Context: an optimization exercise on an open-source flow, tuned for small area. The choices shown serve that exercise and are no tape-out recipe. Function was checked by simulation only, so behaviour that the tests miss may differ from the original. Not every run is shown, and edits may drop behaviour that the tests do not exercise.

===== flow/run.sh =====
#!/bin/bash
# synth_recipe.tcl (not shown) runs the flow's synth.tcl, then flattens the netlist and writes it again
# the make line also repeats each setting of config.mk as NAME=value (left out here)
make -C /OpenROAD-flow-scripts/flow DESIGN_CONFIG=/design/flow/config.mk WORK_HOME=/design/flow/orfs CLKGATE_MAP_FILE= SYNTH_SCRIPT=/design/flow/synth_recipe.tcl finish

===== flow/config.mk =====
export PLATFORM = sky130hd
export DESIGN_NAME = tetris_top
export DESIGN_NICKNAME = tetris_top
export VERILOG_FILES = /design/flow/design.v
export SDC_FILE = /design/flow/constraint.sdc
export NUM_CORES = 4
export LEC_CHECK = 0
export CAP_MARGIN = 20
export CORE_MARGIN = 2
export CORE_UTILIZATION = 45
export PLACE_DENSITY = 0.6
export SLEW_MARGIN = 20

===== flow/constraint.sdc =====
create_clock -name core_clock -period 28.0 [get_ports {clk}]
set_input_delay 5.6000 -clock core_clock [delete_from_list [all_inputs] [get_ports {clk}]]
set_output_delay 5.6000 -clock core_clock [all_outputs]
set_load 0.01 [all_outputs]

===== flow/design.v =====
`timescale 1ns / 1ps
module Tetromino(
    input [2:0] piece,
    input [3:0] piece_x,
    input [5:0] piece_y,
    input [1:0] rotation,
    output reg [3:0] piece_x_off_0,
    output reg [5:0] piece_y_off_0,
    output reg [3:0] piece_x_off_1,
    output reg [5:0] piece_y_off_1,
    output reg [3:0] piece_x_off_2,
    output reg [5:0] piece_y_off_2
    );
    parameter BOARD_EMPTY = 0;
    parameter BOARD_L = 1;
    parameter BOARD_J = 2;
    parameter BOARD_I = 3;
    parameter BOARD_O = 4;
    parameter BOARD_Z = 5;
    parameter BOARD_S = 6;
    parameter BOARD_T = 7;
    parameter ROTATION_0 = 0;
    parameter ROTATION_1 = 1;
    parameter ROTATION_2 = 2;
    parameter ROTATION_3 = 3;
    integer idx;
    reg signed [3:0] x_off[0:2];
    reg signed [5:0] y_off[0:2];
    reg signed [3:0] x_rot_off[0:2];
    reg signed [5:0] y_rot_off[0:2];
    always @(*) begin
        for (idx = 0; idx <= 2; idx = idx + 1) begin
            x_off[idx] = 0; y_off[idx] = 0;
        end
        case (piece)
            BOARD_L: begin
                x_off[0] =  1; y_off[0] =  0;
                x_off[1] = -1; y_off[1] =  0;
                x_off[2] =  1; y_off[2] =  1;
            end
            BOARD_J: begin
                x_off[0] =  1; y_off[0] =  0;
                x_off[1] = -1; y_off[1] =  0;
                x_off[2] = -1; y_off[2] =  1;
            end
            BOARD_I: begin
                x_off[0] =  1; y_off[0] =  0;
                x_off[1] = -1; y_off[1] =  0;
                x_off[2] =  2; y_off[2] =  0;
            end
            BOARD_O: begin
                x_off[0] =  1; y_off[0] =  0;
                x_off[1] =  1; y_off[1] =  1;
                x_off[2] =  0; y_off[2] =  1;
            end
            BOARD_Z: begin
                x_off[0] =  0; y_off[0] =  1;
                x_off[1] = -1; y_off[1] =  1;
                x_off[2] =  1; y_off[2] =  0;
            end
            BOARD_S: begin
                x_off[0] =  0; y_off[0] =  1;
                x_off[1] =  1; y_off[1] =  1;
                x_off[2] = -1; y_off[2] =  0;
            end
            BOARD_T: begin
                x_off[0] = -1; y_off[0] =  0;
                x_off[1] =  1; y_off[1] =  0;
                x_off[2] =  0; y_off[2] =  1;
            end
        endcase
        for (idx = 0; idx <= 2; idx = idx + 1) begin
            case (rotation)
                ROTATION_0: begin
                    x_rot_off[idx] =  x_off[idx];
                    y_rot_off[idx] =  y_off[idx];
                end
                ROTATION_1: begin
                    x_rot_off[idx] =  y_off[idx];
                    y_rot_off[idx] = -x_off[idx];
                end
                ROTATION_2: begin
                    x_rot_off[idx] = -x_off[idx];
                    y_rot_off[idx] = -y_off[idx];
                end
                ROTATION_3: begin
                    x_rot_off[idx] = -y_off[idx];
                    y_rot_off[idx] =  x_off[idx];
                end
            endcase
        end
        piece_x_off_0 = x_rot_off[0] + piece_x;
        piece_y_off_0 = y_rot_off[0] + piece_y;
        piece_x_off_1 = x_rot_off[1] + piece_x;
        piece_y_off_1 = y_rot_off[1] + piece_y;
        piece_x_off_2 = x_rot_off[2] + piece_x;
        piece_y_off_2 = y_rot_off[2] + piece_y;
    end
endmodule
`timescale 1ns / 1ps
module tetromino_rotate_datum(
    input [3:0] piece,
    input [1:0] rotation,
    input [2:0] index,
    output reg signed [3:0] x_off,
    output reg signed [5:0] y_off
    );
    parameter BOARD_EMPTY = 0;
    parameter BOARD_L = 1;
    parameter BOARD_J = 2;
    parameter BOARD_I = 3;
    parameter BOARD_O = 4;
    parameter BOARD_Z = 5;
    parameter BOARD_S = 6;
    parameter BOARD_T = 7;
    parameter ROTATION_0 = 0;
    parameter ROTATION_R = 1;
    parameter ROTATION_2 = 2;
    parameter ROTATION_L = 3;
    always @(*) begin
        x_off = 0;
        y_off = 0;
        case (piece)
            BOARD_O: begin
                case (rotation)
                    ROTATION_0: begin x_off =  0; y_off =  0; end
                    ROTATION_R: begin x_off =  0; y_off = -1; end
                    ROTATION_2: begin x_off = -1; y_off = -1; end
                    ROTATION_L: begin x_off = -1; y_off =  0; end
                endcase
            end
            BOARD_I: begin
                case (rotation)
                    ROTATION_0: begin
                        case (index)
                            0: begin x_off =  0; y_off =  0; end
                            1: begin x_off = -1; y_off =  0; end
                            2: begin x_off =  2; y_off =  0; end
                            3: begin x_off = -1; y_off =  0; end
                            4: begin x_off =  2; y_off =  0; end
                        endcase
                    end
                    ROTATION_R: begin
                        case (index)
                            0: begin x_off = -1; y_off =  0; end
                            1: begin x_off =  0; y_off =  0; end
                            2: begin x_off =  0; y_off =  0; end
                            3: begin x_off =  0; y_off =  1; end
                            4: begin x_off =  0; y_off = -2; end
                        endcase
                    end
                    ROTATION_2: begin
                        case (index)
                            0: begin x_off = -1; y_off =  1; end
                            1: begin x_off =  1; y_off =  1; end
                            2: begin x_off = -2; y_off =  1; end
                            3: begin x_off =  1; y_off =  0; end
                            4: begin x_off = -2; y_off =  0; end
                        endcase
                    end
                    ROTATION_L: begin
                        case (index)
                            0: begin x_off =  0; y_off =  1; end
                            1: begin x_off =  0; y_off =  1; end
                            2: begin x_off =  0; y_off =  1; end
                            3: begin x_off =  0; y_off = -1; end
                            4: begin x_off =  0; y_off =  2; end
                        endcase
                    end
                endcase
            end
            default: begin
                case (rotation)
                    ROTATION_0, ROTATION_2: begin
                        x_off = 0;
                        y_off = 0;
                    end
                    ROTATION_R: begin
                        case (index)
                            0: begin x_off =  0; y_off =  0; end
                            1: begin x_off =  1; y_off =  0; end
                            2: begin x_off =  1; y_off = -1; end
                            3: begin x_off =  0; y_off =  2; end
                            4: begin x_off =  1; y_off =  2; end
                        endcase
                    end
                    ROTATION_L: begin
                        case (index)
                            0: begin x_off =  0; y_off =  0; end
                            1: begin x_off = -1; y_off =  0; end
                            2: begin x_off = -1; y_off = -1; end
                            3: begin x_off =  0; y_off =  2; end
                            4: begin x_off = -1; y_off =  2; end
                        endcase
                    end
                endcase
            end
        endcase
    end
endmodule
`timescale 1ns / 1ps
module seven_permute(  
    input clk,  
    input rst,  
    input latch,
    input  [2:0]  in_val,
    output [2:0] out_val
);
reg [2:0] rand7;
reg [2:0] rand6;
reg [2:0] rand5;
reg [1:0] rand4;
reg [1:0] rand3;
reg       rand2;
wire en4 = !rand2;                           
wire en3 = en4 && !rand4[1] && rand4[0];     
wire en6 = en3 && !rand3[1] && rand3[0];     
always @(posedge clk) begin
    if (rst == 1'b0) begin
        rand7 <= 1;
    end
    else begin
        rand7[2:1] <= rand7[1:0];
        rand7[0] <= rand7[2] ^ rand7[1];
    end
end
always @(posedge clk) begin
    if (rst == 1'b0) begin
        rand6 <= 0;
    end
    else if (en6) begin
        if (rand6 == 6 - 1) begin
            rand6 <= 0;
        end
        else begin
            rand6 <= rand6 + 1;
        end
    end
end
always @(posedge clk) begin
    if (rst == 1'b0) begin
        rand5 <= 0;
    end
    else begin
        if (rand5 == 5 - 1) begin
            rand5 <= 0;
        end
        else begin
            rand5 <= rand5 + 1;
        end
    end
end
always @(posedge clk) begin
    if (rst == 1'b0) begin
        rand4 <= 0;
    end
    else if (en4) begin
        rand4[1] <= rand4[0];
        rand4[0] <= !rand4[1];
    end
end
always @(posedge clk) begin
    if (rst == 1'b0) begin
        rand3 <= 1;
    end
    else if (en3) begin
        rand3[1] <= rand3[0];
        rand3[0] <= rand3[1] ^ rand3[0];
    end
end
always @(posedge clk) begin
    if (rst == 1'b0) begin
        rand2 <= 0;
    end
    else begin
        rand2 <= !rand2;
    end
end
reg [2:0] rand7_latch;
reg [2:0] rand6_latch;
reg [2:0] rand5_latch;
reg [1:0] rand4_latch;
reg [1:0] rand3_latch;
reg       rand2_latch;
always @(negedge clk) begin
    if (rst == 1'b0) begin
        rand7_latch <= 0;
        rand6_latch <= 0;
        rand5_latch <= 0;
        rand4_latch <= 0;
        rand3_latch <= 0;
        rand2_latch <= 0;
    end
    else if (latch) begin
        rand7_latch <= rand7 - 1;
        rand6_latch <= rand6;
        rand5_latch <= rand5;
        rand4_latch <= rand4;
        rand3_latch <= rand3 - 1;
        rand2_latch <= rand2;
    end
end
reg [6:0] pool7;
reg [5:0] pool6;
reg [4:0] pool5;
reg [3:0] pool4;
reg [2:0] pool3;
reg [1:0] pool2;
reg [6:0] out_bit;
always @(*) begin
    pool7 = 0; pool6 = 0; pool5 = 0; pool4 = 0; pool3 = 0; pool2 = 0;
    case (in_val)
        0: pool7 = 7'b0000001;
        1: pool7 = 7'b0000010;
        2: pool7 = 7'b0000100;
        3: pool7 = 7'b0001000;
        4: pool7 = 7'b0010000;
        5: pool7 = 7'b0100000;
        6: pool7 = 7'b1000000;
    endcase
    out_bit[0] = pool7[rand7_latch];
    case (rand7_latch)
        0: pool6 = pool7[6:1];
        1: pool6 = {pool7[6:2], pool7[0]};
        2: pool6 = {pool7[6:3], pool7[1:0]};
        3: pool6 = {pool7[6:4], pool7[2:0]};
        4: pool6 = {pool7[6:5], pool7[3:0]};
        5: pool6 = {pool7[6], pool7[4:0]};
        6: pool6 = pool7[5:0];
    endcase
    out_bit[1] = pool6[rand6_latch];
    case (rand6_latch)
        0: pool5 = pool6[5:1];
        1: pool5 = {pool6[5:2], pool6[0]};
        2: pool5 = {pool6[5:3], pool6[1:0]};
        3: pool5 = {pool6[5:4], pool6[2:0]};
        4: pool5 = {pool6[5], pool6[3:0]};
        5: pool5 = pool6[4:0];
    endcase
    out_bit[2] = pool5[rand5_latch];
    case (rand5_latch)
        0: pool4 = pool5[4:1];
        1: pool4 = {pool5[4:2], pool5[0]};
        2: pool4 = {pool5[4:3], pool5[1:0]};
        3: pool4 = {pool5[4], pool5[2:0]};
        4: pool4 = pool5[3:0];
    endcase
    out_bit[3] = pool4[rand4_latch];
    case (rand4_latch)
        0: pool3 = pool4[3:1];
        1: pool3 = {pool4[3:2], pool4[0]};
        2: pool3 = {pool4[3], pool4[1:0]};
        3: pool3 = pool4[2:0];
    endcase
    out_bit[4] = pool3[rand3_latch];
    case (rand3_latch)
        0: pool2 = pool3[2:1];
        1: pool2 = {pool3[2], pool3[0]};
        2: pool2 = pool3[1:0];
    endcase
    out_bit[5] = pool2[rand2_latch];
    out_bit[6] = pool2[!rand2_latch];
end
assign out_val = out_bit[0] ? 1 :
                 out_bit[1] ? 2 :
                 out_bit[2] ? 3 :
                 out_bit[3] ? 4 :
                 out_bit[4] ? 5 :
                 out_bit[5] ? 6 : 7;
endmodule
`timescale 1ns / 1ps
module text_display(
    input [9:0] pixel_x,
    input [9:0] pixel_y,
    input [9:0] display_x_start,
    input [9:0] display_y_start,
    input [7:0] text_type,   
    output reg is_text_pixel,
    output reg [11:0] text_color
);
    function [4:0] char_pattern;
        input [4:0] ch;
        input [2:0] row;
        begin
            case ({ch, row})
                {5'd0, 3'd0}: char_pattern = 5'b01110;
                {5'd0, 3'd1}: char_pattern = 5'b10001;
                {5'd0, 3'd2}: char_pattern = 5'b10001;
                {5'd0, 3'd3}: char_pattern = 5'b11111;
                {5'd0, 3'd4}: char_pattern = 5'b10001;
                {5'd0, 3'd5}: char_pattern = 5'b10001;
                {5'd0, 3'd6}: char_pattern = 5'b10001;
                {5'd4, 3'd0}: char_pattern = 5'b11111;
                {5'd4, 3'd1}: char_pattern = 5'b10000;
                {5'd4, 3'd2}: char_pattern = 5'b10000;
                {5'd4, 3'd3}: char_pattern = 5'b11110;
                {5'd4, 3'd4}: char_pattern = 5'b10000;
                {5'd4, 3'd5}: char_pattern = 5'b10000;
                {5'd4, 3'd6}: char_pattern = 5'b11111;
                {5'd6, 3'd0}: char_pattern = 5'b01110;
                {5'd6, 3'd1}: char_pattern = 5'b10001;
                {5'd6, 3'd2}: char_pattern = 5'b10000;
                {5'd6, 3'd3}: char_pattern = 5'b10011;
                {5'd6, 3'd4}: char_pattern = 5'b10001;
                {5'd6, 3'd5}: char_pattern = 5'b10001;
                {5'd6, 3'd6}: char_pattern = 5'b01110;
                {5'd12, 3'd0}: char_pattern = 5'b10001;
                {5'd12, 3'd1}: char_pattern = 5'b11011;
                {5'd12, 3'd2}: char_pattern = 5'b10101;
                {5'd12, 3'd3}: char_pattern = 5'b10101;
                {5'd12, 3'd4}: char_pattern = 5'b10001;
                {5'd12, 3'd5}: char_pattern = 5'b10001;
                {5'd12, 3'd6}: char_pattern = 5'b10001;
                {5'd14, 3'd0}: char_pattern = 5'b01110;
                {5'd14, 3'd1}: char_pattern = 5'b10001;
                {5'd14, 3'd2}: char_pattern = 5'b10001;
                {5'd14, 3'd3}: char_pattern = 5'b10001;
                {5'd14, 3'd4}: char_pattern = 5'b10001;
                {5'd14, 3'd5}: char_pattern = 5'b10001;
                {5'd14, 3'd6}: char_pattern = 5'b01110;
                {5'd17, 3'd0}: char_pattern = 5'b11110;
                {5'd17, 3'd1}: char_pattern = 5'b10001;
                {5'd17, 3'd2}: char_pattern = 5'b10001;
                {5'd17, 3'd3}: char_pattern = 5'b11110;
                {5'd17, 3'd4}: char_pattern = 5'b10100;
                {5'd17, 3'd5}: char_pattern = 5'b10010;
                {5'd17, 3'd6}: char_pattern = 5'b10001;
                {5'd18, 3'd0}: char_pattern = 5'b01110;
                {5'd18, 3'd1}: char_pattern = 5'b10001;
                {5'd18, 3'd2}: char_pattern = 5'b10000;
                {5'd18, 3'd3}: char_pattern = 5'b01110;
                {5'd18, 3'd4}: char_pattern = 5'b00001;
                {5'd18, 3'd5}: char_pattern = 5'b10001;
                {5'd18, 3'd6}: char_pattern = 5'b01110;
                {5'd19, 3'd0}: char_pattern = 5'b11111;
                {5'd19, 3'd1}: char_pattern = 5'b00100;
                {5'd19, 3'd2}: char_pattern = 5'b00100;
                {5'd19, 3'd3}: char_pattern = 5'b00100;
                {5'd19, 3'd4}: char_pattern = 5'b00100;
                {5'd19, 3'd5}: char_pattern = 5'b00100;
                {5'd19, 3'd6}: char_pattern = 5'b00100;
                {5'd20, 3'd0}: char_pattern = 5'b10001;
                {5'd20, 3'd1}: char_pattern = 5'b10001;
                {5'd20, 3'd2}: char_pattern = 5'b10001;
                {5'd20, 3'd3}: char_pattern = 5'b10001;
                {5'd20, 3'd4}: char_pattern = 5'b10001;
                {5'd20, 3'd5}: char_pattern = 5'b10001;
                {5'd20, 3'd6}: char_pattern = 5'b01110;
                {5'd21, 3'd0}: char_pattern = 5'b10001;
                {5'd21, 3'd1}: char_pattern = 5'b10001;
                {5'd21, 3'd2}: char_pattern = 5'b10001;
                {5'd21, 3'd3}: char_pattern = 5'b10001;
                {5'd21, 3'd4}: char_pattern = 5'b10001;
                {5'd21, 3'd5}: char_pattern = 5'b01010;
                {5'd21, 3'd6}: char_pattern = 5'b00100;
                {5'd22, 3'd0}: char_pattern = 5'b10001;
                {5'd22, 3'd1}: char_pattern = 5'b10001;
                {5'd22, 3'd2}: char_pattern = 5'b10001;
                {5'd22, 3'd3}: char_pattern = 5'b10101;
                {5'd22, 3'd4}: char_pattern = 5'b10101;
                {5'd22, 3'd5}: char_pattern = 5'b11011;
                {5'd22, 3'd6}: char_pattern = 5'b10001;
                default: char_pattern = 5'b00000;
            endcase
        end
    endfunction
    function [4:0] digit_0_pattern;
        input [2:0] row;
        begin
            case (row)
                3'd0: digit_0_pattern = 5'b01110;
                3'd1: digit_0_pattern = 5'b10001;
                3'd2: digit_0_pattern = 5'b10011;
                3'd3: digit_0_pattern = 5'b10101;
                3'd4: digit_0_pattern = 5'b11001;
                3'd5: digit_0_pattern = 5'b10001;
                3'd6: digit_0_pattern = 5'b01110;
                default: digit_0_pattern = 5'b00000;
            endcase
        end
    endfunction
    parameter SCALE = 3;
    parameter CHAR_WIDTH = 5 * SCALE;
    parameter CHAR_HEIGHT = 7 * SCALE;
    parameter CHAR_SPACING = 2 * SCALE;
    wire [9:0] rel_x = pixel_x - display_x_start;
    wire [9:0] rel_y = pixel_y - display_y_start;
    reg [4:0] char_index;
    reg [2:0] pattern_x;
    reg [2:0] pattern_y;
    reg pixel_on;
    integer char_num;
    always @(*) begin
        is_text_pixel = 0;
        text_color = 12'h0_0_0;
        pixel_on = 0;
        char_index = 0;
        pattern_x = 0;
        pattern_y = 0;
        char_num = rel_x / (CHAR_WIDTH + CHAR_SPACING);
        if (rel_y >= 0 && rel_y < CHAR_HEIGHT) begin
            pattern_y = rel_y / SCALE;
            if (text_type == 0) begin   
                case (char_num)
                    0: char_index = 6;    
                    1: char_index = 0;    
                    2: char_index = 12;   
                    3: char_index = 4;    
                    4: char_index = 99;   
                    5: char_index = 14;   
                    6: char_index = 21;   
                    7: char_index = 4;    
                    8: char_index = 17;   
                    default: char_index = 99;
                endcase
            end
            else if (text_type == 1) begin   
                case (char_num)
                    0: char_index = 20;   
                    1: char_index = 18;   
                    2: char_index = 4;    
                    3: char_index = 99;   
                    4: char_index = 18;   
                    5: char_index = 22;   
                    6: char_index = 26;   
                    7: char_index = 99;   
                    8: char_index = 19;   
                    9: char_index = 14;   
                    10: char_index = 99;  
                    11: char_index = 18;  
                    12: char_index = 19;  
                    13: char_index = 0;   
                    14: char_index = 17;  
                    15: char_index = 19;  
                    default: char_index = 99;
                endcase
            end
            if (char_index < 26) begin
                pattern_x = (rel_x % (CHAR_WIDTH + CHAR_SPACING)) / SCALE;
                if (pattern_x < 5) begin
                    pixel_on = char_pattern(char_index, pattern_y) >> (4 - pattern_x);
                    is_text_pixel = 1;
                end
            end
            else if (char_index == 26) begin   
                pattern_x = (rel_x % (CHAR_WIDTH + CHAR_SPACING)) / SCALE;
                if (pattern_x < 5) begin
                    pixel_on = digit_0_pattern(pattern_y) >> (4 - pattern_x);
                    is_text_pixel = 1;
                end
            end
        end
        if (is_text_pixel && pixel_on) begin
            if (text_type == 0)
                text_color = 12'hF_0_0;   
            else
                text_color = 12'hF_F_0;   
        end
        else begin
            text_color = 12'h0_0_0;
        end
    end
endmodule
`timescale 1ns / 1ps
module score_display(
    input [9:0] pixel_x,
    input [9:0] pixel_y,
    input [15:0] score,
    input [9:0] display_x_start,
    input [9:0] display_y_start,
    output reg is_score_pixel,
    output reg [11:0] score_color
);
    function [4:0] digit_pattern;
        input [3:0] dg;
        input [2:0] row;
        begin
            case ({dg, row})
                {4'd0, 3'd0}: digit_pattern = 5'b01110;
                {4'd0, 3'd1}: digit_pattern = 5'b10001;
                {4'd0, 3'd2}: digit_pattern = 5'b10011;
                {4'd0, 3'd3}: digit_pattern = 5'b10101;
                {4'd0, 3'd4}: digit_pattern = 5'b11001;
                {4'd0, 3'd5}: digit_pattern = 5'b10001;
                {4'd0, 3'd6}: digit_pattern = 5'b01110;
                {4'd1, 3'd0}: digit_pattern = 5'b00100;
                {4'd1, 3'd1}: digit_pattern = 5'b01100;
                {4'd1, 3'd2}: digit_pattern = 5'b00100;
                {4'd1, 3'd3}: digit_pattern = 5'b00100;
                {4'd1, 3'd4}: digit_pattern = 5'b00100;
                {4'd1, 3'd5}: digit_pattern = 5'b00100;
                {4'd1, 3'd6}: digit_pattern = 5'b01110;
                {4'd2, 3'd0}: digit_pattern = 5'b01110;
                {4'd2, 3'd1}: digit_pattern = 5'b10001;
                {4'd2, 3'd2}: digit_pattern = 5'b00001;
                {4'd2, 3'd3}: digit_pattern = 5'b00010;
                {4'd2, 3'd4}: digit_pattern = 5'b00100;
                {4'd2, 3'd5}: digit_pattern = 5'b01000;
                {4'd2, 3'd6}: digit_pattern = 5'b11111;
                {4'd3, 3'd0}: digit_pattern = 5'b01110;
                {4'd3, 3'd1}: digit_pattern = 5'b10001;
                {4'd3, 3'd2}: digit_pattern = 5'b00001;
                {4'd3, 3'd3}: digit_pattern = 5'b00110;
                {4'd3, 3'd4}: digit_pattern = 5'b00001;
                {4'd3, 3'd5}: digit_pattern = 5'b10001;
                {4'd3, 3'd6}: digit_pattern = 5'b01110;
                {4'd4, 3'd0}: digit_pattern = 5'b00010;
                {4'd4, 3'd1}: digit_pattern = 5'b00110;
                {4'd4, 3'd2}: digit_pattern = 5'b01010;
                {4'd4, 3'd3}: digit_pattern = 5'b10010;
                {4'd4, 3'd4}: digit_pattern = 5'b11111;
                {4'd4, 3'd5}: digit_pattern = 5'b00010;
                {4'd4, 3'd6}: digit_pattern = 5'b00010;
                {4'd5, 3'd0}: digit_pattern = 5'b11111;
                {4'd5, 3'd1}: digit_pattern = 5'b10000;
                {4'd5, 3'd2}: digit_pattern = 5'b11110;
                {4'd5, 3'd3}: digit_pattern = 5'b00001;
                {4'd5, 3'd4}: digit_pattern = 5'b00001;
                {4'd5, 3'd5}: digit_pattern = 5'b10001;
                {4'd5, 3'd6}: digit_pattern = 5'b01110;
                {4'd6, 3'd0}: digit_pattern = 5'b01110;
                {4'd6, 3'd1}: digit_pattern = 5'b10000;
                {4'd6, 3'd2}: digit_pattern = 5'b10000;
                {4'd6, 3'd3}: digit_pattern = 5'b11110;
                {4'd6, 3'd4}: digit_pattern = 5'b10001;
                {4'd6, 3'd5}: digit_pattern = 5'b10001;
                {4'd6, 3'd6}: digit_pattern = 5'b01110;
                {4'd7, 3'd0}: digit_pattern = 5'b11111;
                {4'd7, 3'd1}: digit_pattern = 5'b00001;
                {4'd7, 3'd2}: digit_pattern = 5'b00010;
                {4'd7, 3'd3}: digit_pattern = 5'b00100;
                {4'd7, 3'd4}: digit_pattern = 5'b01000;
                {4'd7, 3'd5}: digit_pattern = 5'b01000;
                {4'd7, 3'd6}: digit_pattern = 5'b01000;
                {4'd8, 3'd0}: digit_pattern = 5'b01110;
                {4'd8, 3'd1}: digit_pattern = 5'b10001;
                {4'd8, 3'd2}: digit_pattern = 5'b10001;
                {4'd8, 3'd3}: digit_pattern = 5'b01110;
                {4'd8, 3'd4}: digit_pattern = 5'b10001;
                {4'd8, 3'd5}: digit_pattern = 5'b10001;
                {4'd8, 3'd6}: digit_pattern = 5'b01110;
                {4'd9, 3'd0}: digit_pattern = 5'b01110;
                {4'd9, 3'd1}: digit_pattern = 5'b10001;
                {4'd9, 3'd2}: digit_pattern = 5'b10001;
                {4'd9, 3'd3}: digit_pattern = 5'b01111;
                {4'd9, 3'd4}: digit_pattern = 5'b00001;
                {4'd9, 3'd5}: digit_pattern = 5'b00001;
                {4'd9, 3'd6}: digit_pattern = 5'b01110;
                default: digit_pattern = 5'b00000;
            endcase
        end
    endfunction
    parameter SCALE = 2;
    parameter DIGIT_WIDTH = 5 * SCALE;
    parameter DIGIT_HEIGHT = 7 * SCALE;
    parameter DIGIT_SPACING = 2 * SCALE;
    wire [9:0] rel_x = pixel_x - display_x_start;
    wire [9:0] rel_y = pixel_y - display_y_start;
    wire [3:0] digit_10000 = score / 10000;
    wire [3:0] digit_1000 = (score / 1000) % 10;
    wire [3:0] digit_100 = (score / 100) % 10;
    wire [3:0] digit_10 = (score / 10) % 10;
    wire [3:0] digit_1 = score % 10;
    wire in_digit_0 = (rel_x >= 0) && (rel_x < DIGIT_WIDTH) && 
                      (rel_y >= 8) && (rel_y < 8 + DIGIT_HEIGHT);
    wire in_digit_1 = (rel_x >= DIGIT_WIDTH + DIGIT_SPACING) && 
                      (rel_x < 2*DIGIT_WIDTH + DIGIT_SPACING) && 
                      (rel_y >= 8) && (rel_y < 8 + DIGIT_HEIGHT);
    wire in_digit_2 = (rel_x >= 2*(DIGIT_WIDTH + DIGIT_SPACING)) && 
                      (rel_x < 3*DIGIT_WIDTH + 2*DIGIT_SPACING) && 
                      (rel_y >= 8) && (rel_y < 8 + DIGIT_HEIGHT);
    wire in_digit_3 = (rel_x >= 3*(DIGIT_WIDTH + DIGIT_SPACING)) && 
                      (rel_x < 4*DIGIT_WIDTH + 3*DIGIT_SPACING) && 
                      (rel_y >= 8) && (rel_y < 8 + DIGIT_HEIGHT);
    wire in_digit_4 = (rel_x >= 4*(DIGIT_WIDTH + DIGIT_SPACING)) && 
                      (rel_x < 5*DIGIT_WIDTH + 4*DIGIT_SPACING) && 
                      (rel_y >= 8) && (rel_y < 8 + DIGIT_HEIGHT);
    reg [2:0] pattern_x;
    reg [2:0] pattern_y;
    reg [3:0] current_digit;
    reg pixel_on;
    always @(*) begin
        is_score_pixel = 0;
        score_color = 12'h0_0_0;
        pixel_on = 0;
        pattern_x = 0;
        pattern_y = 0;
        current_digit = 0;
        if (in_digit_0) begin
            pattern_x = (rel_x) / SCALE;
            pattern_y = (rel_y - 8) / SCALE;
            current_digit = digit_10000;
            pixel_on = digit_pattern(current_digit, pattern_y) >> (4 - pattern_x);
            is_score_pixel = 1;
        end
        else if (in_digit_1) begin
            pattern_x = (rel_x - (DIGIT_WIDTH + DIGIT_SPACING)) / SCALE;
            pattern_y = (rel_y - 8) / SCALE;
            current_digit = digit_1000;
            pixel_on = digit_pattern(current_digit, pattern_y) >> (4 - pattern_x);
            is_score_pixel = 1;
        end
        else if (in_digit_2) begin
            pattern_x = (rel_x - 2*(DIGIT_WIDTH + DIGIT_SPACING)) / SCALE;
            pattern_y = (rel_y - 8) / SCALE;
            current_digit = digit_100;
            pixel_on = digit_pattern(current_digit, pattern_y) >> (4 - pattern_x);
            is_score_pixel = 1;
        end
        else if (in_digit_3) begin
            pattern_x = (rel_x - 3*(DIGIT_WIDTH + DIGIT_SPACING)) / SCALE;
            pattern_y = (rel_y - 8) / SCALE;
            current_digit = digit_10;
            pixel_on = digit_pattern(current_digit, pattern_y) >> (4 - pattern_x);
            is_score_pixel = 1;
        end
        else if (in_digit_4) begin
            pattern_x = (rel_x - 4*(DIGIT_WIDTH + DIGIT_SPACING)) / SCALE;
            pattern_y = (rel_y - 8) / SCALE;
            current_digit = digit_1;
            pixel_on = digit_pattern(current_digit, pattern_y) >> (4 - pattern_x);
            is_score_pixel = 1;
        end
        if (is_score_pixel) begin
            if (pixel_on)
                score_color = 12'hF_F_0;  
            else
                score_color = 12'h3_0_0;
        end
    end
endmodule
`timescale 1ns / 1ps
module vga_sync(
  input clk, 
  input ce,
  input reset,
  output wire oHS, 
  output wire oVS, 
  output wire visible, 
  output wire p_tick,
  output wire [9:0] pixel_x, 
  output wire [9:0] pixel_y
  );
   parameter HD = 640;  
   parameter HF = 48 ;  
   parameter HB = 16 ;  
   parameter HR = 96 ;  
   parameter VD = 480;  
   parameter VF = 10;   
   parameter VB = 33;   
   parameter VR = 2;    
   reg mod2_reg;
   wire mod2_next;
   reg [9:0] h_count_reg, h_count_next;
   reg [9:0] v_count_reg, v_count_next;
   reg v_sync_reg, h_sync_reg;
   wire v_sync_next, h_sync_next;
   wire h_end, v_end, pixel_tick;
   always @(posedge clk) begin
      if (!ce)
         begin
         end
      else if (reset)
         begin
            mod2_reg <= 1'b0;
            v_count_reg <= 0;
            h_count_reg <= 0;
            v_sync_reg <= 1'b0;
            h_sync_reg <= 1'b0;
         end
      else
         begin
            mod2_reg <= mod2_next;
            v_count_reg <= v_count_next;
            h_count_reg <= h_count_next;
            v_sync_reg <= v_sync_next;
            h_sync_reg <= h_sync_next;
         end
	end
   assign mod2_next = ~mod2_reg;
   assign pixel_tick = mod2_reg;
   assign h_end = (h_count_reg==(HD+HF+HB+HR-1));
   assign v_end = (v_count_reg==(VD+VF+VB+VR-1));
   always @(*) begin
      if (pixel_tick) begin   
         if (h_end)
            h_count_next = 0;
         else
            h_count_next = h_count_reg + 1;
      end
	  else
         h_count_next = h_count_reg;
	end
   always @(*) begin
      if (pixel_tick & h_end) begin  
         if (v_end)
            v_count_next = 0;
         else
            v_count_next = v_count_reg + 1;
	  end
      else
         v_count_next = v_count_reg;
	end
   assign h_sync_next = (h_count_reg>=(HD+HB) &&
                         h_count_reg<=(HD+HB+HR-1));
   assign v_sync_next = (v_count_reg>=(VD+VB) &&
                         v_count_reg<=(VD+VB+VR-1));
   assign visible = (h_count_reg<HD) && (v_count_reg<VD);
   assign oHS = h_sync_reg;
   assign oVS = v_sync_reg;
   assign pixel_x = h_count_reg;
   assign pixel_y = v_count_reg;
   assign p_tick = pixel_tick;
endmodule
`timescale 1ns / 1ps
module tetris_top(
    input clk,  
    input reset_n,  
    input [3:0] usr_btn,
    input [3:0] usr_sw,
    output [3:0] usr_led,
    output VGA_HSYNC, VGA_VSYNC,
    output [3:0] VGA_RED, VGA_GREEN, VGA_BLUE
);
parameter system_clk = 30_720;  
reg vga_clk;
always @(posedge clk) begin
    if (reset_n == 1'b0) vga_clk <= 1'b0;
    else vga_clk <= !vga_clk;
end
parameter WIDTH = 640;
parameter HEIGHT = 480;
wire vedio_on, pixel_tick;
wire [9:0] pixel_y;
wire [9:0] pixel_x;
reg [11:0] rgb_reg;
reg [11:0] rgb_next;
assign {VGA_RED, VGA_GREEN, VGA_BLUE} = rgb_reg;
vga_sync vga(.clk(clk), .ce(!vga_clk), .reset(~reset_n), .visible(vedio_on),
            .p_tick(pixel_tick), .pixel_x(pixel_x), .pixel_y(pixel_y),
            .oHS(VGA_HSYNC), .oVS(VGA_VSYNC));
wire btn_left, btn_right, btn_soft_drop, btn_rot;
reg sw_hold;
reg [1:0] sw_state;
assign btn_right = usr_btn[0];
assign btn_left = usr_btn[1];
assign btn_soft_drop = usr_btn[2];
assign btn_rot = usr_btn[3];
assign usr_led = ~usr_btn;
parameter BOARD_EMPTY = 0, BOARD_L = 1, BOARD_J = 2,
          BOARD_I     = 3, BOARD_O = 4, BOARD_Z = 5,
          BOARD_S     = 6, BOARD_T = 7;
parameter ROTATION_0 = 0, ROTATION_1 = 1,
          ROTATION_2 = 2, ROTATION_3 = 3;
parameter Handling_DAS = 10, Handling_ARR = 2,
          Handling_ARE = 6;
reg [20:0] cnt_frame;
reg clk_frame_pulse;
always @(negedge clk) begin
    if (reset_n == 1'b0) begin
        cnt_frame <= 0;
        clk_frame_pulse <= 1'b0;
    end else if (cnt_frame == system_clk / 60 - 1) begin  
        cnt_frame <= 0;
        clk_frame_pulse <= 1'b1;
    end else begin
        cnt_frame <= cnt_frame + 1;
        clk_frame_pulse <= 1'b0;
    end
end
reg [9:0] restart_cnt;
reg prev_sw0;
reg sw0_toggled;
parameter S_INIT     = 0, S_MENU     = 1,
          S_GAMEPLAY = 2, S_GAMEOVER = 3;
parameter GAMEOVER_WAIT_TIME = 180;  
reg game_over;
reg [1:0] P_main;
reg [1:0] P_next_main;   
always @(negedge clk) begin
    if (reset_n == 1'b0) begin
        P_main <= S_INIT;
    end else begin
        P_main <= P_next_main;
    end
end
always @(posedge clk) begin
    if (reset_n == 1'b0) begin
        prev_sw0 <= usr_sw[0];
        sw0_toggled <= 1'b0;
    end else if (clk_frame_pulse) begin
        if (prev_sw0 != usr_sw[0]) begin
            sw0_toggled <= 1'b1;
            prev_sw0 <= usr_sw[0];
        end else begin
            sw0_toggled <= 1'b0;
        end
    end
end
always @(posedge clk) begin
    if (reset_n == 1'b0) begin
        P_next_main <= S_INIT;
        restart_cnt <= 0;
    end else begin
        case (P_main)
            S_INIT: begin
                P_next_main <= S_MENU;
                restart_cnt <= 0;
            end
            S_MENU: begin
                if (sw0_toggled) begin
                    P_next_main <= S_GAMEPLAY;
                end else begin
                    P_next_main <= S_MENU;
                end
            end
            S_GAMEPLAY: begin
                if (game_over) begin
                    P_next_main <= S_GAMEOVER;
                    restart_cnt <= GAMEOVER_WAIT_TIME;
                end else begin
                    P_next_main <= S_GAMEPLAY;
                end
            end
            S_GAMEOVER: begin
                if (clk_frame_pulse && restart_cnt > 0) begin
                    restart_cnt <= restart_cnt - 1;
                end
                if (restart_cnt == 0) begin
                    P_next_main <= S_MENU;
                end else begin
                    P_next_main <= S_GAMEOVER;
                end
            end
        endcase
    end
end
reg [2:0] board[0:9][0:39];
reg [2:0] piece;
reg block_write;
reg [3:0] block_x;
reg [5:0] block_y;
reg [2:0] block_data;
integer bx, by;
always @(negedge clk) begin
    if (reset_n == 1'b0) begin
        for (bx = 0; bx < 10; bx = bx + 1)
            for (by = 0; by < 40; by = by + 1)
                board[bx][by] <= BOARD_EMPTY;
    end else if (block_write && block_x < 10 && block_y < 40) begin
        board[block_x][block_y] <= block_data;
    end
end
function [2:0] board_rd;
    input [4:0] x;
    input [5:0] y;
    begin
        board_rd = (x < 10 && y < 40) ? board[x[3:0]][y] : BOARD_EMPTY;
    end
endfunction
reg test_start;  
reg test_busy;  
wire [2:0] test_piece;  
assign test_piece = piece;
reg [3:0] test_x;  
reg [5:0] test_y;  
reg [1:0] test_rotation;
reg [2:0] test_state;
reg test_result;  
reg [3:0] test_x_off;
reg [5:0] test_y_off;
wire test_collide;
assign test_collide = board_rd({1'b0, test_x_off}, test_y_off) == BOARD_EMPTY;
wire [3:0] test_x_off_0;
wire [5:0] test_y_off_0;
wire [3:0] test_x_off_1;
wire [5:0] test_y_off_1;
wire [3:0] test_x_off_2;
wire [5:0] test_y_off_2;
Tetromino tetromino_test(test_piece, test_x, test_y, test_rotation,
                        test_x_off_0, test_y_off_0,
                        test_x_off_1, test_y_off_1,
                        test_x_off_2, test_y_off_2);
always @(negedge clk) begin
    if (reset_n == 1'b0) begin
        test_state <= 0;  
        test_busy <= 1'b0;
        test_result <= 1'b1;
        test_x_off <= 0;
        test_y_off <= 0;
    end else if (test_start) begin
        test_state <= 1;
        test_busy <= 1'b1;
        test_result <= 1'b1;
    end
    if (reset_n == 1'b1) case (test_state)
        1: begin
            test_state <= 2;
            test_x_off <= test_x;
            test_y_off <= test_y;
            case (test_piece)
                BOARD_I: begin
                    case (test_rotation)  
                        ROTATION_0: test_result <= test_x < 1 || test_x > 7               || test_y > 39;
                        ROTATION_1: test_result <=               test_x > 9 || test_y < 2 || test_y > 39;
                        ROTATION_2: test_result <= test_x < 2 || test_x > 8               || test_y > 39;
                        ROTATION_3: test_result <=               test_x > 9 || test_y < 1 || test_y > 39;
                    endcase
                end
                BOARD_O: begin
                    case (test_rotation)
                        ROTATION_0: test_result <=               test_x > 8               || test_y > 39;
                        ROTATION_1: test_result <=               test_x > 8 || test_y < 1 || test_y > 39;
                        ROTATION_2: test_result <= test_x < 1 || test_x > 9 || test_y < 1 || test_y > 39;
                        ROTATION_3: test_result <= test_x < 1 || test_x > 9               || test_y > 39;
                    endcase
                end
                default: begin
                    case (test_rotation)
                        ROTATION_0: test_result <= test_x < 1 || test_x > 8               || test_y > 39;
                        ROTATION_1: test_result <=               test_x > 8 || test_y < 1 || test_y > 39;
                        ROTATION_2: test_result <= test_x < 1 || test_x > 8 || test_y < 1 || test_y > 39;
                        ROTATION_3: test_result <= test_x < 1 || test_x > 9 || test_y < 1 || test_y > 39;
                    endcase
                end
            endcase
        end
        2: begin
            test_state <= 3;
            test_result <= !test_result && test_collide;
            test_x_off <= test_x_off_0;
            test_y_off <= test_y_off_0;
        end
        3: begin
            test_state <= 4;
            test_result <= test_result && test_collide;
            test_x_off <= test_x_off_1;
            test_y_off <= test_y_off_1;
        end
        4: begin
            test_state <= 5;
            test_result <= test_result && test_collide;
            test_x_off <= test_x_off_2;
            test_y_off <= test_y_off_2;
        end
        5: begin
            test_state <= 0;
            test_busy <= 1'b0;  
            test_result <= test_result && test_collide;
        end
    endcase
end
reg [3:0] piece_x;
reg [5:0] piece_y;
reg top_out_detect;
always @(posedge clk) begin
    if (reset_n == 1'b0) top_out_detect <= 1'b0;
    else case (test_piece)
        BOARD_I: begin
            case (test_rotation)
                ROTATION_0: top_out_detect <= piece_y > 19;
                ROTATION_1: top_out_detect <= piece_y > 21;
                ROTATION_2: top_out_detect <= piece_y > 19;
                ROTATION_3: top_out_detect <= piece_y > 20;
            endcase
        end
        BOARD_O: begin
            case (test_rotation)
                ROTATION_0: top_out_detect <= piece_y > 19;
                ROTATION_1: top_out_detect <= piece_y > 20;
                ROTATION_2: top_out_detect <= piece_y > 20;
                ROTATION_3: top_out_detect <= piece_y > 19;
            endcase
        end
        default: begin
            case (test_rotation)
                ROTATION_0: top_out_detect <= piece_y > 19;
                ROTATION_1: top_out_detect <= piece_y > 20;
                ROTATION_2: top_out_detect <= piece_y > 20;
                ROTATION_3: top_out_detect <= piece_y > 20;
            endcase
        end
    endcase
end
reg [15:0] score;
reg [15:0] lines_cleared_total;
reg score_added;  
reg [15:0] final_score;  
always @(posedge clk) begin
    if (reset_n == 1'b0) begin
        score <= 0;
        lines_cleared_total <= 0;
        score_added <= 0;
        final_score <= 0;
    end
    else if (P_next_main != S_GAMEPLAY || P_piece == S_PIECE_COUNTDOWN) begin
        score <= 0;
        lines_cleared_total <= 0;
        score_added <= 0;
        if (P_main == S_INIT || P_main == S_MENU) begin
            final_score <= 0;
        end
    end
    else if (P_main == S_GAMEPLAY && game_over && score > 0) begin
        final_score <= score;
    end
    else if (P_piece == S_PIECE_LINE_CLEAR_GRAVITY_WIPE && line_cleared > 0 && !score_added) begin
        case (line_cleared)
            1: score <= score + 100;
            2: score <= score + 300;
            3: score <= score + 500;
            4: score <= score + 800;
            default: score <= score;
        endcase
        lines_cleared_total <= lines_cleared_total + line_cleared;
        score_added <= 1;
    end
    else if (P_piece != S_PIECE_LINE_CLEAR_GRAVITY_WIPE) begin
        score_added <= 0;
    end
end
parameter ACTION_NONE = 0;
parameter ACTION_MOVE_L = 1;
parameter ACTION_MOVE_R = 2;
parameter ACTION_ROT_CW = 3;
parameter ACTION_HARD_DROP = 6;
reg [2:0] action;
reg [1:0] rotation;
reg DAS_active;
reg [4:0] DAS_cnt;
reg [3:0] ARE_cnt;
reg [3:0] hold_piece;
reg hold_able;
reg btn_rot_debounce;  
reg line_full;
reg line_empty;
reg [3:0] line_x;
reg [5:0] line_y_scan;
reg [5:0] line_y_write;
wire [3:0] line_scan;
wire line_scan_is_empty;
assign line_scan = {1'b0, board_rd({1'b0, line_x}, line_y_scan)};
assign line_scan_is_empty = (line_scan == BOARD_EMPTY);
reg [2:0] line_cleared;
parameter GRAVITY_FRAMES = 14;
reg [3:0] gravity_cnt;
reg gravity_trig;
parameter LOCK_FRAMES = 30;
parameter MOVE_RESET_LIMIT = 15;
reg [4:0] lock_cnt;
reg [3:0] move_reset;
reg on_ground;
reg on_ground_trig_test;  
reg permute_latch;
reg [2:0] queue_cnt;
wire [2:0] permute_in;
wire [2:0] permute_out;
assign permute_in = queue_cnt;
seven_permute UUT(clk, reset_n, permute_latch, permute_in, permute_out);
integer kdx;
reg [3:0] queue[15:0];
reg [3:0] queue_length;
reg [3:0] queue_data;
reg queue_pop;
reg queue_add;
reg queue_clear;
always @(negedge clk) begin
    if (reset_n == 1'b0) begin
        queue_length <= 0;
        for (kdx = 0; kdx < 16; kdx = kdx + 1) begin
            queue[kdx] <= BOARD_EMPTY;
        end
    end else if (queue_clear) begin
        queue_length <= 0;
    end else if (queue_pop) begin
        for (kdx = 0; kdx < 15; kdx = kdx + 1) begin
            queue[kdx] <= queue[kdx + 1];
        end
        queue[15] <= BOARD_EMPTY;
        queue_length <= queue_length - 1;
    end else if (queue_add) begin
        queue[queue_length] <= queue_data;
        queue_length <= queue_length + 1;
    end
end
reg ghost_calc;
reg [5:0] ghost_piece_y;
reg [2:0] datum_index;
wire signed [3:0] datum_x_off;
wire signed [5:0] datum_y_off;
wire signed [3:0] datum_x_off_test;
wire signed [5:0] datum_y_off_test;
wire signed [3:0] datum_x;
wire signed [5:0] datum_y;
tetromino_rotate_datum datum1(piece, rotation, datum_index, datum_x_off, datum_y_off);
tetromino_rotate_datum datum2(piece, test_rotation, datum_index, datum_x_off_test, datum_y_off_test);
assign datum_x = (datum_x_off - datum_x_off_test);
assign datum_y = (datum_y_off - datum_y_off_test);
parameter S_PIECE_COUNTDOWN       = 0, S_PIECE_BOARD_CLEARUP   = 1,
          S_PIECE_PREPARE_QUEUE_0 = 2, S_PIECE_PREPARE_QUEUE_1 = 3,
          S_PIECE_PREPARE_QUEUE_2 = 4, S_PIECE_SETUP           = 5,
          S_PIECE_SPAWN_DETECT    = 6, S_PIECE_DROP            = 7;
parameter S_PIECE_PLACE   =  8, S_PIECE_PLACE_0 =  9, S_PIECE_PLACE_1 = 10,
          S_PIECE_PLACE_2 = 11, S_PIECE_PLACE_3 = 12;
parameter S_PIECE_LINE_CLEAR_GRAVITY = 13;
parameter S_PIECE_LINE_CLEAR_GRAVITY_WIPE = 14;
parameter S_PIECE_ARE = 15;
reg [3:0] P_piece;
reg [3:0] P_next_piece;
wire [3:0] piece_x_off[0:2];
wire [5:0] piece_y_off[0:2];
reg [2:0] P_test;
reg [2:0] P_next_test;
reg [2:0] nP_next_test;
always @(negedge clk) begin
    if (reset_n == 1'b0) begin
        P_piece <= S_PIECE_COUNTDOWN;
        P_test <= 0;
    end else begin
        P_piece <= P_next_piece;
        P_test <= P_next_test;
    end
end
always @(posedge clk) begin
    if (reset_n == 1'b0) begin
        P_next_piece <= S_PIECE_COUNTDOWN;
        P_next_test <= 0;
        nP_next_test <= 0;
        game_over <= 1'b0;
        DAS_cnt <= 0;
        DAS_active <= 1'b0;
        hold_piece <= BOARD_EMPTY;
        hold_able <= 1'b0;
        queue_pop <= 1'b0;
        queue_add <= 1'b0;
        queue_cnt <= 0;
        queue_clear <= 1'b0;
        queue_data <= 0;
        permute_latch <= 1'b0;
        line_x <= 0;
        line_y_write <= 0;
        line_y_scan <= 0;
        line_empty <= 1'b0;
        line_full <= 1'b0;
        line_cleared <= 0;
        sw_state <= 0;
        sw_hold <= 1'b0;
        block_x <= 0;
        block_y <= 0;
        block_data <= 0;
        block_write <= 1'b0;
        piece <= BOARD_EMPTY;
        piece_x <= 0;
        piece_y <= 0;
        test_x <= 0;
        test_y <= 0;
        rotation <= 0;
        test_rotation <= 0;
        btn_rot_debounce <= 1'b0;
        ARE_cnt <= 0;
        gravity_cnt <= 0;
        gravity_trig <= 1'b0;
        test_start <= 1'b0;
        lock_cnt <= 0;
        move_reset <= 0;
        action <= ACTION_NONE;
        on_ground <= 1'b0;
        on_ground_trig_test <= 1'b0;
        ghost_calc <= 1'b0;
        ghost_piece_y <= 0;
        datum_index <= 0;
    end
    else if (P_next_main != S_GAMEPLAY) begin
        P_next_piece <= S_PIECE_COUNTDOWN;
        game_over <= 1'b0;
    end
    else begin
        case (P_piece)
            S_PIECE_COUNTDOWN: begin
                P_next_piece <= S_PIECE_BOARD_CLEARUP;
                DAS_cnt <= 0;
                hold_piece <= BOARD_EMPTY;
                hold_able <= 1'b1;
                game_over <= 1'b0;
                queue_pop <= 1'b0;
                queue_add <= 1'b0;
                queue_cnt <= 0;
                queue_clear <= 1'b1;
                line_x <= 0;
                line_y_write <= 0;
                sw_state <= {2{usr_sw[3]}};
                sw_hold <= 0;
            end
            S_PIECE_BOARD_CLEARUP: begin
                block_x <= line_x;
                block_y <= line_y_write;
                block_data <= BOARD_EMPTY;
                if (line_y_write == 40) begin
                    block_write <= 1'b0;
                    P_next_piece <= S_PIECE_PREPARE_QUEUE_0;
                end
                else begin
                    block_write <= 1'b1;
                end
                if (line_x == 9) begin
                    line_x <= 0;
                    line_y_write <= line_y_write + 1;
                end
                else begin
                    line_x <= line_x + 1;
                end
            end
            S_PIECE_PREPARE_QUEUE_0: begin
                queue_clear <= 1'b0;
                if (queue_length < 7) begin
                    P_next_piece <= S_PIECE_PREPARE_QUEUE_1;
                end
                else begin
                    P_next_piece <= S_PIECE_SETUP;
                end
                queue_add <= 1'b0;
                queue_cnt <= 6;
                permute_latch <= 1'b1;
            end
            S_PIECE_PREPARE_QUEUE_1: begin
                permute_latch <= 1'b0;
                queue_data <= permute_out;
                queue_cnt <= queue_cnt - 1;
                queue_add <= 1'b1;
                if (queue_cnt == 0) begin
                    P_next_piece <= S_PIECE_PREPARE_QUEUE_2;
                end
            end
            S_PIECE_PREPARE_QUEUE_2: begin
                queue_add <= 1'b0;
                P_next_piece <= S_PIECE_SETUP;
            end
            S_PIECE_SETUP: begin
                if (hold_able || piece == BOARD_EMPTY) begin
                    piece <= queue[0];
                    queue_pop <= 1'b1;
                end
                piece_x <= 4;
                piece_y <= 21;
                test_x <= 4;
                test_y <= 21;
                if (btn_rot) begin
                    rotation <= ROTATION_1;
                    test_rotation <= ROTATION_1;
                    btn_rot_debounce <= 1'b1;  
                end
                else begin
                    rotation <= ROTATION_0;
                    test_rotation <= ROTATION_0;
                end
                P_next_piece <= S_PIECE_SPAWN_DETECT;
                ARE_cnt <= Handling_ARE;
                gravity_cnt <= 0;
                test_start <= 1'b1;
                lock_cnt <= 0;
                move_reset <= 0;
            end
            S_PIECE_SPAWN_DETECT: begin
                queue_pop <= 1'b0;
                test_start <= 1'b0;
                if (!test_busy) begin
                    if (test_result) begin
                        P_next_piece <= S_PIECE_DROP;
                    end
                    else begin
                        game_over <= 1'b1;
                    end
                end
            end
            S_PIECE_DROP: begin
                if (clk_frame_pulse) begin
                    if (btn_left ^ btn_right) begin
                        DAS_active <= 1'b1;
                        if (!DAS_active) begin  
                            DAS_cnt <= Handling_DAS;
                        end
                        else if (DAS_cnt == 0) begin
                            DAS_cnt <= Handling_ARR;
                        end
                        else begin
                            DAS_cnt <= DAS_cnt - 1;
                        end
                    end
                    else begin
                        DAS_active <= 1'b0;
                    end
                    if (gravity_cnt >= GRAVITY_FRAMES - 1 || btn_soft_drop && gravity_cnt >= GRAVITY_FRAMES / 6 - 1) begin
                        gravity_cnt <= 0;
                        gravity_trig <= 1'b1;
                    end
                    else begin
                        gravity_cnt <= gravity_cnt + 1;
                    end
                    if (btn_left && !btn_right) begin
                        if (!DAS_active || DAS_cnt == 0) begin
                            action <= ACTION_MOVE_L;
                        end
                    end
                    else if (!btn_left && btn_right) begin
                        if (!DAS_active || DAS_cnt == 0) begin
                            action <= ACTION_MOVE_R;
                        end
                    end
                    if (!btn_rot_debounce && btn_rot) begin
                        action <= ACTION_ROT_CW;
                    end
                    btn_rot_debounce <= btn_rot;
                    P_next_test <= 0;
                    if (on_ground) begin
                        lock_cnt <= lock_cnt + 1;
                    end
                    if (lock_cnt == 30 - 1 || move_reset == 15) begin
                        action <= ACTION_HARD_DROP;
                    end
                    on_ground_trig_test <= 1'b1;  
                    ghost_calc <= 1'b1;
                    sw_state <= {sw_state[0], usr_sw[3]};
                    if (^sw_state && hold_able) begin
                        piece <= hold_piece;
                        hold_piece <= piece;
                        hold_able <= 0;
                        P_next_piece <= S_PIECE_SETUP;
                    end
                end
                else begin
                    case (P_test)
                        0: begin  
                            if (action == ACTION_MOVE_L || action == ACTION_MOVE_R) begin
                                if (action == ACTION_MOVE_L) begin
                                    test_x <= piece_x - 1;
                                end
                                else begin
                                    test_x <= piece_x + 1;
                                end
                                test_y <= piece_y;
                                test_rotation <= rotation;
                                P_next_test <= 1;
                                nP_next_test <= 3;
                            end
                            else if (action == ACTION_ROT_CW ) begin
                                test_rotation <= rotation + 1;
                                P_next_test <= 1;
                                nP_next_test <= 2;
                                datum_index <= 0;
                            end
                            else if (action == ACTION_HARD_DROP) begin
                                test_x <= piece_x;
                                test_y <= piece_y - 1;
                                test_rotation <= rotation;
                                action <= ACTION_NONE;
                                P_next_test <= 1;
                                nP_next_test <= 5;
                            end
                            else if (gravity_trig) begin
                                gravity_trig <= 1'b0;
                                test_x <= piece_x;
                                test_y <= piece_y - 1;
                                test_rotation <= rotation;
                                P_next_test <= 1;
                                nP_next_test <= 4;
                            end
                            else if (on_ground_trig_test) begin
                                on_ground_trig_test <= 1'b0;
                                test_x <= piece_x;
                                test_y <= piece_y - 1;
                                test_rotation <= rotation;
                                P_next_test <= 1;
                                nP_next_test <= 6;
                            end
                            else if (ghost_calc) begin
                                ghost_calc <= 1'b0;
                                test_x <= piece_x;
                                test_y <= piece_y;
                                test_rotation <= rotation;
                                P_next_test <= 1;
                                nP_next_test <= 7;
                            end
                            else begin
                                P_next_test <= 0;
                                nP_next_test <= 0;
                            end
                            test_start <= 1'b0;
                        end
                        1: begin  
                            test_start <= 1'b1;
                            P_next_test <= nP_next_test;
                            if (nP_next_test == 2) begin
                                test_x <= piece_x + datum_x;
                                test_y <= piece_y + datum_y;
                            end
                        end
                        2: begin  
                            test_start <= 1'b0;
                            if (!test_busy) begin
                                if (test_result) begin
                                    P_next_test <= 4;
                                end
                                else if (datum_index == 4) begin
                                    P_next_test <= 0;
                                    action <= ACTION_NONE;
                                end
                                else begin
                                    datum_index <= datum_index + 1;
                                    P_next_test <= 1;
                                    nP_next_test <= 2;
                                end
                            end
                        end
                        3: begin  
                            test_start <= 1'b0;
                            if (!test_busy) begin
                                P_next_test <= 4;
                            end
                        end
                        4: begin  
                            if (!test_busy) begin
                                P_next_test <= 0;
                                action <= ACTION_NONE;
                                if (test_result) begin
                                    piece_x <= test_x;
                                    piece_y <= test_y;
                                    rotation <= test_rotation;
                                    if (lock_cnt != 0) begin
                                        lock_cnt <= 0;
                                        move_reset <= move_reset + 1;
                                    end
                                end
                            end
                        end
                        5: begin  
                            test_start <= 1'b0;
                            if (!test_busy) begin
                                if (test_result) begin
                                    test_y <= test_y - 1;
                                    test_start <= 1'b1;
                                end
                                else begin
                                    piece_y <= test_y + 1;
                                    P_next_test <= 0;
                                    P_next_piece <= S_PIECE_PLACE;
                                end
                            end
                        end
                        6: begin  
                            if (!test_busy) begin
                                P_next_test <= 0;
                                on_ground <= !test_result;
                            end
                        end
                        7: begin  
                            test_start <= 1'b0;
                            if (!test_busy) begin
                                if (test_result) begin
                                    test_y <= test_y - 1;
                                    test_start <= 1'b1;
                                end
                                else begin
                                    ghost_piece_y <= test_y + 1;
                                    P_next_test <= 0;
                                end
                            end
                        end
                    endcase
                end
            end
            S_PIECE_PLACE: begin
                block_data <= piece;
                block_write <= 1'b0;
                P_next_piece <= S_PIECE_PLACE_0;
            end
            S_PIECE_PLACE_0: begin
                block_x <= piece_x;
                block_y <= piece_y;
                block_write <= 1'b1;
                P_next_piece <= S_PIECE_PLACE_1;
            end
            S_PIECE_PLACE_1: begin
                block_x <= piece_x_off[0];
                block_y <= piece_y_off[0];
                P_next_piece <= S_PIECE_PLACE_2;
            end
            S_PIECE_PLACE_2: begin
                block_x <= piece_x_off[1];
                block_y <= piece_y_off[1];
                P_next_piece <= S_PIECE_PLACE_3;
            end
            S_PIECE_PLACE_3: begin
                block_x <= piece_x_off[2];
                block_y <= piece_y_off[2];
                P_next_piece <= S_PIECE_LINE_CLEAR_GRAVITY;
                line_x <= 0;
                line_y_scan <= 0;
                line_y_write <= 0;
                line_empty <= 1'b1;
                line_full <= 1'b1;
                if (top_out_detect) begin
                    game_over <= 1'b1;
                end
            end
            S_PIECE_LINE_CLEAR_GRAVITY: begin
                block_x <= line_x;
                block_y <= line_y_write;
                block_data <= line_scan;
                if (line_x == 9) begin
                    line_x <= 0;
                    if (line_empty && line_scan_is_empty) begin
                        line_cleared <= line_y_scan - line_y_write;
                        P_next_piece <= S_PIECE_LINE_CLEAR_GRAVITY_WIPE;
                    end
                    if (!(line_full && !line_scan_is_empty)) begin
                        line_y_write <= line_y_write + 1;
                    end
                    line_y_scan <= line_y_scan + 1;
                    line_empty <= 1'b1;
                    line_full <= 1'b1;
                end
                else begin
                    line_x <= line_x + 1;
                    line_empty <= line_empty && line_scan_is_empty;
                    line_full <= line_full && !line_scan_is_empty;
                end
            end
            S_PIECE_LINE_CLEAR_GRAVITY_WIPE: begin
                block_x <= line_x;
                block_y <= line_y_write;
                block_data <= BOARD_EMPTY;
                if (line_y_write == line_y_scan) begin
                    P_next_piece <= S_PIECE_ARE;
                end
                if (line_x == 9) begin
                    line_x <= 0;
                    line_y_write <= line_y_write + 1;
                end
                else begin
                    line_x <= line_x + 1;
                end
            end
            S_PIECE_ARE: begin
                block_write <= 1'b0;
                hold_able <= 1'b1;
                if (clk_frame_pulse) begin
                    ARE_cnt <= ARE_cnt - 1;
                    if (ARE_cnt == 0) begin
                        P_next_piece <= S_PIECE_PREPARE_QUEUE_0;
                    end
                end
            end
        endcase
    end
end
    parameter CENTER_W = WIDTH / 2;
    parameter CENTER_H = HEIGHT / 2;
    parameter BLOCK_SIZE = 16;
    parameter LINE_WIDTH = 4;  
    parameter LEFT_BOUND  = CENTER_W - BLOCK_SIZE * 5;   
    parameter RIGHT_BOUND = CENTER_W + BLOCK_SIZE * 5;   
    parameter TOP_BOUND   = CENTER_H - BLOCK_SIZE * 10;  
    parameter BOTTOM_BOUND= CENTER_H + BLOCK_SIZE * 10;  
    parameter HOLD_W_START = LEFT_BOUND - BLOCK_SIZE * 5 - 10;  
    parameter HOLD_W_END   = LEFT_BOUND - 10;
    parameter HOLD_H_START = TOP_BOUND;
    parameter HOLD_H_END   = TOP_BOUND + BLOCK_SIZE * 5;  
    parameter SCORE_W_START = RIGHT_BOUND + 10;
    parameter SCORE_W_END   = RIGHT_BOUND + BLOCK_SIZE * 5 + 10;
    parameter SCORE_H_END   = BOTTOM_BOUND;  
    parameter SCORE_H_START = BOTTOM_BOUND - BLOCK_SIZE * 4;  
    parameter NEXT_W_START = RIGHT_BOUND + 10;
    parameter NEXT_W_END   = RIGHT_BOUND + BLOCK_SIZE * 5 + 10;
    parameter NEXT_H_START = TOP_BOUND;
    parameter NEXT_H_END   = SCORE_H_START - 10;  
    wire [4:0] index_W;
    wire [3:0] index_neg_W;
    wire index_sign_W;
    wire [5:0] index_H;
    wire [3:0] index_item;
    assign index_W = (pixel_x - LEFT_BOUND) / BLOCK_SIZE;
    assign index_neg_W = 15 - (LEFT_BOUND - pixel_x) / BLOCK_SIZE;
    assign index_sign_W = LEFT_BOUND > pixel_x;
    assign index_H = (BOTTOM_BOUND - pixel_y) / BLOCK_SIZE;
    assign index_item = {1'b0, board_rd(index_W, index_H)};
    Tetromino tetromino1(piece, piece_x, piece_y, rotation, piece_x_off[0], piece_y_off[0], piece_x_off[1], piece_y_off[1], piece_x_off[2], piece_y_off[2]);
    wire index_is_piece;
    assign index_is_piece = ((index_W == piece_x && index_H == piece_y)
                            || (index_W == piece_x_off[0] && index_H == piece_y_off[0])
                            || (index_W == piece_x_off[1] && index_H == piece_y_off[1])
                            || (index_W == piece_x_off[2] && index_H == piece_y_off[2]))
                            && (P_piece == S_PIECE_DROP);
    wire [3:0] hold_piece_x_off[0:2];
    wire [5:0] hold_piece_y_off[0:2];
    Tetromino tetromino_hold(hold_piece, 12, 17, ROTATION_0, hold_piece_x_off[0], hold_piece_y_off[0], hold_piece_x_off[1], hold_piece_y_off[1], hold_piece_x_off[2], hold_piece_y_off[2]);
    wire hold_piece_render;
    assign hold_piece_render = ((index_neg_W == 12 && index_H == 17) ||
                            (index_neg_W == hold_piece_x_off[0] && index_H == hold_piece_y_off[0]) ||
                            (index_neg_W == hold_piece_x_off[1] && index_H == hold_piece_y_off[1]) ||
                            (index_neg_W == hold_piece_x_off[2] && index_H == hold_piece_y_off[2])) &&
                            hold_piece != BOARD_EMPTY && index_sign_W;
    wire [3:0] q_x_off[0:4][0:2];
    wire [5:0] q_y_off[0:4][0:2];
    wire q_render[0:4];
    genvar i;
    generate
        for(i=0; i<5; i=i+1) begin : queue_gen
            Tetromino t_q(queue[i], 12, 17 - (i*3), ROTATION_0, q_x_off[i][0], q_y_off[i][0], q_x_off[i][1], q_y_off[i][1], q_x_off[i][2], q_y_off[i][2]);
            assign q_render[i] = ((index_W == 12 && index_H == 17 - (i*3)) ||
                                (index_W == q_x_off[i][0] && index_H == q_y_off[i][0]) ||
                                (index_W == q_x_off[i][1] && index_H == q_y_off[i][1]) ||
                                (index_W == q_x_off[i][2] && index_H == q_y_off[i][2])) &&
                                !index_sign_W;
        end
    endgenerate
    wire queue_piece_render_all;
    assign queue_piece_render_all = q_render[0] || q_render[1] ||
                                    q_render[2] || q_render[3] || q_render[4];
    wire [3:0] ghost_piece_x_off[0:2];
    wire [5:0] ghost_piece_y_off[0:2];
    Tetromino tetromino_ghost(piece, piece_x, ghost_piece_y, rotation, ghost_piece_x_off[0], ghost_piece_y_off[0], ghost_piece_x_off[1], ghost_piece_y_off[1], ghost_piece_x_off[2], ghost_piece_y_off[2]);
    wire ghost_piece_render;
    assign ghost_piece_render = ((index_W == piece_x && index_H == ghost_piece_y) || (index_W == piece_x_off[0] && index_H == ghost_piece_y_off[0]) || (index_W == piece_x_off[1] && index_H == ghost_piece_y_off[1]) || (index_W == piece_x_off[2] && index_H == ghost_piece_y_off[2])) && (P_piece == S_PIECE_DROP) && !index_sign_W;
    wire is_score_pixel;
    wire [11:0] score_pixel_color;
    score_display score_disp(
        .pixel_x(pixel_x),
        .pixel_y(pixel_y),
        .score(score),
        .display_x_start(SCORE_W_START + 8),
        .display_y_start(SCORE_H_START + 8),
        .is_score_pixel(is_score_pixel),
        .score_color(score_pixel_color)
    );
    wire is_gameover_text_pixel;
    wire [11:0] gameover_text_color;
    text_display gameover_text(
        .pixel_x(pixel_x),
        .pixel_y(pixel_y),
        .display_x_start(10'd185),   
        .display_y_start(10'd180),
        .text_type(8'd0),   
        .is_text_pixel(is_gameover_text_pixel),
        .text_color(gameover_text_color)
    );
    wire is_menu_text_pixel;
    wire [11:0] menu_text_color;
    text_display menu_text(
        .pixel_x(pixel_x),
        .pixel_y(pixel_y),
        .display_x_start(10'd152),   
        .display_y_start(10'd220),
        .text_type(8'd1),   
        .is_text_pixel(is_menu_text_pixel),
        .text_color(menu_text_color)
    );
    wire is_gameover_score_pixel;
    wire [11:0] gameover_score_color;
    score_display gameover_score_disp(
        .pixel_x(pixel_x),
        .pixel_y(pixel_y),
        .score(final_score),   
        .display_x_start(10'd270),   
        .display_y_start(10'd250),
        .is_score_pixel(is_gameover_score_pixel),
        .score_color(gameover_score_color)
    );
    wire grid_line;
    assign grid_line = (pixel_x[3:0] == 0) || (pixel_y[3:0] == 0);
    always@(posedge clk) begin
        if (reset_n == 1'b0) rgb_reg <= 12'h000;
        else if(pixel_tick) rgb_reg <= rgb_next;
    end
    always @(*) begin
        if (vedio_on) begin
            if (P_main == S_MENU) begin
                if (is_menu_text_pixel && menu_text_color != 12'h0_0_0) begin
                    rgb_next = menu_text_color;
                end
                else begin
                    if ((pixel_x + pixel_y) & 16) rgb_next = 12'h1_1_2;
                    else rgb_next = 12'h0_0_1;
                end
            end
            else if (P_main == S_GAMEOVER) begin
                if (is_gameover_text_pixel && gameover_text_color != 12'h0_0_0) begin
                    rgb_next = gameover_text_color;
                end
                else if (is_gameover_score_pixel && gameover_score_color != 12'h3_0_0) begin
                    rgb_next = gameover_score_color;
                end
                else begin
                    if ((pixel_x + pixel_y) & 16) rgb_next = 12'h2_0_0;
                    else rgb_next = 12'h1_0_0;
                end
            end
            else begin
            if (((pixel_x >= LEFT_BOUND - LINE_WIDTH && pixel_x < LEFT_BOUND) ||
                (pixel_x >= RIGHT_BOUND && pixel_x < RIGHT_BOUND + LINE_WIDTH)) &&
                (pixel_y >= TOP_BOUND - LINE_WIDTH && pixel_y < BOTTOM_BOUND + LINE_WIDTH) ||
                ((pixel_y >= TOP_BOUND - LINE_WIDTH && pixel_y < TOP_BOUND) ||
                (pixel_y >= BOTTOM_BOUND && pixel_y < BOTTOM_BOUND + LINE_WIDTH)) &&
                (pixel_x >= LEFT_BOUND - LINE_WIDTH && pixel_x < RIGHT_BOUND + LINE_WIDTH) ) begin
                rgb_next = 12'h0_F_F;  
            end
            else if(((pixel_x >= HOLD_W_START - LINE_WIDTH && pixel_x < HOLD_W_START) ||
                    (pixel_x >= HOLD_W_END && pixel_x < HOLD_W_END + LINE_WIDTH)) &&
                    (pixel_y >= HOLD_H_START && pixel_y < HOLD_H_END) ||
                    ((pixel_y >= HOLD_H_START - LINE_WIDTH && pixel_y < HOLD_H_START) ||
                    (pixel_y >= HOLD_H_END && pixel_y < HOLD_H_END + LINE_WIDTH)) &&
                    (pixel_x >= HOLD_W_START && pixel_x < HOLD_W_END) ) begin
                rgb_next = 12'hF_F_F;  
            end
            else if(((pixel_x >= NEXT_W_START - LINE_WIDTH && pixel_x < NEXT_W_START) ||
                    (pixel_x >= NEXT_W_END && pixel_x < NEXT_W_END + LINE_WIDTH)) &&
                    (pixel_y >= NEXT_H_START && pixel_y < NEXT_H_END) ||
                    ((pixel_y >= NEXT_H_START - LINE_WIDTH && pixel_y < NEXT_H_START) ||
                    (pixel_y >= NEXT_H_END && pixel_y < NEXT_H_END + LINE_WIDTH)) &&
                    (pixel_x >= NEXT_W_START && pixel_x < NEXT_W_END) ) begin
                rgb_next = 12'hF_F_F;  
            end
            else if(((pixel_x >= SCORE_W_START - LINE_WIDTH && pixel_x < SCORE_W_START) ||
                    (pixel_x >= SCORE_W_END && pixel_x < SCORE_W_END + LINE_WIDTH)) &&
                    (pixel_y >= SCORE_H_START && pixel_y < SCORE_H_END) ||
                    ((pixel_y >= SCORE_H_START - LINE_WIDTH && pixel_y < SCORE_H_START) ||
                    (pixel_y >= SCORE_H_END && pixel_y < SCORE_H_END + LINE_WIDTH)) &&
                    (pixel_x >= SCORE_W_START && pixel_x < SCORE_W_END) ) begin
                rgb_next = 12'hF_A_0;  
            end
            else if (hold_piece_render && !hold_able) begin
                if (grid_line) rgb_next = 12'h2_2_2;  
                else rgb_next = 12'h4_4_4;  
            end
            else if (hold_piece_render || queue_piece_render_all) begin
                if (grid_line) rgb_next = 12'h1_1_1;  
                else begin
                    case(hold_piece_render ? hold_piece : (
                        q_render[0] ? queue[0] : (
                        q_render[1] ? queue[1] : (
                        q_render[2] ? queue[2] : (
                        q_render[3] ? queue[3] : queue[4] )))))
                        BOARD_L: rgb_next = 12'hf_8_0;
                        BOARD_J: rgb_next = 12'h0_0_f;
                        BOARD_I: rgb_next = 12'h0_f_f;
                        BOARD_O: rgb_next = 12'hf_f_0;
                        BOARD_Z: rgb_next = 12'hf_0_0;
                        BOARD_S: rgb_next = 12'h0_f_0;
                        BOARD_T: rgb_next = 12'h8_0_8;
                        default: rgb_next = 12'h5_5_5;
                    endcase
                end
            end
            else if(pixel_x >= LEFT_BOUND && pixel_x < RIGHT_BOUND &&
                    pixel_y >= TOP_BOUND && pixel_y < BOTTOM_BOUND) begin
                if (index_is_piece || (index_H <= 19 && index_item != BOARD_EMPTY)) begin  
                    if (grid_line) rgb_next = 12'h2_2_2;  
                    else if (index_is_piece) begin
                        case(piece)
                            BOARD_L: rgb_next = 12'hf_8_0;
                            BOARD_J: rgb_next = 12'h0_0_f;
                            BOARD_I: rgb_next = 12'h0_f_f;
                            BOARD_O: rgb_next = 12'hf_f_0;
                            BOARD_Z: rgb_next = 12'hf_0_0;
                            BOARD_S: rgb_next = 12'h0_f_0;
                            BOARD_T: rgb_next = 12'h8_0_8;
                            default: rgb_next = 12'hF_F_F;
                        endcase
                    end
                    else begin
                        case(index_item)
                            BOARD_L: rgb_next = 12'hf_8_0;
                            BOARD_J: rgb_next = 12'h0_0_f;
                            BOARD_I: rgb_next = 12'h0_f_f;
                            BOARD_O: rgb_next = 12'hf_f_0;
                            BOARD_Z: rgb_next = 12'hf_0_0;
                            BOARD_S: rgb_next = 12'h0_f_0;
                            BOARD_T: rgb_next = 12'h8_0_8;
                            default: rgb_next = 12'h8_8_8;
                        endcase
                    end
                end
                else if (ghost_piece_render) begin
                    if (grid_line) rgb_next = 12'h0_0_0;
                    else rgb_next = 12'h4_4_4;  
                end
                else begin
                    if (grid_line) rgb_next = 12'h2_2_2;  
                    else rgb_next = 12'h0_0_0;  
                end
            end
            else if(pixel_x >= HOLD_W_START && pixel_x < HOLD_W_END &&
                    pixel_y >= HOLD_H_START && pixel_y < HOLD_H_END) begin
                rgb_next = 12'h0_0_2;  
            end
            else if(pixel_x >= NEXT_W_START && pixel_x < NEXT_W_END &&
                    pixel_y >= NEXT_H_START && pixel_y < NEXT_H_END) begin
                rgb_next = 12'h0_0_2;  
            end
            else if(pixel_x >= SCORE_W_START && pixel_x < SCORE_W_END &&
                    pixel_y >= SCORE_H_START && pixel_y < SCORE_H_END) begin
                if (is_score_pixel) begin
                    rgb_next = score_pixel_color;
                end
                else begin
                    rgb_next = 12'h3_0_0;  
                end
            end
            else begin
                if ((pixel_x + pixel_y) & 16) rgb_next = 12'h1_1_2;
                else rgb_next = 12'h0_0_1;
            end
            end  
        end
        else begin
            rgb_next = 12'h0_0_0;  
        end
    end
endmodule

==> notes.md, run 1 <==
- The number of flip-flops in the largest register is about 1500.
- The setup slack after layout is 5.415 ns.
- The count of maximum capacitance violations is 0.
- The ratio of cells with drive above 1 in the final layout is about a tenth.
- The area of placed instances is 0.1612 mm².
- From synthesis to final layout, the design area changed by 11.26%.
- The average wire per standard cell is 23.90 µm.
- On the critical path, the stage with the largest delay is an instance of sky130_fd_sc_hd__nor2_4.
- By instance count, the cell type seen most on the critical path is sky130_fd_sc_hd__nand2_1.
- The critical path's largest stage delay is about 0.9 ns.
- The max-slew violation count is 0.
- Buffers inserted to repair hold after CTS numbered 0.
- Counting the fill cells in the layout gives about 33000.
- After global routing the overflow that remains totals 0.
- The fraction of synthesized area in multiplexers is approximately 15%.
- The run finished with no timing, DRC or antenna violations.
- The endpoint required time on the critical path is roughly 15 ns.
- The combinational family with the most area after synthesis is simple AND/OR/NAND/NOR gates.
- The CTS tree is yes.
- Setup repair after global routing left no endpoint under its margin.
- The biggest fanout along the worst timing path is 60.
- The synthesized design contains around 1900 register bits.
- Before CTS, the worst setup slack after placement is 4.615 ns.
- Synthesis produced a netlist with a net count of between 15000 and 20000.
- The synthesized design devotes to its leading area cell type between 30% and 40% of total area.
- The count of H-tree levels built during CTS is 4.
- The count of mapped cells out of synthesis is roughly 17000.
- The hold violation count in the final report is 0.
- Pin placement for this block handled 28 I/O pins.
- Of all flip-flops after synthesis, the portion carrying an async set or reset was 0%.
- The path with the worst hold slack has its endpoint at P_next_piece[1]$_SDFFE_PP0P_.
- The synthesized netlist devotes 21.17% of its cell area to simple gates.
- In this run the critical register-to-register path is captured at rgb_reg[6]$_SDFFE_PN0P_.
- The leading cell type by number of instances after synthesis is sky130_fd_sc_hd__nand2_1.
- During synthesis, Yosys emitted a total of 22 warnings.
- Routability-driven placement finished with a final weighted congestion of 0.9306.
- At the pin with the least slew margin, the transition time is ~1.2 ns.
- Measured in cells, the most critical reg-to-reg path has a length of 15.
- The HPWL reported at the end of detailed placement is approximately 360 mm.
- Measured against its own limit, the worst slew margin works out to around 18%.
- The post-cts repair resize count is 0.
- Measured along the y axis, the die boundary spans between 500 and 600 µm.
- The clock passes through at most 4 buffers.
- The via count of the first global-routing pass came to 142600.
- Traced cell by cell, the critical path runs through buf_8 > nand4_1 > or3_1 > nor2_4 > buf_4 > nand2_1 > nand2_1.
- The class of the tightest hold or removal check is register to register.
- Hold is met by roughly 0.45 ns.
- The first detailed-routing pass took 8 iterations.
- The register with the most flip-flops is board.
- The quantity of I/O buffers inserted on ports is 25.
- The number of cell rows is 217.
- The all-layer global routing usage is 29.67%.
-- run 1: final cells by class --
class                   count  share of cell area (%)
diodes                      9                 0.01283
clock buffers             226                   3.175
clock inverters          1819                   4.754
inverters                 338                  0.7271
multi-input cells       13700                   55.72
flip-flops and latches   1872                   30.54
well taps                4599                   3.278
repair buffers            361                   1.791
-- run 1: per-stage QoR --
step / util [%] / cells
2_1_floorplan: - / 17420
4_1_cts: 50.14 / 22900
3_3_place_gp: 46.16 / 20860
5_1_grt: 50.27 / 22920
3_5_place_dp: 46.16 / 20860
6_report: 50.27 / 22930
-- run 1: routing by layer --
layer | global-route usage, % | share of wire, % | wire, µm
met4 | 13.29 | 4.1 | 22680
met5 | 0 | 0.011 | 59
met2 | 46.66 | 45 | 248900
met1 | 39.48 | 41 | 226100
met3 | 5.960 | 9.2 | 50250
-- run 1: placed cells by master (no fill, tap or decap), types with 302 or more instances in the layout --
master                     instances
sky130_fd_sc_hd__buf_4           311
sky130_fd_sc_hd__nand3_1         344
sky130_fd_sc_hd__inv_1          1982
sky130_fd_sc_hd__a21oi_1        1326
sky130_fd_sc_hd__nand2_1        1878
sky130_fd_sc_hd__o21ai_0         872
sky130_fd_sc_hd__mux2i_1         530
sky130_fd_sc_hd__nor2_1         1414
sky130_fd_sc_hd__ha_1            302
sky130_fd_sc_hd__xnor2_1         413
sky130_fd_sc_hd__mux4_2          758
sky130_fd_sc_hd__and3_1         1295
sky130_fd_sc_hd__nor3_1          650
sky130_fd_sc_hd__edfxtp_1       1608
-- run 1: worst max path at each step --
stage	cells past startpoint	start	endpoint	slack, ns
global route	7	reset_n	board[300][2]$_SDFFCE_NN0P_	5.39
finish	7	reset_n	board[300][0]$_SDFFCE_NN0P_	5.42
detailed placement	7	reset_n	board[300][0]$_SDFFCE_NN0P_	4.62
global placement	7	reset_n	board[60][1]$_SDFFCE_NN0P_	4.64
floorplan	9	reset_n	board[113][0]$_SDFFCE_NN0P_	6.19
CTS	7	reset_n	board[364][1]$_SDFFCE_NN0P_	5.54
-- run 1: worst register-to-register path: cells and delay by family, from the launching register on --
family	cells	cell delay [ns]
multiplexers	5	2.91
AO/OA/AOI/OAI	5	1.05
AND/OR/NAND/NOR	4	0.94
flip-flops	1	0.42
buffers and inverters	1	0.11
==> run_1/util_map.png <==
The die is cut into 30 by 30 equal tiles; dark purple is low, yellow is high, 0 to 100% covered.
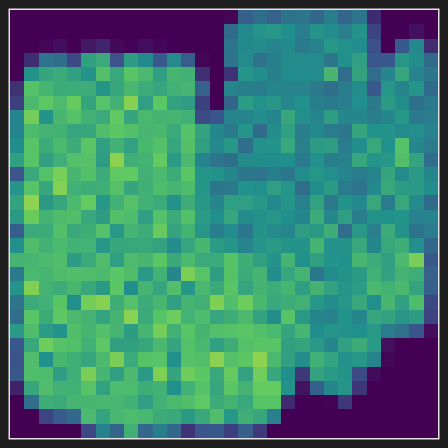
mean over tiles: 48%
fullest tile: 83%
nearly empty tiles: 12%
emptiest ninth of the die: bottom right
tiles over 75% full: 3.9%
utilization after layout: 50.27%
initial core utilization: 45.18%
core footprint: 0.3492 mm²

==> run_1/top_view.png <==
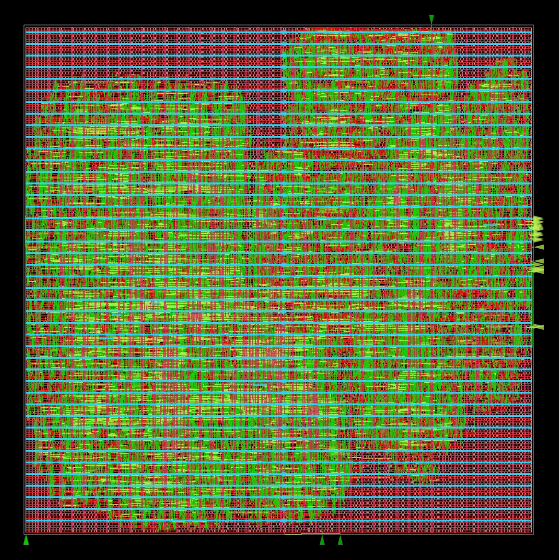
post-detailed-routing wire length: 547.9 mm
non-filler cells in the finished layout: 22930

==> run_1/m2.png <==
The bar under the picture is 200 µm long.
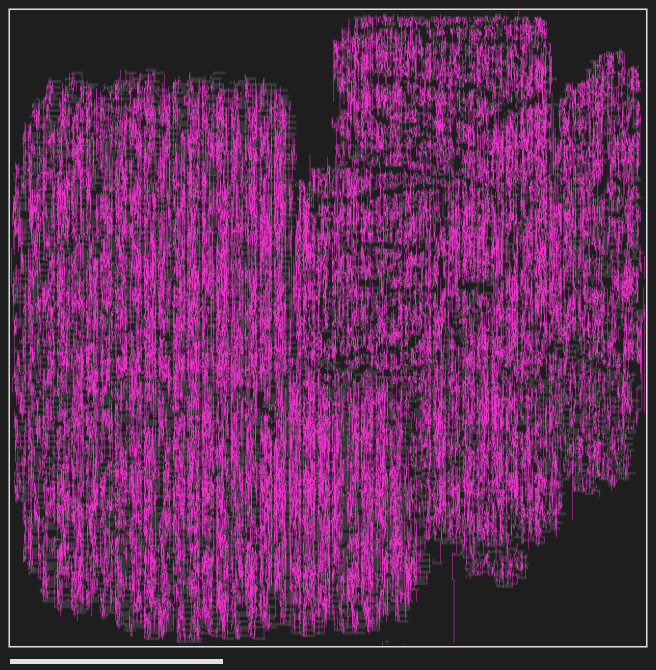
share of all routed wire: 45%
wire length on this layer: 249 mm
Global Route met2 Usage: 46.66%
count of vias placed by the detailed router: 149100

==> run 2: a larger rewrite; changed files in full <==
==> flow/design.v <==
`timescale 1ns / 1ps
module Tetromino(
    input [2:0] piece,
    input [3:0] piece_x,
    input [5:0] piece_y,
    input [1:0] rotation,
    output reg [3:0] piece_x_off_0,
    output reg [5:0] piece_y_off_0,
    output reg [3:0] piece_x_off_1,
    output reg [5:0] piece_y_off_1,
    output reg [3:0] piece_x_off_2,
    output reg [5:0] piece_y_off_2
    );
    parameter BOARD_EMPTY = 0;
    parameter BOARD_L = 1;
    parameter BOARD_J = 2;
    parameter BOARD_I = 3;
    parameter BOARD_O = 4;
    parameter BOARD_Z = 5;
    parameter BOARD_S = 6;
    parameter BOARD_T = 7;
    parameter ROTATION_0 = 0;
    parameter ROTATION_1 = 1;
    parameter ROTATION_2 = 2;
    parameter ROTATION_3 = 3;
    integer idx;
    reg signed [3:0] x_off[0:2];
    reg signed [5:0] y_off[0:2];
    reg signed [3:0] x_rot_off[0:2];
    reg signed [5:0] y_rot_off[0:2];
    always @(*) begin
        for (idx = 0; idx <= 2; idx = idx + 1) begin
            x_off[idx] = 0; y_off[idx] = 0;
        end
        case (piece)
            BOARD_L: begin
                x_off[0] =  1; y_off[0] =  0;
                x_off[1] = -1; y_off[1] =  0;
                x_off[2] =  1; y_off[2] =  1;
            end
            BOARD_J: begin
                x_off[0] =  1; y_off[0] =  0;
                x_off[1] = -1; y_off[1] =  0;
                x_off[2] = -1; y_off[2] =  1;
            end
            BOARD_I: begin
                x_off[0] =  1; y_off[0] =  0;
                x_off[1] = -1; y_off[1] =  0;
                x_off[2] =  2; y_off[2] =  0;
            end
            BOARD_O: begin
                x_off[0] =  1; y_off[0] =  0;
                x_off[1] =  1; y_off[1] =  1;
                x_off[2] =  0; y_off[2] =  1;
            end
            BOARD_Z: begin
                x_off[0] =  0; y_off[0] =  1;
                x_off[1] = -1; y_off[1] =  1;
                x_off[2] =  1; y_off[2] =  0;
            end
            BOARD_S: begin
                x_off[0] =  0; y_off[0] =  1;
                x_off[1] =  1; y_off[1] =  1;
                x_off[2] = -1; y_off[2] =  0;
            end
            BOARD_T: begin
                x_off[0] = -1; y_off[0] =  0;
                x_off[1] =  1; y_off[1] =  0;
                x_off[2] =  0; y_off[2] =  1;
            end
        endcase
        for (idx = 0; idx <= 2; idx = idx + 1) begin
            case (rotation)
                ROTATION_0: begin
                    x_rot_off[idx] =  x_off[idx];
                    y_rot_off[idx] =  y_off[idx];
                end
                ROTATION_1: begin
                    x_rot_off[idx] =  y_off[idx];
                    y_rot_off[idx] = -x_off[idx];
                end
                ROTATION_2: begin
                    x_rot_off[idx] = -x_off[idx];
                    y_rot_off[idx] = -y_off[idx];
                end
                ROTATION_3: begin
                    x_rot_off[idx] = -y_off[idx];
                    y_rot_off[idx] =  x_off[idx];
                end
            endcase
        end
        piece_x_off_0 = x_rot_off[0] + piece_x;
        piece_y_off_0 = y_rot_off[0] + piece_y;
        piece_x_off_1 = x_rot_off[1] + piece_x;
        piece_y_off_1 = y_rot_off[1] + piece_y;
        piece_x_off_2 = x_rot_off[2] + piece_x;
        piece_y_off_2 = y_rot_off[2] + piece_y;
    end
endmodule
module tetromino_cell(
    input [2:0] piece,
    input [1:0] rotation,
    input [3:0] dx,
    input [5:0] dy,
    output reg on
    );
    always @(*) begin
        on = 1'b0;
        case ({piece, rotation, dx, dy})
            15'd0: on = 1'b1;
            15'd1024: on = 1'b1;
            15'd2048: on = 1'b1;
            15'd3072: on = 1'b1;
            15'd5056: on = 1'b1;
            15'd4096: on = 1'b1;
            15'd4160: on = 1'b1;
            15'd4161: on = 1'b1;
            15'd5183: on = 1'b1;
            15'd5120: on = 1'b1;
            15'd5121: on = 1'b1;
            15'd5247: on = 1'b1;
            15'd7167: on = 1'b1;
            15'd7104: on = 1'b1;
            15'd6144: on = 1'b1;
            15'd6208: on = 1'b1;
            15'd8129: on = 1'b1;
            15'd7231: on = 1'b1;
            15'd7168: on = 1'b1;
            15'd7169: on = 1'b1;
            15'd9152: on = 1'b1;
            15'd9153: on = 1'b1;
            15'd8192: on = 1'b1;
            15'd8256: on = 1'b1;
            15'd9279: on = 1'b1;
            15'd9216: on = 1'b1;
            15'd9217: on = 1'b1;
            15'd9281: on = 1'b1;
            15'd11200: on = 1'b1;
            15'd10240: on = 1'b1;
            15'd10367: on = 1'b1;
            15'd10304: on = 1'b1;
            15'd12287: on = 1'b1;
            15'd11327: on = 1'b1;
            15'd11264: on = 1'b1;
            15'd11265: on = 1'b1;
            15'd13248: on = 1'b1;
            15'd12288: on = 1'b1;
            15'd12352: on = 1'b1;
            15'd12416: on = 1'b1;
            15'd13374: on = 1'b1;
            15'd13375: on = 1'b1;
            15'd13312: on = 1'b1;
            15'd13313: on = 1'b1;
            15'd15232: on = 1'b1;
            15'd15296: on = 1'b1;
            15'd14336: on = 1'b1;
            15'd14400: on = 1'b1;
            15'd15423: on = 1'b1;
            15'd15360: on = 1'b1;
            15'd15361: on = 1'b1;
            15'd15362: on = 1'b1;
            15'd16384: on = 1'b1;
            15'd16385: on = 1'b1;
            15'd16448: on = 1'b1;
            15'd16449: on = 1'b1;
            15'd17471: on = 1'b1;
            15'd17408: on = 1'b1;
            15'd17535: on = 1'b1;
            15'd17472: on = 1'b1;
            15'd19455: on = 1'b1;
            15'd19392: on = 1'b1;
            15'd18495: on = 1'b1;
            15'd18432: on = 1'b1;
            15'd20416: on = 1'b1;
            15'd20417: on = 1'b1;
            15'd19456: on = 1'b1;
            15'd19457: on = 1'b1;
            15'd21441: on = 1'b1;
            15'd20480: on = 1'b1;
            15'd20481: on = 1'b1;
            15'd20544: on = 1'b1;
            15'd21567: on = 1'b1;
            15'd21504: on = 1'b1;
            15'd21568: on = 1'b1;
            15'd21569: on = 1'b1;
            15'd23488: on = 1'b1;
            15'd22591: on = 1'b1;
            15'd22528: on = 1'b1;
            15'd22655: on = 1'b1;
            15'd24575: on = 1'b1;
            15'd24512: on = 1'b1;
            15'd23552: on = 1'b1;
            15'd23553: on = 1'b1;
            15'd25536: on = 1'b1;
            15'd24576: on = 1'b1;
            15'd24577: on = 1'b1;
            15'd24641: on = 1'b1;
            15'd25600: on = 1'b1;
            15'd25601: on = 1'b1;
            15'd25727: on = 1'b1;
            15'd25664: on = 1'b1;
            15'd27647: on = 1'b1;
            15'd26687: on = 1'b1;
            15'd26624: on = 1'b1;
            15'd26688: on = 1'b1;
            15'd28608: on = 1'b1;
            15'd28609: on = 1'b1;
            15'd27711: on = 1'b1;
            15'd27648: on = 1'b1;
            15'd29632: on = 1'b1;
            15'd28672: on = 1'b1;
            15'd28673: on = 1'b1;
            15'd28736: on = 1'b1;
            15'd29759: on = 1'b1;
            15'd29696: on = 1'b1;
            15'd29697: on = 1'b1;
            15'd29760: on = 1'b1;
            15'd31680: on = 1'b1;
            15'd30783: on = 1'b1;
            15'd30720: on = 1'b1;
            15'd30784: on = 1'b1;
            15'd32704: on = 1'b1;
            15'd31807: on = 1'b1;
            15'd31744: on = 1'b1;
            15'd31745: on = 1'b1;
        endcase
    end
endmodule
module tetromino_cell0(
    input [2:0] piece,
    input [1:0] cx,
    input cy,
    output reg on
    );
    always @(*) begin
        on = 1'b0;
        case ({piece, cx, cy})
            6'd2: on = 1'b1;
            6'd8: on = 1'b1;
            6'd10: on = 1'b1;
            6'd12: on = 1'b1;
            6'd13: on = 1'b1;
            6'd16: on = 1'b1;
            6'd17: on = 1'b1;
            6'd18: on = 1'b1;
            6'd20: on = 1'b1;
            6'd24: on = 1'b1;
            6'd26: on = 1'b1;
            6'd28: on = 1'b1;
            6'd30: on = 1'b1;
            6'd34: on = 1'b1;
            6'd35: on = 1'b1;
            6'd36: on = 1'b1;
            6'd37: on = 1'b1;
            6'd41: on = 1'b1;
            6'd42: on = 1'b1;
            6'd43: on = 1'b1;
            6'd44: on = 1'b1;
            6'd48: on = 1'b1;
            6'd50: on = 1'b1;
            6'd51: on = 1'b1;
            6'd53: on = 1'b1;
            6'd56: on = 1'b1;
            6'd58: on = 1'b1;
            6'd59: on = 1'b1;
            6'd60: on = 1'b1;
        endcase
    end
endmodule
`timescale 1ns / 1ps
module tetromino_rotate_datum(
    input [3:0] piece,
    input [1:0] rotation,
    input [2:0] index,
    output reg signed [3:0] x_off,
    output reg signed [5:0] y_off
    );
    parameter BOARD_EMPTY = 0;
    parameter BOARD_L = 1;
    parameter BOARD_J = 2;
    parameter BOARD_I = 3;
    parameter BOARD_O = 4;
    parameter BOARD_Z = 5;
    parameter BOARD_S = 6;
    parameter BOARD_T = 7;
    parameter ROTATION_0 = 0;
    parameter ROTATION_R = 1;
    parameter ROTATION_2 = 2;
    parameter ROTATION_L = 3;
    always @(*) begin
        x_off = 0;
        y_off = 0;
        case (piece)
            BOARD_O: begin
                case (rotation)
                    ROTATION_0: begin x_off =  0; y_off =  0; end
                    ROTATION_R: begin x_off =  0; y_off = -1; end
                    ROTATION_2: begin x_off = -1; y_off = -1; end
                    ROTATION_L: begin x_off = -1; y_off =  0; end
                endcase
            end
            BOARD_I: begin
                case (rotation)
                    ROTATION_0: begin
                        case (index)
                            0: begin x_off =  0; y_off =  0; end
                            1: begin x_off = -1; y_off =  0; end
                            2: begin x_off =  2; y_off =  0; end
                            3: begin x_off = -1; y_off =  0; end
                            4: begin x_off =  2; y_off =  0; end
                        endcase
                    end
                    ROTATION_R: begin
                        case (index)
                            0: begin x_off = -1; y_off =  0; end
                            1: begin x_off =  0; y_off =  0; end
                            2: begin x_off =  0; y_off =  0; end
                            3: begin x_off =  0; y_off =  1; end
                            4: begin x_off =  0; y_off = -2; end
                        endcase
                    end
                    ROTATION_2: begin
                        case (index)
                            0: begin x_off = -1; y_off =  1; end
                            1: begin x_off =  1; y_off =  1; end
                            2: begin x_off = -2; y_off =  1; end
                            3: begin x_off =  1; y_off =  0; end
                            4: begin x_off = -2; y_off =  0; end
                        endcase
                    end
                    ROTATION_L: begin
                        case (index)
                            0: begin x_off =  0; y_off =  1; end
                            1: begin x_off =  0; y_off =  1; end
                            2: begin x_off =  0; y_off =  1; end
                            3: begin x_off =  0; y_off = -1; end
                            4: begin x_off =  0; y_off =  2; end
                        endcase
                    end
                endcase
            end
            default: begin
                case (rotation)
                    ROTATION_0, ROTATION_2: begin
                        x_off = 0;
                        y_off = 0;
                    end
                    ROTATION_R: begin
                        case (index)
                            0: begin x_off =  0; y_off =  0; end
                            1: begin x_off =  1; y_off =  0; end
                            2: begin x_off =  1; y_off = -1; end
                            3: begin x_off =  0; y_off =  2; end
                            4: begin x_off =  1; y_off =  2; end
                        endcase
                    end
                    ROTATION_L: begin
                        case (index)
                            0: begin x_off =  0; y_off =  0; end
                            1: begin x_off = -1; y_off =  0; end
                            2: begin x_off = -1; y_off = -1; end
                            3: begin x_off =  0; y_off =  2; end
                            4: begin x_off = -1; y_off =  2; end
                        endcase
                    end
                endcase
            end
        endcase
    end
endmodule
`timescale 1ns / 1ps
module seven_permute(  
    input clk,  
    input rst,  
    input latch,
    input  [2:0]  in_val,
    output [2:0] out_val
);
reg [2:0] rand7;
reg [2:0] rand6;
reg [2:0] rand5;
reg [1:0] rand4;
reg [1:0] rand3;
reg       rand2;
wire en4 = !rand2;                           
wire en3 = en4 && !rand4[1] && rand4[0];     
wire en6 = en3 && !rand3[1] && rand3[0];     
always @(posedge clk) begin
    if (rst == 1'b0) begin
        rand7 <= 1;
    end
    else begin
        rand7[2:1] <= rand7[1:0];
        rand7[0] <= rand7[2] ^ rand7[1];
    end
end
always @(posedge clk) begin
    if (rst == 1'b0) begin
        rand6 <= 0;
    end
    else if (en6) begin
        if (rand6 == 6 - 1) begin
            rand6 <= 0;
        end
        else begin
            rand6 <= rand6 + 1;
        end
    end
end
always @(posedge clk) begin
    if (rst == 1'b0) begin
        rand5 <= 0;
    end
    else begin
        if (rand5 == 5 - 1) begin
            rand5 <= 0;
        end
        else begin
            rand5 <= rand5 + 1;
        end
    end
end
always @(posedge clk) begin
    if (rst == 1'b0) begin
        rand4 <= 0;
    end
    else if (en4) begin
        rand4[1] <= rand4[0];
        rand4[0] <= !rand4[1];
    end
end
always @(posedge clk) begin
    if (rst == 1'b0) begin
        rand3 <= 1;
    end
    else if (en3) begin
        rand3[1] <= rand3[0];
        rand3[0] <= rand3[1] ^ rand3[0];
    end
end
always @(posedge clk) begin
    if (rst == 1'b0) begin
        rand2 <= 0;
    end
    else begin
        rand2 <= !rand2;
    end
end
reg [2:0] rand7_latch;
reg [2:0] rand6_latch;
reg [2:0] rand5_latch;
reg [1:0] rand4_latch;
reg [1:0] rand3_latch;
reg       rand2_latch;
always @(negedge clk) begin
    if (rst == 1'b0) begin
        rand7_latch <= 0;
        rand6_latch <= 0;
        rand5_latch <= 0;
        rand4_latch <= 0;
        rand3_latch <= 0;
        rand2_latch <= 0;
    end
    else if (latch) begin
        rand7_latch <= rand7 - 1;
        rand6_latch <= rand6;
        rand5_latch <= rand5;
        rand4_latch <= rand4;
        rand3_latch <= rand3 - 1;
        rand2_latch <= rand2;
    end
end
reg [6:0] pool7;
reg [5:0] pool6;
reg [4:0] pool5;
reg [3:0] pool4;
reg [2:0] pool3;
reg [1:0] pool2;
reg [6:0] out_bit;
always @(*) begin
    pool7 = 0; pool6 = 0; pool5 = 0; pool4 = 0; pool3 = 0; pool2 = 0;
    case (in_val)
        0: pool7 = 7'b0000001;
        1: pool7 = 7'b0000010;
        2: pool7 = 7'b0000100;
        3: pool7 = 7'b0001000;
        4: pool7 = 7'b0010000;
        5: pool7 = 7'b0100000;
        6: pool7 = 7'b1000000;
    endcase
    out_bit[0] = pool7[rand7_latch];
    case (rand7_latch)
        0: pool6 = pool7[6:1];
        1: pool6 = {pool7[6:2], pool7[0]};
        2: pool6 = {pool7[6:3], pool7[1:0]};
        3: pool6 = {pool7[6:4], pool7[2:0]};
        4: pool6 = {pool7[6:5], pool7[3:0]};
        5: pool6 = {pool7[6], pool7[4:0]};
        6: pool6 = pool7[5:0];
    endcase
    out_bit[1] = pool6[rand6_latch];
    case (rand6_latch)
        0: pool5 = pool6[5:1];
        1: pool5 = {pool6[5:2], pool6[0]};
        2: pool5 = {pool6[5:3], pool6[1:0]};
        3: pool5 = {pool6[5:4], pool6[2:0]};
        4: pool5 = {pool6[5], pool6[3:0]};
        5: pool5 = pool6[4:0];
    endcase
    out_bit[2] = pool5[rand5_latch];
    case (rand5_latch)
        0: pool4 = pool5[4:1];
        1: pool4 = {pool5[4:2], pool5[0]};
        2: pool4 = {pool5[4:3], pool5[1:0]};
        3: pool4 = {pool5[4], pool5[2:0]};
        4: pool4 = pool5[3:0];
    endcase
    out_bit[3] = pool4[rand4_latch];
    case (rand4_latch)
        0: pool3 = pool4[3:1];
        1: pool3 = {pool4[3:2], pool4[0]};
        2: pool3 = {pool4[3], pool4[1:0]};
        3: pool3 = pool4[2:0];
    endcase
    out_bit[4] = pool3[rand3_latch];
    case (rand3_latch)
        0: pool2 = pool3[2:1];
        1: pool2 = {pool3[2], pool3[0]};
        2: pool2 = pool3[1:0];
    endcase
    out_bit[5] = pool2[rand2_latch];
    out_bit[6] = pool2[!rand2_latch];
end
assign out_val = out_bit[0] ? 1 :
                 out_bit[1] ? 2 :
                 out_bit[2] ? 3 :
                 out_bit[3] ? 4 :
                 out_bit[4] ? 5 :
                 out_bit[5] ? 6 : 7;
endmodule
`timescale 1ns / 1ps
module text_display(
    input [9:0] pixel_x,
    input [9:0] pixel_y,
    input go,
    output lit
);
    wire [9:0] rel_x = pixel_x - (go ? 10'd185 : 10'd152);
    wire [9:0] rel_y = pixel_y - (go ? 10'd180 : 10'd220);
    reg [6:0] u;       
    always @(*) begin
        case (rel_x[8:0])
            9'd0: u = 7'd0;
            9'd1: u = 7'd0;
            9'd2: u = 7'd0;
            9'd3: u = 7'd1;
            9'd4: u = 7'd1;
            9'd5: u = 7'd1;
            9'd6: u = 7'd2;
            9'd7: u = 7'd2;
            9'd8: u = 7'd2;
            9'd9: u = 7'd3;
            9'd10: u = 7'd3;
            9'd11: u = 7'd3;
            9'd12: u = 7'd4;
            9'd13: u = 7'd4;
            9'd14: u = 7'd4;
            9'd15: u = 7'd5;
            9'd16: u = 7'd5;
            9'd17: u = 7'd5;
            9'd18: u = 7'd6;
            9'd19: u = 7'd6;
            9'd20: u = 7'd6;
            9'd21: u = 7'd7;
            9'd22: u = 7'd7;
            9'd23: u = 7'd7;
            9'd24: u = 7'd8;
            9'd25: u = 7'd8;
            9'd26: u = 7'd8;
            9'd27: u = 7'd9;
            9'd28: u = 7'd9;
            9'd29: u = 7'd9;
            9'd30: u = 7'd10;
            9'd31: u = 7'd10;
            9'd32: u = 7'd10;
            9'd33: u = 7'd11;
            9'd34: u = 7'd11;
            9'd35: u = 7'd11;
            9'd36: u = 7'd12;
            9'd37: u = 7'd12;
            9'd38: u = 7'd12;
            9'd39: u = 7'd13;
            9'd40: u = 7'd13;
            9'd41: u = 7'd13;
            9'd42: u = 7'd14;
            9'd43: u = 7'd14;
            9'd44: u = 7'd14;
            9'd45: u = 7'd15;
            9'd46: u = 7'd15;
            9'd47: u = 7'd15;
            9'd48: u = 7'd16;
            9'd49: u = 7'd16;
            9'd50: u = 7'd16;
            9'd51: u = 7'd17;
            9'd52: u = 7'd17;
            9'd53: u = 7'd17;
            9'd54: u = 7'd18;
            9'd55: u = 7'd18;
            9'd56: u = 7'd18;
            9'd57: u = 7'd19;
            9'd58: u = 7'd19;
            9'd59: u = 7'd19;
            9'd60: u = 7'd20;
            9'd61: u = 7'd20;
            9'd62: u = 7'd20;
            9'd63: u = 7'd21;
            9'd64: u = 7'd21;
            9'd65: u = 7'd21;
            9'd66: u = 7'd22;
            9'd67: u = 7'd22;
            9'd68: u = 7'd22;
            9'd69: u = 7'd23;
            9'd70: u = 7'd23;
            9'd71: u = 7'd23;
            9'd72: u = 7'd24;
            9'd73: u = 7'd24;
            9'd74: u = 7'd24;
            9'd75: u = 7'd25;
            9'd76: u = 7'd25;
            9'd77: u = 7'd25;
            9'd78: u = 7'd26;
            9'd79: u = 7'd26;
            9'd80: u = 7'd26;
            9'd81: u = 7'd27;
            9'd82: u = 7'd27;
            9'd83: u = 7'd27;
            9'd84: u = 7'd28;
            9'd85: u = 7'd28;
            9'd86: u = 7'd28;
            9'd87: u = 7'd29;
            9'd88: u = 7'd29;
            9'd89: u = 7'd29;
            9'd90: u = 7'd30;
            9'd91: u = 7'd30;
            9'd92: u = 7'd30;
            9'd93: u = 7'd31;
            9'd94: u = 7'd31;
            9'd95: u = 7'd31;
            9'd96: u = 7'd32;
            9'd97: u = 7'd32;
            9'd98: u = 7'd32;
            9'd99: u = 7'd33;
            9'd100: u = 7'd33;
            9'd101: u = 7'd33;
            9'd102: u = 7'd34;
            9'd103: u = 7'd34;
            9'd104: u = 7'd34;
            9'd105: u = 7'd35;
            9'd106: u = 7'd35;
            9'd107: u = 7'd35;
            9'd108: u = 7'd36;
            9'd109: u = 7'd36;
            9'd110: u = 7'd36;
            9'd111: u = 7'd37;
            9'd112: u = 7'd37;
            9'd113: u = 7'd37;
            9'd114: u = 7'd38;
            9'd115: u = 7'd38;
            9'd116: u = 7'd38;
            9'd117: u = 7'd39;
            9'd118: u = 7'd39;
            9'd119: u = 7'd39;
            9'd120: u = 7'd40;
            9'd121: u = 7'd40;
            9'd122: u = 7'd40;
            9'd123: u = 7'd41;
            9'd124: u = 7'd41;
            9'd125: u = 7'd41;
            9'd126: u = 7'd42;
            9'd127: u = 7'd42;
            9'd128: u = 7'd42;
            9'd129: u = 7'd43;
            9'd130: u = 7'd43;
            9'd131: u = 7'd43;
            9'd132: u = 7'd44;
            9'd133: u = 7'd44;
            9'd134: u = 7'd44;
            9'd135: u = 7'd45;
            9'd136: u = 7'd45;
            9'd137: u = 7'd45;
            9'd138: u = 7'd46;
            9'd139: u = 7'd46;
            9'd140: u = 7'd46;
            9'd141: u = 7'd47;
            9'd142: u = 7'd47;
            9'd143: u = 7'd47;
            9'd144: u = 7'd48;
            9'd145: u = 7'd48;
            9'd146: u = 7'd48;
            9'd147: u = 7'd49;
            9'd148: u = 7'd49;
            9'd149: u = 7'd49;
            9'd150: u = 7'd50;
            9'd151: u = 7'd50;
            9'd152: u = 7'd50;
            9'd153: u = 7'd51;
            9'd154: u = 7'd51;
            9'd155: u = 7'd51;
            9'd156: u = 7'd52;
            9'd157: u = 7'd52;
            9'd158: u = 7'd52;
            9'd159: u = 7'd53;
            9'd160: u = 7'd53;
            9'd161: u = 7'd53;
            9'd162: u = 7'd54;
            9'd163: u = 7'd54;
            9'd164: u = 7'd54;
            9'd165: u = 7'd55;
            9'd166: u = 7'd55;
            9'd167: u = 7'd55;
            9'd168: u = 7'd56;
            9'd169: u = 7'd56;
            9'd170: u = 7'd56;
            9'd171: u = 7'd57;
            9'd172: u = 7'd57;
            9'd173: u = 7'd57;
            9'd174: u = 7'd58;
            9'd175: u = 7'd58;
            9'd176: u = 7'd58;
            9'd177: u = 7'd59;
            9'd178: u = 7'd59;
            9'd179: u = 7'd59;
            9'd180: u = 7'd60;
            9'd181: u = 7'd60;
            9'd182: u = 7'd60;
            9'd183: u = 7'd61;
            9'd184: u = 7'd61;
            9'd185: u = 7'd61;
            9'd186: u = 7'd62;
            9'd187: u = 7'd62;
            9'd188: u = 7'd62;
            9'd189: u = 7'd63;
            9'd190: u = 7'd63;
            9'd191: u = 7'd63;
            9'd192: u = 7'd64;
            9'd193: u = 7'd64;
            9'd194: u = 7'd64;
            9'd195: u = 7'd65;
            9'd196: u = 7'd65;
            9'd197: u = 7'd65;
            9'd198: u = 7'd66;
            9'd199: u = 7'd66;
            9'd200: u = 7'd66;
            9'd201: u = 7'd67;
            9'd202: u = 7'd67;
            9'd203: u = 7'd67;
            9'd204: u = 7'd68;
            9'd205: u = 7'd68;
            9'd206: u = 7'd68;
            9'd207: u = 7'd69;
            9'd208: u = 7'd69;
            9'd209: u = 7'd69;
            9'd210: u = 7'd70;
            9'd211: u = 7'd70;
            9'd212: u = 7'd70;
            9'd213: u = 7'd71;
            9'd214: u = 7'd71;
            9'd215: u = 7'd71;
            9'd216: u = 7'd72;
            9'd217: u = 7'd72;
            9'd218: u = 7'd72;
            9'd219: u = 7'd73;
            9'd220: u = 7'd73;
            9'd221: u = 7'd73;
            9'd222: u = 7'd74;
            9'd223: u = 7'd74;
            9'd224: u = 7'd74;
            9'd225: u = 7'd75;
            9'd226: u = 7'd75;
            9'd227: u = 7'd75;
            9'd228: u = 7'd76;
            9'd229: u = 7'd76;
            9'd230: u = 7'd76;
            9'd231: u = 7'd77;
            9'd232: u = 7'd77;
            9'd233: u = 7'd77;
            9'd234: u = 7'd78;
            9'd235: u = 7'd78;
            9'd236: u = 7'd78;
            9'd237: u = 7'd79;
            9'd238: u = 7'd79;
            9'd239: u = 7'd79;
            9'd240: u = 7'd80;
            9'd241: u = 7'd80;
            9'd242: u = 7'd80;
            9'd243: u = 7'd81;
            9'd244: u = 7'd81;
            9'd245: u = 7'd81;
            9'd246: u = 7'd82;
            9'd247: u = 7'd82;
            9'd248: u = 7'd82;
            9'd249: u = 7'd83;
            9'd250: u = 7'd83;
            9'd251: u = 7'd83;
            9'd252: u = 7'd84;
            9'd253: u = 7'd84;
            9'd254: u = 7'd84;
            9'd255: u = 7'd85;
            9'd256: u = 7'd85;
            9'd257: u = 7'd85;
            9'd258: u = 7'd86;
            9'd259: u = 7'd86;
            9'd260: u = 7'd86;
            9'd261: u = 7'd87;
            9'd262: u = 7'd87;
            9'd263: u = 7'd87;
            9'd264: u = 7'd88;
            9'd265: u = 7'd88;
            9'd266: u = 7'd88;
            9'd267: u = 7'd89;
            9'd268: u = 7'd89;
            9'd269: u = 7'd89;
            9'd270: u = 7'd90;
            9'd271: u = 7'd90;
            9'd272: u = 7'd90;
            9'd273: u = 7'd91;
            9'd274: u = 7'd91;
            9'd275: u = 7'd91;
            9'd276: u = 7'd92;
            9'd277: u = 7'd92;
            9'd278: u = 7'd92;
            9'd279: u = 7'd93;
            9'd280: u = 7'd93;
            9'd281: u = 7'd93;
            9'd282: u = 7'd94;
            9'd283: u = 7'd94;
            9'd284: u = 7'd94;
            9'd285: u = 7'd95;
            9'd286: u = 7'd95;
            9'd287: u = 7'd95;
            9'd288: u = 7'd96;
            9'd289: u = 7'd96;
            9'd290: u = 7'd96;
            9'd291: u = 7'd97;
            9'd292: u = 7'd97;
            9'd293: u = 7'd97;
            9'd294: u = 7'd98;
            9'd295: u = 7'd98;
            9'd296: u = 7'd98;
            9'd297: u = 7'd99;
            9'd298: u = 7'd99;
            9'd299: u = 7'd99;
            9'd300: u = 7'd100;
            9'd301: u = 7'd100;
            9'd302: u = 7'd100;
            9'd303: u = 7'd101;
            9'd304: u = 7'd101;
            9'd305: u = 7'd101;
            9'd306: u = 7'd102;
            9'd307: u = 7'd102;
            9'd308: u = 7'd102;
            9'd309: u = 7'd103;
            9'd310: u = 7'd103;
            9'd311: u = 7'd103;
            9'd312: u = 7'd104;
            9'd313: u = 7'd104;
            9'd314: u = 7'd104;
            9'd315: u = 7'd105;
            9'd316: u = 7'd105;
            9'd317: u = 7'd105;
            9'd318: u = 7'd106;
            9'd319: u = 7'd106;
            9'd320: u = 7'd106;
            9'd321: u = 7'd107;
            9'd322: u = 7'd107;
            9'd323: u = 7'd107;
            9'd324: u = 7'd108;
            9'd325: u = 7'd108;
            9'd326: u = 7'd108;
            9'd327: u = 7'd109;
            9'd328: u = 7'd109;
            9'd329: u = 7'd109;
            9'd330: u = 7'd110;
            9'd331: u = 7'd110;
            9'd332: u = 7'd110;
            9'd333: u = 7'd111;
            9'd334: u = 7'd111;
            9'd335: u = 7'd111;
            default: u = 7'd127;
        endcase
        if (rel_x[9]) u = 7'd127;
    end
    reg [2:0] py; reg yv;
    always @(*) begin
        yv = 1'b1;
        case (rel_y)
            10'd0: py = 3'd0;
            10'd1: py = 3'd0;
            10'd2: py = 3'd0;
            10'd3: py = 3'd1;
            10'd4: py = 3'd1;
            10'd5: py = 3'd1;
            10'd6: py = 3'd2;
            10'd7: py = 3'd2;
            10'd8: py = 3'd2;
            10'd9: py = 3'd3;
            10'd10: py = 3'd3;
            10'd11: py = 3'd3;
            10'd12: py = 3'd4;
            10'd13: py = 3'd4;
            10'd14: py = 3'd4;
            10'd15: py = 3'd5;
            10'd16: py = 3'd5;
            10'd17: py = 3'd5;
            10'd18: py = 3'd6;
            10'd19: py = 3'd6;
            10'd20: py = 3'd6;
            default: begin py = 3'd0; yv = 1'b0; end
        endcase
    end
    reg [3:0] c; reg [2:0] px;
    always @(*) begin
        case (u)
            7'd0: begin c = 4'd0; px = 3'd0; end
            7'd1: begin c = 4'd0; px = 3'd1; end
            7'd2: begin c = 4'd0; px = 3'd2; end
            7'd3: begin c = 4'd0; px = 3'd3; end
            7'd4: begin c = 4'd0; px = 3'd4; end
            7'd5: begin c = 4'd0; px = 3'd5; end
            7'd6: begin c = 4'd0; px = 3'd6; end
            7'd7: begin c = 4'd1; px = 3'd0; end
            7'd8: begin c = 4'd1; px = 3'd1; end
            7'd9: begin c = 4'd1; px = 3'd2; end
            7'd10: begin c = 4'd1; px = 3'd3; end
            7'd11: begin c = 4'd1; px = 3'd4; end
            7'd12: begin c = 4'd1; px = 3'd5; end
            7'd13: begin c = 4'd1; px = 3'd6; end
            7'd14: begin c = 4'd2; px = 3'd0; end
            7'd15: begin c = 4'd2; px = 3'd1; end
            7'd16: begin c = 4'd2; px = 3'd2; end
            7'd17: begin c = 4'd2; px = 3'd3; end
            7'd18: begin c = 4'd2; px = 3'd4; end
            7'd19: begin c = 4'd2; px = 3'd5; end
            7'd20: begin c = 4'd2; px = 3'd6; end
            7'd21: begin c = 4'd3; px = 3'd0; end
            7'd22: begin c = 4'd3; px = 3'd1; end
            7'd23: begin c = 4'd3; px = 3'd2; end
            7'd24: begin c = 4'd3; px = 3'd3; end
            7'd25: begin c = 4'd3; px = 3'd4; end
            7'd26: begin c = 4'd3; px = 3'd5; end
            7'd27: begin c = 4'd3; px = 3'd6; end
            7'd28: begin c = 4'd4; px = 3'd0; end
            7'd29: begin c = 4'd4; px = 3'd1; end
            7'd30: begin c = 4'd4; px = 3'd2; end
            7'd31: begin c = 4'd4; px = 3'd3; end
            7'd32: begin c = 4'd4; px = 3'd4; end
            7'd33: begin c = 4'd4; px = 3'd5; end
            7'd34: begin c = 4'd4; px = 3'd6; end
            7'd35: begin c = 4'd5; px = 3'd0; end
            7'd36: begin c = 4'd5; px = 3'd1; end
            7'd37: begin c = 4'd5; px = 3'd2; end
            7'd38: begin c = 4'd5; px = 3'd3; end
            7'd39: begin c = 4'd5; px = 3'd4; end
            7'd40: begin c = 4'd5; px = 3'd5; end
            7'd41: begin c = 4'd5; px = 3'd6; end
            7'd42: begin c = 4'd6; px = 3'd0; end
            7'd43: begin c = 4'd6; px = 3'd1; end
            7'd44: begin c = 4'd6; px = 3'd2; end
            7'd45: begin c = 4'd6; px = 3'd3; end
            7'd46: begin c = 4'd6; px = 3'd4; end
            7'd47: begin c = 4'd6; px = 3'd5; end
            7'd48: begin c = 4'd6; px = 3'd6; end
            7'd49: begin c = 4'd7; px = 3'd0; end
            7'd50: begin c = 4'd7; px = 3'd1; end
            7'd51: begin c = 4'd7; px = 3'd2; end
            7'd52: begin c = 4'd7; px = 3'd3; end
            7'd53: begin c = 4'd7; px = 3'd4; end
            7'd54: begin c = 4'd7; px = 3'd5; end
            7'd55: begin c = 4'd7; px = 3'd6; end
            7'd56: begin c = 4'd8; px = 3'd0; end
            7'd57: begin c = 4'd8; px = 3'd1; end
            7'd58: begin c = 4'd8; px = 3'd2; end
            7'd59: begin c = 4'd8; px = 3'd3; end
            7'd60: begin c = 4'd8; px = 3'd4; end
            7'd61: begin c = 4'd8; px = 3'd5; end
            7'd62: begin c = 4'd8; px = 3'd6; end
            7'd63: begin c = 4'd9; px = 3'd0; end
            7'd64: begin c = 4'd9; px = 3'd1; end
            7'd65: begin c = 4'd9; px = 3'd2; end
            7'd66: begin c = 4'd9; px = 3'd3; end
            7'd67: begin c = 4'd9; px = 3'd4; end
            7'd68: begin c = 4'd9; px = 3'd5; end
            7'd69: begin c = 4'd9; px = 3'd6; end
            7'd70: begin c = 4'd10; px = 3'd0; end
            7'd71: begin c = 4'd10; px = 3'd1; end
            7'd72: begin c = 4'd10; px = 3'd2; end
            7'd73: begin c = 4'd10; px = 3'd3; end
            7'd74: begin c = 4'd10; px = 3'd4; end
            7'd75: begin c = 4'd10; px = 3'd5; end
            7'd76: begin c = 4'd10; px = 3'd6; end
            7'd77: begin c = 4'd11; px = 3'd0; end
            7'd78: begin c = 4'd11; px = 3'd1; end
            7'd79: begin c = 4'd11; px = 3'd2; end
            7'd80: begin c = 4'd11; px = 3'd3; end
            7'd81: begin c = 4'd11; px = 3'd4; end
            7'd82: begin c = 4'd11; px = 3'd5; end
            7'd83: begin c = 4'd11; px = 3'd6; end
            7'd84: begin c = 4'd12; px = 3'd0; end
            7'd85: begin c = 4'd12; px = 3'd1; end
            7'd86: begin c = 4'd12; px = 3'd2; end
            7'd87: begin c = 4'd12; px = 3'd3; end
            7'd88: begin c = 4'd12; px = 3'd4; end
            7'd89: begin c = 4'd12; px = 3'd5; end
            7'd90: begin c = 4'd12; px = 3'd6; end
            7'd91: begin c = 4'd13; px = 3'd0; end
            7'd92: begin c = 4'd13; px = 3'd1; end
            7'd93: begin c = 4'd13; px = 3'd2; end
            7'd94: begin c = 4'd13; px = 3'd3; end
            7'd95: begin c = 4'd13; px = 3'd4; end
            7'd96: begin c = 4'd13; px = 3'd5; end
            7'd97: begin c = 4'd13; px = 3'd6; end
            7'd98: begin c = 4'd14; px = 3'd0; end
            7'd99: begin c = 4'd14; px = 3'd1; end
            7'd100: begin c = 4'd14; px = 3'd2; end
            7'd101: begin c = 4'd14; px = 3'd3; end
            7'd102: begin c = 4'd14; px = 3'd4; end
            7'd103: begin c = 4'd14; px = 3'd5; end
            7'd104: begin c = 4'd14; px = 3'd6; end
            7'd105: begin c = 4'd15; px = 3'd0; end
            7'd106: begin c = 4'd15; px = 3'd1; end
            7'd107: begin c = 4'd15; px = 3'd2; end
            7'd108: begin c = 4'd15; px = 3'd3; end
            7'd109: begin c = 4'd15; px = 3'd4; end
            7'd110: begin c = 4'd15; px = 3'd5; end
            7'd111: begin c = 4'd15; px = 3'd6; end
            default: begin c = 4'd15; px = 3'd7; end
        endcase
    end
    reg [4:0] row;
    always @(*) begin
        case ({go, c, py})
            8'd0: row = 5'b10001;
            8'd1: row = 5'b10001;
            8'd2: row = 5'b10001;
            8'd3: row = 5'b10001;
            8'd4: row = 5'b10001;
            8'd5: row = 5'b10001;
            8'd6: row = 5'b01110;
            8'd8: row = 5'b01110;
            8'd9: row = 5'b10001;
            8'd10: row = 5'b10000;
            8'd11: row = 5'b01110;
            8'd12: row = 5'b00001;
            8'd13: row = 5'b10001;
            8'd14: row = 5'b01110;
            8'd16: row = 5'b11111;
            8'd17: row = 5'b10000;
            8'd18: row = 5'b10000;
            8'd19: row = 5'b11110;
            8'd20: row = 5'b10000;
            8'd21: row = 5'b10000;
            8'd22: row = 5'b11111;
            8'd32: row = 5'b01110;
            8'd33: row = 5'b10001;
            8'd34: row = 5'b10000;
            8'd35: row = 5'b01110;
            8'd36: row = 5'b00001;
            8'd37: row = 5'b10001;
            8'd38: row = 5'b01110;
            8'd40: row = 5'b10001;
            8'd41: row = 5'b10001;
            8'd42: row = 5'b10001;
            8'd43: row = 5'b10101;
            8'd44: row = 5'b10101;
            8'd45: row = 5'b11011;
            8'd46: row = 5'b10001;
            8'd48: row = 5'b01110;
            8'd49: row = 5'b10001;
            8'd50: row = 5'b10011;
            8'd51: row = 5'b10101;
            8'd52: row = 5'b11001;
            8'd53: row = 5'b10001;
            8'd54: row = 5'b01110;
            8'd64: row = 5'b11111;
            8'd65: row = 5'b00100;
            8'd66: row = 5'b00100;
            8'd67: row = 5'b00100;
            8'd68: row = 5'b00100;
            8'd69: row = 5'b00100;
            8'd70: row = 5'b00100;
            8'd72: row = 5'b01110;
            8'd73: row = 5'b10001;
            8'd74: row = 5'b10001;
            8'd75: row = 5'b10001;
            8'd76: row = 5'b10001;
            8'd77: row = 5'b10001;
            8'd78: row = 5'b01110;
            8'd88: row = 5'b01110;
            8'd89: row = 5'b10001;
            8'd90: row = 5'b10000;
            8'd91: row = 5'b01110;
            8'd92: row = 5'b00001;
            8'd93: row = 5'b10001;
            8'd94: row = 5'b01110;
            8'd96: row = 5'b11111;
            8'd97: row = 5'b00100;
            8'd98: row = 5'b00100;
            8'd99: row = 5'b00100;
            8'd100: row = 5'b00100;
            8'd101: row = 5'b00100;
            8'd102: row = 5'b00100;
            8'd104: row = 5'b01110;
            8'd105: row = 5'b10001;
            8'd106: row = 5'b10001;
            8'd107: row = 5'b11111;
            8'd108: row = 5'b10001;
            8'd109: row = 5'b10001;
            8'd110: row = 5'b10001;
            8'd112: row = 5'b11110;
            8'd113: row = 5'b10001;
            8'd114: row = 5'b10001;
            8'd115: row = 5'b11110;
            8'd116: row = 5'b10100;
            8'd117: row = 5'b10010;
            8'd118: row = 5'b10001;
            8'd120: row = 5'b11111;
            8'd121: row = 5'b00100;
            8'd122: row = 5'b00100;
            8'd123: row = 5'b00100;
            8'd124: row = 5'b00100;
            8'd125: row = 5'b00100;
            8'd126: row = 5'b00100;
            8'd128: row = 5'b01110;
            8'd129: row = 5'b10001;
            8'd130: row = 5'b10000;
            8'd131: row = 5'b10011;
            8'd132: row = 5'b10001;
            8'd133: row = 5'b10001;
            8'd134: row = 5'b01110;
            8'd136: row = 5'b01110;
            8'd137: row = 5'b10001;
            8'd138: row = 5'b10001;
            8'd139: row = 5'b11111;
            8'd140: row = 5'b10001;
            8'd141: row = 5'b10001;
            8'd142: row = 5'b10001;
            8'd144: row = 5'b10001;
            8'd145: row = 5'b11011;
            8'd146: row = 5'b10101;
            8'd147: row = 5'b10101;
            8'd148: row = 5'b10001;
            8'd149: row = 5'b10001;
            8'd150: row = 5'b10001;
            8'd152: row = 5'b11111;
            8'd153: row = 5'b10000;
            8'd154: row = 5'b10000;
            8'd155: row = 5'b11110;
            8'd156: row = 5'b10000;
            8'd157: row = 5'b10000;
            8'd158: row = 5'b11111;
            8'd168: row = 5'b01110;
            8'd169: row = 5'b10001;
            8'd170: row = 5'b10001;
            8'd171: row = 5'b10001;
            8'd172: row = 5'b10001;
            8'd173: row = 5'b10001;
            8'd174: row = 5'b01110;
            8'd176: row = 5'b10001;
            8'd177: row = 5'b10001;
            8'd178: row = 5'b10001;
            8'd179: row = 5'b10001;
            8'd180: row = 5'b10001;
            8'd181: row = 5'b01010;
            8'd182: row = 5'b00100;
            8'd184: row = 5'b11111;
            8'd185: row = 5'b10000;
            8'd186: row = 5'b10000;
            8'd187: row = 5'b11110;
            8'd188: row = 5'b10000;
            8'd189: row = 5'b10000;
            8'd190: row = 5'b11111;
            8'd192: row = 5'b11110;
            8'd193: row = 5'b10001;
            8'd194: row = 5'b10001;
            8'd195: row = 5'b11110;
            8'd196: row = 5'b10100;
            8'd197: row = 5'b10010;
            8'd198: row = 5'b10001;
            default: row = 5'b00000;
        endcase
    end
    assign lit = yv && px < 5 && row[3'd4 - px];
endmodule
`timescale 1ns / 1ps
module score_display(
    input [9:0] pixel_x,
    input [9:0] pixel_y,
    input go,
    input [18:0] digits,
    output lit
);
    wire [8:0] ux = pixel_x[9:1] - (go ? 9'd135 : 9'd209);
    wire [8:0] uy = pixel_y[9:1] - (go ? 9'd129 : 9'd176);
    reg [2:0] k; reg [2:0] px;
    always @(*) begin
        case (ux)
            9'd0: begin k = 3'd0; px = 3'd0; end
            9'd1: begin k = 3'd0; px = 3'd1; end
            9'd2: begin k = 3'd0; px = 3'd2; end
            9'd3: begin k = 3'd0; px = 3'd3; end
            9'd4: begin k = 3'd0; px = 3'd4; end
            9'd7: begin k = 3'd1; px = 3'd0; end
            9'd8: begin k = 3'd1; px = 3'd1; end
            9'd9: begin k = 3'd1; px = 3'd2; end
            9'd10: begin k = 3'd1; px = 3'd3; end
            9'd11: begin k = 3'd1; px = 3'd4; end
            9'd14: begin k = 3'd2; px = 3'd0; end
            9'd15: begin k = 3'd2; px = 3'd1; end
            9'd16: begin k = 3'd2; px = 3'd2; end
            9'd17: begin k = 3'd2; px = 3'd3; end
            9'd18: begin k = 3'd2; px = 3'd4; end
            9'd21: begin k = 3'd3; px = 3'd0; end
            9'd22: begin k = 3'd3; px = 3'd1; end
            9'd23: begin k = 3'd3; px = 3'd2; end
            9'd24: begin k = 3'd3; px = 3'd3; end
            9'd25: begin k = 3'd3; px = 3'd4; end
            9'd28: begin k = 3'd4; px = 3'd0; end
            9'd29: begin k = 3'd4; px = 3'd1; end
            9'd30: begin k = 3'd4; px = 3'd2; end
            9'd31: begin k = 3'd4; px = 3'd3; end
            9'd32: begin k = 3'd4; px = 3'd4; end
            default: begin k = 3'd7; px = 3'd7; end
        endcase
    end
    reg [3:0] d;
    always @(*) begin
        case (k)
            3'd0: d = {1'b0, digits[18:16]};
            3'd1: d = digits[15:12];
            3'd2: d = digits[11:8];
            3'd3: d = digits[7:4];
            default: d = digits[3:0];
        endcase
    end
    reg [4:0] row;
    always @(*) begin
        case ({d, uy[2:0]})
            7'd0: row = 5'b01110;
            7'd1: row = 5'b10001;
            7'd2: row = 5'b10011;
            7'd3: row = 5'b10101;
            7'd4: row = 5'b11001;
            7'd5: row = 5'b10001;
            7'd6: row = 5'b01110;
            7'd8: row = 5'b00100;
            7'd9: row = 5'b01100;
            7'd10: row = 5'b00100;
            7'd11: row = 5'b00100;
            7'd12: row = 5'b00100;
            7'd13: row = 5'b00100;
            7'd14: row = 5'b01110;
            7'd16: row = 5'b01110;
            7'd17: row = 5'b10001;
            7'd18: row = 5'b00001;
            7'd19: row = 5'b00010;
            7'd20: row = 5'b00100;
            7'd21: row = 5'b01000;
            7'd22: row = 5'b11111;
            7'd24: row = 5'b01110;
            7'd25: row = 5'b10001;
            7'd26: row = 5'b00001;
            7'd27: row = 5'b00110;
            7'd28: row = 5'b00001;
            7'd29: row = 5'b10001;
            7'd30: row = 5'b01110;
            7'd32: row = 5'b00010;
            7'd33: row = 5'b00110;
            7'd34: row = 5'b01010;
            7'd35: row = 5'b10010;
            7'd36: row = 5'b11111;
            7'd37: row = 5'b00010;
            7'd38: row = 5'b00010;
            7'd40: row = 5'b11111;
            7'd41: row = 5'b10000;
            7'd42: row = 5'b11110;
            7'd43: row = 5'b00001;
            7'd44: row = 5'b00001;
            7'd45: row = 5'b10001;
            7'd46: row = 5'b01110;
            7'd48: row = 5'b01110;
            7'd49: row = 5'b10000;
            7'd50: row = 5'b10000;
            7'd51: row = 5'b11110;
            7'd52: row = 5'b10001;
            7'd53: row = 5'b10001;
            7'd54: row = 5'b01110;
            7'd56: row = 5'b11111;
            7'd57: row = 5'b00001;
            7'd58: row = 5'b00010;
            7'd59: row = 5'b00100;
            7'd60: row = 5'b01000;
            7'd61: row = 5'b01000;
            7'd62: row = 5'b01000;
            7'd64: row = 5'b01110;
            7'd65: row = 5'b10001;
            7'd66: row = 5'b10001;
            7'd67: row = 5'b01110;
            7'd68: row = 5'b10001;
            7'd69: row = 5'b10001;
            7'd70: row = 5'b01110;
            7'd72: row = 5'b01110;
            7'd73: row = 5'b10001;
            7'd74: row = 5'b10001;
            7'd75: row = 5'b01111;
            7'd76: row = 5'b00001;
            7'd77: row = 5'b00001;
            7'd78: row = 5'b01110;
            default: row = 5'b00000;
        endcase
    end
    assign lit = k != 3'd7 && uy < 7 && row[3'd4 - px];
endmodule
`timescale 1ns / 1ps
module vga_sync(
  input clk, 
  input ce,
  input reset,
  output wire oHS, 
  output wire oVS, 
  output wire visible, 
  output wire p_tick,
  output wire [9:0] pixel_x, 
  output wire [9:0] pixel_y
  );
   parameter HD = 640;  
   parameter HF = 48 ;  
   parameter HB = 16 ;  
   parameter HR = 96 ;  
   parameter VD = 480;  
   parameter VF = 10;   
   parameter VB = 33;   
   parameter VR = 2;    
   reg mod2_reg;
   wire mod2_next;
   reg [9:0] h_count_reg, h_count_next;
   reg [9:0] v_count_reg, v_count_next;
   reg v_sync_reg, h_sync_reg;
   wire v_sync_next, h_sync_next;
   wire h_end, v_end, pixel_tick;
   always @(posedge clk) begin
      if (!ce)
         begin
         end
      else if (reset)
         begin
            mod2_reg <= 1'b0;
            v_count_reg <= 0;
            h_count_reg <= 0;
            v_sync_reg <= 1'b0;
            h_sync_reg <= 1'b0;
         end
      else
         begin
            mod2_reg <= mod2_next;
            v_count_reg <= v_count_next;
            h_count_reg <= h_count_next;
            v_sync_reg <= v_sync_next;
            h_sync_reg <= h_sync_next;
         end
	end
   assign mod2_next = ~mod2_reg;
   assign pixel_tick = mod2_reg;
   assign h_end = (h_count_reg==(HD+HF+HB+HR-1));
   assign v_end = (v_count_reg==(VD+VF+VB+VR-1));
   always @(*) begin
      if (pixel_tick) begin   
         if (h_end)
            h_count_next = 0;
         else
            h_count_next = h_count_reg + 1;
      end
	  else
         h_count_next = h_count_reg;
	end
   always @(*) begin
      if (pixel_tick & h_end) begin  
         if (v_end)
            v_count_next = 0;
         else
            v_count_next = v_count_reg + 1;
	  end
      else
         v_count_next = v_count_reg;
	end
   assign h_sync_next = (h_count_reg>=(HD+HB) &&
                         h_count_reg<=(HD+HB+HR-1));
   assign v_sync_next = (v_count_reg>=(VD+VB) &&
                         v_count_reg<=(VD+VB+VR-1));
   assign visible = (h_count_reg<HD) && (v_count_reg<VD);
   assign oHS = h_sync_reg;
   assign oVS = v_sync_reg;
   assign pixel_x = h_count_reg;
   assign pixel_y = v_count_reg;
   assign p_tick = pixel_tick;
endmodule
`timescale 1ns / 1ps
module tetris_top(
    input clk,  
    input reset_n,  
    input [3:0] usr_btn,
    input [3:0] usr_sw,
    output [3:0] usr_led,
    output VGA_HSYNC, VGA_VSYNC,
    output [3:0] VGA_RED, VGA_GREEN, VGA_BLUE
);
parameter system_clk = 30_720;  
reg vga_clk;
always @(posedge clk) begin
    if (reset_n == 1'b0) vga_clk <= 1'b0;
    else vga_clk <= !vga_clk;
end
parameter WIDTH = 640;
parameter HEIGHT = 480;
wire vedio_on, pixel_tick;
wire [9:0] pixel_y;
wire [9:0] pixel_x;
reg [11:0] rgb_reg;
reg [11:0] rgb_next;
assign {VGA_RED, VGA_GREEN, VGA_BLUE} = rgb_reg;
vga_sync vga(.clk(clk), .ce(!vga_clk), .reset(~reset_n), .visible(vedio_on),
            .p_tick(pixel_tick), .pixel_x(pixel_x), .pixel_y(pixel_y),
            .oHS(VGA_HSYNC), .oVS(VGA_VSYNC));
wire btn_left, btn_right, btn_soft_drop, btn_rot;
reg sw_hold;
reg [1:0] sw_state;
assign btn_right = usr_btn[0];
assign btn_left = usr_btn[1];
assign btn_soft_drop = usr_btn[2];
assign btn_rot = usr_btn[3];
assign usr_led = ~usr_btn;
parameter BOARD_EMPTY = 0, BOARD_L = 1, BOARD_J = 2,
          BOARD_I     = 3, BOARD_O = 4, BOARD_Z = 5,
          BOARD_S     = 6, BOARD_T = 7;
parameter ROTATION_0 = 0, ROTATION_1 = 1,
          ROTATION_2 = 2, ROTATION_3 = 3;
parameter Handling_DAS = 10, Handling_ARR = 2,
          Handling_ARE = 6;
reg [20:0] cnt_frame;
reg clk_frame_pulse;
always @(negedge clk) begin
    if (reset_n == 1'b0) begin
        cnt_frame <= 0;
        clk_frame_pulse <= 1'b0;
    end else if (cnt_frame == system_clk / 60 - 1) begin  
        cnt_frame <= 0;
        clk_frame_pulse <= 1'b1;
    end else begin
        cnt_frame <= cnt_frame + 1;
        clk_frame_pulse <= 1'b0;
    end
end
reg [9:0] restart_cnt;
reg prev_sw0;
reg sw0_toggled;
parameter S_INIT     = 0, S_MENU     = 1,
          S_GAMEPLAY = 2, S_GAMEOVER = 3;
parameter GAMEOVER_WAIT_TIME = 180;  
reg game_over;
reg [1:0] P_main;
reg [1:0] P_next_main;  
always @(negedge clk) begin
    if (reset_n == 1'b0) begin
        P_main <= S_INIT;
    end else begin
        P_main <= P_next_main;
    end
end
always @(posedge clk) begin
    if (reset_n == 1'b0) begin
        prev_sw0 <= usr_sw[0];
        sw0_toggled <= 1'b0;
    end else if (clk_frame_pulse) begin
        if (prev_sw0 != usr_sw[0]) begin
            sw0_toggled <= 1'b1;
            prev_sw0 <= usr_sw[0];
        end else begin
            sw0_toggled <= 1'b0;
        end
    end
end
always @(posedge clk) begin
    if (reset_n == 1'b0) begin
        P_next_main <= S_INIT;
        restart_cnt <= 0;
    end else begin
        case (P_main)
            S_INIT: begin
                P_next_main <= S_MENU;
                restart_cnt <= 0;
            end
            S_MENU: begin
                if (sw0_toggled) begin
                    P_next_main <= S_GAMEPLAY;
                end else begin
                    P_next_main <= S_MENU;
                end
            end
            S_GAMEPLAY: begin
                if (game_over) begin
                    P_next_main <= S_GAMEOVER;
                    restart_cnt <= GAMEOVER_WAIT_TIME;
                end else begin
                    P_next_main <= S_GAMEPLAY;
                end
            end
            S_GAMEOVER: begin
                if (clk_frame_pulse && restart_cnt > 0) begin
                    restart_cnt <= restart_cnt - 1;
                end
                if (restart_cnt == 0) begin
                    P_next_main <= S_MENU;
                end else begin
                    P_next_main <= S_GAMEOVER;
                end
            end
        endcase
    end
end
reg [2:0] board[0:9][0:22];
reg board_clr;
reg [2:0] piece;
reg block_write;
reg [3:0] block_x;
reg [5:0] block_y;
reg [2:0] block_data;
always @(negedge clk) begin
    if (block_write && block_x < 10 && block_y < 23) begin
        board[block_x][block_y] <= block_data;
    end
end
always @(negedge clk) begin
    if (reset_n == 1'b0) board_clr <= 1'b1;
    else if (block_write && block_x == 9 && block_y == 22) board_clr <= 1'b0;
end
function [2:0] board_rd;
    input [4:0] x;
    input [5:0] y;
    begin
        board_rd = (x < 10 && y < 23 && !board_clr) ? board[x[3:0]][y] : BOARD_EMPTY;
    end
endfunction
reg test_start;  
reg test_busy;  
wire [2:0] test_piece;
assign test_piece = piece;
reg [3:0] test_x;  
reg [5:0] test_y;  
reg [1:0] test_rotation;
reg [2:0] test_state;
reg test_result;  
reg [3:0] test_x_off;
reg [5:0] test_y_off;
wire test_collide;
wire [2:0] port2_data;
assign test_collide = port2_data == BOARD_EMPTY;
wire [3:0] test_x_off_0;
wire [5:0] test_y_off_0;
wire [3:0] test_x_off_1;
wire [5:0] test_y_off_1;
wire [3:0] test_x_off_2;
wire [5:0] test_y_off_2;
Tetromino tetromino_test(test_piece, test_x, test_y, test_rotation,
                        test_x_off_0, test_y_off_0,
                        test_x_off_1, test_y_off_1,
                        test_x_off_2, test_y_off_2);
always @(negedge clk) begin
    if (reset_n == 1'b0) begin
        test_state <= 0;  
        test_busy <= 1'b0;
        test_result <= 1'b1;
        test_x_off <= 0;
        test_y_off <= 0;
    end else if (test_start) begin
        test_state <= 1;
        test_busy <= 1'b1;
        test_result <= 1'b1;
    end
    if (reset_n == 1'b1) case (test_state)
        1: begin
            test_state <= 2;
            test_x_off <= test_x;
            test_y_off <= test_y;
            case (test_piece)
                BOARD_I: begin
                    case (test_rotation)  
                        ROTATION_0: test_result <= test_x < 1 || test_x > 7               || test_y > 39;
                        ROTATION_1: test_result <=               test_x > 9 || test_y < 2 || test_y > 39;
                        ROTATION_2: test_result <= test_x < 2 || test_x > 8               || test_y > 39;
                        ROTATION_3: test_result <=               test_x > 9 || test_y < 1 || test_y > 39;
                    endcase
                end
                BOARD_O: begin
                    case (test_rotation)
                        ROTATION_0: test_result <=               test_x > 8               || test_y > 39;
                        ROTATION_1: test_result <=               test_x > 8 || test_y < 1 || test_y > 39;
                        ROTATION_2: test_result <= test_x < 1 || test_x > 9 || test_y < 1 || test_y > 39;
                        ROTATION_3: test_result <= test_x < 1 || test_x > 9               || test_y > 39;
                    endcase
                end
                default: begin
                    case (test_rotation)
                        ROTATION_0: test_result <= test_x < 1 || test_x > 8               || test_y > 39;
                        ROTATION_1: test_result <=               test_x > 8 || test_y < 1 || test_y > 39;
                        ROTATION_2: test_result <= test_x < 1 || test_x > 8 || test_y < 1 || test_y > 39;
                        ROTATION_3: test_result <= test_x < 1 || test_x > 9 || test_y < 1 || test_y > 39;
                    endcase
                end
            endcase
        end
        2: begin
            test_state <= 3;
            test_result <= !test_result && test_collide;
            test_x_off <= test_x_off_0;
            test_y_off <= test_y_off_0;
        end
        3: begin
            test_state <= 4;
            test_result <= test_result && test_collide;
            test_x_off <= test_x_off_1;
            test_y_off <= test_y_off_1;
        end
        4: begin
            test_state <= 5;
            test_result <= test_result && test_collide;
            test_x_off <= test_x_off_2;
            test_y_off <= test_y_off_2;
        end
        5: begin
            test_state <= 0;
            test_busy <= 1'b0;  
            test_result <= test_result && test_collide;
        end
    endcase
end
reg [3:0] piece_x;
reg [5:0] piece_y;
reg top_out_detect;
always @(posedge clk) begin
    if (reset_n == 1'b0) top_out_detect <= 1'b0;
    else case (test_piece)
        BOARD_I: begin
            case (test_rotation)
                ROTATION_0: top_out_detect <= piece_y > 19;
                ROTATION_1: top_out_detect <= piece_y > 21;
                ROTATION_2: top_out_detect <= piece_y > 19;
                ROTATION_3: top_out_detect <= piece_y > 20;
            endcase
        end
        BOARD_O: begin
            case (test_rotation)
                ROTATION_0: top_out_detect <= piece_y > 19;
                ROTATION_1: top_out_detect <= piece_y > 20;
                ROTATION_2: top_out_detect <= piece_y > 20;
                ROTATION_3: top_out_detect <= piece_y > 19;
            endcase
        end
        default: begin
            case (test_rotation)
                ROTATION_0: top_out_detect <= piece_y > 19;
                ROTATION_1: top_out_detect <= piece_y > 20;
                ROTATION_2: top_out_detect <= piece_y > 20;
                ROTATION_3: top_out_detect <= piece_y > 20;
            endcase
        end
    endcase
end
reg [2:0] score_d4;
reg [3:0] score_d3, score_d2, score_d1, score_d0;
reg score_added;
reg [2:0] final_d4;  
reg [3:0] final_d3, final_d2, final_d1, final_d0;
wire score_nz = |{score_d4, score_d3, score_d2, score_d1, score_d0};
reg [3:0] add_k;
reg [4:0] add_t2;
reg add_c2, add_c3, add_wrap;
reg [3:0] add_n2, add_n3, add_t3;
reg [2:0] add_t4;
reg [4:0] sub_t0, sub_t1, sub_t2;
reg [2:0] new_d4;
reg [3:0] new_d3, new_d2, new_d1, new_d0;
always @(*) begin
    case (line_cleared)
        1: add_k = 4'd1;
        2: add_k = 4'd3;
        3: add_k = 4'd5;
        default: add_k = 4'd8;
    endcase
    add_t2 = score_d2 + add_k;
    add_c2 = add_t2 > 9;
    add_n2 = add_c2 ? add_t2 - 10 : add_t2;
    add_t3 = score_d3 + add_c2;
    add_c3 = add_t3 > 9;
    add_n3 = add_c3 ? 4'd0 : add_t3;
    add_t4 = score_d4 + add_c3;
    add_wrap = add_t4 == 6 && (add_n3 > 5 || add_n3 == 5 && (add_n2 > 5 || add_n2 == 5 &&
               (score_d1 > 3 || score_d1 == 3 && score_d0 >= 6)));
    sub_t0 = {1'b0, score_d0} - 5'd6;
    sub_t1 = {1'b0, score_d1} - 5'd3 - sub_t0[4];
    sub_t2 = {1'b0, add_n2} - 5'd5 - sub_t1[4];
    if (add_wrap) begin
        new_d4 = 3'd0;
        new_d3 = 4'd0;
        new_d2 = sub_t2[4] ? sub_t2[3:0] + 4'd10 : sub_t2[3:0];
        new_d1 = sub_t1[4] ? sub_t1[3:0] + 4'd10 : sub_t1[3:0];
        new_d0 = sub_t0[4] ? sub_t0[3:0] + 4'd10 : sub_t0[3:0];
    end else begin
        new_d4 = add_t4;
        new_d3 = add_n3;
        new_d2 = add_n2;
        new_d1 = score_d1;
        new_d0 = score_d0;
    end
end
always @(posedge clk) begin
    if (reset_n == 1'b0) begin
        {score_d4, score_d3, score_d2, score_d1, score_d0} <= 0;
        score_added <= 0;
        {final_d4, final_d3, final_d2, final_d1, final_d0} <= 0;
    end
    else if (P_next_main != S_GAMEPLAY || P_piece == S_PIECE_COUNTDOWN) begin
        {score_d4, score_d3, score_d2, score_d1, score_d0} <= 0;
        score_added <= 0;
        if (P_main == S_INIT || P_main == S_MENU) begin
            {final_d4, final_d3, final_d2, final_d1, final_d0} <= 0;
        end
    end
    else if (P_main == S_GAMEPLAY && game_over && score_nz) begin
        {final_d4, final_d3, final_d2, final_d1, final_d0} <= {score_d4, score_d3, score_d2, score_d1, score_d0};
    end
    else if (P_piece == S_PIECE_LINE_CLEAR_GRAVITY_WIPE && line_cleared > 0 && !score_added) begin
        if (line_cleared <= 4)
            {score_d4, score_d3, score_d2, score_d1, score_d0} <= {new_d4, new_d3, new_d2, new_d1, new_d0};
        score_added <= 1;
    end
    else if (P_piece != S_PIECE_LINE_CLEAR_GRAVITY_WIPE) begin
        score_added <= 0;
    end
end
parameter ACTION_NONE = 0;
parameter ACTION_MOVE_L = 1;
parameter ACTION_MOVE_R = 2;
parameter ACTION_ROT_CW = 3;
parameter ACTION_HARD_DROP = 6;
reg [2:0] action;
reg [1:0] rotation;
reg DAS_active;
reg [4:0] DAS_cnt;
reg [3:0] ARE_cnt;
reg [3:0] hold_piece;
reg hold_able;
reg btn_rot_debounce;  
reg line_full;
reg line_empty;
reg [3:0] line_x;
reg [5:0] line_y_scan;
reg [5:0] line_y_write;
wire [3:0] line_scan;
wire line_scan_is_empty;
assign line_scan = {1'b0, port2_data};
assign line_scan_is_empty = (line_scan == BOARD_EMPTY);
reg [2:0] line_cleared;
parameter GRAVITY_FRAMES = 14;
reg [3:0] gravity_cnt;
reg gravity_trig;
parameter LOCK_FRAMES = 30;
parameter MOVE_RESET_LIMIT = 15;
reg [4:0] lock_cnt;
reg [3:0] move_reset;
reg on_ground;
reg on_ground_trig_test;  
reg permute_latch;
reg [2:0] queue_cnt;
wire [2:0] permute_in;
wire [2:0] permute_out;
assign permute_in = queue_cnt;
seven_permute UUT(clk, reset_n, permute_latch, permute_in, permute_out);
integer kdx;
reg [3:0] queue[15:0];
reg [3:0] queue_length;
reg [3:0] queue_data;
reg queue_pop;
reg queue_add;
reg queue_clear;
always @(negedge clk) begin
    if (reset_n == 1'b0) begin
        queue_length <= 0;
        for (kdx = 0; kdx < 16; kdx = kdx + 1) begin
            queue[kdx] <= BOARD_EMPTY;
        end
    end else if (queue_clear) begin
        queue_length <= 0;
    end else if (queue_pop) begin
        for (kdx = 0; kdx < 15; kdx = kdx + 1) begin
            queue[kdx] <= queue[kdx + 1];
        end
        queue[15] <= BOARD_EMPTY;
        queue_length <= queue_length - 1;
    end else if (queue_add) begin
        queue[queue_length] <= queue_data;
        queue_length <= queue_length + 1;
    end
end
reg ghost_calc;
reg [5:0] ghost_piece_y;
reg [2:0] datum_index;
wire signed [3:0] datum_x_off;
wire signed [5:0] datum_y_off;
wire signed [3:0] datum_x_off_test;
wire signed [5:0] datum_y_off_test;
wire signed [3:0] datum_x;
wire signed [5:0] datum_y;
tetromino_rotate_datum datum1(piece, rotation, datum_index, datum_x_off, datum_y_off);
tetromino_rotate_datum datum2(piece, test_rotation, datum_index, datum_x_off_test, datum_y_off_test);
assign datum_x = (datum_x_off - datum_x_off_test);
assign datum_y = (datum_y_off - datum_y_off_test);
parameter S_PIECE_COUNTDOWN       = 0, S_PIECE_BOARD_CLEARUP   = 1,
          S_PIECE_PREPARE_QUEUE_0 = 2, S_PIECE_PREPARE_QUEUE_1 = 3,
          S_PIECE_PREPARE_QUEUE_2 = 4, S_PIECE_SETUP           = 5,
          S_PIECE_SPAWN_DETECT    = 6, S_PIECE_DROP            = 7;
parameter S_PIECE_PLACE   =  8, S_PIECE_PLACE_0 =  9, S_PIECE_PLACE_1 = 10,
          S_PIECE_PLACE_2 = 11, S_PIECE_PLACE_3 = 12;
parameter S_PIECE_LINE_CLEAR_GRAVITY = 13;
parameter S_PIECE_LINE_CLEAR_GRAVITY_WIPE = 14;
parameter S_PIECE_ARE = 15;
reg [3:0] P_piece;
reg [3:0] P_next_piece;
wire port2_line = (P_piece == S_PIECE_LINE_CLEAR_GRAVITY);
assign port2_data = board_rd(port2_line ? {1'b0, line_x} : {1'b0, test_x_off},
                             port2_line ? line_y_scan : test_y_off);
wire [3:0] piece_x_off[0:2];
wire [5:0] piece_y_off[0:2];
reg [2:0] P_test;
reg [2:0] P_next_test;
reg [2:0] nP_next_test;
always @(negedge clk) begin
    if (reset_n == 1'b0) begin
        P_piece <= S_PIECE_COUNTDOWN;
        P_test <= 0;
    end else begin
        P_piece <= P_next_piece;
        P_test <= P_next_test;
    end
end
always @(posedge clk) begin
    if (reset_n == 1'b0) begin
        P_next_piece <= S_PIECE_COUNTDOWN;
        P_next_test <= 0;
        nP_next_test <= 0;
        game_over <= 1'b0;
        DAS_cnt <= 0;
        DAS_active <= 1'b0;
        hold_piece <= BOARD_EMPTY;
        hold_able <= 1'b0;
        queue_pop <= 1'b0;
        queue_add <= 1'b0;
        queue_cnt <= 0;
        queue_clear <= 1'b0;
        queue_data <= 0;
        permute_latch <= 1'b0;
        line_x <= 0;
        line_y_write <= 0;
        line_y_scan <= 0;
        line_empty <= 1'b0;
        line_full <= 1'b0;
        line_cleared <= 0;
        sw_state <= 0;
        sw_hold <= 1'b0;
        block_x <= 0;
        block_y <= 0;
        block_data <= 0;
        block_write <= 1'b0;
        piece <= BOARD_EMPTY;
        piece_x <= 0;
        piece_y <= 0;
        test_x <= 0;
        test_y <= 0;
        rotation <= 0;
        test_rotation <= 0;
        btn_rot_debounce <= 1'b0;
        ARE_cnt <= 0;
        gravity_cnt <= 0;
        gravity_trig <= 1'b0;
        test_start <= 1'b0;
        lock_cnt <= 0;
        move_reset <= 0;
        action <= ACTION_NONE;
        on_ground <= 1'b0;
        on_ground_trig_test <= 1'b0;
        ghost_calc <= 1'b0;
        ghost_piece_y <= 0;
        datum_index <= 0;
    end
    else if (P_next_main != S_GAMEPLAY) begin
        P_next_piece <= S_PIECE_COUNTDOWN;
        game_over <= 1'b0;
    end
    else begin
        case (P_piece)
            S_PIECE_COUNTDOWN: begin
                P_next_piece <= S_PIECE_BOARD_CLEARUP;
                DAS_cnt <= 0;
                hold_piece <= BOARD_EMPTY;
                hold_able <= 1'b1;
                game_over <= 1'b0;
                queue_pop <= 1'b0;
                queue_add <= 1'b0;
                queue_cnt <= 0;
                queue_clear <= 1'b1;
                line_x <= 0;
                line_y_write <= 0;
                sw_state <= {2{usr_sw[3]}};
                sw_hold <= 0;
            end
            S_PIECE_BOARD_CLEARUP: begin
                block_x <= line_x;
                block_y <= line_y_write;
                block_data <= BOARD_EMPTY;
                if (line_y_write == 40) begin
                    block_write <= 1'b0;
                    P_next_piece <= S_PIECE_PREPARE_QUEUE_0;
                end
                else begin
                    block_write <= 1'b1;
                end
                if (line_x == 9) begin
                    line_x <= 0;
                    line_y_write <= line_y_write + 1;
                end
                else begin
                    line_x <= line_x + 1;
                end
            end
            S_PIECE_PREPARE_QUEUE_0: begin
                queue_clear <= 1'b0;
                if (queue_length < 7) begin
                    P_next_piece <= S_PIECE_PREPARE_QUEUE_1;
                end
                else begin
                    P_next_piece <= S_PIECE_SETUP;
                end
                queue_add <= 1'b0;
                queue_cnt <= 6;
                permute_latch <= 1'b1;
            end
            S_PIECE_PREPARE_QUEUE_1: begin
                permute_latch <= 1'b0;
                queue_data <= permute_out;
                queue_cnt <= queue_cnt - 1;
                queue_add <= 1'b1;
                if (queue_cnt == 0) begin
                    P_next_piece <= S_PIECE_PREPARE_QUEUE_2;
                end
            end
            S_PIECE_PREPARE_QUEUE_2: begin
                queue_add <= 1'b0;
                P_next_piece <= S_PIECE_SETUP;
            end
            S_PIECE_SETUP: begin
                if (hold_able || piece == BOARD_EMPTY) begin
                    piece <= queue[0];
                    queue_pop <= 1'b1;
                end
                piece_x <= 4;
                piece_y <= 21;
                test_x <= 4;
                test_y <= 21;
                if (btn_rot) begin
                    rotation <= ROTATION_1;
                    test_rotation <= ROTATION_1;
                    btn_rot_debounce <= 1'b1;  
                end
                else begin
                    rotation <= ROTATION_0;
                    test_rotation <= ROTATION_0;
                end
                P_next_piece <= S_PIECE_SPAWN_DETECT;
                ARE_cnt <= Handling_ARE;
                gravity_cnt <= 0;
                test_start <= 1'b1;
                lock_cnt <= 0;
                move_reset <= 0;
            end
            S_PIECE_SPAWN_DETECT: begin
                queue_pop <= 1'b0;
                test_start <= 1'b0;
                if (!test_busy) begin
                    if (test_result) begin
                        P_next_piece <= S_PIECE_DROP;
                    end
                    else begin
                        game_over <= 1'b1;
                    end
                end
            end
            S_PIECE_DROP: begin
                if (clk_frame_pulse) begin
                    if (btn_left ^ btn_right) begin
                        DAS_active <= 1'b1;
                        if (!DAS_active) begin  
                            DAS_cnt <= Handling_DAS;
                        end
                        else if (DAS_cnt == 0) begin
                            DAS_cnt <= Handling_ARR;
                        end
                        else begin
                            DAS_cnt <= DAS_cnt - 1;
                        end
                    end
                    else begin
                        DAS_active <= 1'b0;
                    end
                    if (gravity_cnt >= GRAVITY_FRAMES - 1 || btn_soft_drop && gravity_cnt >= GRAVITY_FRAMES / 6 - 1) begin
                        gravity_cnt <= 0;
                        gravity_trig <= 1'b1;
                    end
                    else begin
                        gravity_cnt <= gravity_cnt + 1;
                    end
                    if (btn_left && !btn_right) begin
                        if (!DAS_active || DAS_cnt == 0) begin
                            action <= ACTION_MOVE_L;
                        end
                    end
                    else if (!btn_left && btn_right) begin
                        if (!DAS_active || DAS_cnt == 0) begin
                            action <= ACTION_MOVE_R;
                        end
                    end
                    if (!btn_rot_debounce && btn_rot) begin
                        action <= ACTION_ROT_CW;
                    end
                    btn_rot_debounce <= btn_rot;
                    P_next_test <= 0;
                    if (on_ground) begin
                        lock_cnt <= lock_cnt + 1;
                    end
                    if (lock_cnt == 30 - 1 || move_reset == 15) begin
                        action <= ACTION_HARD_DROP;
                    end
                    on_ground_trig_test <= 1'b1;  
                    ghost_calc <= 1'b1;
                    sw_state <= {sw_state[0], usr_sw[3]};
                    if (^sw_state && hold_able) begin
                        piece <= hold_piece;
                        hold_piece <= piece;
                        hold_able <= 0;
                        P_next_piece <= S_PIECE_SETUP;
                    end
                end
                else begin
                    case (P_test)
                        0: begin  
                            if (action == ACTION_MOVE_L || action == ACTION_MOVE_R) begin
                                if (action == ACTION_MOVE_L) begin
                                    test_x <= piece_x - 1;
                                end
                                else begin
                                    test_x <= piece_x + 1;
                                end
                                test_y <= piece_y;
                                test_rotation <= rotation;
                                P_next_test <= 1;
                                nP_next_test <= 3;
                            end
                            else if (action == ACTION_ROT_CW ) begin
                                test_rotation <= rotation + 1;
                                P_next_test <= 1;
                                nP_next_test <= 2;
                                datum_index <= 0;
                            end
                            else if (action == ACTION_HARD_DROP) begin
                                test_x <= piece_x;
                                test_y <= piece_y - 1;
                                test_rotation <= rotation;
                                action <= ACTION_NONE;
                                P_next_test <= 1;
                                nP_next_test <= 5;
                            end
                            else if (gravity_trig) begin
                                gravity_trig <= 1'b0;
                                test_x <= piece_x;
                                test_y <= piece_y - 1;
                                test_rotation <= rotation;
                                P_next_test <= 1;
                                nP_next_test <= 4;
                            end
                            else if (on_ground_trig_test) begin
                                on_ground_trig_test <= 1'b0;
                                test_x <= piece_x;
                                test_y <= piece_y - 1;
                                test_rotation <= rotation;
                                P_next_test <= 1;
                                nP_next_test <= 6;
                            end
                            else if (ghost_calc) begin
                                ghost_calc <= 1'b0;
                                test_x <= piece_x;
                                test_y <= piece_y;
                                test_rotation <= rotation;
                                P_next_test <= 1;
                                nP_next_test <= 7;
                            end
                            else begin
                                P_next_test <= 0;
                                nP_next_test <= 0;
                            end
                            test_start <= 1'b0;
                        end
                        1: begin  
                            test_start <= 1'b1;
                            P_next_test <= nP_next_test;
                            if (nP_next_test == 2) begin
                                test_x <= piece_x + datum_x;
                                test_y <= piece_y + datum_y;
                            end
                        end
                        2: begin  
                            test_start <= 1'b0;
                            if (!test_busy) begin
                                if (test_result) begin
                                    P_next_test <= 4;
                                end
                                else if (datum_index == 4) begin
                                    P_next_test <= 0;
                                    action <= ACTION_NONE;
                                end
                                else begin
                                    datum_index <= datum_index + 1;
                                    P_next_test <= 1;
                                    nP_next_test <= 2;
                                end
                            end
                        end
                        3: begin  
                            test_start <= 1'b0;
                            if (!test_busy) begin
                                P_next_test <= 4;
                            end
                        end
                        4: begin  
                            if (!test_busy) begin
                                P_next_test <= 0;
                                action <= ACTION_NONE;
                                if (test_result) begin
                                    piece_x <= test_x;
                                    piece_y <= test_y;
                                    rotation <= test_rotation;
                                    if (lock_cnt != 0) begin
                                        lock_cnt <= 0;
                                        move_reset <= move_reset + 1;
                                    end
                                end
                            end
                        end
                        5: begin  
                            test_start <= 1'b0;
                            if (!test_busy) begin
                                if (test_result) begin
                                    test_y <= test_y - 1;
                                    test_start <= 1'b1;
                                end
                                else begin
                                    piece_y <= test_y + 1;
                                    P_next_test <= 0;
                                    P_next_piece <= S_PIECE_PLACE;
                                end
                            end
                        end
                        6: begin  
                            if (!test_busy) begin
                                P_next_test <= 0;
                                on_ground <= !test_result;
                            end
                        end
                        7: begin  
                            test_start <= 1'b0;
                            if (!test_busy) begin
                                if (test_result) begin
                                    test_y <= test_y - 1;
                                    test_start <= 1'b1;
                                end
                                else begin
                                    ghost_piece_y <= test_y + 1;
                                    P_next_test <= 0;
                                end
                            end
                        end
                    endcase
                end
            end
            S_PIECE_PLACE: begin
                block_data <= piece;
                block_write <= 1'b0;
                P_next_piece <= S_PIECE_PLACE_0;
            end
            S_PIECE_PLACE_0: begin
                block_x <= piece_x;
                block_y <= piece_y;
                block_write <= 1'b1;
                P_next_piece <= S_PIECE_PLACE_1;
            end
            S_PIECE_PLACE_1: begin
                block_x <= piece_x_off[0];
                block_y <= piece_y_off[0];
                P_next_piece <= S_PIECE_PLACE_2;
            end
            S_PIECE_PLACE_2: begin
                block_x <= piece_x_off[1];
                block_y <= piece_y_off[1];
                P_next_piece <= S_PIECE_PLACE_3;
            end
            S_PIECE_PLACE_3: begin
                block_x <= piece_x_off[2];
                block_y <= piece_y_off[2];
                P_next_piece <= S_PIECE_LINE_CLEAR_GRAVITY;
                line_x <= 0;
                line_y_scan <= 0;
                line_y_write <= 0;
                line_empty <= 1'b1;
                line_full <= 1'b1;
                if (top_out_detect) begin
                    game_over <= 1'b1;
                end
            end
            S_PIECE_LINE_CLEAR_GRAVITY: begin
                block_x <= line_x;
                block_y <= line_y_write;
                block_data <= line_scan;
                if (line_x == 9) begin
                    line_x <= 0;
                    if (line_empty && line_scan_is_empty) begin
                        line_cleared <= line_y_scan - line_y_write;
                        P_next_piece <= S_PIECE_LINE_CLEAR_GRAVITY_WIPE;
                    end
                    if (!(line_full && !line_scan_is_empty)) begin
                        line_y_write <= line_y_write + 1;
                    end
                    line_y_scan <= line_y_scan + 1;
                    line_empty <= 1'b1;
                    line_full <= 1'b1;
                end
                else begin
                    line_x <= line_x + 1;
                    line_empty <= line_empty && line_scan_is_empty;
                    line_full <= line_full && !line_scan_is_empty;
                end
            end
            S_PIECE_LINE_CLEAR_GRAVITY_WIPE: begin
                block_x <= line_x;
                block_y <= line_y_write;
                block_data <= BOARD_EMPTY;
                if (line_y_write == line_y_scan) begin
                    P_next_piece <= S_PIECE_ARE;
                end
                if (line_x == 9) begin
                    line_x <= 0;
                    line_y_write <= line_y_write + 1;
                end
                else begin
                    line_x <= line_x + 1;
                end
            end
            S_PIECE_ARE: begin
                block_write <= 1'b0;
                hold_able <= 1'b1;
                if (clk_frame_pulse) begin
                    ARE_cnt <= ARE_cnt - 1;
                    if (ARE_cnt == 0) begin
                        P_next_piece <= S_PIECE_PREPARE_QUEUE_0;
                    end
                end
            end
        endcase
    end
end
    parameter CENTER_W = WIDTH / 2;
    parameter CENTER_H = HEIGHT / 2;
    parameter BLOCK_SIZE = 16;
    parameter LINE_WIDTH = 4;
    parameter LEFT_BOUND  = CENTER_W - BLOCK_SIZE * 5;   
    parameter RIGHT_BOUND = CENTER_W + BLOCK_SIZE * 5;   
    parameter TOP_BOUND   = CENTER_H - BLOCK_SIZE * 10;  
    parameter BOTTOM_BOUND= CENTER_H + BLOCK_SIZE * 10;  
    parameter HOLD_W_START = LEFT_BOUND - BLOCK_SIZE * 5 - 10;
    parameter HOLD_W_END   = LEFT_BOUND - 10;
    parameter HOLD_H_START = TOP_BOUND;
    parameter HOLD_H_END   = TOP_BOUND + BLOCK_SIZE * 5;  
    parameter SCORE_W_START = RIGHT_BOUND + 10;
    parameter SCORE_W_END   = RIGHT_BOUND + BLOCK_SIZE * 5 + 10;
    parameter SCORE_H_END   = BOTTOM_BOUND;
    parameter SCORE_H_START = BOTTOM_BOUND - BLOCK_SIZE * 4;  
    parameter NEXT_W_START = RIGHT_BOUND + 10;
    parameter NEXT_W_END   = RIGHT_BOUND + BLOCK_SIZE * 5 + 10;
    parameter NEXT_H_START = TOP_BOUND;
    parameter NEXT_H_END   = SCORE_H_START - 10;
    wire [9:0] h = pixel_x;
    wire [9:0] v = pixel_y;
    wire [5:0] bw = h[9:4] - 6'd15;                         
    wire [5:0] bh = 6'd25 - v[9:4] - (v[3:0] != 4'd0);      
    Tetromino tetromino1(piece, piece_x, piece_y, rotation, piece_x_off[0], piece_y_off[0], piece_x_off[1], piece_y_off[1], piece_x_off[2], piece_y_off[2]);
    wire [3:0] pdx = bw[3:0] - piece_x;
    wire [5:0] pdy = bh - piece_y;
    wire [5:0] gdy = bh - ghost_piece_y;
    wire piece_cell, ghost_cell;
    tetromino_cell cell_piece(piece, rotation, pdx, pdy, piece_cell);
    tetromino_cell cell_ghost(piece, rotation, pdx, gdy, ghost_cell);
    wire index_is_piece = piece_cell && (P_piece == S_PIECE_DROP);
    wire ghost_piece_render = ghost_cell && (P_piece == S_PIECE_DROP);
    wire [2:0] index_item = (bh < 20 && !board_clr) ? board[bw[3:0]][bh] : BOARD_EMPTY;
    wire [9:0] hn = 10'd240 - h;
    wire [5:0] hj = hn[9:4];
    wire hold_col = hj >= 1 && hj <= 4;
    wire [1:0] hold_cx = 3'd4 - hj[2:0];
    wire hold_row = bh == 17 || bh == 18;
    wire hold_cell;
    tetromino_cell0 cell_hold(hold_piece[2:0], hold_cx, bh == 18, hold_cell);
    wire hold_piece_render = hold_col && hold_row && hold_cell && hold_piece != BOARD_EMPTY;
    reg [2:0] q_slot_piece;
    reg q_row, q_cy;
    always @(*) begin
        q_row = 1'b1;
        q_cy = 1'b0;
        q_slot_piece = queue[0][2:0];
        case (bh)
            6'd17: q_slot_piece = queue[0][2:0];
            6'd18: begin q_slot_piece = queue[0][2:0]; q_cy = 1'b1; end
            6'd14: q_slot_piece = queue[1][2:0];
            6'd15: begin q_slot_piece = queue[1][2:0]; q_cy = 1'b1; end
            6'd11: q_slot_piece = queue[2][2:0];
            6'd12: begin q_slot_piece = queue[2][2:0]; q_cy = 1'b1; end
            6'd8:  q_slot_piece = queue[3][2:0];
            6'd9:  begin q_slot_piece = queue[3][2:0]; q_cy = 1'b1; end
            6'd5:  q_slot_piece = queue[4][2:0];
            6'd6:  begin q_slot_piece = queue[4][2:0]; q_cy = 1'b1; end
            default: q_row = 1'b0;
        endcase
    end
    wire q_col = bw >= 11 && bw <= 14;
    wire [5:0] q_cx6 = bw - 6'd11;
    wire q_cell;
    tetromino_cell0 cell_queue(q_slot_piece, q_cx6[1:0], q_cy, q_cell);
    wire queue_piece_render_all = q_col && q_row && q_cell;
    wire go_screen = (P_main == S_GAMEOVER);
    wire text_lit;
    text_display text(.pixel_x(h), .pixel_y(v), .go(go_screen), .lit(text_lit));
    wire digit_lit;
    score_display digits(.pixel_x(h), .pixel_y(v), .go(go_screen),
        .digits(go_screen ? {final_d4, final_d3, final_d2, final_d1, final_d0}
                          : {score_d4, score_d3, score_d2, score_d1, score_d0}),
        .lit(digit_lit));
    wire grid_line = (h[3:0] == 0) || (v[3:0] == 0);
    wire [4:0] diag = h[4:0] + v[4:0];
    wire stripe = diag[4];
    function [11:0] piece_color;
        input [2:0] p;
        input [11:0] dflt;
        begin
            case (p)
                BOARD_L: piece_color = 12'hf_8_0;
                BOARD_J: piece_color = 12'h0_0_f;
                BOARD_I: piece_color = 12'h0_f_f;
                BOARD_O: piece_color = 12'hf_f_0;
                BOARD_Z: piece_color = 12'hf_0_0;
                BOARD_S: piece_color = 12'h0_f_0;
                BOARD_T: piece_color = 12'h8_0_8;
                default: piece_color = dflt;
            endcase
        end
    endfunction
    always@(posedge clk) begin
        if (reset_n == 1'b0) rgb_reg <= 12'h000;
        else if(pixel_tick) rgb_reg <= rgb_next;
    end
    always @(*) begin
        if (vedio_on) begin
            if (P_main == S_MENU) begin
                if (text_lit) rgb_next = 12'hF_F_0;
                else if (stripe) rgb_next = 12'h1_1_2;
                else rgb_next = 12'h0_0_1;
            end
            else if (P_main == S_GAMEOVER) begin
                if (text_lit) rgb_next = 12'hF_0_0;
                else if (digit_lit) rgb_next = 12'hF_F_0;
                else if (stripe) rgb_next = 12'h2_0_0;
                else rgb_next = 12'h1_0_0;
            end
            else begin
            if (((h >= LEFT_BOUND - LINE_WIDTH && h < LEFT_BOUND) ||
                (h >= RIGHT_BOUND && h < RIGHT_BOUND + LINE_WIDTH)) &&
                (v >= TOP_BOUND - LINE_WIDTH && v < BOTTOM_BOUND + LINE_WIDTH) ||
                ((v >= TOP_BOUND - LINE_WIDTH && v < TOP_BOUND) ||
                (v >= BOTTOM_BOUND && v < BOTTOM_BOUND + LINE_WIDTH)) &&
                (h >= LEFT_BOUND - LINE_WIDTH && h < RIGHT_BOUND + LINE_WIDTH) ) begin
                rgb_next = 12'h0_F_F;
            end
            else if(((h >= HOLD_W_START - LINE_WIDTH && h < HOLD_W_START) ||
                    (h >= HOLD_W_END && h < HOLD_W_END + LINE_WIDTH)) &&
                    (v >= HOLD_H_START && v < HOLD_H_END) ||
                    ((v >= HOLD_H_START - LINE_WIDTH && v < HOLD_H_START) ||
                    (v >= HOLD_H_END && v < HOLD_H_END + LINE_WIDTH)) &&
                    (h >= HOLD_W_START && h < HOLD_W_END) ) begin
                rgb_next = 12'hF_F_F;
            end
            else if(((h >= NEXT_W_START - LINE_WIDTH && h < NEXT_W_START) ||
                    (h >= NEXT_W_END && h < NEXT_W_END + LINE_WIDTH)) &&
                    (v >= NEXT_H_START && v < NEXT_H_END) ||
                    ((v >= NEXT_H_START - LINE_WIDTH && v < NEXT_H_START) ||
                    (v >= NEXT_H_END && v < NEXT_H_END + LINE_WIDTH)) &&
                    (h >= NEXT_W_START && h < NEXT_W_END) ) begin
                rgb_next = 12'hF_F_F;
            end
            else if(((h >= SCORE_W_START - LINE_WIDTH && h < SCORE_W_START) ||
                    (h >= SCORE_W_END && h < SCORE_W_END + LINE_WIDTH)) &&
                    (v >= SCORE_H_START && v < SCORE_H_END) ||
                    ((v >= SCORE_H_START - LINE_WIDTH && v < SCORE_H_START) ||
                    (v >= SCORE_H_END && v < SCORE_H_END + LINE_WIDTH)) &&
                    (h >= SCORE_W_START && h < SCORE_W_END) ) begin
                rgb_next = 12'hF_A_0;
            end
            else if (hold_piece_render && !hold_able) begin
                if (grid_line) rgb_next = 12'h2_2_2;
                else rgb_next = 12'h4_4_4;
            end
            else if (hold_piece_render || queue_piece_render_all) begin
                if (grid_line) rgb_next = 12'h1_1_1;
                else rgb_next = piece_color(hold_piece_render ? hold_piece[2:0] : q_slot_piece, 12'h5_5_5);
            end
            else if(h >= LEFT_BOUND && h < RIGHT_BOUND &&
                    v >= TOP_BOUND && v < BOTTOM_BOUND) begin
                if (index_is_piece || index_item != BOARD_EMPTY) begin
                    if (grid_line) rgb_next = 12'h2_2_2;
                    else if (index_is_piece) rgb_next = piece_color(piece, 12'hF_F_F);
                    else rgb_next = piece_color(index_item, 12'h8_8_8);
                end
                else if (ghost_piece_render) begin
                    if (grid_line) rgb_next = 12'h0_0_0;
                    else rgb_next = 12'h4_4_4;
                end
                else begin
                    if (grid_line) rgb_next = 12'h2_2_2;
                    else rgb_next = 12'h0_0_0;
                end
            end
            else if(h >= HOLD_W_START && h < HOLD_W_END &&
                    v >= HOLD_H_START && v < HOLD_H_END) begin
                rgb_next = 12'h0_0_2;
            end
            else if(h >= NEXT_W_START && h < NEXT_W_END &&
                    v >= NEXT_H_START && v < NEXT_H_END) begin
                rgb_next = 12'h0_0_2;
            end
            else if(h >= SCORE_W_START && h < SCORE_W_END &&
                    v >= SCORE_H_START && v < SCORE_H_END) begin
                if (digit_lit) rgb_next = 12'hF_F_0;
                else rgb_next = 12'h3_0_0;
            end
            else begin
                if (stripe) rgb_next = 12'h1_1_2;
                else rgb_next = 12'h0_0_1;
            end
            end
        end
        else begin
            rgb_next = 12'h0_0_0;  
        end
    end
endmodule
==> flow/config.mk <==
export PLATFORM = sky130hd
export DESIGN_NAME = tetris_top
export DESIGN_NICKNAME = tetris_top
export VERILOG_FILES = /design/flow/design.v
export SDC_FILE = /design/flow/constraint.sdc
export NUM_CORES = 4
export LEC_CHECK = 0
export ABC_AREA = 1
export CAP_MARGIN = 20
export CORE_MARGIN = 2
export CORE_UTILIZATION = 45
export PLACE_DENSITY = 0.6
export SLEW_MARGIN = 20
==> run_2/layers.png <==
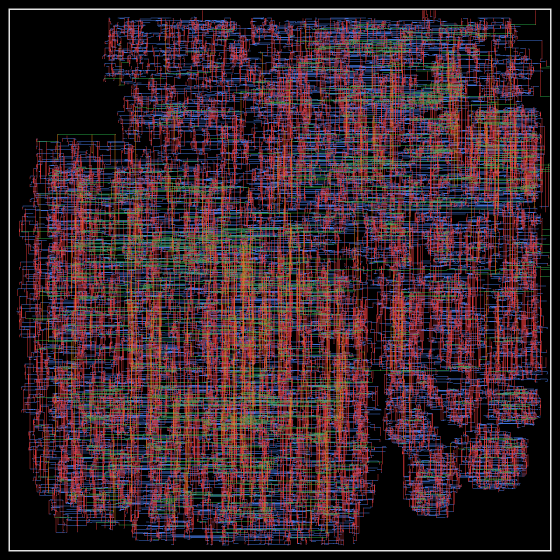
| color | layer | wire length |
|---|---|---|
| blue | M1 | 97.4 mm |
| red | M2 | 104 mm |
| orange | M4 | 8520 µm |
| green | M3 | 21.3 mm |
post-detailed-routing wire length: 231.5 mm
average wire per cell in the routed design: 20.19 µm
overall global routing resource usage: 29.33%
count of vias placed by the detailed router: 66810

==> run 2 against run 1 <==
Synthesized cell count decreased by 49%. Non-clock buffer count decreased by 259. Worst hold slack got worse by 0.015 ns. Synthesized area decreased by 57%. Wire length decreased by 58%. Utilization increased by 1.3 points. Clock skew decreased by 0.033 ns. First-iteration DRC count decreased by 56%. Final cell count decreased by 50%. Critical path depth increased by 18. Sequential cell count decreased by 837. Critical endpoint is now line_cleared[1]$_SDFFE_PN0P_. Highest routed layer is now met4.
==> notes.md, run 2 <==
- The count of hold buffers inserted by post-cts repair is 0 (unchanged).
- The final setup skew was 0.07472 ns (was 0.1081 ns).
- The hold path startpoint was UUT.rand4[1]$_SDFFE_PN0N_ (was P_next_piece[1]$_SDFFE_PP0P_).
- The via density per instance is 5.827 (was 6.505).
- The number of flip-flops in the largest register is 690 (was 1536).
- The worst slew margin relative to its limit was 23.49% (was 17.80%).
- The topmost layer with routed signal wires was met4 (was met5).
- The max-slew violation count came to 0 (unchanged).
- The cell family contributing the most delay on the critical path was simple AND/OR/NAND/NOR gates (unchanged).
- The logic depth of the worst setup path including buffers is 25 (was 7).
- The number of library cell types mapped by synthesis was 72 (was 134).
- Synth top area cells: sky130_fd_sc_hd__edfxtp_1 (34%), sky130_fd_sc_hd__nand2_1 (9.5%), sky130_fd_sc_hd__dfxtp_1 (8.1%) (was sky130_fd_sc_hd__edfxtp_1 (31%), sky130_fd_sc_hd__mux4_2 (11%), sky130_fd_sc_hd__and3_1 (5.1%)).
- The post-cts repair resize count was 0 (unchanged).
- The detailed-route DRC error count is 0 (unchanged).
- Result of the run: no timing/DRC/antenna violations (unchanged).
- The initial antenna violation count is 1 (was 22).
- The leading cell type in the layout, fill and taps excluded is sky130_fd_sc_hd__inv_1 (unchanged).
- The worst-case reg-to-reg path depth is 25 (was 15).
- The count of H-tree levels built during CTS is 3 (was 4).
- The final antenna diode count is 0 (was 9).
- The kind of start point of the critical path is a register (was input port).
- The overall die height was 390.5 µm (was 596.1 µm).
- The share of synthesized flip-flops with an asynchronous set or reset came to 0% (unchanged).
- The timing startpoint of the critical path is P_piece[0]$_SDFF_NN0_ (was reset_n).
- The net count of the mapped netlist was 9137 (was 17770).
- The number of search-and-repair iterations in the first detailed-routing pass is 8 (unchanged).
- The combined buffer and inverter count along the critical path is 7 (was 2).
- The pin count of the biggest net entering global routing was 206 (was 138).
- The slew of the pin with the lowest slew margin is 1.144 ns (was 1.231 ns).
- The setup slack after layout is 4.634 ns (was 5.415 ns).
- The number of filler instances in the final layout is 14320 (was 32590).
- The met2 wire length came to 104.3 mm (was 248.9 mm).
- The final-layout setup total negative slack came to 0 ns (unchanged).
- The clock root buffer is sky130_fd_sc_hd__clkbuf_16 (unchanged).
- The CTS tree is yes (unchanged).
- The final weighted congestion of routability-driven global placement came to 0.9480 (was 0.9306).
- The total standard cell area after synthesis is 0.06722 mm² (was 0.1578 mm²).
- The leading cell type by number of instances after synthesis is sky130_fd_sc_hd__nand2_1 (unchanged).
- The class of the tightest hold or removal check is register to register (unchanged).
- The quantity of I/O buffers inserted on ports is 25 (unchanged).
- The capturing element type of the critical path was a register (unchanged).
- The most common cell type on the critical path is sky130_fd_sc_hd__inv_1 (was sky130_fd_sc_hd__nand2_1).
- The worst hold path endpoint is UUT.rand4[0]$_SDFFE_PN0N_ (was P_next_piece[1]$_SDFFE_PP0P_).
- Unrepaired setup endpoints after global routing: no (unchanged).
- The routed length on met1 is 97.44 mm (was 226.1 mm).
- The total overflow reported by the global router is 0 (unchanged).
- The global-route wire length before repair is 353.0 mm (was 835.1 mm).
- The effective utilization at floorplan is 45.41% (was 45.18%).
- The total length of routed met3 wires was 21.25 mm (was 50.25 mm).
- The capturing point of the worst reg2reg path is line_cleared[1]$_SDFFE_PN0P_ (was rgb_reg[6]$_SDFFE_PN0P_).
- The yosys synthesis warning count is 15 (was 22).
- The DRC violation total after the first TritonRoute iteration is 7485 (was 16820).
- The area growth from synthesis to layout is 13.52% (was 11.26%).
- The HPWL reported at the end of detailed placement is 147.7 mm (was 358.0 mm).
- The clock transition at the register clock pins on the worst setup and hold paths after CTS is 0.07 ns (was 0.06 ns).
- Most instantiated cells after synthesis: sky130_fd_sc_hd__nand2_1 (1701), sky130_fd_sc_hd__inv_1 (970), sky130_fd_sc_hd__nor2_1 (970), sky130_fd_sc_hd__a21oi_1 (929), sky130_fd_sc_hd__edfxtp_1 (762) (was sky130_fd_sc_hd__nand2_1 (1884), sky130_fd_sc_hd__edfxtp_1 (1608), sky130_fd_sc_hd__nor2_1 (1456), sky130_fd_sc_hd__a21oi_1 (1326), sky130_fd_sc_hd__and3_1 (1295)).
- The number of cells traversed by the worst hold path is 1 (was 2).
- The biggest fanout along the worst timing path was 34 (was 60).
- The area inside the core boundary is 0.1480 mm² (was 0.3492 mm²).
- The number of nets still failing antenna checks after routing is 0 (unchanged).
- The count of mapped cells out of synthesis is 8851 (was 17420).
- The number of cell rows is 141 (was 217).
- The register with the most flip-flops is board (unchanged).
- The ratio of cells with drive above 1 in the final layout is 4.489% (was 10.58%).
- The register bit total from synthesis is 1035 (was 1872).
- The termination of the worst setup path is line_cleared[1]$_SDFFE_PN0P_ (was board[300][0]$_SDFFCE_NN0P_).
- The fraction of the yosys area taken by sequential cells came to 42.17% (was 33.96%).
- The endpoint required time on the critical path was 28.67 ns (was 14.58 ns).
- The worst hold slack after final layout was 0.4324 ns (was 0.4478 ns).
- The slowest stage cell on the critical path is sky130_fd_sc_hd__fa_4 (was sky130_fd_sc_hd__nor2_4).
- The count of maximum capacitance violations is 0 (unchanged).
- The startpoint of the lowest-slack register-to-register path was P_piece[0]$_SDFF_NN0_ (was board[372][0]$_SDFFCE_NN0P_).
- The most area-hungry cell type in the Yosys netlist is sky130_fd_sc_hd__edfxtp_1 (unchanged).
- Most frequent cells in the layout: sky130_fd_sc_hd__inv_1 (1783), sky130_fd_sc_hd__nand2_1 (1689), sky130_fd_sc_hd__nor2_1 (968) (was sky130_fd_sc_hd__inv_1 (1982), sky130_fd_sc_hd__nand2_1 (1878), sky130_fd_sc_hd__edfxtp_1 (1608)).
- The number of top-level pins is 28 (unchanged).
- The number of flops mapped to enable cells by yosys is 762 (was 1608).
- The final count of negative-setup-slack endpoints came to 0 (unchanged).
- The deepest clock path buffer count is 3 (was 4).
- The worst slack at placement came to 4.826 ns (was 4.615 ns).
- The CTS buffer count is 121 (was 218).
- The final layout net count is 9715 (was 18490).
- The portion of synthesized cell area occupied by the leading cell type came to 34.04% (was 30.61%).
- The setup slack on the worst flop-to-flop path is 4.63 ns (was 8.37 ns).
- The critical path's largest stage delay is 1.13 ns (was 0.89 ns).
- The post-CTS repair timing setup buffer count is 0 (unchanged).
- The hold violation count in the final report is 0 (unchanged).
- The via count of the first global-routing pass is 64030 (was 142600).
- The clock latency reported for the late side of the worst-skew pair is 0.78 ns (was 0.96 ns).
- The kind of critical path is register to register (was input port to register).
- The most frequently used flop master after synthesis is sky130_fd_sc_hd__edfxtp_1 (unchanged).
- The average cell area after synthesis came to 7.594 µm² (was 9.056 µm²).
==> run_2/m2.png <==
The bar under the picture is 100 µm long.
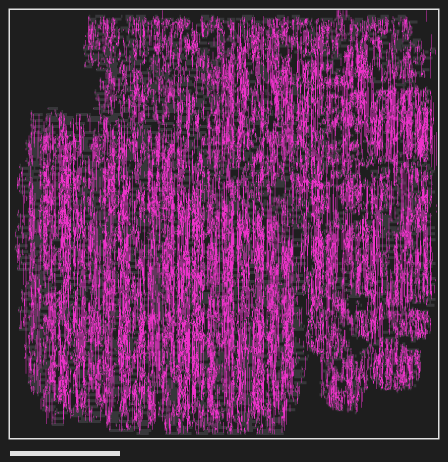
longest straight run: 116 µm
share of all routed wire: 45%
Global Route met2 Usage: 46.05%

[run 2: cell count changes in the layout (fill, tap and decap cells not counted), moves of 173 or more]
cell | previous run | this run
sky130_fd_sc_hd__mux4_2 | 758 | 0
sky130_fd_sc_hd__xnor2_1 | 413 | 32
sky130_fd_sc_hd__a211oi_1 | 255 | 82
sky130_fd_sc_hd__nor2_1 | 1414 | 968
sky130_fd_sc_hd__nor3_1 | 650 | 129
sky130_fd_sc_hd__inv_1 | 1982 | 1783
sky130_fd_sc_hd__a21oi_1 | 1326 | 928
sky130_fd_sc_hd__nand3_1 | 344 | 649
sky130_fd_sc_hd__buf_4 | 311 | 67
sky130_fd_sc_hd__mux2i_1 | 530 | 3
sky130_fd_sc_hd__nor4_1 | 220 | 16
sky130_fd_sc_hd__and3_1 | 1295 | 2
sky130_fd_sc_hd__nand2_1 | 1878 | 1689
sky130_fd_sc_hd__edfxtp_1 | 1608 | 762
[run 2: layer usage]
| metal | global-route usage (%) | vias to the layer above |
|---|---|---|
| met2 | 46.05 | 3213 |
| li1 | - | 31640 |
| met5 | 0 | - |
| met3 | 5.934 | 483 |
| met1 | 38.77 | 31470 |
| met4 | 13.86 | 0 |
[run 2: logic make-up after synthesis]
logic type,synth area share [%]
and+or+nand+nor,22.64
AOI/OAI and AO/OA,19.85
buffers and inverters,8.250
DFF,42.17
adders and majority gates,5.618
xor gates and xnor gates,1.431
muxes,0.04468
[run 2: metrics by stage]
| stage | instances | area (µm²) | utilization, % |
|---|---|---|---|
| after floorplan | 8851 | 67220 | - |
| after global placement | 10430 | 69000 | 46.61 |
| after detailed placement | 10430 | 69000 | 46.61 |
| after CTS | 11460 | 76300 | 51.55 |
| after global routing | 11470 | 76310 | 51.55 |
| final | 11470 | 76310 | 51.55 |
[run 2: final cells by class]
| type | count | area [µm²] | share of cell area (%) |
|---|---|---|---|
| Multi-Input combinational cell | 6361 | 33480 | 43.88 |
| Clock buffer | 137 | 3256 | 4.266 |
| Sequential cell | 1035 | 28360 | 37.16 |
| Tap cell | 1930 | 2415 | 3.165 |
| Clock inverter | 895 | 4050 | 5.308 |
| Inverter | 1005 | 3801 | 4.981 |
| Timing Repair Buffer | 102 | 948.4 | 1.243 |
--- run 3 (diff from run 2) ---
--- a/flow/config.mk
+++ b/flow/config.mk
@@ -7,3 +7,2 @@
 export LEC_CHECK = 0
-export ABC_AREA = 1
 export CAP_MARGIN = 20
==> run_3/top_view.png <==
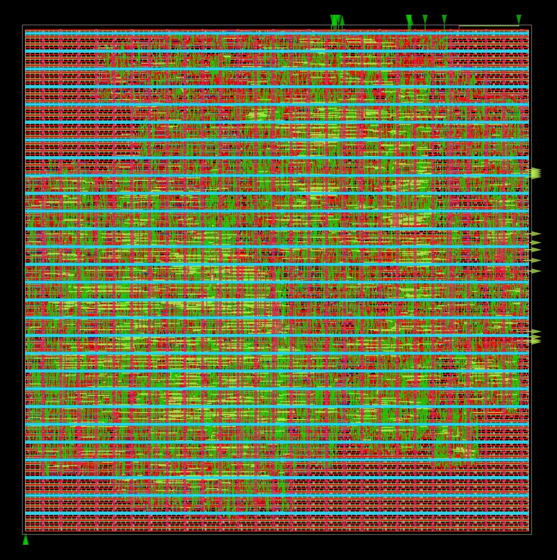
number of top-level design ports: 28
site row count: 141
die boundary height: 389.9 µm
utilization after layout: 51.46%

==> run 3 against run 2 <==
Final cell count down 22%. Still clean on timing, DRC and antenna. Via count down 17%. Final area down 0.30%. Global-route usage down 2.8 points.
==> notes.md, run 3 <==
- The worst slew margin relative to its limit is 21.35% (was 23.49%).
- The initial antenna violation count is 3 (was 1).
- The clock latency reported for the late side of the worst-skew pair is 0.80 ns (was 0.78 ns).
- The ratio of cells with drive above 1 in the final layout is 12.22% (was 4.489%).
- The number of library cell types mapped by synthesis was 118 (was 72).
- The arrival time of data at the critical path endpoint is 24.08 ns (was 24.04 ns).
- The capturing element type of the critical path is a register (unchanged).
- The quantity of I/O buffers inserted on ports came to 25 (unchanged).
- The clock root buffer is sky130_fd_sc_hd__clkbuf_16 (unchanged).
- The number of filler instances in the final layout is 13200 (was 14320).
- The pin count of the biggest net entering global routing is 118 (was 206).
- Unrepaired setup endpoints after global routing: no (unchanged).
- The number of sinks driven by the clock tree came to 1035 (unchanged).
- The total non-filler cell area in the finished layout is 0.07608 mm² (was 0.07631 mm²).
- The count of maximum capacitance violations is 0 (unchanged).
- The register bit total from synthesis is 1035 (unchanged).
- The number of nets still failing antenna checks after routing is 0 (unchanged).
- The deepest clock path buffer count is 3 (unchanged).
- The HPWL reported at the end of detailed placement came to 134.9 mm (was 147.7 mm).
- The portion of synthesized cell area occupied by the leading cell type is 34.14% (was 34.04%).
- The count of mapped cells out of synthesis is 6297 (was 8851).
- The yosys synthesis warning count is 15 (unchanged).
- Walking the worst path, the cells encountered are nand2_1 > or3_1 > o21ai_0 > ha_1 > ha_1 > fa_1 > inv_1 > fa_4 > buf_4 > mux4_2 > mux4_2 > a21oi_1 > a211oi_1 > nor3_1 > buf_4 > a21oi_1 > or4_1 > a211o_1 > a21oi_1.
- The via count of the first global-routing pass came to 54920 (was 64030).
- Most frequent cells in the layout: sky130_fd_sc_hd__inv_1 (1059), sky130_fd_sc_hd__edfxtp_1 (762), sky130_fd_sc_hd__nor2_1 (760) (was sky130_fd_sc_hd__inv_1 (1783), sky130_fd_sc_hd__nand2_1 (1689), sky130_fd_sc_hd__nor2_1 (968)).
- The total standard cell area after synthesis is 0.06703 mm² (was 0.06722 mm²).
- The number of flops mapped to enable cells by yosys came to 762 (unchanged).
- The effective utilization at floorplan is 45.34% (was 45.41%).
- The combined buffer and inverter count along the critical path is 3 (was 7).
- The biggest fanout along the worst timing path is 36 (was 34).
- The count of hold buffers inserted by post-cts repair is 0 (unchanged).
- The final weighted congestion of routability-driven global placement is 0.9402 (was 0.9480).
- The fraction of the yosys area taken by sequential cells is 42.29% (was 42.17%).
- The post-cts repair resize count is 0 (unchanged).
- The die width came to 389.9 µm (was 390.5 µm).
- The die footprint is 0.1521 mm² (was 0.1525 mm²).
- The area growth from synthesis to layout is 13.50% (was 13.52%).
- The kind of critical path is register to register (unchanged).
- The most frequently used flop master after synthesis is sky130_fd_sc_hd__edfxtp_1 (unchanged).
- The critical path's largest stage delay is 1.26 ns (was 1.13 ns).
- The leading cell type in the layout, fill and taps excluded is sky130_fd_sc_hd__inv_1 (unchanged).
- The endpoint required time on the critical path was 28.70 ns (was 28.67 ns).
- The share of synthesized flip-flops with an asynchronous set or reset is 0% (unchanged).
- The detailed-route DRC error count came to 0 (unchanged).
- Most instantiated cells after synthesis: sky130_fd_sc_hd__edfxtp_1 (762), sky130_fd_sc_hd__nor2_1 (762), sky130_fd_sc_hd__nand2_1 (536), sky130_fd_sc_hd__mux4_2 (425), sky130_fd_sc_hd__a21oi_1 (403) (was sky130_fd_sc_hd__nand2_1 (1701), sky130_fd_sc_hd__inv_1 (970), sky130_fd_sc_hd__nor2_1 (970), sky130_fd_sc_hd__a21oi_1 (929), sky130_fd_sc_hd__edfxtp_1 (762)).
- The final count of negative-setup-slack endpoints is 0 (unchanged).
- The average cell area after synthesis was 10.64 µm² (was 7.594 µm²).
- The most common cell type on the critical path was sky130_fd_sc_hd__a21oi_1 (was sky130_fd_sc_hd__inv_1).
- The area of placed instances is 0.06897 mm² (was 0.06900 mm²).
- The count of H-tree levels built during CTS is 3 (unchanged).
- The slowest stage cell on the critical path is sky130_fd_sc_hd__fa_4 (unchanged).
- The number of flip-flops in the largest register came to 690 (unchanged).
- The clock transition at the register clock pins on the worst setup and hold paths after CTS is 0.07 ns (about the same).
- The register with the most flip-flops is board (unchanged).
- The hold violation count in the final report is 0 (unchanged).
- The CTS tree is yes (unchanged).
- The final setup skew was 0.09032 ns (was 0.07472 ns).
- The area inside the core boundary is 0.1478 mm² (was 0.1480 mm²).
- The global-route wire length before repair is 315.4 mm (was 353.0 mm).
- The most area-hungry cell type in the Yosys netlist is sky130_fd_sc_hd__edfxtp_1 (unchanged).
- Synth top area cells: sky130_fd_sc_hd__edfxtp_1 (34%), sky130_fd_sc_hd__mux4_2 (14%), sky130_fd_sc_hd__dfxtp_1 (8.2%) (was sky130_fd_sc_hd__edfxtp_1 (34%), sky130_fd_sc_hd__nand2_1 (9.5%), sky130_fd_sc_hd__dfxtp_1 (8.1%)).
- The total overflow reported by the global router is 0 (unchanged).
- The max-slew violation count is 0 (unchanged).
- The kind of start point of the critical path is a register (unchanged).
- The slew of the pin with the lowest slew margin is 1.171 ns (was 1.144 ns).
- The post-CTS repair timing setup buffer count is 0 (unchanged).
- The final-layout setup total negative slack is 0 ns (unchanged).
- The via density per instance is 6.198 (was 5.827).
- The DRC violation total after the first TritonRoute iteration was 6014 (was 7485).
- The number of search-and-repair iterations in the first detailed-routing pass was 8 (unchanged).
- The cell family contributing the most delay on the critical path was adder cells (was simple AND/OR/NAND/NOR gates).
- The final layout net count is 7215 (was 9715).
- Result of the run: no timing/DRC/antenna violations (unchanged).
- The net count of the mapped netlist is 6583 (was 9137).
- The class of the tightest hold or removal check is register to register (unchanged).
- The CTS buffer count is 116 (was 121).
==> run_3/layers.png <==
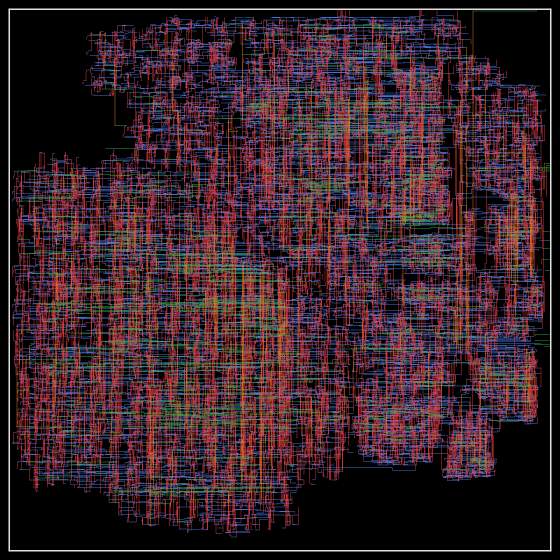
| color | layer | wire length |
|---|---|---|
| green | M3 | 16400 µm |
| blue | M1 | 85.8 mm |
| red | M2 | 95.7 mm |
| orange | M4 | 7210 µm |
overall global routing resource usage: 26.52%
post-detailed-routing wire length: 205.2 mm
average wire per cell in the routed design: 22.91 µm
count of vias placed by the detailed router: 55500

## run 3: cell types whose count changed in the layout (fill, tap and decap cells not counted), sizes merged, moves of 223 or more
cell,previous run,this run
o21ai,763,321
nand3,653,145
inv,1832,1091
a21oi,935,408
nand2,1727,537
mux4,0,425
nor2,986,763
## run 3: final cells by class
cell class | instances | area, µm² | share of cell area, %
multi-input cells | 4588 | 36180 | 47.56
flip-flops and latches | 1035 | 28360 | 37.28
clock inverters | 893 | 4088 | 5.373
clock buffers | 123 | 3003 | 3.947
well taps | 1930 | 2415 | 3.174
repair buffers | 131 | 1067 | 1.403
inverters | 254 | 958.4 | 1.260
diodes | 1 | 2.502 | 0.003289
## run 3: path summary, 6_finish.rpt
kind                                             from  cells after the start  slack, ns                           end
worst max-delay path            P_piece[2]$_SDFF_NN0_                     19       4.62  P_next_piece[1]$_SDFFE_PP0P_
worst max register to register  P_piece[2]$_SDFF_NN0_                     19       4.62  P_next_piece[1]$_SDFFE_PP0P_
worst min register to register     vga_clk$_SDFF_PN0_                      1       0.45            vga_clk$_SDFF_PN0_
worst min-delay path               vga_clk$_SDFF_PN0_                      1       0.45            vga_clk$_SDFF_PN0_
## run 3: metrics by stage
stage               hold slack [ns]  instances  worst slack (ns)  utilization, %
CTS                          0.4540       8953             4.724           51.44
global placement             0.4227       7938             4.751           46.65
detailed placement           0.4400       7938             4.711           46.65
floorplan                    0.4111       6297             6.693               -
global route                 0.4783       8954             4.295           51.46
finish                       0.4525       8955             4.622           51.46
## run 3: per-layer routing
metal | global-route usage, % | wire (µm) | up-vias | part of all wire [%]
li1 | - | - | 25260 | -
met1 | 35.52 | 85830 | 27310 | 42
met2 | 41.80 | 95690 | 2491 | 47
met3 | 5.614 | 16450 | 438 | 8.0
met4 | 11.17 | 7210 | 0 | 3.5
met5 | 0 | 0 | - | 0
## run 3: cell families after synthesis
family / Yosys count / synth area share, %
simple gates: 2023 / 13.78
compound gates: 1532 / 15.34
flops: 1035 / 42.29
buf+inv: 674 / 4.002
mux: 541 / 16.04
fa+ha+maj: 277 / 5.649
xor+xnor: 215 / 2.903
--- run 4: outline of the changes from run 3 ---
flow/design.v: 2477 -> 2011 lines; modules unchanged: 4
  tetromino_offsets: new, 89 lines
  text_display: edited, 652 -> 244 lines
  score_display: edited, 128 -> 159 lines
  tetris_top: edited, 1071 -> 1120 lines
  removed: Tetromino, tetromino_cell
==> module tetromino_offsets as of run 4 <==
module tetromino_offsets(
    input [2:0] piece,
    input [1:0] rotation,
    output reg signed [2:0] ox0,
    output reg signed [2:0] oy0,
    output reg signed [2:0] ox1,
    output reg signed [2:0] oy1,
    output reg signed [2:0] ox2,
    output reg signed [2:0] oy2
    );
    parameter BOARD_EMPTY = 0;
    parameter BOARD_L = 1;
    parameter BOARD_J = 2;
    parameter BOARD_I = 3;
    parameter BOARD_O = 4;
    parameter BOARD_Z = 5;
    parameter BOARD_S = 6;
    parameter BOARD_T = 7;
    integer idx;
    reg signed [2:0] x_off[0:2];
    reg signed [2:0] y_off[0:2];
    reg signed [2:0] x_rot_off[0:2];
    reg signed [2:0] y_rot_off[0:2];
    always @(*) begin
        for (idx = 0; idx <= 2; idx = idx + 1) begin
            x_off[idx] = 0; y_off[idx] = 0;
        end
        case (piece)
            BOARD_L: begin
                x_off[0] =  1; y_off[0] =  0;
                x_off[1] = -1; y_off[1] =  0;
                x_off[2] =  1; y_off[2] =  1;
            end
            BOARD_J: begin
                x_off[0] =  1; y_off[0] =  0;
                x_off[1] = -1; y_off[1] =  0;
                x_off[2] = -1; y_off[2] =  1;
            end
            BOARD_I: begin
                x_off[0] =  1; y_off[0] =  0;
                x_off[1] = -1; y_off[1] =  0;
                x_off[2] =  2; y_off[2] =  0;
            end
            BOARD_O: begin
                x_off[0] =  1; y_off[0] =  0;
                x_off[1] =  1; y_off[1] =  1;
                x_off[2] =  0; y_off[2] =  1;
            end
            BOARD_Z: begin
                x_off[0] =  0; y_off[0] =  1;
                x_off[1] = -1; y_off[1] =  1;
                x_off[2] =  1; y_off[2] =  0;
            end
            BOARD_S: begin
                x_off[0] =  0; y_off[0] =  1;
                x_off[1] =  1; y_off[1] =  1;
                x_off[2] = -1; y_off[2] =  0;
            end
            BOARD_T: begin
                x_off[0] = -1; y_off[0] =  0;
                x_off[1] =  1; y_off[1] =  0;
                x_off[2] =  0; y_off[2] =  1;
            end
        endcase
        for (idx = 0; idx <= 2; idx = idx + 1) begin
            case (rotation)
                2'd0: begin
                    x_rot_off[idx] =  x_off[idx];
                    y_rot_off[idx] =  y_off[idx];
                end
                2'd1: begin
                    x_rot_off[idx] =  y_off[idx];
                    y_rot_off[idx] = -x_off[idx];
                end
                2'd2: begin
                    x_rot_off[idx] = -x_off[idx];
                    y_rot_off[idx] = -y_off[idx];
                end
                2'd3: begin
                    x_rot_off[idx] = -y_off[idx];
                    y_rot_off[idx] =  x_off[idx];
                end
            endcase
        end
        ox0 = x_rot_off[0]; oy0 = y_rot_off[0];
        ox1 = x_rot_off[1]; oy1 = y_rot_off[1];
        ox2 = x_rot_off[2]; oy2 = y_rot_off[2];
    end
endmodule
==> module text_display as of run 4 <==
module text_display(
    input clk,
    input ce,
    input reset,
    input p_tick,
    input [9:0] pixel_x,
    input [9:0] pixel_y,
    input go,
    output lit
);
    reg [1:0] s3;
    reg [2:0] p7;
    reg [4:0] c;
    always @(posedge clk) begin
        if (ce) begin
            if (reset || (p_tick && pixel_x == 10'd799)) begin
                c <= 5'd31; p7 <= 3'd0; s3 <= 2'd0;
            end
            else if (p_tick) begin
                if (pixel_x == 10'd151) begin
                    c <= 5'd0; p7 <= 3'd0; s3 <= 2'd0;
                end
                else if (c != 5'd31) begin
                    if (s3 == 2'd2) begin
                        s3 <= 2'd0;
                        if (p7 == 3'd6) begin p7 <= 3'd0; c <= c + 5'd1; end
                        else p7 <= p7 + 3'd1;
                    end
                    else s3 <= s3 + 2'd1;
                end
            end
        end
    end
    wire [4:0] cg = (p7 >= 3'd4) ? c - 5'd1 : c - 5'd2;
    wire [2:0] pg = (p7 >= 3'd4) ? p7 - 3'd4 : p7 + 3'd3;
    wire go_ok = c != 5'd31 && (c >= 5'd2 || c == 5'd1 && p7 >= 3'd4) && cg < 5'd9;
    wire menu_ok = c < 5'd16;
    wire [3:0] ch = go ? cg[3:0] : c[3:0];
    wire [2:0] px = go ? pg : p7;
    wire x_ok = (go ? go_ok : menu_ok) && px < 3'd5;
    reg [2:0] py; reg yv;
    always @(*) begin
        yv = 1'b1;
        case ({go, pixel_y})
            11'd220: py = 3'd0;
            11'd221: py = 3'd0;
            11'd222: py = 3'd0;
            11'd223: py = 3'd1;
            11'd224: py = 3'd1;
            11'd225: py = 3'd1;
            11'd226: py = 3'd2;
            11'd227: py = 3'd2;
            11'd228: py = 3'd2;
            11'd229: py = 3'd3;
            11'd230: py = 3'd3;
            11'd231: py = 3'd3;
            11'd232: py = 3'd4;
            11'd233: py = 3'd4;
            11'd234: py = 3'd4;
            11'd235: py = 3'd5;
            11'd236: py = 3'd5;
            11'd237: py = 3'd5;
            11'd238: py = 3'd6;
            11'd239: py = 3'd6;
            11'd240: py = 3'd6;
            11'd1204: py = 3'd0;
            11'd1205: py = 3'd0;
            11'd1206: py = 3'd0;
            11'd1207: py = 3'd1;
            11'd1208: py = 3'd1;
            11'd1209: py = 3'd1;
            11'd1210: py = 3'd2;
            11'd1211: py = 3'd2;
            11'd1212: py = 3'd2;
            11'd1213: py = 3'd3;
            11'd1214: py = 3'd3;
            11'd1215: py = 3'd3;
            11'd1216: py = 3'd4;
            11'd1217: py = 3'd4;
            11'd1218: py = 3'd4;
            11'd1219: py = 3'd5;
            11'd1220: py = 3'd5;
            11'd1221: py = 3'd5;
            11'd1222: py = 3'd6;
            11'd1223: py = 3'd6;
            11'd1224: py = 3'd6;
            default: begin py = 3'd0; yv = 1'b0; end
        endcase
    end
    reg [4:0] row;
    always @(*) begin
        case ({go, ch, py})
            8'd0: row = 5'b10001;
            8'd1: row = 5'b10001;
            8'd2: row = 5'b10001;
            8'd3: row = 5'b10001;
            8'd4: row = 5'b10001;
            8'd5: row = 5'b10001;
            8'd6: row = 5'b01110;
            8'd8: row = 5'b01110;
            8'd9: row = 5'b10001;
            8'd10: row = 5'b10000;
            8'd11: row = 5'b01110;
            8'd12: row = 5'b00001;
            8'd13: row = 5'b10001;
            8'd14: row = 5'b01110;
            8'd16: row = 5'b11111;
            8'd17: row = 5'b10000;
            8'd18: row = 5'b10000;
            8'd19: row = 5'b11110;
            8'd20: row = 5'b10000;
            8'd21: row = 5'b10000;
            8'd22: row = 5'b11111;
            8'd32: row = 5'b01110;
            8'd33: row = 5'b10001;
            8'd34: row = 5'b10000;
            8'd35: row = 5'b01110;
            8'd36: row = 5'b00001;
            8'd37: row = 5'b10001;
            8'd38: row = 5'b01110;
            8'd40: row = 5'b10001;
            8'd41: row = 5'b10001;
            8'd42: row = 5'b10001;
            8'd43: row = 5'b10101;
            8'd44: row = 5'b10101;
            8'd45: row = 5'b11011;
            8'd46: row = 5'b10001;
            8'd48: row = 5'b01110;
            8'd49: row = 5'b10001;
            8'd50: row = 5'b10011;
            8'd51: row = 5'b10101;
            8'd52: row = 5'b11001;
            8'd53: row = 5'b10001;
            8'd54: row = 5'b01110;
            8'd64: row = 5'b11111;
            8'd65: row = 5'b00100;
            8'd66: row = 5'b00100;
            8'd67: row = 5'b00100;
            8'd68: row = 5'b00100;
            8'd69: row = 5'b00100;
            8'd70: row = 5'b00100;
            8'd72: row = 5'b01110;
            8'd73: row = 5'b10001;
            8'd74: row = 5'b10001;
            8'd75: row = 5'b10001;
            8'd76: row = 5'b10001;
            8'd77: row = 5'b10001;
            8'd78: row = 5'b01110;
            8'd88: row = 5'b01110;
            8'd89: row = 5'b10001;
            8'd90: row = 5'b10000;
            8'd91: row = 5'b01110;
            8'd92: row = 5'b00001;
            8'd93: row = 5'b10001;
            8'd94: row = 5'b01110;
            8'd96: row = 5'b11111;
            8'd97: row = 5'b00100;
            8'd98: row = 5'b00100;
            8'd99: row = 5'b00100;
            8'd100: row = 5'b00100;
            8'd101: row = 5'b00100;
            8'd102: row = 5'b00100;
            8'd104: row = 5'b01110;
            8'd105: row = 5'b10001;
            8'd106: row = 5'b10001;
            8'd107: row = 5'b11111;
            8'd108: row = 5'b10001;
            8'd109: row = 5'b10001;
            8'd110: row = 5'b10001;
            8'd112: row = 5'b11110;
            8'd113: row = 5'b10001;
            8'd114: row = 5'b10001;
            8'd115: row = 5'b11110;
            8'd116: row = 5'b10100;
            8'd117: row = 5'b10010;
            8'd118: row = 5'b10001;
            8'd120: row = 5'b11111;
            8'd121: row = 5'b00100;
            8'd122: row = 5'b00100;
            8'd123: row = 5'b00100;
            8'd124: row = 5'b00100;
            8'd125: row = 5'b00100;
            8'd126: row = 5'b00100;
            8'd128: row = 5'b01110;
            8'd129: row = 5'b10001;
            8'd130: row = 5'b10000;
            8'd131: row = 5'b10011;
            8'd132: row = 5'b10001;
            8'd133: row = 5'b10001;
            8'd134: row = 5'b01110;
            8'd136: row = 5'b01110;
            8'd137: row = 5'b10001;
            8'd138: row = 5'b10001;
            8'd139: row = 5'b11111;
            8'd140: row = 5'b10001;
            8'd141: row = 5'b10001;
            8'd142: row = 5'b10001;
            8'd144: row = 5'b10001;
            8'd145: row = 5'b11011;
            8'd146: row = 5'b10101;
            8'd147: row = 5'b10101;
            8'd148: row = 5'b10001;
            8'd149: row = 5'b10001;
            8'd150: row = 5'b10001;
            8'd152: row = 5'b11111;
            8'd153: row = 5'b10000;
            8'd154: row = 5'b10000;
            8'd155: row = 5'b11110;
            8'd156: row = 5'b10000;
            8'd157: row = 5'b10000;
            8'd158: row = 5'b11111;
            8'd168: row = 5'b01110;
            8'd169: row = 5'b10001;
            8'd170: row = 5'b10001;
            8'd171: row = 5'b10001;
            8'd172: row = 5'b10001;
            8'd173: row = 5'b10001;
            8'd174: row = 5'b01110;
            8'd176: row = 5'b10001;
            8'd177: row = 5'b10001;
            8'd178: row = 5'b10001;
            8'd179: row = 5'b10001;
            8'd180: row = 5'b10001;
            8'd181: row = 5'b01010;
            8'd182: row = 5'b00100;
            8'd184: row = 5'b11111;
            8'd185: row = 5'b10000;
            8'd186: row = 5'b10000;
            8'd187: row = 5'b11110;
            8'd188: row = 5'b10000;
            8'd189: row = 5'b10000;
            8'd190: row = 5'b11111;
            8'd192: row = 5'b11110;
            8'd193: row = 5'b10001;
            8'd194: row = 5'b10001;
            8'd195: row = 5'b11110;
            8'd196: row = 5'b10100;
            8'd197: row = 5'b10010;
            8'd198: row = 5'b10001;
            default: row = 5'b00000;
        endcase
    end
    assign lit = yv && x_ok && row[3'd4 - px];
endmodule
==> module score_display as of run 4 <==
module score_display(
    input clk,
    input ce,
    input reset,
    input p_tick,
    input [9:0] pixel_x,
    input [9:0] pixel_y,
    input go,
    input [18:0] digits,
    output lit
);
    reg [2:0] p7;
    reg [4:0] k;
    always @(posedge clk) begin
        if (ce) begin
            if (reset || (p_tick && pixel_x == 10'd799)) begin
                k <= 5'd31; p7 <= 3'd0;
            end
            else if (p_tick) begin
                if (pixel_x == 10'd269) begin
                    k <= 5'd0; p7 <= 3'd0;
                end
                else if (k != 5'd31 && pixel_x[0]) begin
                    if (p7 == 3'd6) begin p7 <= 3'd0; k <= k + 5'd1; end
                    else p7 <= p7 + 3'd1;
                end
            end
        end
    end
    wire [4:0] ks = (p7 >= 3'd4) ? k - 5'd10 : k - 5'd11;
    wire [2:0] ps = (p7 >= 3'd4) ? p7 - 3'd4 : p7 + 3'd3;
    wire s_ok = k != 5'd31 && (k >= 5'd11 || k == 5'd10 && p7 >= 3'd4) && ks < 5'd5;
    wire g_ok = k < 5'd5;
    wire [2:0] di = go ? k[2:0] : ks[2:0];
    wire [2:0] px = go ? p7 : ps;
    wire x_ok = (go ? g_ok : s_ok) && px < 3'd5;
    reg [2:0] py; reg yv;
    always @(*) begin
        yv = 1'b1;
        case ({go, pixel_y})
            11'd352: py = 3'd0;
            11'd353: py = 3'd0;
            11'd354: py = 3'd1;
            11'd355: py = 3'd1;
            11'd356: py = 3'd2;
            11'd357: py = 3'd2;
            11'd358: py = 3'd3;
            11'd359: py = 3'd3;
            11'd360: py = 3'd4;
            11'd361: py = 3'd4;
            11'd362: py = 3'd5;
            11'd363: py = 3'd5;
            11'd364: py = 3'd6;
            11'd365: py = 3'd6;
            11'd1282: py = 3'd0;
            11'd1283: py = 3'd0;
            11'd1284: py = 3'd1;
            11'd1285: py = 3'd1;
            11'd1286: py = 3'd2;
            11'd1287: py = 3'd2;
            11'd1288: py = 3'd3;
            11'd1289: py = 3'd3;
            11'd1290: py = 3'd4;
            11'd1291: py = 3'd4;
            11'd1292: py = 3'd5;
            11'd1293: py = 3'd5;
            11'd1294: py = 3'd6;
            11'd1295: py = 3'd6;
            default: begin py = 3'd0; yv = 1'b0; end
        endcase
    end
    reg [3:0] d;
    always @(*) begin
        case (di)
            3'd0: d = {1'b0, digits[18:16]};
            3'd1: d = digits[15:12];
            3'd2: d = digits[11:8];
            3'd3: d = digits[7:4];
            default: d = digits[3:0];
        endcase
    end
    reg [4:0] row;
    always @(*) begin
        case ({d, py})
            7'd0: row = 5'b01110;
            7'd1: row = 5'b10001;
            7'd2: row = 5'b10011;
            7'd3: row = 5'b10101;
            7'd4: row = 5'b11001;
            7'd5: row = 5'b10001;
            7'd6: row = 5'b01110;
            7'd8: row = 5'b00100;
            7'd9: row = 5'b01100;
            7'd10: row = 5'b00100;
            7'd11: row = 5'b00100;
            7'd12: row = 5'b00100;
            7'd13: row = 5'b00100;
            7'd14: row = 5'b01110;
            7'd16: row = 5'b01110;
            7'd17: row = 5'b10001;
            7'd18: row = 5'b00001;
            7'd19: row = 5'b00010;
            7'd20: row = 5'b00100;
            7'd21: row = 5'b01000;
            7'd22: row = 5'b11111;
            7'd24: row = 5'b01110;
            7'd25: row = 5'b10001;
            7'd26: row = 5'b00001;
            7'd27: row = 5'b00110;
            7'd28: row = 5'b00001;
            7'd29: row = 5'b10001;
            7'd30: row = 5'b01110;
            7'd32: row = 5'b00010;
            7'd33: row = 5'b00110;
            7'd34: row = 5'b01010;
            7'd35: row = 5'b10010;
            7'd36: row = 5'b11111;
            7'd37: row = 5'b00010;
            7'd38: row = 5'b00010;
            7'd40: row = 5'b11111;
            7'd41: row = 5'b10000;
            7'd42: row = 5'b11110;
            7'd43: row = 5'b00001;
            7'd44: row = 5'b00001;
            7'd45: row = 5'b10001;
            7'd46: row = 5'b01110;
            7'd48: row = 5'b01110;
            7'd49: row = 5'b10000;
            7'd50: row = 5'b10000;
            7'd51: row = 5'b11110;
            7'd52: row = 5'b10001;
            7'd53: row = 5'b10001;
            7'd54: row = 5'b01110;
            7'd56: row = 5'b11111;
            7'd57: row = 5'b00001;
            7'd58: row = 5'b00010;
            7'd59: row = 5'b00100;
            7'd60: row = 5'b01000;
            7'd61: row = 5'b01000;
            7'd62: row = 5'b01000;
            7'd64: row = 5'b01110;
            7'd65: row = 5'b10001;
            7'd66: row = 5'b10001;
            7'd67: row = 5'b01110;
            7'd68: row = 5'b10001;
            7'd69: row = 5'b10001;
            7'd70: row = 5'b01110;
            7'd72: row = 5'b01110;
            7'd73: row = 5'b10001;
            7'd74: row = 5'b10001;
            7'd75: row = 5'b01111;
            7'd76: row = 5'b00001;
            7'd77: row = 5'b00001;
            7'd78: row = 5'b01110;
            default: row = 5'b00000;
        endcase
    end
    assign lit = yv && x_ok && row[3'd4 - px];
endmodule
--- a/flow/config.mk
+++ b/flow/config.mk
@@ -6,7 +6,8 @@
 export NUM_CORES = 4
 export LEC_CHECK = 0
-export CAP_MARGIN = 20
+export CAP_MARGIN = 5
 export CORE_MARGIN = 2
 export CORE_UTILIZATION = 45
+export CTS_BUF_LIST = sky130_fd_sc_hd__clkbuf_8
 export PLACE_DENSITY = 0.6
-export SLEW_MARGIN = 20
+export SLEW_MARGIN = 5
==> run_4/util_map.png <==
The die is cut into 36 by 36 equal tiles; dark purple is low, yellow is high, 0 to 100% covered.
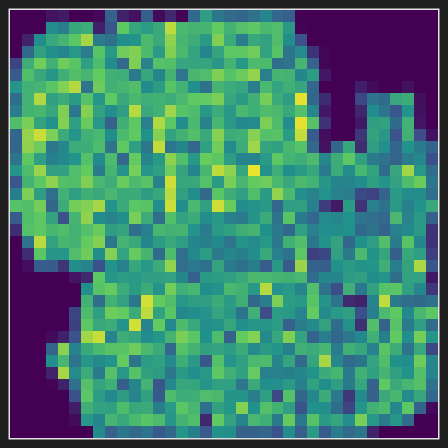
emptiest ninth of the die: top right
tiles over 75% full: 9.4%
mean over tiles: 47%
initial core utilization: 45.32%
utilization after layout: 49.96%
core footprint: 0.1256 mm²

==> run 4 against run 3 <==
Still clean on timing, DRC and antenna. Global-route usage rose by 3.0 points. Critical path depth fell by 2. Sequential cell count fell by 20. Wire length fell by 3.9%. Critical endpoint is now rgb_reg[7]$_SDFFE_PN0P_. Highest routed layer is now met5.
==> notes.md, run 4 <==
- The max-slew violation count is 0 (unchanged).
- The combined area of the multi-input logic cells is 0.02704 mm² (was 0.03618 mm²).
- The number of flip-flops in the largest register is 660 (was 690).
- The HPWL reported at the end of detailed placement is 129.6 mm (was 134.9 mm).
- The initial antenna violation count is 5 (was 3).
- The post-CTS repair timing setup buffer count is 0 (unchanged).
- Most instantiated cells after synthesis: sky130_fd_sc_hd__edfxtp_1 (751), sky130_fd_sc_hd__nor2_1 (704), sky130_fd_sc_hd__nand2_1 (547), sky130_fd_sc_hd__a21oi_1 (332), sky130_fd_sc_hd__dfxtp_1 (264) (was sky130_fd_sc_hd__edfxtp_1 (762), sky130_fd_sc_hd__nor2_1 (762), sky130_fd_sc_hd__nand2_1 (536), sky130_fd_sc_hd__mux4_2 (425), sky130_fd_sc_hd__a21oi_1 (403)).
- The combined flip-flop and latch cell area is 0.02785 mm² (was 0.02836 mm²).
- The quantity of I/O buffers inserted on ports is 25 (unchanged).
- The combined buffer and inverter count along the critical path is 3 (unchanged).
- The most frequently used flop master after synthesis is sky130_fd_sc_hd__edfxtp_1 (unchanged).
- The biggest fanout along the worst timing path is 25 (was 36).
- The final count of negative-setup-slack endpoints is 0 (unchanged).
- The number of top-level pins is 28 (unchanged).
- The total overflow reported by the global router was 0 (unchanged).
- The DRC violation total after the first TritonRoute iteration is 6498 (was 6014).
- The share of synthesized flip-flops with an asynchronous set or reset is 0% (unchanged).
- The cell family contributing the most delay on the critical path is simple AND/OR/NAND/NOR gates (was adder cells).
- The die footprint came to 0.1293 mm² (was 0.1521 mm²).
- Crit path cell chain: or3_1 > a221oi_2 > nor2_4 > buf_4 > buf_4 > nor3_1 > buf_4 > a221o_1 > o31ai_1 > o21ai_0 > or3_1 > nor4_1 > a311oi_2 > nor2_1 > o311ai_1 > a311oi_1 > o21ai_1 (was nand2_1 > or3_1 > o21ai_0 > ha_1 > ha_1 > fa_1 > inv_1 > fa_4 > buf_4 > mux4_2 > mux4_2 > a21oi_1 > a211oi_1 > nor3_1 > buf_4 > a21oi_1 > or4_1 > a211o_1 > a21oi_1).
- The via count of the first global-routing pass is 45410 (was 54920).
- The hold violation count in the final report was 0 (unchanged).
- The number of nets still failing antenna checks after routing is 0 (unchanged).
- The number of flops mapped to enable cells by yosys is 751 (was 762).
- The final weighted congestion of routability-driven global placement is 0.9205 (was 0.9402).
- The average cell area after synthesis came to 9.871 µm² (was 10.64 µm²).
- The total via count in the routed design is 48530 (was 55500).
- The count of hold buffers inserted by post-cts repair is 0 (unchanged).
- The slowest stage cell on the critical path is sky130_fd_sc_hd__nor4_1 (was sky130_fd_sc_hd__fa_4).
- The worst slew margin relative to its limit is 13.36% (was 21.35%).
- The detailed-route DRC error count was 0 (unchanged).
- The clock transition at the register clock pins on the worst setup and hold paths after CTS is 0.06 ns (was 0.07 ns).
- The register bit total from synthesis is 1015 (was 1035).
- The endpoint required time on the critical path is 28.77 ns (was 28.70 ns).
- The kind of critical path is register to register (unchanged).
- The number of sinks driven by the clock tree is 1015 (was 1035).
- The ratio of cells with drive above 1 in the final layout is 8.566% (was 12.22%).
- The most area-hungry cell type in the Yosys netlist is sky130_fd_sc_hd__edfxtp_1 (unchanged).
- The global-route wire length before repair is 291.3 mm (was 315.4 mm).
- The final layout net count is 6043 (was 7215).
- The all-layer global routing usage came to 29.49% (was 26.52%).
- The number of search-and-repair iterations in the first detailed-routing pass came to 8 (unchanged).
- The average wire per standard cell is 25.91 µm (was 22.91 µm).
- The portion of synthesized cell area occupied by the leading cell type is 39.62% (was 34.14%).
- The number of library cell types mapped by synthesis is 107 (was 118).
- The overall die height is 359.6 µm (was 389.9 µm).
- Most frequent cells in the layout: sky130_fd_sc_hd__edfxtp_1 (751), sky130_fd_sc_hd__nor2_1 (698), sky130_fd_sc_hd__nand2_1 (541) (was sky130_fd_sc_hd__inv_1 (1059), sky130_fd_sc_hd__edfxtp_1 (762), sky130_fd_sc_hd__nor2_1 (760)).
- The leading cell type by number of instances after synthesis is sky130_fd_sc_hd__edfxtp_1.
- The deepest clock path buffer count is 3 (unchanged).
- The yosys synthesis warning count was 14 (was 15).
- The clock latency reported for the late side of the worst-skew pair is 0.95 ns (was 0.80 ns).
- The total standard cell area after synthesis is 0.05691 mm² (was 0.06703 mm²).
- Unrepaired setup endpoints after global routing: no (unchanged).
- The slew of the pin with the lowest slew margin is 1.300 ns (was 1.171 ns).
- Synth top area cells: sky130_fd_sc_hd__edfxtp_1 (40%), sky130_fd_sc_hd__dfxtp_1 (9.3%), sky130_fd_sc_hd__nor2_1 (4.6%) (was sky130_fd_sc_hd__edfxtp_1 (34%), sky130_fd_sc_hd__mux4_2 (14%), sky130_fd_sc_hd__dfxtp_1 (8.2%)).
- The die width is 359.6 µm (was 389.9 µm).
- Result of the run: no timing/DRC/antenna violations (unchanged).
- The capturing element type of the critical path is a register (unchanged).
- The net count of the mapped netlist is 5994 (was 6583).
- The count of mapped cells out of synthesis is 5766 (was 6297).
- The critical path's largest stage delay is 1.03 ns (was 1.26 ns).
- The area growth from synthesis to layout came to 10.23% (was 13.50%).
- The clock root buffer is sky130_fd_sc_hd__clkbuf_8 (was sky130_fd_sc_hd__clkbuf_16).
- The kind of start point of the critical path was a register (unchanged).
- The number of filler instances in the final layout was 11630 (was 13200).
- The pin count of the biggest net entering global routing is 109 (was 118).
- The count of H-tree levels built during CTS is 4 (was 3).
- The total length of routed wires was 197.1 mm (was 205.2 mm).
- The final setup skew is 0.1474 ns (was 0.09032 ns).
- The setup slack on the worst flop-to-flop path is 6.35 ns (was 4.62 ns).
- The worst slack at placement is 6.226 ns (was 4.711 ns).
- The CTS tree is yes (unchanged).
- The post-cts repair resize count is 0 (unchanged).
- The leading cell type in the layout, fill and taps excluded is sky130_fd_sc_hd__edfxtp_1 (was sky130_fd_sc_hd__inv_1).
- The area of placed instances is 0.05884 mm² (was 0.06897 mm²).
- The class of the tightest hold or removal check is register to register (unchanged).
- The number of cell rows is 130 (was 141).
- The worst hold slack after final layout is 0.4387 ns (was 0.4525 ns).
- The CTS buffer count is 173 (was 116).
- The count of maximum capacitance violations is 0 (unchanged).
- The arrival time of data at the critical path endpoint is 22.42 ns (was 24.08 ns).
- The fraction of the yosys area taken by sequential cells was 48.91% (was 42.29%).
- The most common cell type on the critical path is sky130_fd_sc_hd__buf_4 (was sky130_fd_sc_hd__a21oi_1).
- The via density per instance is 6.380 (was 6.198).
- The total non-filler cell area in the finished layout is 0.06274 mm² (was 0.07608 mm²).
==> run_4/critical_path.png <==
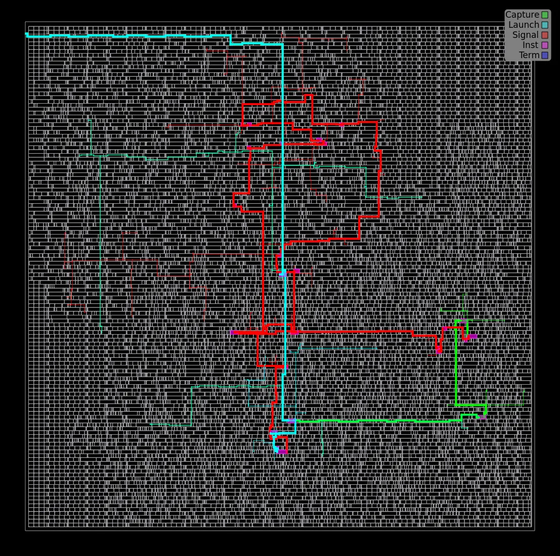
non-filler cells in the finished layout: 7607
final sum of negative setup slack: 0 ns
final worst-path setup slack: 6.350 ns

-- run 4: changes by cell type in the layout (fill, tap and decap cells not counted), sizes merged, moves of 33 or more --
cell and delta:
ha -33, inv -731, clkbuf +54, nor2 -56, a21oi -76, clkinv +33, mux2i +37, mux2 +33
a211oi -38, o22ai +35, a22oi +68, o21ai -52, mux4 -420
-- run 4: metrics by stage --
step | cells | util, %
global route | 7605 | 49.96
finish | 7607 | 49.96
global placement | 7196 | 46.86
CTS | 7604 | 49.96
detailed placement | 7196 | 46.86
floorplan | 5766 | -
-- run 4: layout make-up --
class | count | share of cell area (%)
antenna | 3 | 0.01197
clock buffer | 178 | 3.905
clock inverter | 231 | 2.300
inverter | 201 | 1.207
multi-input combinational | 4188 | 43.09
sequential | 1015 | 44.39
tap | 1650 | 3.291
timing repair buffer | 141 | 1.803
-- run 4: kinds of logic after synthesis --
kind of cell | Yosys count | share of synthesized area (%)
compound gates | 1549 | 18.78
xor+xnor | 199 | 3.135
fa+ha+maj | 218 | 5.030
buf+inv | 563 | 3.926
flops | 1015 | 48.91
mux | 191 | 3.583
simple gates | 2031 | 16.63
-- run 4: final timing paths --
check        cells past startpoint               startpoint                       to
max                             17    test_state[1]$_DFF_N_  rgb_reg[7]$_SDFFE_PN0P_
min                              2  DAS_cnt[4]$_SDFFE_PN0P_  DAS_cnt[4]$_SDFFE_PN0P_
min reg2reg                      2  DAS_cnt[4]$_SDFFE_PN0P_  DAS_cnt[4]$_SDFFE_PN0P_
max reg2reg                     17    test_state[1]$_DFF_N_  rgb_reg[7]$_SDFFE_PN0P_
-- run 4: metal layers --
metal / track usage (%) / wire (µm)
met1: 40.44 / 80770
met2: 45.40 / 86700
met3: 6.509 / 21590
met4: 11.59 / 8047
met5: 0 / 9
--- run 5 (diff from run 4) ---
--- a/flow/config.mk
+++ b/flow/config.mk
@@ -7,7 +7,6 @@
 export LEC_CHECK = 0
-export CAP_MARGIN = 5
+export CAP_MARGIN = 20
 export CORE_MARGIN = 2
 export CORE_UTILIZATION = 45
-export CTS_BUF_LIST = sky130_fd_sc_hd__clkbuf_8
 export PLACE_DENSITY = 0.6
-export SLEW_MARGIN = 5
+export SLEW_MARGIN = 20
==> run_5/layers.png <==
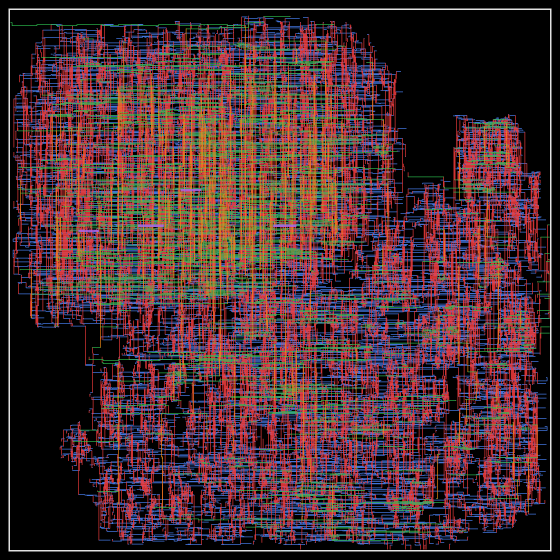
| color | layer | wire length |
|---|---|---|
| orange | M4 | 7840 µm |
| purple | M5 | 53.4 µm |
| red | M2 | 87.1 mm |
| green | M3 | 20.6 mm |
| blue | M1 | 80.9 mm |
average wire per cell in the routed design: 26.21 µm
overall global routing resource usage: 29.40%
post-detailed-routing wire length: 196.5 mm

==> run 5 against run 4 <==
Still clean. Wire length is 0.28% lower. Largest cell class unchanged. Highest routed layer unchanged.
==> notes.md, run 5 <==
- Result of the run: no timing/DRC/antenna violations (unchanged).
- The total via count in the routed design is 48120 (was 48530).
- The fraction of synthesized area in multiplexers is 3.583% (unchanged).
- The met2 global-route usage was 45.58% (was 45.40%).
- The multi-input gate share of total cell area came to 42.85% (was 43.09%).
- The max-slew violation count is 0 (unchanged).
- The number of nets still failing antenna checks after routing is 0 (unchanged).
- The combinational family with the most area after synthesis is compound AO/OA/AOI/OAI gates (unchanged).
- The global-route wire length before repair is 290.6 mm (was 291.3 mm).
- The via density per instance is 6.416 (was 6.380).
- Most frequent cells in the layout: sky130_fd_sc_hd__edfxtp_1 (751), sky130_fd_sc_hd__nor2_1 (697), sky130_fd_sc_hd__nand2_1 (541) (was sky130_fd_sc_hd__edfxtp_1 (751), sky130_fd_sc_hd__nor2_1 (698), sky130_fd_sc_hd__nand2_1 (541)).
- Most instantiated cells after synthesis: sky130_fd_sc_hd__edfxtp_1 (751), sky130_fd_sc_hd__nor2_1 (704), sky130_fd_sc_hd__nand2_1 (547), sky130_fd_sc_hd__a21oi_1 (332), sky130_fd_sc_hd__dfxtp_1 (264) (unchanged).
- The number of search-and-repair iterations in the first detailed-routing pass was 6 (was 8).
- The met2 wire length is 87.13 mm (was 86.70 mm).
- The cell kind with the greatest summed area is flip-flops and latches (unchanged).
- The count of mapped cells out of synthesis was 5766 (unchanged).
- The adder and majority gate portion of the synthesized area is 5.030% (unchanged).
- The biggest fanout along the worst timing path came to 40 (was 25).
- The HPWL reported at the end of detailed placement is 129.6 mm (about the same).
- The kind of critical path is register to register (unchanged).
- The clock latency reported for the late side of the worst-skew pair was 0.78 ns (was 0.95 ns).
- The number of sinks driven by the clock tree is 1015 (unchanged).
- The most frequently used flop master after synthesis is sky130_fd_sc_hd__edfxtp_1 (unchanged).
- The total overflow reported by the global router came to 0 (unchanged).
- The number of cells traversed by the worst hold path is 2 (unchanged).
- Unrepaired setup endpoints after global routing: no (unchanged).
- The total number of multi-input combinational cells is 4188 (unchanged).
- The final antenna diode count is 3 (unchanged).
- The met3 demand-to-capacity share in global routing is 7.040% (was 6.509%).
- The pin count of the biggest net entering global routing is 109 (unchanged).
- The number of buffers other than clock buffers in the final layout was 143 (was 141).
- The total standard cell area after synthesis is 0.05691 mm² (unchanged).
- The endpoint required time on the critical path is 28.59 ns (was 28.77 ns).
- The arrival time of data at the critical path endpoint is 22.18 ns (was 22.42 ns).
- The routed length on met1 is 80.91 mm (was 80.77 mm).
- The deepest clock path buffer count was 3 (unchanged).
- The post-synthesis compound-gate area fraction is 18.78% (unchanged).
- The routing usage on met1 came to 39.98% (was 40.44%).
- The DRC violation total after the first TritonRoute iteration is 5989 (was 6498).
- The slew of the pin with the lowest slew margin is 1.216 ns (was 1.300 ns).
- The combined flip-flop and latch cell area is 0.02785 mm² (unchanged).
- The number of library cell types mapped by synthesis is 107 (unchanged).
- The via count of the first global-routing pass was 44930 (was 45410).
- The final-layout setup total negative slack is 0 ns (unchanged).
- The number of logic inverters in the finished layout is 201 (unchanged).
- The leading cell type in the layout, fill and taps excluded is sky130_fd_sc_hd__edfxtp_1 (unchanged).
- The average cell area after synthesis is 9.871 µm² (unchanged).
- The net count of the mapped netlist is 5994 (unchanged).
- The worst slew margin relative to its limit is 18.70% (was 13.36%).
- The detailed-route DRC error count is 0 (unchanged).
- The combined area of the multi-input logic cells is 0.02705 mm² (was 0.02704 mm²).
- The final count of negative-setup-slack endpoints is 0 (unchanged).
- The count of maximum capacitance violations is 0 (unchanged).
- The total non-filler cell area in the finished layout is 0.06313 mm² (was 0.06274 mm²).
- The yosys synthesis warning count is 14 (unchanged).
- The register bit total from synthesis is 1015 (unchanged).
- The worst-case reg-to-reg path depth is 18 (was 17).
- The number of flops mapped to enable cells by yosys is 751 (unchanged).
- The hold violation count in the final report was 0 (unchanged).
- The ratio of cells with drive above 1 in the final layout was 7.782% (was 8.566%).
- The post-cts repair resize count is 0 (unchanged).
- The number of flip-flops and latches is 1015 (unchanged).
- The fraction of the yosys area taken by sequential cells came to 48.91% (unchanged).
- The topmost layer with routed signal wires is met5 (unchanged).
- The quantity of I/O buffers inserted on ports is 25 (unchanged).
- The leading cell type by number of instances after synthesis is sky130_fd_sc_hd__edfxtp_1 (unchanged).
- The clock-cell share of area is 6.707% (was 6.205%).
- The area growth from synthesis to layout was 10.92% (was 10.23%).
- The share of synthesized flip-flops with an asynchronous set or reset is 0% (unchanged).
- The number of clock buffers in the layout is 139 (was 178).
- The die width is 359.6 µm (unchanged).
- The number of filler instances in the final layout is 11510 (was 11630).
- The number of flip-flops in the largest register came to 660 (unchanged).
- The proportion of cell area occupied by registers came to 44.11% (was 44.39%).
- The count of H-tree levels built during CTS is 3 (was 4).
- The die footprint is 0.1293 mm² (unchanged).
- The initial antenna violation count is 4 (was 5).
- The clock transition at the register clock pins on the worst setup and hold paths after CTS came to 0.06 ns (about the same).
- The xor and xnor fraction of the mapped netlist area is 3.135% (unchanged).
- The area inside the core boundary is 0.1256 mm² (unchanged).
- The effective utilization at floorplan is 45.32% (unchanged).
- The proportion of final cell area spent on non-clock buffers is 1.849% (was 1.803%).
- The final setup skew is 0.06921 ns (was 0.1474 ns).
- The total length of routed met3 wires is 20.61 mm (was 21.59 mm).
- The portion of synthesized cell area occupied by the leading cell type is 39.62% (unchanged).
- The final layout net count is 5982 (was 6043).
- The count of hold buffers inserted by post-cts repair is 0 (unchanged).
- The number of well taps was 1650 (unchanged).
- Synth top area cells: sky130_fd_sc_hd__edfxtp_1 (40%), sky130_fd_sc_hd__dfxtp_1 (9.3%), sky130_fd_sc_hd__nor2_1 (4.6%) (unchanged).
- The capturing element type of the critical path is a register (unchanged).
- The CTS tree is yes (unchanged).
- The kind of start point of the critical path is a register (unchanged).
- The most heavily used metal layer in global routing was met2 (unchanged).
- The number of top-level pins is 28 (unchanged).
- The class of the tightest hold or removal check is register to register (unchanged).
- The final weighted congestion of routability-driven global placement was 0.9205 (unchanged).
- The simple logic cell fraction of the synthesized area is 16.63% (unchanged).
- The clock root buffer is sky130_fd_sc_hd__clkbuf_16 (was sky130_fd_sc_hd__clkbuf_8).
- The area of placed instances came to 0.05884 mm² (about the same).
- The post-CTS repair timing setup buffer count is 0 (unchanged).
==> run_5/top_view.png <==
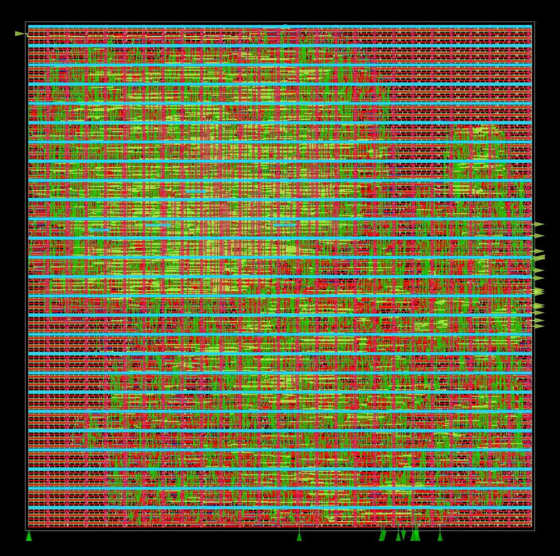
die boundary height: 359.6 µm
utilization after layout: 50.27%

[run 5: stage by stage]
| step | utilization (%) | hold WS (ns) | instances | setup WS [ns] |
|---|---|---|---|---|
| 3_3_place_gp | 46.86 | 0.4273 | 7196 | 6.264 |
| 5_1_grt | 50.27 | 0.4694 | 7497 | 6.347 |
| 6_report | 50.27 | 0.4384 | 7500 | 6.411 |
| 3_5_place_dp | 46.86 | 0.4331 | 7196 | 6.217 |
| 2_1_floorplan | - | 0.3975 | 5766 | 6.536 |
| 4_1_cts | 50.23 | 0.4416 | 7495 | 6.717 |
[run 5: worst max-delay path: stages (launching register included)]
cell and delay, ns:
sky130_fd_sc_hd__dfxtp_1 0.60, sky130_fd_sc_hd__or3_1 0.68, sky130_fd_sc_hd__a221oi_4 0.16, sky130_fd_sc_hd__buf_4 0.24
sky130_fd_sc_hd__nor2_4 0.55, sky130_fd_sc_hd__buf_4 0.69, sky130_fd_sc_hd__buf_4 0.57, sky130_fd_sc_hd__mux2_4 0.36
sky130_fd_sc_hd__a222oi_1 0.32, sky130_fd_sc_hd__a31oi_1 0.34, sky130_fd_sc_hd__nor4_1 0.37, sky130_fd_sc_hd__o2111ai_1 0.29
sky130_fd_sc_hd__nor4_4 0.63, sky130_fd_sc_hd__o22ai_1 0.44, sky130_fd_sc_hd__ha_1 0.35, sky130_fd_sc_hd__o21a_1 0.11
sky130_fd_sc_hd__o221a_2 0.29, sky130_fd_sc_hd__o2111ai_1 0.29, sky130_fd_sc_hd__a21oi_1 0.10
[run 5: path summary, 6_finish.rpt]
check                          start                      end  slack, ns
max            test_state[1]$_DFF_N_  rgb_reg[4]$_SDFFE_PN0P_       6.41
min          DAS_cnt[4]$_SDFFE_PN0P_  DAS_cnt[4]$_SDFFE_PN0P_       0.44
max reg2reg    test_state[1]$_DFF_N_  rgb_reg[4]$_SDFFE_PN0P_       6.41
min reg2reg  DAS_cnt[4]$_SDFFE_PN0P_  DAS_cnt[4]$_SDFFE_PN0P_       0.44
## Run 6: large edit since run 5, in outline
flow/design.v: 2011 -> 1984 lines; modules unchanged: 3
  tetromino_rotate_datum: edited, 100 -> 162 lines
  seven_permute: edited, 169 -> 119 lines
  text_display: edited, 244 -> 120 lines
  score_display: edited, 159 -> 85 lines
  glyph_row: new, 161 lines
  tetris_top: edited, 1120 -> 1118 lines
==> module score_display as of run 6 <==
module score_display(
    input clk,
    input ce,
    input reset,
    input p_tick,
    input [9:0] pixel_x,
    input [9:0] pixel_y,
    input go,
    input [18:0] digits,
    output valid,
    output reg [4:0] code,
    output reg [2:0] py,
    output [2:0] px
);
    reg [2:0] p7;
    reg [4:0] k;
    always @(posedge clk) begin
        if (ce) begin
            if (reset || (p_tick && pixel_x == 10'd799)) begin
                k <= 5'd31; p7 <= 3'd0;
            end
            else if (p_tick) begin
                if (pixel_x == 10'd269) begin
                    k <= 5'd0; p7 <= 3'd0;
                end
                else if (k != 5'd31 && pixel_x[0]) begin
                    if (p7 == 3'd6) begin p7 <= 3'd0; k <= k + 5'd1; end
                    else p7 <= p7 + 3'd1;
                end
            end
        end
    end
    wire [4:0] ks = (p7 >= 3'd4) ? k - 5'd10 : k - 5'd11;
    wire [2:0] ps = (p7 >= 3'd4) ? p7 - 3'd4 : p7 + 3'd3;
    wire s_ok = k != 5'd31 && (k >= 5'd11 || k == 5'd10 && p7 >= 3'd4) && ks < 5'd5;
    wire g_ok = k < 5'd5;
    wire [2:0] di = go ? k[2:0] : ks[2:0];
    assign px = go ? p7 : ps;
    wire x_ok = (go ? g_ok : s_ok) && px < 3'd5;
    reg yv;
    always @(*) begin
        yv = 1'b1;
        case ({go, pixel_y})
            11'd352: py = 3'd0;
            11'd353: py = 3'd0;
            11'd354: py = 3'd1;
            11'd355: py = 3'd1;
            11'd356: py = 3'd2;
            11'd357: py = 3'd2;
            11'd358: py = 3'd3;
            11'd359: py = 3'd3;
            11'd360: py = 3'd4;
            11'd361: py = 3'd4;
            11'd362: py = 3'd5;
            11'd363: py = 3'd5;
            11'd364: py = 3'd6;
            11'd365: py = 3'd6;
            11'd1282: py = 3'd0;
            11'd1283: py = 3'd0;
            11'd1284: py = 3'd1;
            11'd1285: py = 3'd1;
            11'd1286: py = 3'd2;
            11'd1287: py = 3'd2;
            11'd1288: py = 3'd3;
            11'd1289: py = 3'd3;
            11'd1290: py = 3'd4;
            11'd1291: py = 3'd4;
            11'd1292: py = 3'd5;
            11'd1293: py = 3'd5;
            11'd1294: py = 3'd6;
            11'd1295: py = 3'd6;
            default: begin py = 3'd0; yv = 1'b0; end
        endcase
    end
    always @(*) begin
        case (di)
            3'd0: code = {2'b00, digits[18:16]};
            3'd1: code = {1'b0, digits[15:12]};
            3'd2: code = {1'b0, digits[11:8]};
            3'd3: code = {1'b0, digits[7:4]};
            default: code = {1'b0, digits[3:0]};
        endcase
    end
    assign valid = yv && x_ok;
endmodule
==> module glyph_row as of run 6 <==
module glyph_row(
    input [4:0] code,
    input [2:0] py,
    input [2:0] px,
    output on
);
    reg [4:0] row;
    always @(*) begin
        case ({code, py})
            8'd0: row = 5'b01110;
            8'd1: row = 5'b10001;
            8'd2: row = 5'b10011;
            8'd3: row = 5'b10101;
            8'd4: row = 5'b11001;
            8'd5: row = 5'b10001;
            8'd6: row = 5'b01110;
            8'd8: row = 5'b00100;
            8'd9: row = 5'b01100;
            8'd10: row = 5'b00100;
            8'd11: row = 5'b00100;
            8'd12: row = 5'b00100;
            8'd13: row = 5'b00100;
            8'd14: row = 5'b01110;
            8'd16: row = 5'b01110;
            8'd17: row = 5'b10001;
            8'd18: row = 5'b00001;
            8'd19: row = 5'b00010;
            8'd20: row = 5'b00100;
            8'd21: row = 5'b01000;
            8'd22: row = 5'b11111;
            8'd24: row = 5'b01110;
            8'd25: row = 5'b10001;
            8'd26: row = 5'b00001;
            8'd27: row = 5'b00110;
            8'd28: row = 5'b00001;
            8'd29: row = 5'b10001;
            8'd30: row = 5'b01110;
            8'd32: row = 5'b00010;
            8'd33: row = 5'b00110;
            8'd34: row = 5'b01010;
            8'd35: row = 5'b10010;
            8'd36: row = 5'b11111;
            8'd37: row = 5'b00010;
            8'd38: row = 5'b00010;
            8'd40: row = 5'b11111;
            8'd41: row = 5'b10000;
            8'd42: row = 5'b11110;
            8'd43: row = 5'b00001;
            8'd44: row = 5'b00001;
            8'd45: row = 5'b10001;
            8'd46: row = 5'b01110;
            8'd48: row = 5'b01110;
            8'd49: row = 5'b10000;
            8'd50: row = 5'b10000;
            8'd51: row = 5'b11110;
            8'd52: row = 5'b10001;
            8'd53: row = 5'b10001;
            8'd54: row = 5'b01110;
            8'd56: row = 5'b11111;
            8'd57: row = 5'b00001;
            8'd58: row = 5'b00010;
            8'd59: row = 5'b00100;
            8'd60: row = 5'b01000;
            8'd61: row = 5'b01000;
            8'd62: row = 5'b01000;
            8'd64: row = 5'b01110;
            8'd65: row = 5'b10001;
            8'd66: row = 5'b10001;
            8'd67: row = 5'b01110;
            8'd68: row = 5'b10001;
            8'd69: row = 5'b10001;
            8'd70: row = 5'b01110;
            8'd72: row = 5'b01110;
            8'd73: row = 5'b10001;
            8'd74: row = 5'b10001;
            8'd75: row = 5'b01111;
            8'd76: row = 5'b00001;
            8'd77: row = 5'b00001;
            8'd78: row = 5'b01110;
            8'd80: row = 5'b01110;
            8'd81: row = 5'b10001;
            8'd82: row = 5'b10001;
            8'd83: row = 5'b11111;
            8'd84: row = 5'b10001;
            8'd85: row = 5'b10001;
            8'd86: row = 5'b10001;
            8'd88: row = 5'b11111;
            8'd89: row = 5'b10000;
            8'd90: row = 5'b10000;
            8'd91: row = 5'b11110;
            8'd92: row = 5'b10000;
            8'd93: row = 5'b10000;
            8'd94: row = 5'b11111;
            8'd96: row = 5'b01110;
            8'd97: row = 5'b10001;
            8'd98: row = 5'b10000;
            8'd99: row = 5'b10011;
            8'd100: row = 5'b10001;
            8'd101: row = 5'b10001;
            8'd102: row = 5'b01110;
            8'd104: row = 5'b10001;
            8'd105: row = 5'b11011;
            8'd106: row = 5'b10101;
            8'd107: row = 5'b10101;
            8'd108: row = 5'b10001;
            8'd109: row = 5'b10001;
            8'd110: row = 5'b10001;
            8'd112: row = 5'b01110;
            8'd113: row = 5'b10001;
            8'd114: row = 5'b10001;
            8'd115: row = 5'b10001;
            8'd116: row = 5'b10001;
            8'd117: row = 5'b10001;
            8'd118: row = 5'b01110;
            8'd120: row = 5'b11110;
            8'd121: row = 5'b10001;
            8'd122: row = 5'b10001;
            8'd123: row = 5'b11110;
            8'd124: row = 5'b10100;
            8'd125: row = 5'b10010;
            8'd126: row = 5'b10001;
            8'd128: row = 5'b01110;
            8'd129: row = 5'b10001;
            8'd130: row = 5'b10000;
            8'd131: row = 5'b01110;
            8'd132: row = 5'b00001;
            8'd133: row = 5'b10001;
            8'd134: row = 5'b01110;
            8'd136: row = 5'b11111;
            8'd137: row = 5'b00100;
            8'd138: row = 5'b00100;
            8'd139: row = 5'b00100;
            8'd140: row = 5'b00100;
            8'd141: row = 5'b00100;
            8'd142: row = 5'b00100;
            8'd144: row = 5'b10001;
            8'd145: row = 5'b10001;
            8'd146: row = 5'b10001;
            8'd147: row = 5'b10001;
            8'd148: row = 5'b10001;
            8'd149: row = 5'b10001;
            8'd150: row = 5'b01110;
            8'd152: row = 5'b10001;
            8'd153: row = 5'b10001;
            8'd154: row = 5'b10001;
            8'd155: row = 5'b10001;
            8'd156: row = 5'b10001;
            8'd157: row = 5'b01010;
            8'd158: row = 5'b00100;
            8'd160: row = 5'b10001;
            8'd161: row = 5'b10001;
            8'd162: row = 5'b10001;
            8'd163: row = 5'b10101;
            8'd164: row = 5'b10101;
            8'd165: row = 5'b11011;
            8'd166: row = 5'b10001;
            default: row = 5'b00000;
        endcase
    end
    assign on = row[3'd4 - px];
endmodule
==> module seven_permute as of run 6 <==
module seven_permute(  
    input clk,  
    input rst,  
    input latch,
    input  [2:0]  in_val,
    output [2:0] out_val
);
reg [2:0] rand7;
reg [2:0] rand6;
reg [2:0] rand5;
reg [1:0] rand4;
reg [1:0] rand3;
reg       rand2;
wire en4 = !rand2;                           
wire en3 = en4 && !rand4[1] && rand4[0];     
wire en6 = en3 && !rand3[1] && rand3[0];     
always @(posedge clk) begin
    if (rst == 1'b0) begin
        rand7 <= 1;
    end
    else begin
        rand7[2:1] <= rand7[1:0];
        rand7[0] <= rand7[2] ^ rand7[1];
    end
end
always @(posedge clk) begin
    if (rst == 1'b0) begin
        rand6 <= 0;
    end
    else if (en6) begin
        if (rand6 == 6 - 1) begin
            rand6 <= 0;
        end
        else begin
            rand6 <= rand6 + 1;
        end
    end
end
always @(posedge clk) begin
    if (rst == 1'b0) begin
        rand5 <= 0;
    end
    else begin
        if (rand5 == 5 - 1) begin
            rand5 <= 0;
        end
        else begin
            rand5 <= rand5 + 1;
        end
    end
end
always @(posedge clk) begin
    if (rst == 1'b0) begin
        rand4 <= 0;
    end
    else if (en4) begin
        rand4[1] <= rand4[0];
        rand4[0] <= !rand4[1];
    end
end
always @(posedge clk) begin
    if (rst == 1'b0) begin
        rand3 <= 1;
    end
    else if (en3) begin
        rand3[1] <= rand3[0];
        rand3[0] <= rand3[1] ^ rand3[0];
    end
end
always @(posedge clk) begin
    if (rst == 1'b0) begin
        rand2 <= 0;
    end
    else begin
        rand2 <= !rand2;
    end
end
reg [2:0] rand7_latch;
reg [2:0] rand6_latch;
reg [2:0] rand5_latch;
reg [1:0] rand4_latch;
reg [1:0] rand3_latch;
reg       rand2_latch;
always @(negedge clk) begin
    if (rst == 1'b0) begin
        rand7_latch <= 0;
        rand6_latch <= 0;
        rand5_latch <= 0;
        rand4_latch <= 0;
        rand3_latch <= 0;
        rand2_latch <= 0;
    end
    else if (latch) begin
        rand7_latch <= rand7 - 1;
        rand6_latch <= rand6;
        rand5_latch <= rand5;
        rand4_latch <= rand4;
        rand3_latch <= rand3 - 1;
        rand2_latch <= rand2;
    end
end
reg [2:0] p6, p5, p4, p3, p2;
reg [2:0] out_r;
always @(*) begin
    p6 = in_val - (in_val > rand7_latch);
    p5 = p6 - (p6 > rand6_latch);
    p4 = p5 - (p5 > rand5_latch);
    p3 = p4 - (p4 > {1'b0, rand4_latch});
    p2 = p3 - (p3 > {1'b0, rand3_latch});
    if (in_val == rand7_latch) out_r = 1;
    else if (p6 == rand6_latch) out_r = 2;
    else if (p5 == rand5_latch) out_r = 3;
    else if (p4 == {1'b0, rand4_latch}) out_r = 4;
    else if (p3 == {1'b0, rand3_latch}) out_r = 5;
    else if (p2 == {2'b0, rand2_latch}) out_r = 6;
    else out_r = 7;
end
assign out_val = out_r;
endmodule
--- a/flow/config.mk
+++ b/flow/config.mk
@@ -6,7 +6,11 @@
 export NUM_CORES = 4
 export LEC_CHECK = 0
-export CAP_MARGIN = 20
+export ABC_AREA = 1
+export CAP_MARGIN = 5
 export CORE_MARGIN = 2
 export CORE_UTILIZATION = 45
+export CTS_BUF_LIST = sky130_fd_sc_hd__clkbuf_16
+export CTS_CLUSTER_DIAMETER = 90
+export CTS_CLUSTER_SIZE = 20
 export PLACE_DENSITY = 0.6
-export SLEW_MARGIN = 20
+export SLEW_MARGIN = 5
==> run_6/gates.png <==
The bar under the picture is 100 µm long.
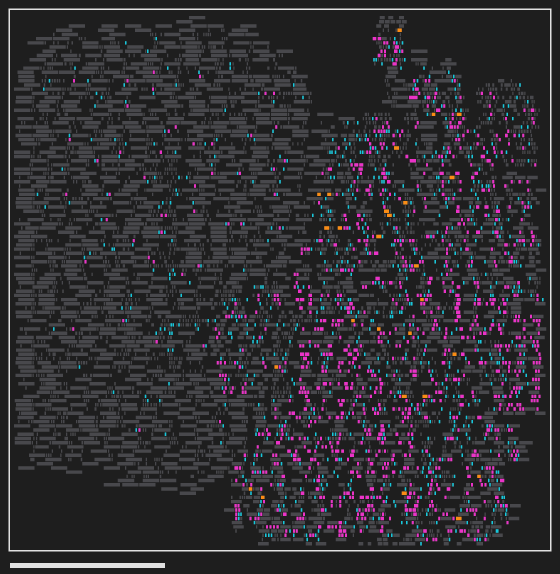
| color | family | cells |
|---|---|---|
| magenta | aoi and oai cells | 981 |
| cyan | inv cells | 730 |
| orange | non-inverting ao/oa cells | 27 |
multi-input gate share of the layout cell area: 40.34%
non-filler cells in the finished layout: 8034

==> run 6 against run 5 <==
Sequential share of layout area rose by 2.8 points. Final area fell by 9.5%. Count of clock-buffer cells in the layout fell by 80. Setup slack improved by 0.086 ns. Critical endpoint is now queue_data[0]$_SDFFE_PN0P_.
==> notes.md, run 6 <==
- The DRC violation total after the first TritonRoute iteration is 4626 (was 5989).
- The die footprint is 0.1218 mm² (was 0.1293 mm²).
- The yosys synthesis warning count is 15 (was 14).
- The most common cell type on the critical path is sky130_fd_sc_hd__ha_1 (was sky130_fd_sc_hd__buf_4).
- The critical path's largest stage delay is 0.41 ns (was 0.69 ns).
- The post-CTS repair timing setup buffer count was 0 (unchanged).
- Synth top area cells: sky130_fd_sc_hd__edfxtp_1 (40%), sky130_fd_sc_hd__nand2_1 (12%), sky130_fd_sc_hd__dfxtp_1 (10%) (was sky130_fd_sc_hd__edfxtp_1 (40%), sky130_fd_sc_hd__dfxtp_1 (9.3%), sky130_fd_sc_hd__nor2_1 (4.6%)).
- The number of nets still failing antenna checks after routing is 0 (unchanged).
- The average cell area after synthesis is 8.250 µm² (was 9.871 µm²).
- The register bit total from synthesis is 981 (was 1015).
- The number of flops mapped to enable cells by yosys was 712 (was 751).
- The clock root buffer is sky130_fd_sc_hd__clkbuf_16 (unchanged).
- The number of flip-flops in the largest register is 660 (unchanged).
- The hold violation count in the final report is 0 (unchanged).
- The number of cell rows is 126 (was 130).
- The ratio of cells with drive above 1 in the final layout is 3.847% (was 7.782%).
- The via count of the first global-routing pass is 42380 (was 44930).
- The final antenna diode count was 0 (was 3).
- The capturing element type of the critical path is a register (unchanged).
- The final weighted congestion of routability-driven global placement was 0.9712 (was 0.9205).
- The share of synthesized flip-flops with an asynchronous set or reset is 0% (unchanged).
- The post-cts repair resize count came to 0 (unchanged).
- The global-route wire length before repair is 254.5 mm (was 290.6 mm).
- The most area-hungry cell type in the Yosys netlist is sky130_fd_sc_hd__edfxtp_1 (unchanged).
- The most frequently used flop master after synthesis is sky130_fd_sc_hd__edfxtp_1 (unchanged).
- The slew of the pin with the lowest slew margin came to 1.202 ns (was 1.216 ns).
- Unrepaired setup endpoints after global routing: no (unchanged).
- The clock latency reported for the late side of the worst-skew pair is 0.74 ns (was 0.78 ns).
- The kind of critical path is register to register (unchanged).
- The overall die height is 349 µm (was 359.6 µm).
- The pin count of the biggest net entering global routing came to 186 (was 109).
- The number of filler instances in the final layout is 11530 (was 11510).
- The final layout net count is 6694 (was 5982).
- The area growth from synthesis to layout came to 6.630% (was 10.92%).
- The total standard cell area after synthesis is 0.05356 mm² (was 0.05691 mm²).
- The final-layout setup total negative slack is 0 ns (unchanged).
- Result of the run: no timing/DRC/antenna violations (unchanged).
- The arrival time of data at the critical path endpoint came to 22.08 ns (was 22.18 ns).
- The HPWL reported at the end of detailed placement is 111.4 mm (was 129.6 mm).
- The CTS tree is yes (unchanged).
- The max-slew violation count is 0 (unchanged).
- The average wire per standard cell is 20.83 µm (was 26.21 µm).
- The total via count in the routed design came to 44840 (was 48120).
- The number of top-level pins is 28 (unchanged).
==> run_6/critical_path.png <==
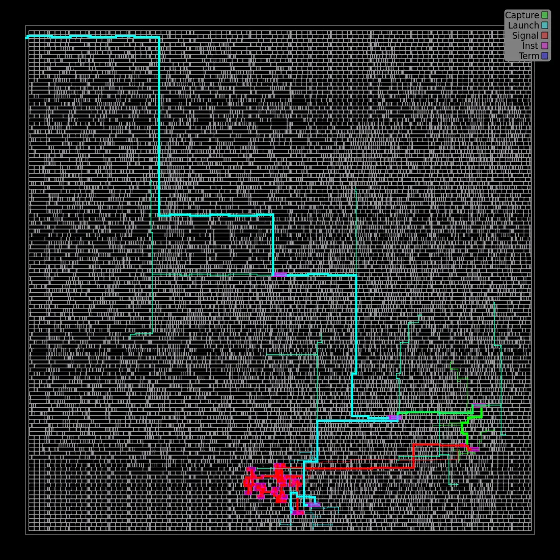
final worst-path setup slack: 6.497 ns
utilization after layout: 48.37%

==> run 6: final cells by class <==
type / count / area [µm²] / area share [%]
Inverter: 730 / 2743 / 4.802
Tap cell: 1536 / 1922 / 3.365
Clock inverter: 70 / 397.9 / 0.6967
Timing Repair Buffer: 91 / 755.7 / 1.323
Sequential cell: 981 / 26780 / 46.88
Clock buffer: 59 / 1476 / 2.585
Multi-Input combinational cell: 4567 / 23040 / 40.34
==> run 6: worst paths after layout <==
kind	cells past startpoint	to	start
worst max register to register	46	queue_data[0]$_SDFFE_PN0P_	UUT.rand7_latch[2]$_SDFFE_NN0P_
worst max-delay path	46	queue_data[0]$_SDFFE_PN0P_	UUT.rand7_latch[2]$_SDFFE_NN0P_
worst min-delay path	1	ph_p$_DFF_P_	ph_p$_DFF_P_
worst min register to register	1	ph_p$_DFF_P_	ph_p$_DFF_P_
==> run 6: metrics by stage <==
stage | instance area, µm² | instances | hold WS (ns) | setup slack [ns]
detailed placement | 55240 | 7906 | 0.4234 | 6.487
CTS | 57110 | 8034 | 0.4428 | 6.476
floorplan | 53560 | 6492 | 0.3998 | 7.271
global placement | 55240 | 7906 | 0.4103 | 6.464
global route | 57110 | 8034 | 0.4569 | 6.019
finish | 57110 | 8034 | 0.4376 | 6.497
==> run 6: worst max-delay path: cells and delay by family (launching register included) <==
family          cells  cell delay, ns
compound gates     10            1.33
xor+xnor            2            0.44
fa+ha+maj          15            3.56
buf+inv             7            0.37
flops               1            0.29
simple gates       12            1.34
==> run 6: kinds of logic after synthesis <==
| group | count (synthesis) | synth area share, % |
|---|---|---|
| XOR/XNOR | 126 | 2.060 |
| buffers and inverters | 944 | 7.071 |
| adder cells (fa/ha/maj) | 220 | 5.307 |
| AO/OA/AOI/OAI | 1008 | 10.72 |
| AND/OR/NAND/NOR | 3212 | 24.85 |
| multiplexers | 1 | 0.01869 |
| flip-flops | 981 | 49.97 |
==> run 6: per-layer routing <==
layer	part of all wire [%]	track usage, %
met5	0	0
met4	3.5	9.465
met3	7.3	3.119
met2	47	45.04
met1	43	36.65
--- run 7 (diff from run 6) ---
--- a/flow/config.mk
+++ b/flow/config.mk
@@ -7,3 +7,2 @@
 export LEC_CHECK = 0
-export ABC_AREA = 1
 export CAP_MARGIN = 5
==> run_7/top_view.png <==
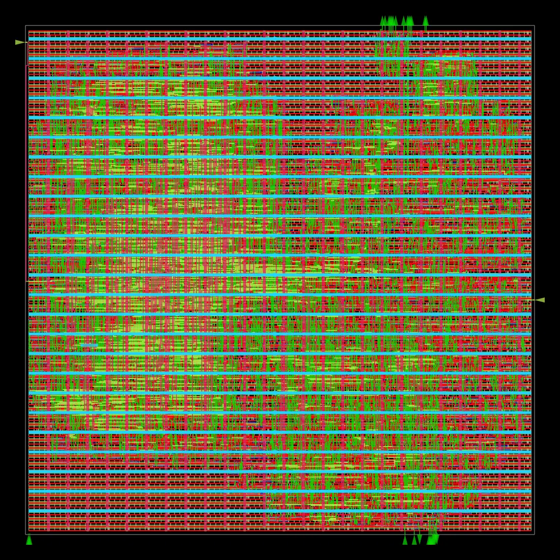
utilization after layout: 48.69%
post-detailed-routing wire length: 186.7 mm

==> run 7 against run 6 <==
Final cell count down 12%. First-iteration DRC count is 36% higher. Synthesized cell count decreased by 15%. Setup slack lost 0.25 ns. Critical path depth fell by 31. The layout now fails its checks (max-slew violations). Via count up 1.3%. Non-clock buffer count rose by 55.
==> notes.md, run 7 <==
- The capturing point of the worst reg2reg path is rgb_reg[3]$_SDFFE_PN0P_ (was queue_data[0]$_SDFFE_PN0P_).
- The max-slew violation count is 75 (was 0).
- The worst-case reg-to-reg path depth is 15 (was 46).
- The most common cell type on the critical path is sky130_fd_sc_hd__o31a_1 (was sky130_fd_sc_hd__ha_1).
- The number of sinks driven by the clock tree is 981 (unchanged).
- The termination of the worst setup path is rgb_reg[3]$_SDFFE_PN0P_ (was queue_data[0]$_SDFFE_PN0P_).
- The startpoint of the lowest-slack register-to-register path was test_state[2]$_DFF_N_ (was UUT.rand7_latch[2]$_SDFFE_NN0P_).
- The detailed-route DRC error count came to 0 (unchanged).
- The capturing element type of the critical path is a register (unchanged).
- The final count of negative-setup-slack endpoints is 0 (unchanged).
- The met3 demand-to-capacity share in global routing is 5.342% (was 3.119%).
- The final layout net count is 5633 (was 6694).
- The kind of critical path is register to register (unchanged).
- Most instantiated cells after synthesis: sky130_fd_sc_hd__edfxtp_1 (712), sky130_fd_sc_hd__nor2_1 (701), sky130_fd_sc_hd__nand2_1 (457), sky130_fd_sc_hd__a21oi_1 (371), sky130_fd_sc_hd__dfxtp_1 (269) (was sky130_fd_sc_hd__nand2_1 (1698), sky130_fd_sc_hd__nor2_1 (811), sky130_fd_sc_hd__edfxtp_1 (712), sky130_fd_sc_hd__inv_1 (689), sky130_fd_sc_hd__nand3_1 (430)).
- The quantity of I/O buffers inserted on ports is 25 (unchanged).
- The clock latency reported for the late side of the worst-skew pair is 0.75 ns (was 0.74 ns).
- The via density per instance came to 6.455 (was 5.582).
- The register bit total from synthesis was 981 (unchanged).
- The deepest clock path buffer count is 3 (unchanged).
- Unrepaired setup endpoints after global routing: no (unchanged).
- The number of placed instances, taps included is 6920 (was 7906).
- The critical path goes through nor3_4 > a211o_1 > a22oi_2 > buf_4 > nand2_1 > o221ai_1 > o31a_1 > a2111oi_0 > nand4_1 > nor3_2 > a31oi_1 > nor3b_2 > mux2_1 > o2111a_1 > o31a_1.
- The total via count in the routed design is 45440 (was 44840).
- The routing usage on met1 is 38.68% (was 36.65%).
- The final setup skew is 0.06884 ns (was 0.08445 ns).
- The number of search-and-repair iterations in the first detailed-routing pass is 8 (was 6).
- The routed length on met1 is 73.69 mm (was 71.27 mm).
- The checks that failed: max-slew violations.
- The die footprint is 0.1239 mm² (was 0.1218 mm²).
- The hold violation count in the final report is 0 (unchanged).
- The arrival time of data at the critical path endpoint was 22.34 ns (was 22.08 ns).
- The met2 wire length came to 84.04 mm (was 78.06 mm).
- The number of flops mapped to enable cells by yosys was 712 (unchanged).
- The average wire per standard cell is 26.53 µm (was 20.83 µm).
- The number of cell rows is 127 (was 126).
- Result of the run: complete, but fails checks (was no timing/DRC/antenna violations).
- The area growth from synthesis to layout is 7.191% (was 6.630%).
- The topmost layer with routed signal wires is met5 (was met4).
- The net count of the mapped netlist is 5740 (was 6722).
- The met2 global-route usage is 45.72% (was 45.04%).
- The final weighted congestion of routability-driven global placement is 0.9290 (was 0.9712).
- The endpoint required time on the critical path is 28.59 ns (was 28.58 ns).
- The total length of routed met3 wires is 18.57 mm (was 12.14 mm).
- The critical path's largest stage delay is 1.01 ns (was 0.41 ns).
- The die width was 352 µm (was 349 µm).
- The number of library cell types mapped by synthesis came to 104 (was 69).
- The global-route wire length before repair is 276.4 mm (was 254.5 mm).
- The ratio of cells with drive above 1 in the final layout is 6.616% (was 3.847%).
- The fraction of the yosys area taken by sequential cells is 49.11% (was 49.97%).
- The number of flip-flops in the largest register is 660 (unchanged).
- The slowest stage cell on the critical path is sky130_fd_sc_hd__a2111oi_0 (was sky130_fd_sc_hd__nor2_1).
- The HPWL reported at the end of detailed placement is 122.6 mm (was 111.4 mm).
- The portion of synthesized cell area occupied by the leading cell type came to 39.23% (was 39.92%).
- The area of placed instances came to 0.05646 mm² (was 0.05524 mm²).
- The pin count of the biggest net entering global routing is 225 (was 186).
- The initial antenna violation count was 3 (was 0).
- The count of maximum capacitance violations came to 0 (unchanged).
- The clock transition at the register clock pins on the worst setup and hold paths after CTS is 0.09 ns (about the same).
- The leading cell type by number of instances after synthesis is sky130_fd_sc_hd__edfxtp_1 (was sky130_fd_sc_hd__nand2_1).
- The most frequently used flop master after synthesis is sky130_fd_sc_hd__edfxtp_1 (unchanged).
- The area inside the core boundary is 0.1200 mm² (was 0.1181 mm²).
- The post-CTS repair timing setup buffer count is 0 (unchanged).
- The count of hold buffers inserted by post-cts repair is 0 (unchanged).
- The clock root buffer is sky130_fd_sc_hd__clkbuf_16 (unchanged).
- The DRC violation total after the first TritonRoute iteration is 6309 (was 4626).
- The total overflow reported by the global router is 0 (unchanged).
- The biggest fanout along the worst timing path is 28 (was 2).
- The most heavily used metal layer in global routing is met2 (unchanged).
- The count of mapped cells out of synthesis is 5510 (was 6492).
- The total non-filler cell area in the finished layout is 0.05842 mm² (was 0.05711 mm²).
- The count of H-tree levels built during CTS was 2 (unchanged).
- The timing startpoint of the critical path is test_state[2]$_DFF_N_ (was UUT.rand7_latch[2]$_SDFFE_NN0P_).
- The via count of the first global-routing pass came to 42220 (was 42380).
- The share of synthesized flip-flops with an asynchronous set or reset was 0% (unchanged).
- The most area-hungry cell type in the Yosys netlist is sky130_fd_sc_hd__edfxtp_1 (unchanged).
- The CTS buffer count is 59 (was 58).
- The final-layout setup total negative slack came to 0 ns (unchanged).
- The kind of start point of the critical path is a register (unchanged).
- The number of top-level pins is 28 (unchanged).
- The leading cell type in the layout, fill and taps excluded is sky130_fd_sc_hd__edfxtp_1 (was sky130_fd_sc_hd__nand2_1).
- The class of the tightest hold or removal check is register to register (unchanged).
- The all-layer global routing usage is 29.08% (was 27.11%).
- Most frequent cells in the layout: sky130_fd_sc_hd__edfxtp_1 (712), sky130_fd_sc_hd__nor2_1 (698), sky130_fd_sc_hd__nand2_1 (451) (was sky130_fd_sc_hd__nand2_1 (1693), sky130_fd_sc_hd__nor2_1 (808), sky130_fd_sc_hd__inv_1 (738)).
- The yosys synthesis warning count is 15 (unchanged).
- The slew of the pin with the lowest slew margin came to 1.608 ns (was 1.202 ns).
- The average cell area after synthesis is 9.891 µm² (was 8.250 µm²).
- The register with the most flip-flops is board (unchanged).
- The CTS tree is yes (unchanged).
- The worst slew margin relative to its limit is -7.199% (was 19.67%).
- The post-cts repair resize count came to 0 (unchanged).
- The effective utilization at floorplan was 45.43% (was 45.36%).
- The overall die height came to 352 µm (was 349 µm).
- Synth top area cells: sky130_fd_sc_hd__edfxtp_1 (39%), sky130_fd_sc_hd__dfxtp_1 (9.9%), sky130_fd_sc_hd__nor2_1 (4.8%) (was sky130_fd_sc_hd__edfxtp_1 (40%), sky130_fd_sc_hd__nand2_1 (12%), sky130_fd_sc_hd__dfxtp_1 (10%)).
- The final cell count without fillers is 7039 (was 8034).
- The number of nets still failing antenna checks after routing is 0 (unchanged).
==> run_7/util_map.png <==
The die is cut into 35 by 35 equal tiles; dark purple is low, yellow is high, 0 to 100% covered.
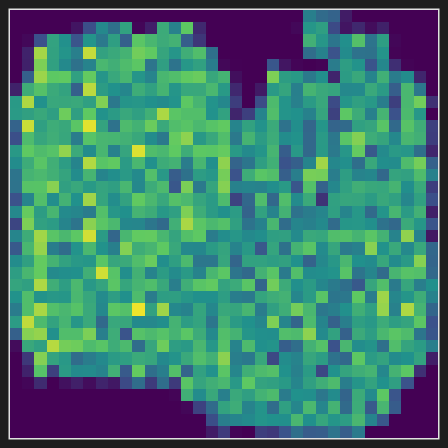
densest ninth of the die: left middle
tiles over 75% full: 6.9%
nearly empty tiles: 14%

-- run 7: cell count changes in the layout (fill, tap and decap cells not counted), sizes merged, moves of 48 or more --
cell,previous run,this run
nand2,1720,458
inv,775,242
nand3,432,154
o21ai,428,251
mux2i,1,131
nor2,824,704
a22oi,12,91
xnor2,42,118
buf,67,122
mux2,0,54
nand2b,0,53
a211oi,47,98
nor2b,0,50
a31oi,30,78
-- run 7: worst max-delay path: cells and delay by family, from the launching register on --
family | cells | cell delay (ns)
simple gates | 5 | 3.18
buf+inv | 1 | 0.31
compound gates | 8 | 3.20
flops | 1 | 0.49
mux | 1 | 0.40
-- run 7: cell families (layout without fill, tap and decap cells) --
group,after synthesis,after routing,share of synthesized area (%)
flops,981,981,49.11
buf+inv,549,465,3.995
simple gates,1913,1913,16.48
compound gates,1467,1467,18.39
xor+xnor,193,193,3.194
other cells,0,1,0
mux,187,187,3.605
fa+ha+maj,220,220,5.216
-- run 7: how the worst min path moves through the flow --
| stage | from | to | slack, ns | depth (start not counted) |
|---|---|---|---|---|
| 4_1_cts | cnt_frame[0]$_SDFF_PP0_ | cnt_frame[0]$_SDFF_PP0_ | 0.45 | 1 |
| 3_5_place_dp | cnt_frame[0]$_SDFF_PP0_ | cnt_frame[0]$_SDFF_PP0_ | 0.44 | 1 |
| 2_1_floorplan | cnt_frame[0]$_SDFF_PP0_ | cnt_frame[0]$_SDFF_PP0_ | 0.41 | 1 |
| 3_3_place_gp | cnt_frame[0]$_SDFF_PP0_ | cnt_frame[0]$_SDFF_PP0_ | 0.43 | 1 |
| 5_1_grt | cnt_frame[0]$_SDFF_PP0_ | cnt_frame[0]$_SDFF_PP0_ | 0.48 | 1 |
| 6_report | cnt_frame[0]$_SDFF_PP0_ | cnt_frame[0]$_SDFF_PP0_ | 0.46 | 1 |
-- run 7: per-stage QoR --
stage | worst slack, ns | util (%) | hold WS (ns)
final | 6.250 | 48.69 | 0.4552
after global routing | 6.373 | 48.69 | 0.4785
after CTS | 6.681 | 48.69 | 0.4504
after detailed placement | 6.396 | 47.06 | 0.4374
after global placement | 6.419 | 47.06 | 0.4274
after floorplan | 7.412 | - | 0.4132
-- run 7: cell type report --
cell class	instances	area, µm²
flip-flops and latches	981	26780
well taps	1612	2017
clock buffers	60	1501
fillers	11100	61560
multi-input cells	3980	25730
diodes	1	2.502
repair buffers	146	1179
inverters	200	755.7
clock inverters	59	452.9
--- run 8 (diff from run 7) ---
--- a/flow/design.v
+++ b/flow/design.v
@@ -1338,3 +1338,3 @@
 reg ph_p, ph_n;
-always @(posedge clk) ph_p <= !ph_p;
+always @(posedge clk) ph_p <= reset_n ? !ph_p : 1'b0;
 always @(negedge clk) ph_n <= ph_p;
--- a/flow/config.mk
+++ b/flow/config.mk
@@ -7,3 +7,4 @@
 export LEC_CHECK = 0
-export CAP_MARGIN = 5
+export ABC_AREA = 1
+export CAP_MARGIN = 10
 export CORE_MARGIN = 2
@@ -14,2 +15,2 @@
 export PLACE_DENSITY = 0.6
-export SLEW_MARGIN = 5
+export SLEW_MARGIN = 10
==> run_8/util_map.png <==
The die is cut into 35 by 35 equal tiles; dark purple is low, yellow is high, 0 to 100% covered.
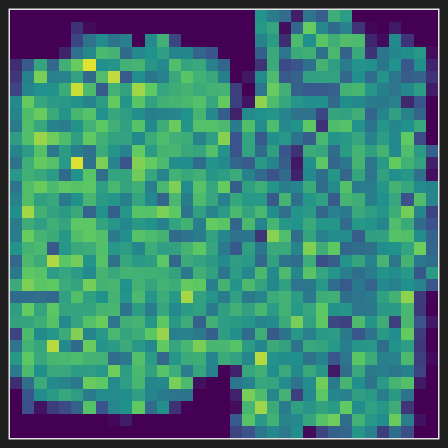
densest ninth of the die: left middle
nearly empty tiles: 11%
fullest tile: 95%
tiles over 75% full: 5.3%
mean over tiles: 45%

==> run 8 against run 7 <==
Now clean on timing, DRC and antenna. Critical path depth grew 31. Highest routed layer is now met4. First-iteration DRC count shrank 29%. Non-clock buffer count shrank 55. Register-to-register slack gained 0.16 ns.
==> notes.md, run 8 <==
- The overall die height is 350.2 µm (was 352 µm).
- The average cell area after synthesis is 8.247 µm² (was 9.891 µm²).
- The count of hold buffers inserted by post-cts repair is 0 (unchanged).
- The total standard cell area after synthesis was 0.05393 mm² (was 0.05450 mm²).
- The total overflow reported by the global router is 0 (unchanged).
- The yosys synthesis warning count came to 15 (unchanged).
- The initial antenna violation count was 0 (was 3).
- The kind of critical path is register to register (unchanged).
- The effective utilization at floorplan came to 45.20% (was 45.43%).
- The met2 global-route usage is 45.63% (was 45.72%).
- The number of cell rows is 127 (unchanged).
- The CTS buffer count is 60 (was 59).
- The met3 demand-to-capacity share in global routing was 2.789% (was 5.342%).
- Most instantiated cells after synthesis: sky130_fd_sc_hd__nand2_1 (1651), sky130_fd_sc_hd__nor2_1 (831), sky130_fd_sc_hd__edfxtp_1 (712), sky130_fd_sc_hd__inv_1 (705), sky130_fd_sc_hd__nand3_1 (481) (was sky130_fd_sc_hd__edfxtp_1 (712), sky130_fd_sc_hd__nor2_1 (701), sky130_fd_sc_hd__nand2_1 (457), sky130_fd_sc_hd__a21oi_1 (371), sky130_fd_sc_hd__dfxtp_1 (269)).
- The slew of the pin with the lowest slew margin is 1.187 ns (was 1.608 ns).
- The post-CTS repair timing setup buffer count is 0 (unchanged).
- The final count of negative-setup-slack endpoints was 0 (unchanged).
- The hold violation count in the final report is 0 (unchanged).
- The number of nets still failing antenna checks after routing was 0 (unchanged).
- The area of placed instances is 0.05570 mm² (was 0.05646 mm²).
- The total length of routed wires is 168.1 mm (was 186.7 mm).
- The register with the most flip-flops is board (unchanged).
- The max-slew violation count is 0 (was 75).
- The routing usage on met1 is 36.13% (was 38.68%).
- The most area-hungry cell type in the Yosys netlist is sky130_fd_sc_hd__edfxtp_1 (unchanged).
- Synth top area cells: sky130_fd_sc_hd__edfxtp_1 (40%), sky130_fd_sc_hd__nand2_1 (11%), sky130_fd_sc_hd__dfxtp_1 (10%) (was sky130_fd_sc_hd__edfxtp_1 (39%), sky130_fd_sc_hd__dfxtp_1 (9.9%), sky130_fd_sc_hd__nor2_1 (4.8%)).
- The detailed-route DRC error count is 0 (unchanged).
- Result of the run: no timing/DRC/antenna violations (was complete, but fails checks).
- Unrepaired setup endpoints after global routing: no (unchanged).
- The share of synthesized flip-flops with an asynchronous set or reset was 0% (unchanged).
- The register bit total from synthesis is 981 (unchanged).
- The count of maximum capacitance violations is 0 (unchanged).
- The most heavily used metal layer in global routing is met2 (unchanged).
- The quantity of I/O buffers inserted on ports was 25 (unchanged).
- The final layout net count is 6745 (was 5633).
- The number of sinks driven by the clock tree is 981 (unchanged).
- The number of flops mapped to enable cells by yosys was 712 (unchanged).
- The total non-filler cell area in the finished layout is 0.05770 mm² (was 0.05842 mm²).
- The fraction of the yosys area taken by sequential cells is 49.63% (was 49.11%).
- The critical path's largest stage delay was 0.34 ns (was 1.01 ns).
- The DRC violation total after the first TritonRoute iteration is 4492 (was 6309).
- The number of filler instances in the final layout is 11650 (was 11100).
- The number of placed instances, taps included is 8031 (was 6920).
- The HPWL reported at the end of detailed placement came to 113.1 mm (was 122.6 mm).
- The global-route wire length before repair came to 255.9 mm (was 276.4 mm).
- The post-cts repair resize count is 0 (unchanged).
- The class of the tightest hold or removal check is register to register (unchanged).
- The die footprint is 0.1226 mm² (was 0.1239 mm²).
- The clock root buffer was sky130_fd_sc_hd__clkbuf_16 (unchanged).
- Most frequent cells in the layout: sky130_fd_sc_hd__nand2_1 (1646), sky130_fd_sc_hd__nor2_1 (830), sky130_fd_sc_hd__inv_1 (754) (was sky130_fd_sc_hd__edfxtp_1 (712), sky130_fd_sc_hd__nor2_1 (698), sky130_fd_sc_hd__nand2_1 (451)).
- The setup slack after layout came to 6.411 ns (was 6.250 ns).
- The count of H-tree levels built during CTS was 2 (unchanged).
- The most common cell type on the critical path is sky130_fd_sc_hd__ha_1 (was sky130_fd_sc_hd__o31a_1).
- The worst slack at placement is 6.387 ns (was 6.396 ns).
- The area inside the core boundary is 0.1193 mm² (was 0.1200 mm²).
- The biggest fanout along the worst timing path came to 2 (was 28).
- The deepest clock path buffer count is 3 (unchanged).
- The area growth from synthesis to layout was 6.978% (was 7.191%).
- The final antenna diode count is 0 (was 1).
- The share of the core filled with cells in the final layout is 48.35% (was 48.69%).
- The via count of the first global-routing pass is 42730 (was 42220).
- The die width came to 350.2 µm (was 352 µm).
- The pin count of the biggest net entering global routing is 102 (was 225).
==> run_8/gates.png <==
The bar under the picture is 100 µm long.
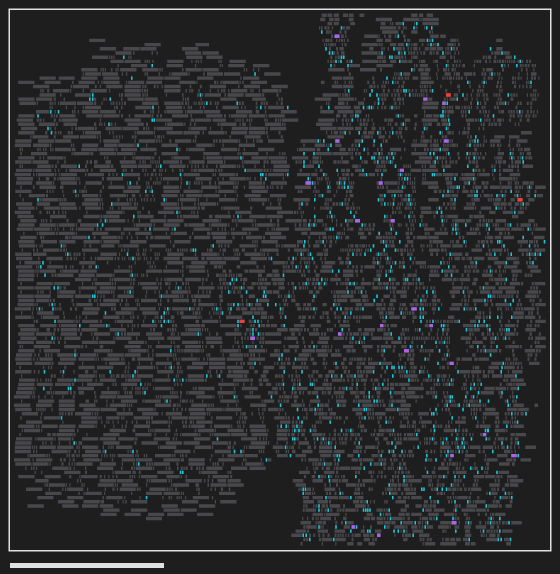
| color | family | cells | most used |
|---|---|---|---|
| purple | non-inverting ao/oa cells | 23 | o21a_1 |
| red | mux cells | 3 | mux2i_1 |
| cyan | inv cells | 745 | inv_1 |
non-filler cells in the finished layout: 8162
multi-input gate share of the layout cell area: 40.48%
most frequent standard cell in the layout excluding fill and tap cells: sky130_fd_sc_hd__nand2_1

[run 8: layer usage]
layer	share of wire (%)	wire length [µm]	up-vias
met5	0	0	-
met4	3.8	6342	0
met3	6.5	10960	305
met2	47	79250	1596
met1	43	71590	21370
li1	-	-	21830
[run 8: path summary, 6_finish.rpt]
check | start | end | slack, ns | cells past startpoint
worst min-delay path | UUT.rand7[1]$_SDFF_PN0_ | UUT.rand7[2]$_SDFF_PN0_ | 0.44 | 2
worst min register to register | UUT.rand7[1]$_SDFF_PN0_ | UUT.rand7[2]$_SDFF_PN0_ | 0.44 | 2
worst max register to register | UUT.rand7_latch[2]$_SDFFE_NN0P_ | queue_data[0]$_SDFFE_PN0P_ | 6.41 | 46
worst max-delay path | UUT.rand7_latch[2]$_SDFFE_NN0P_ | queue_data[0]$_SDFFE_PN0P_ | 6.41 | 46
[run 8: logic make-up after synthesis]
| kind of cell | Yosys count | synth area share (%) |
|---|---|---|
| flops | 981 | 49.63 |
| xor+xnor | 121 | 1.979 |
| fa+ha+maj | 220 | 5.271 |
| mux | 3 | 0.05568 |
| buf+inv | 958 | 7.113 |
| simple gates | 3247 | 25.22 |
| compound gates | 1010 | 10.74 |
[run 8: final cells by class]
| class | count | area (µm²) | share of cell area, % |
|---|---|---|---|
| clock buffers | 61 | 1526 | 2.646 |
| clock inverters | 71 | 479.2 | 0.8306 |
| inverters | 745 | 2798 | 4.849 |
| multi-input cells | 4601 | 23360 | 40.48 |
| flip-flops and latches | 981 | 26780 | 46.41 |
| well taps | 1612 | 2017 | 3.496 |
| repair buffers | 91 | 743.2 | 1.288 |
[run 8: critical path, delay by kind of cell, from the launching register on]
kind | cells | cell delay (ns)
fa+ha+maj | 15 | 3.58
flops | 1 | 0.30
xor+xnor | 2 | 0.48
buf+inv | 7 | 0.41
compound gates | 10 | 1.37
simple gates | 12 | 1.29
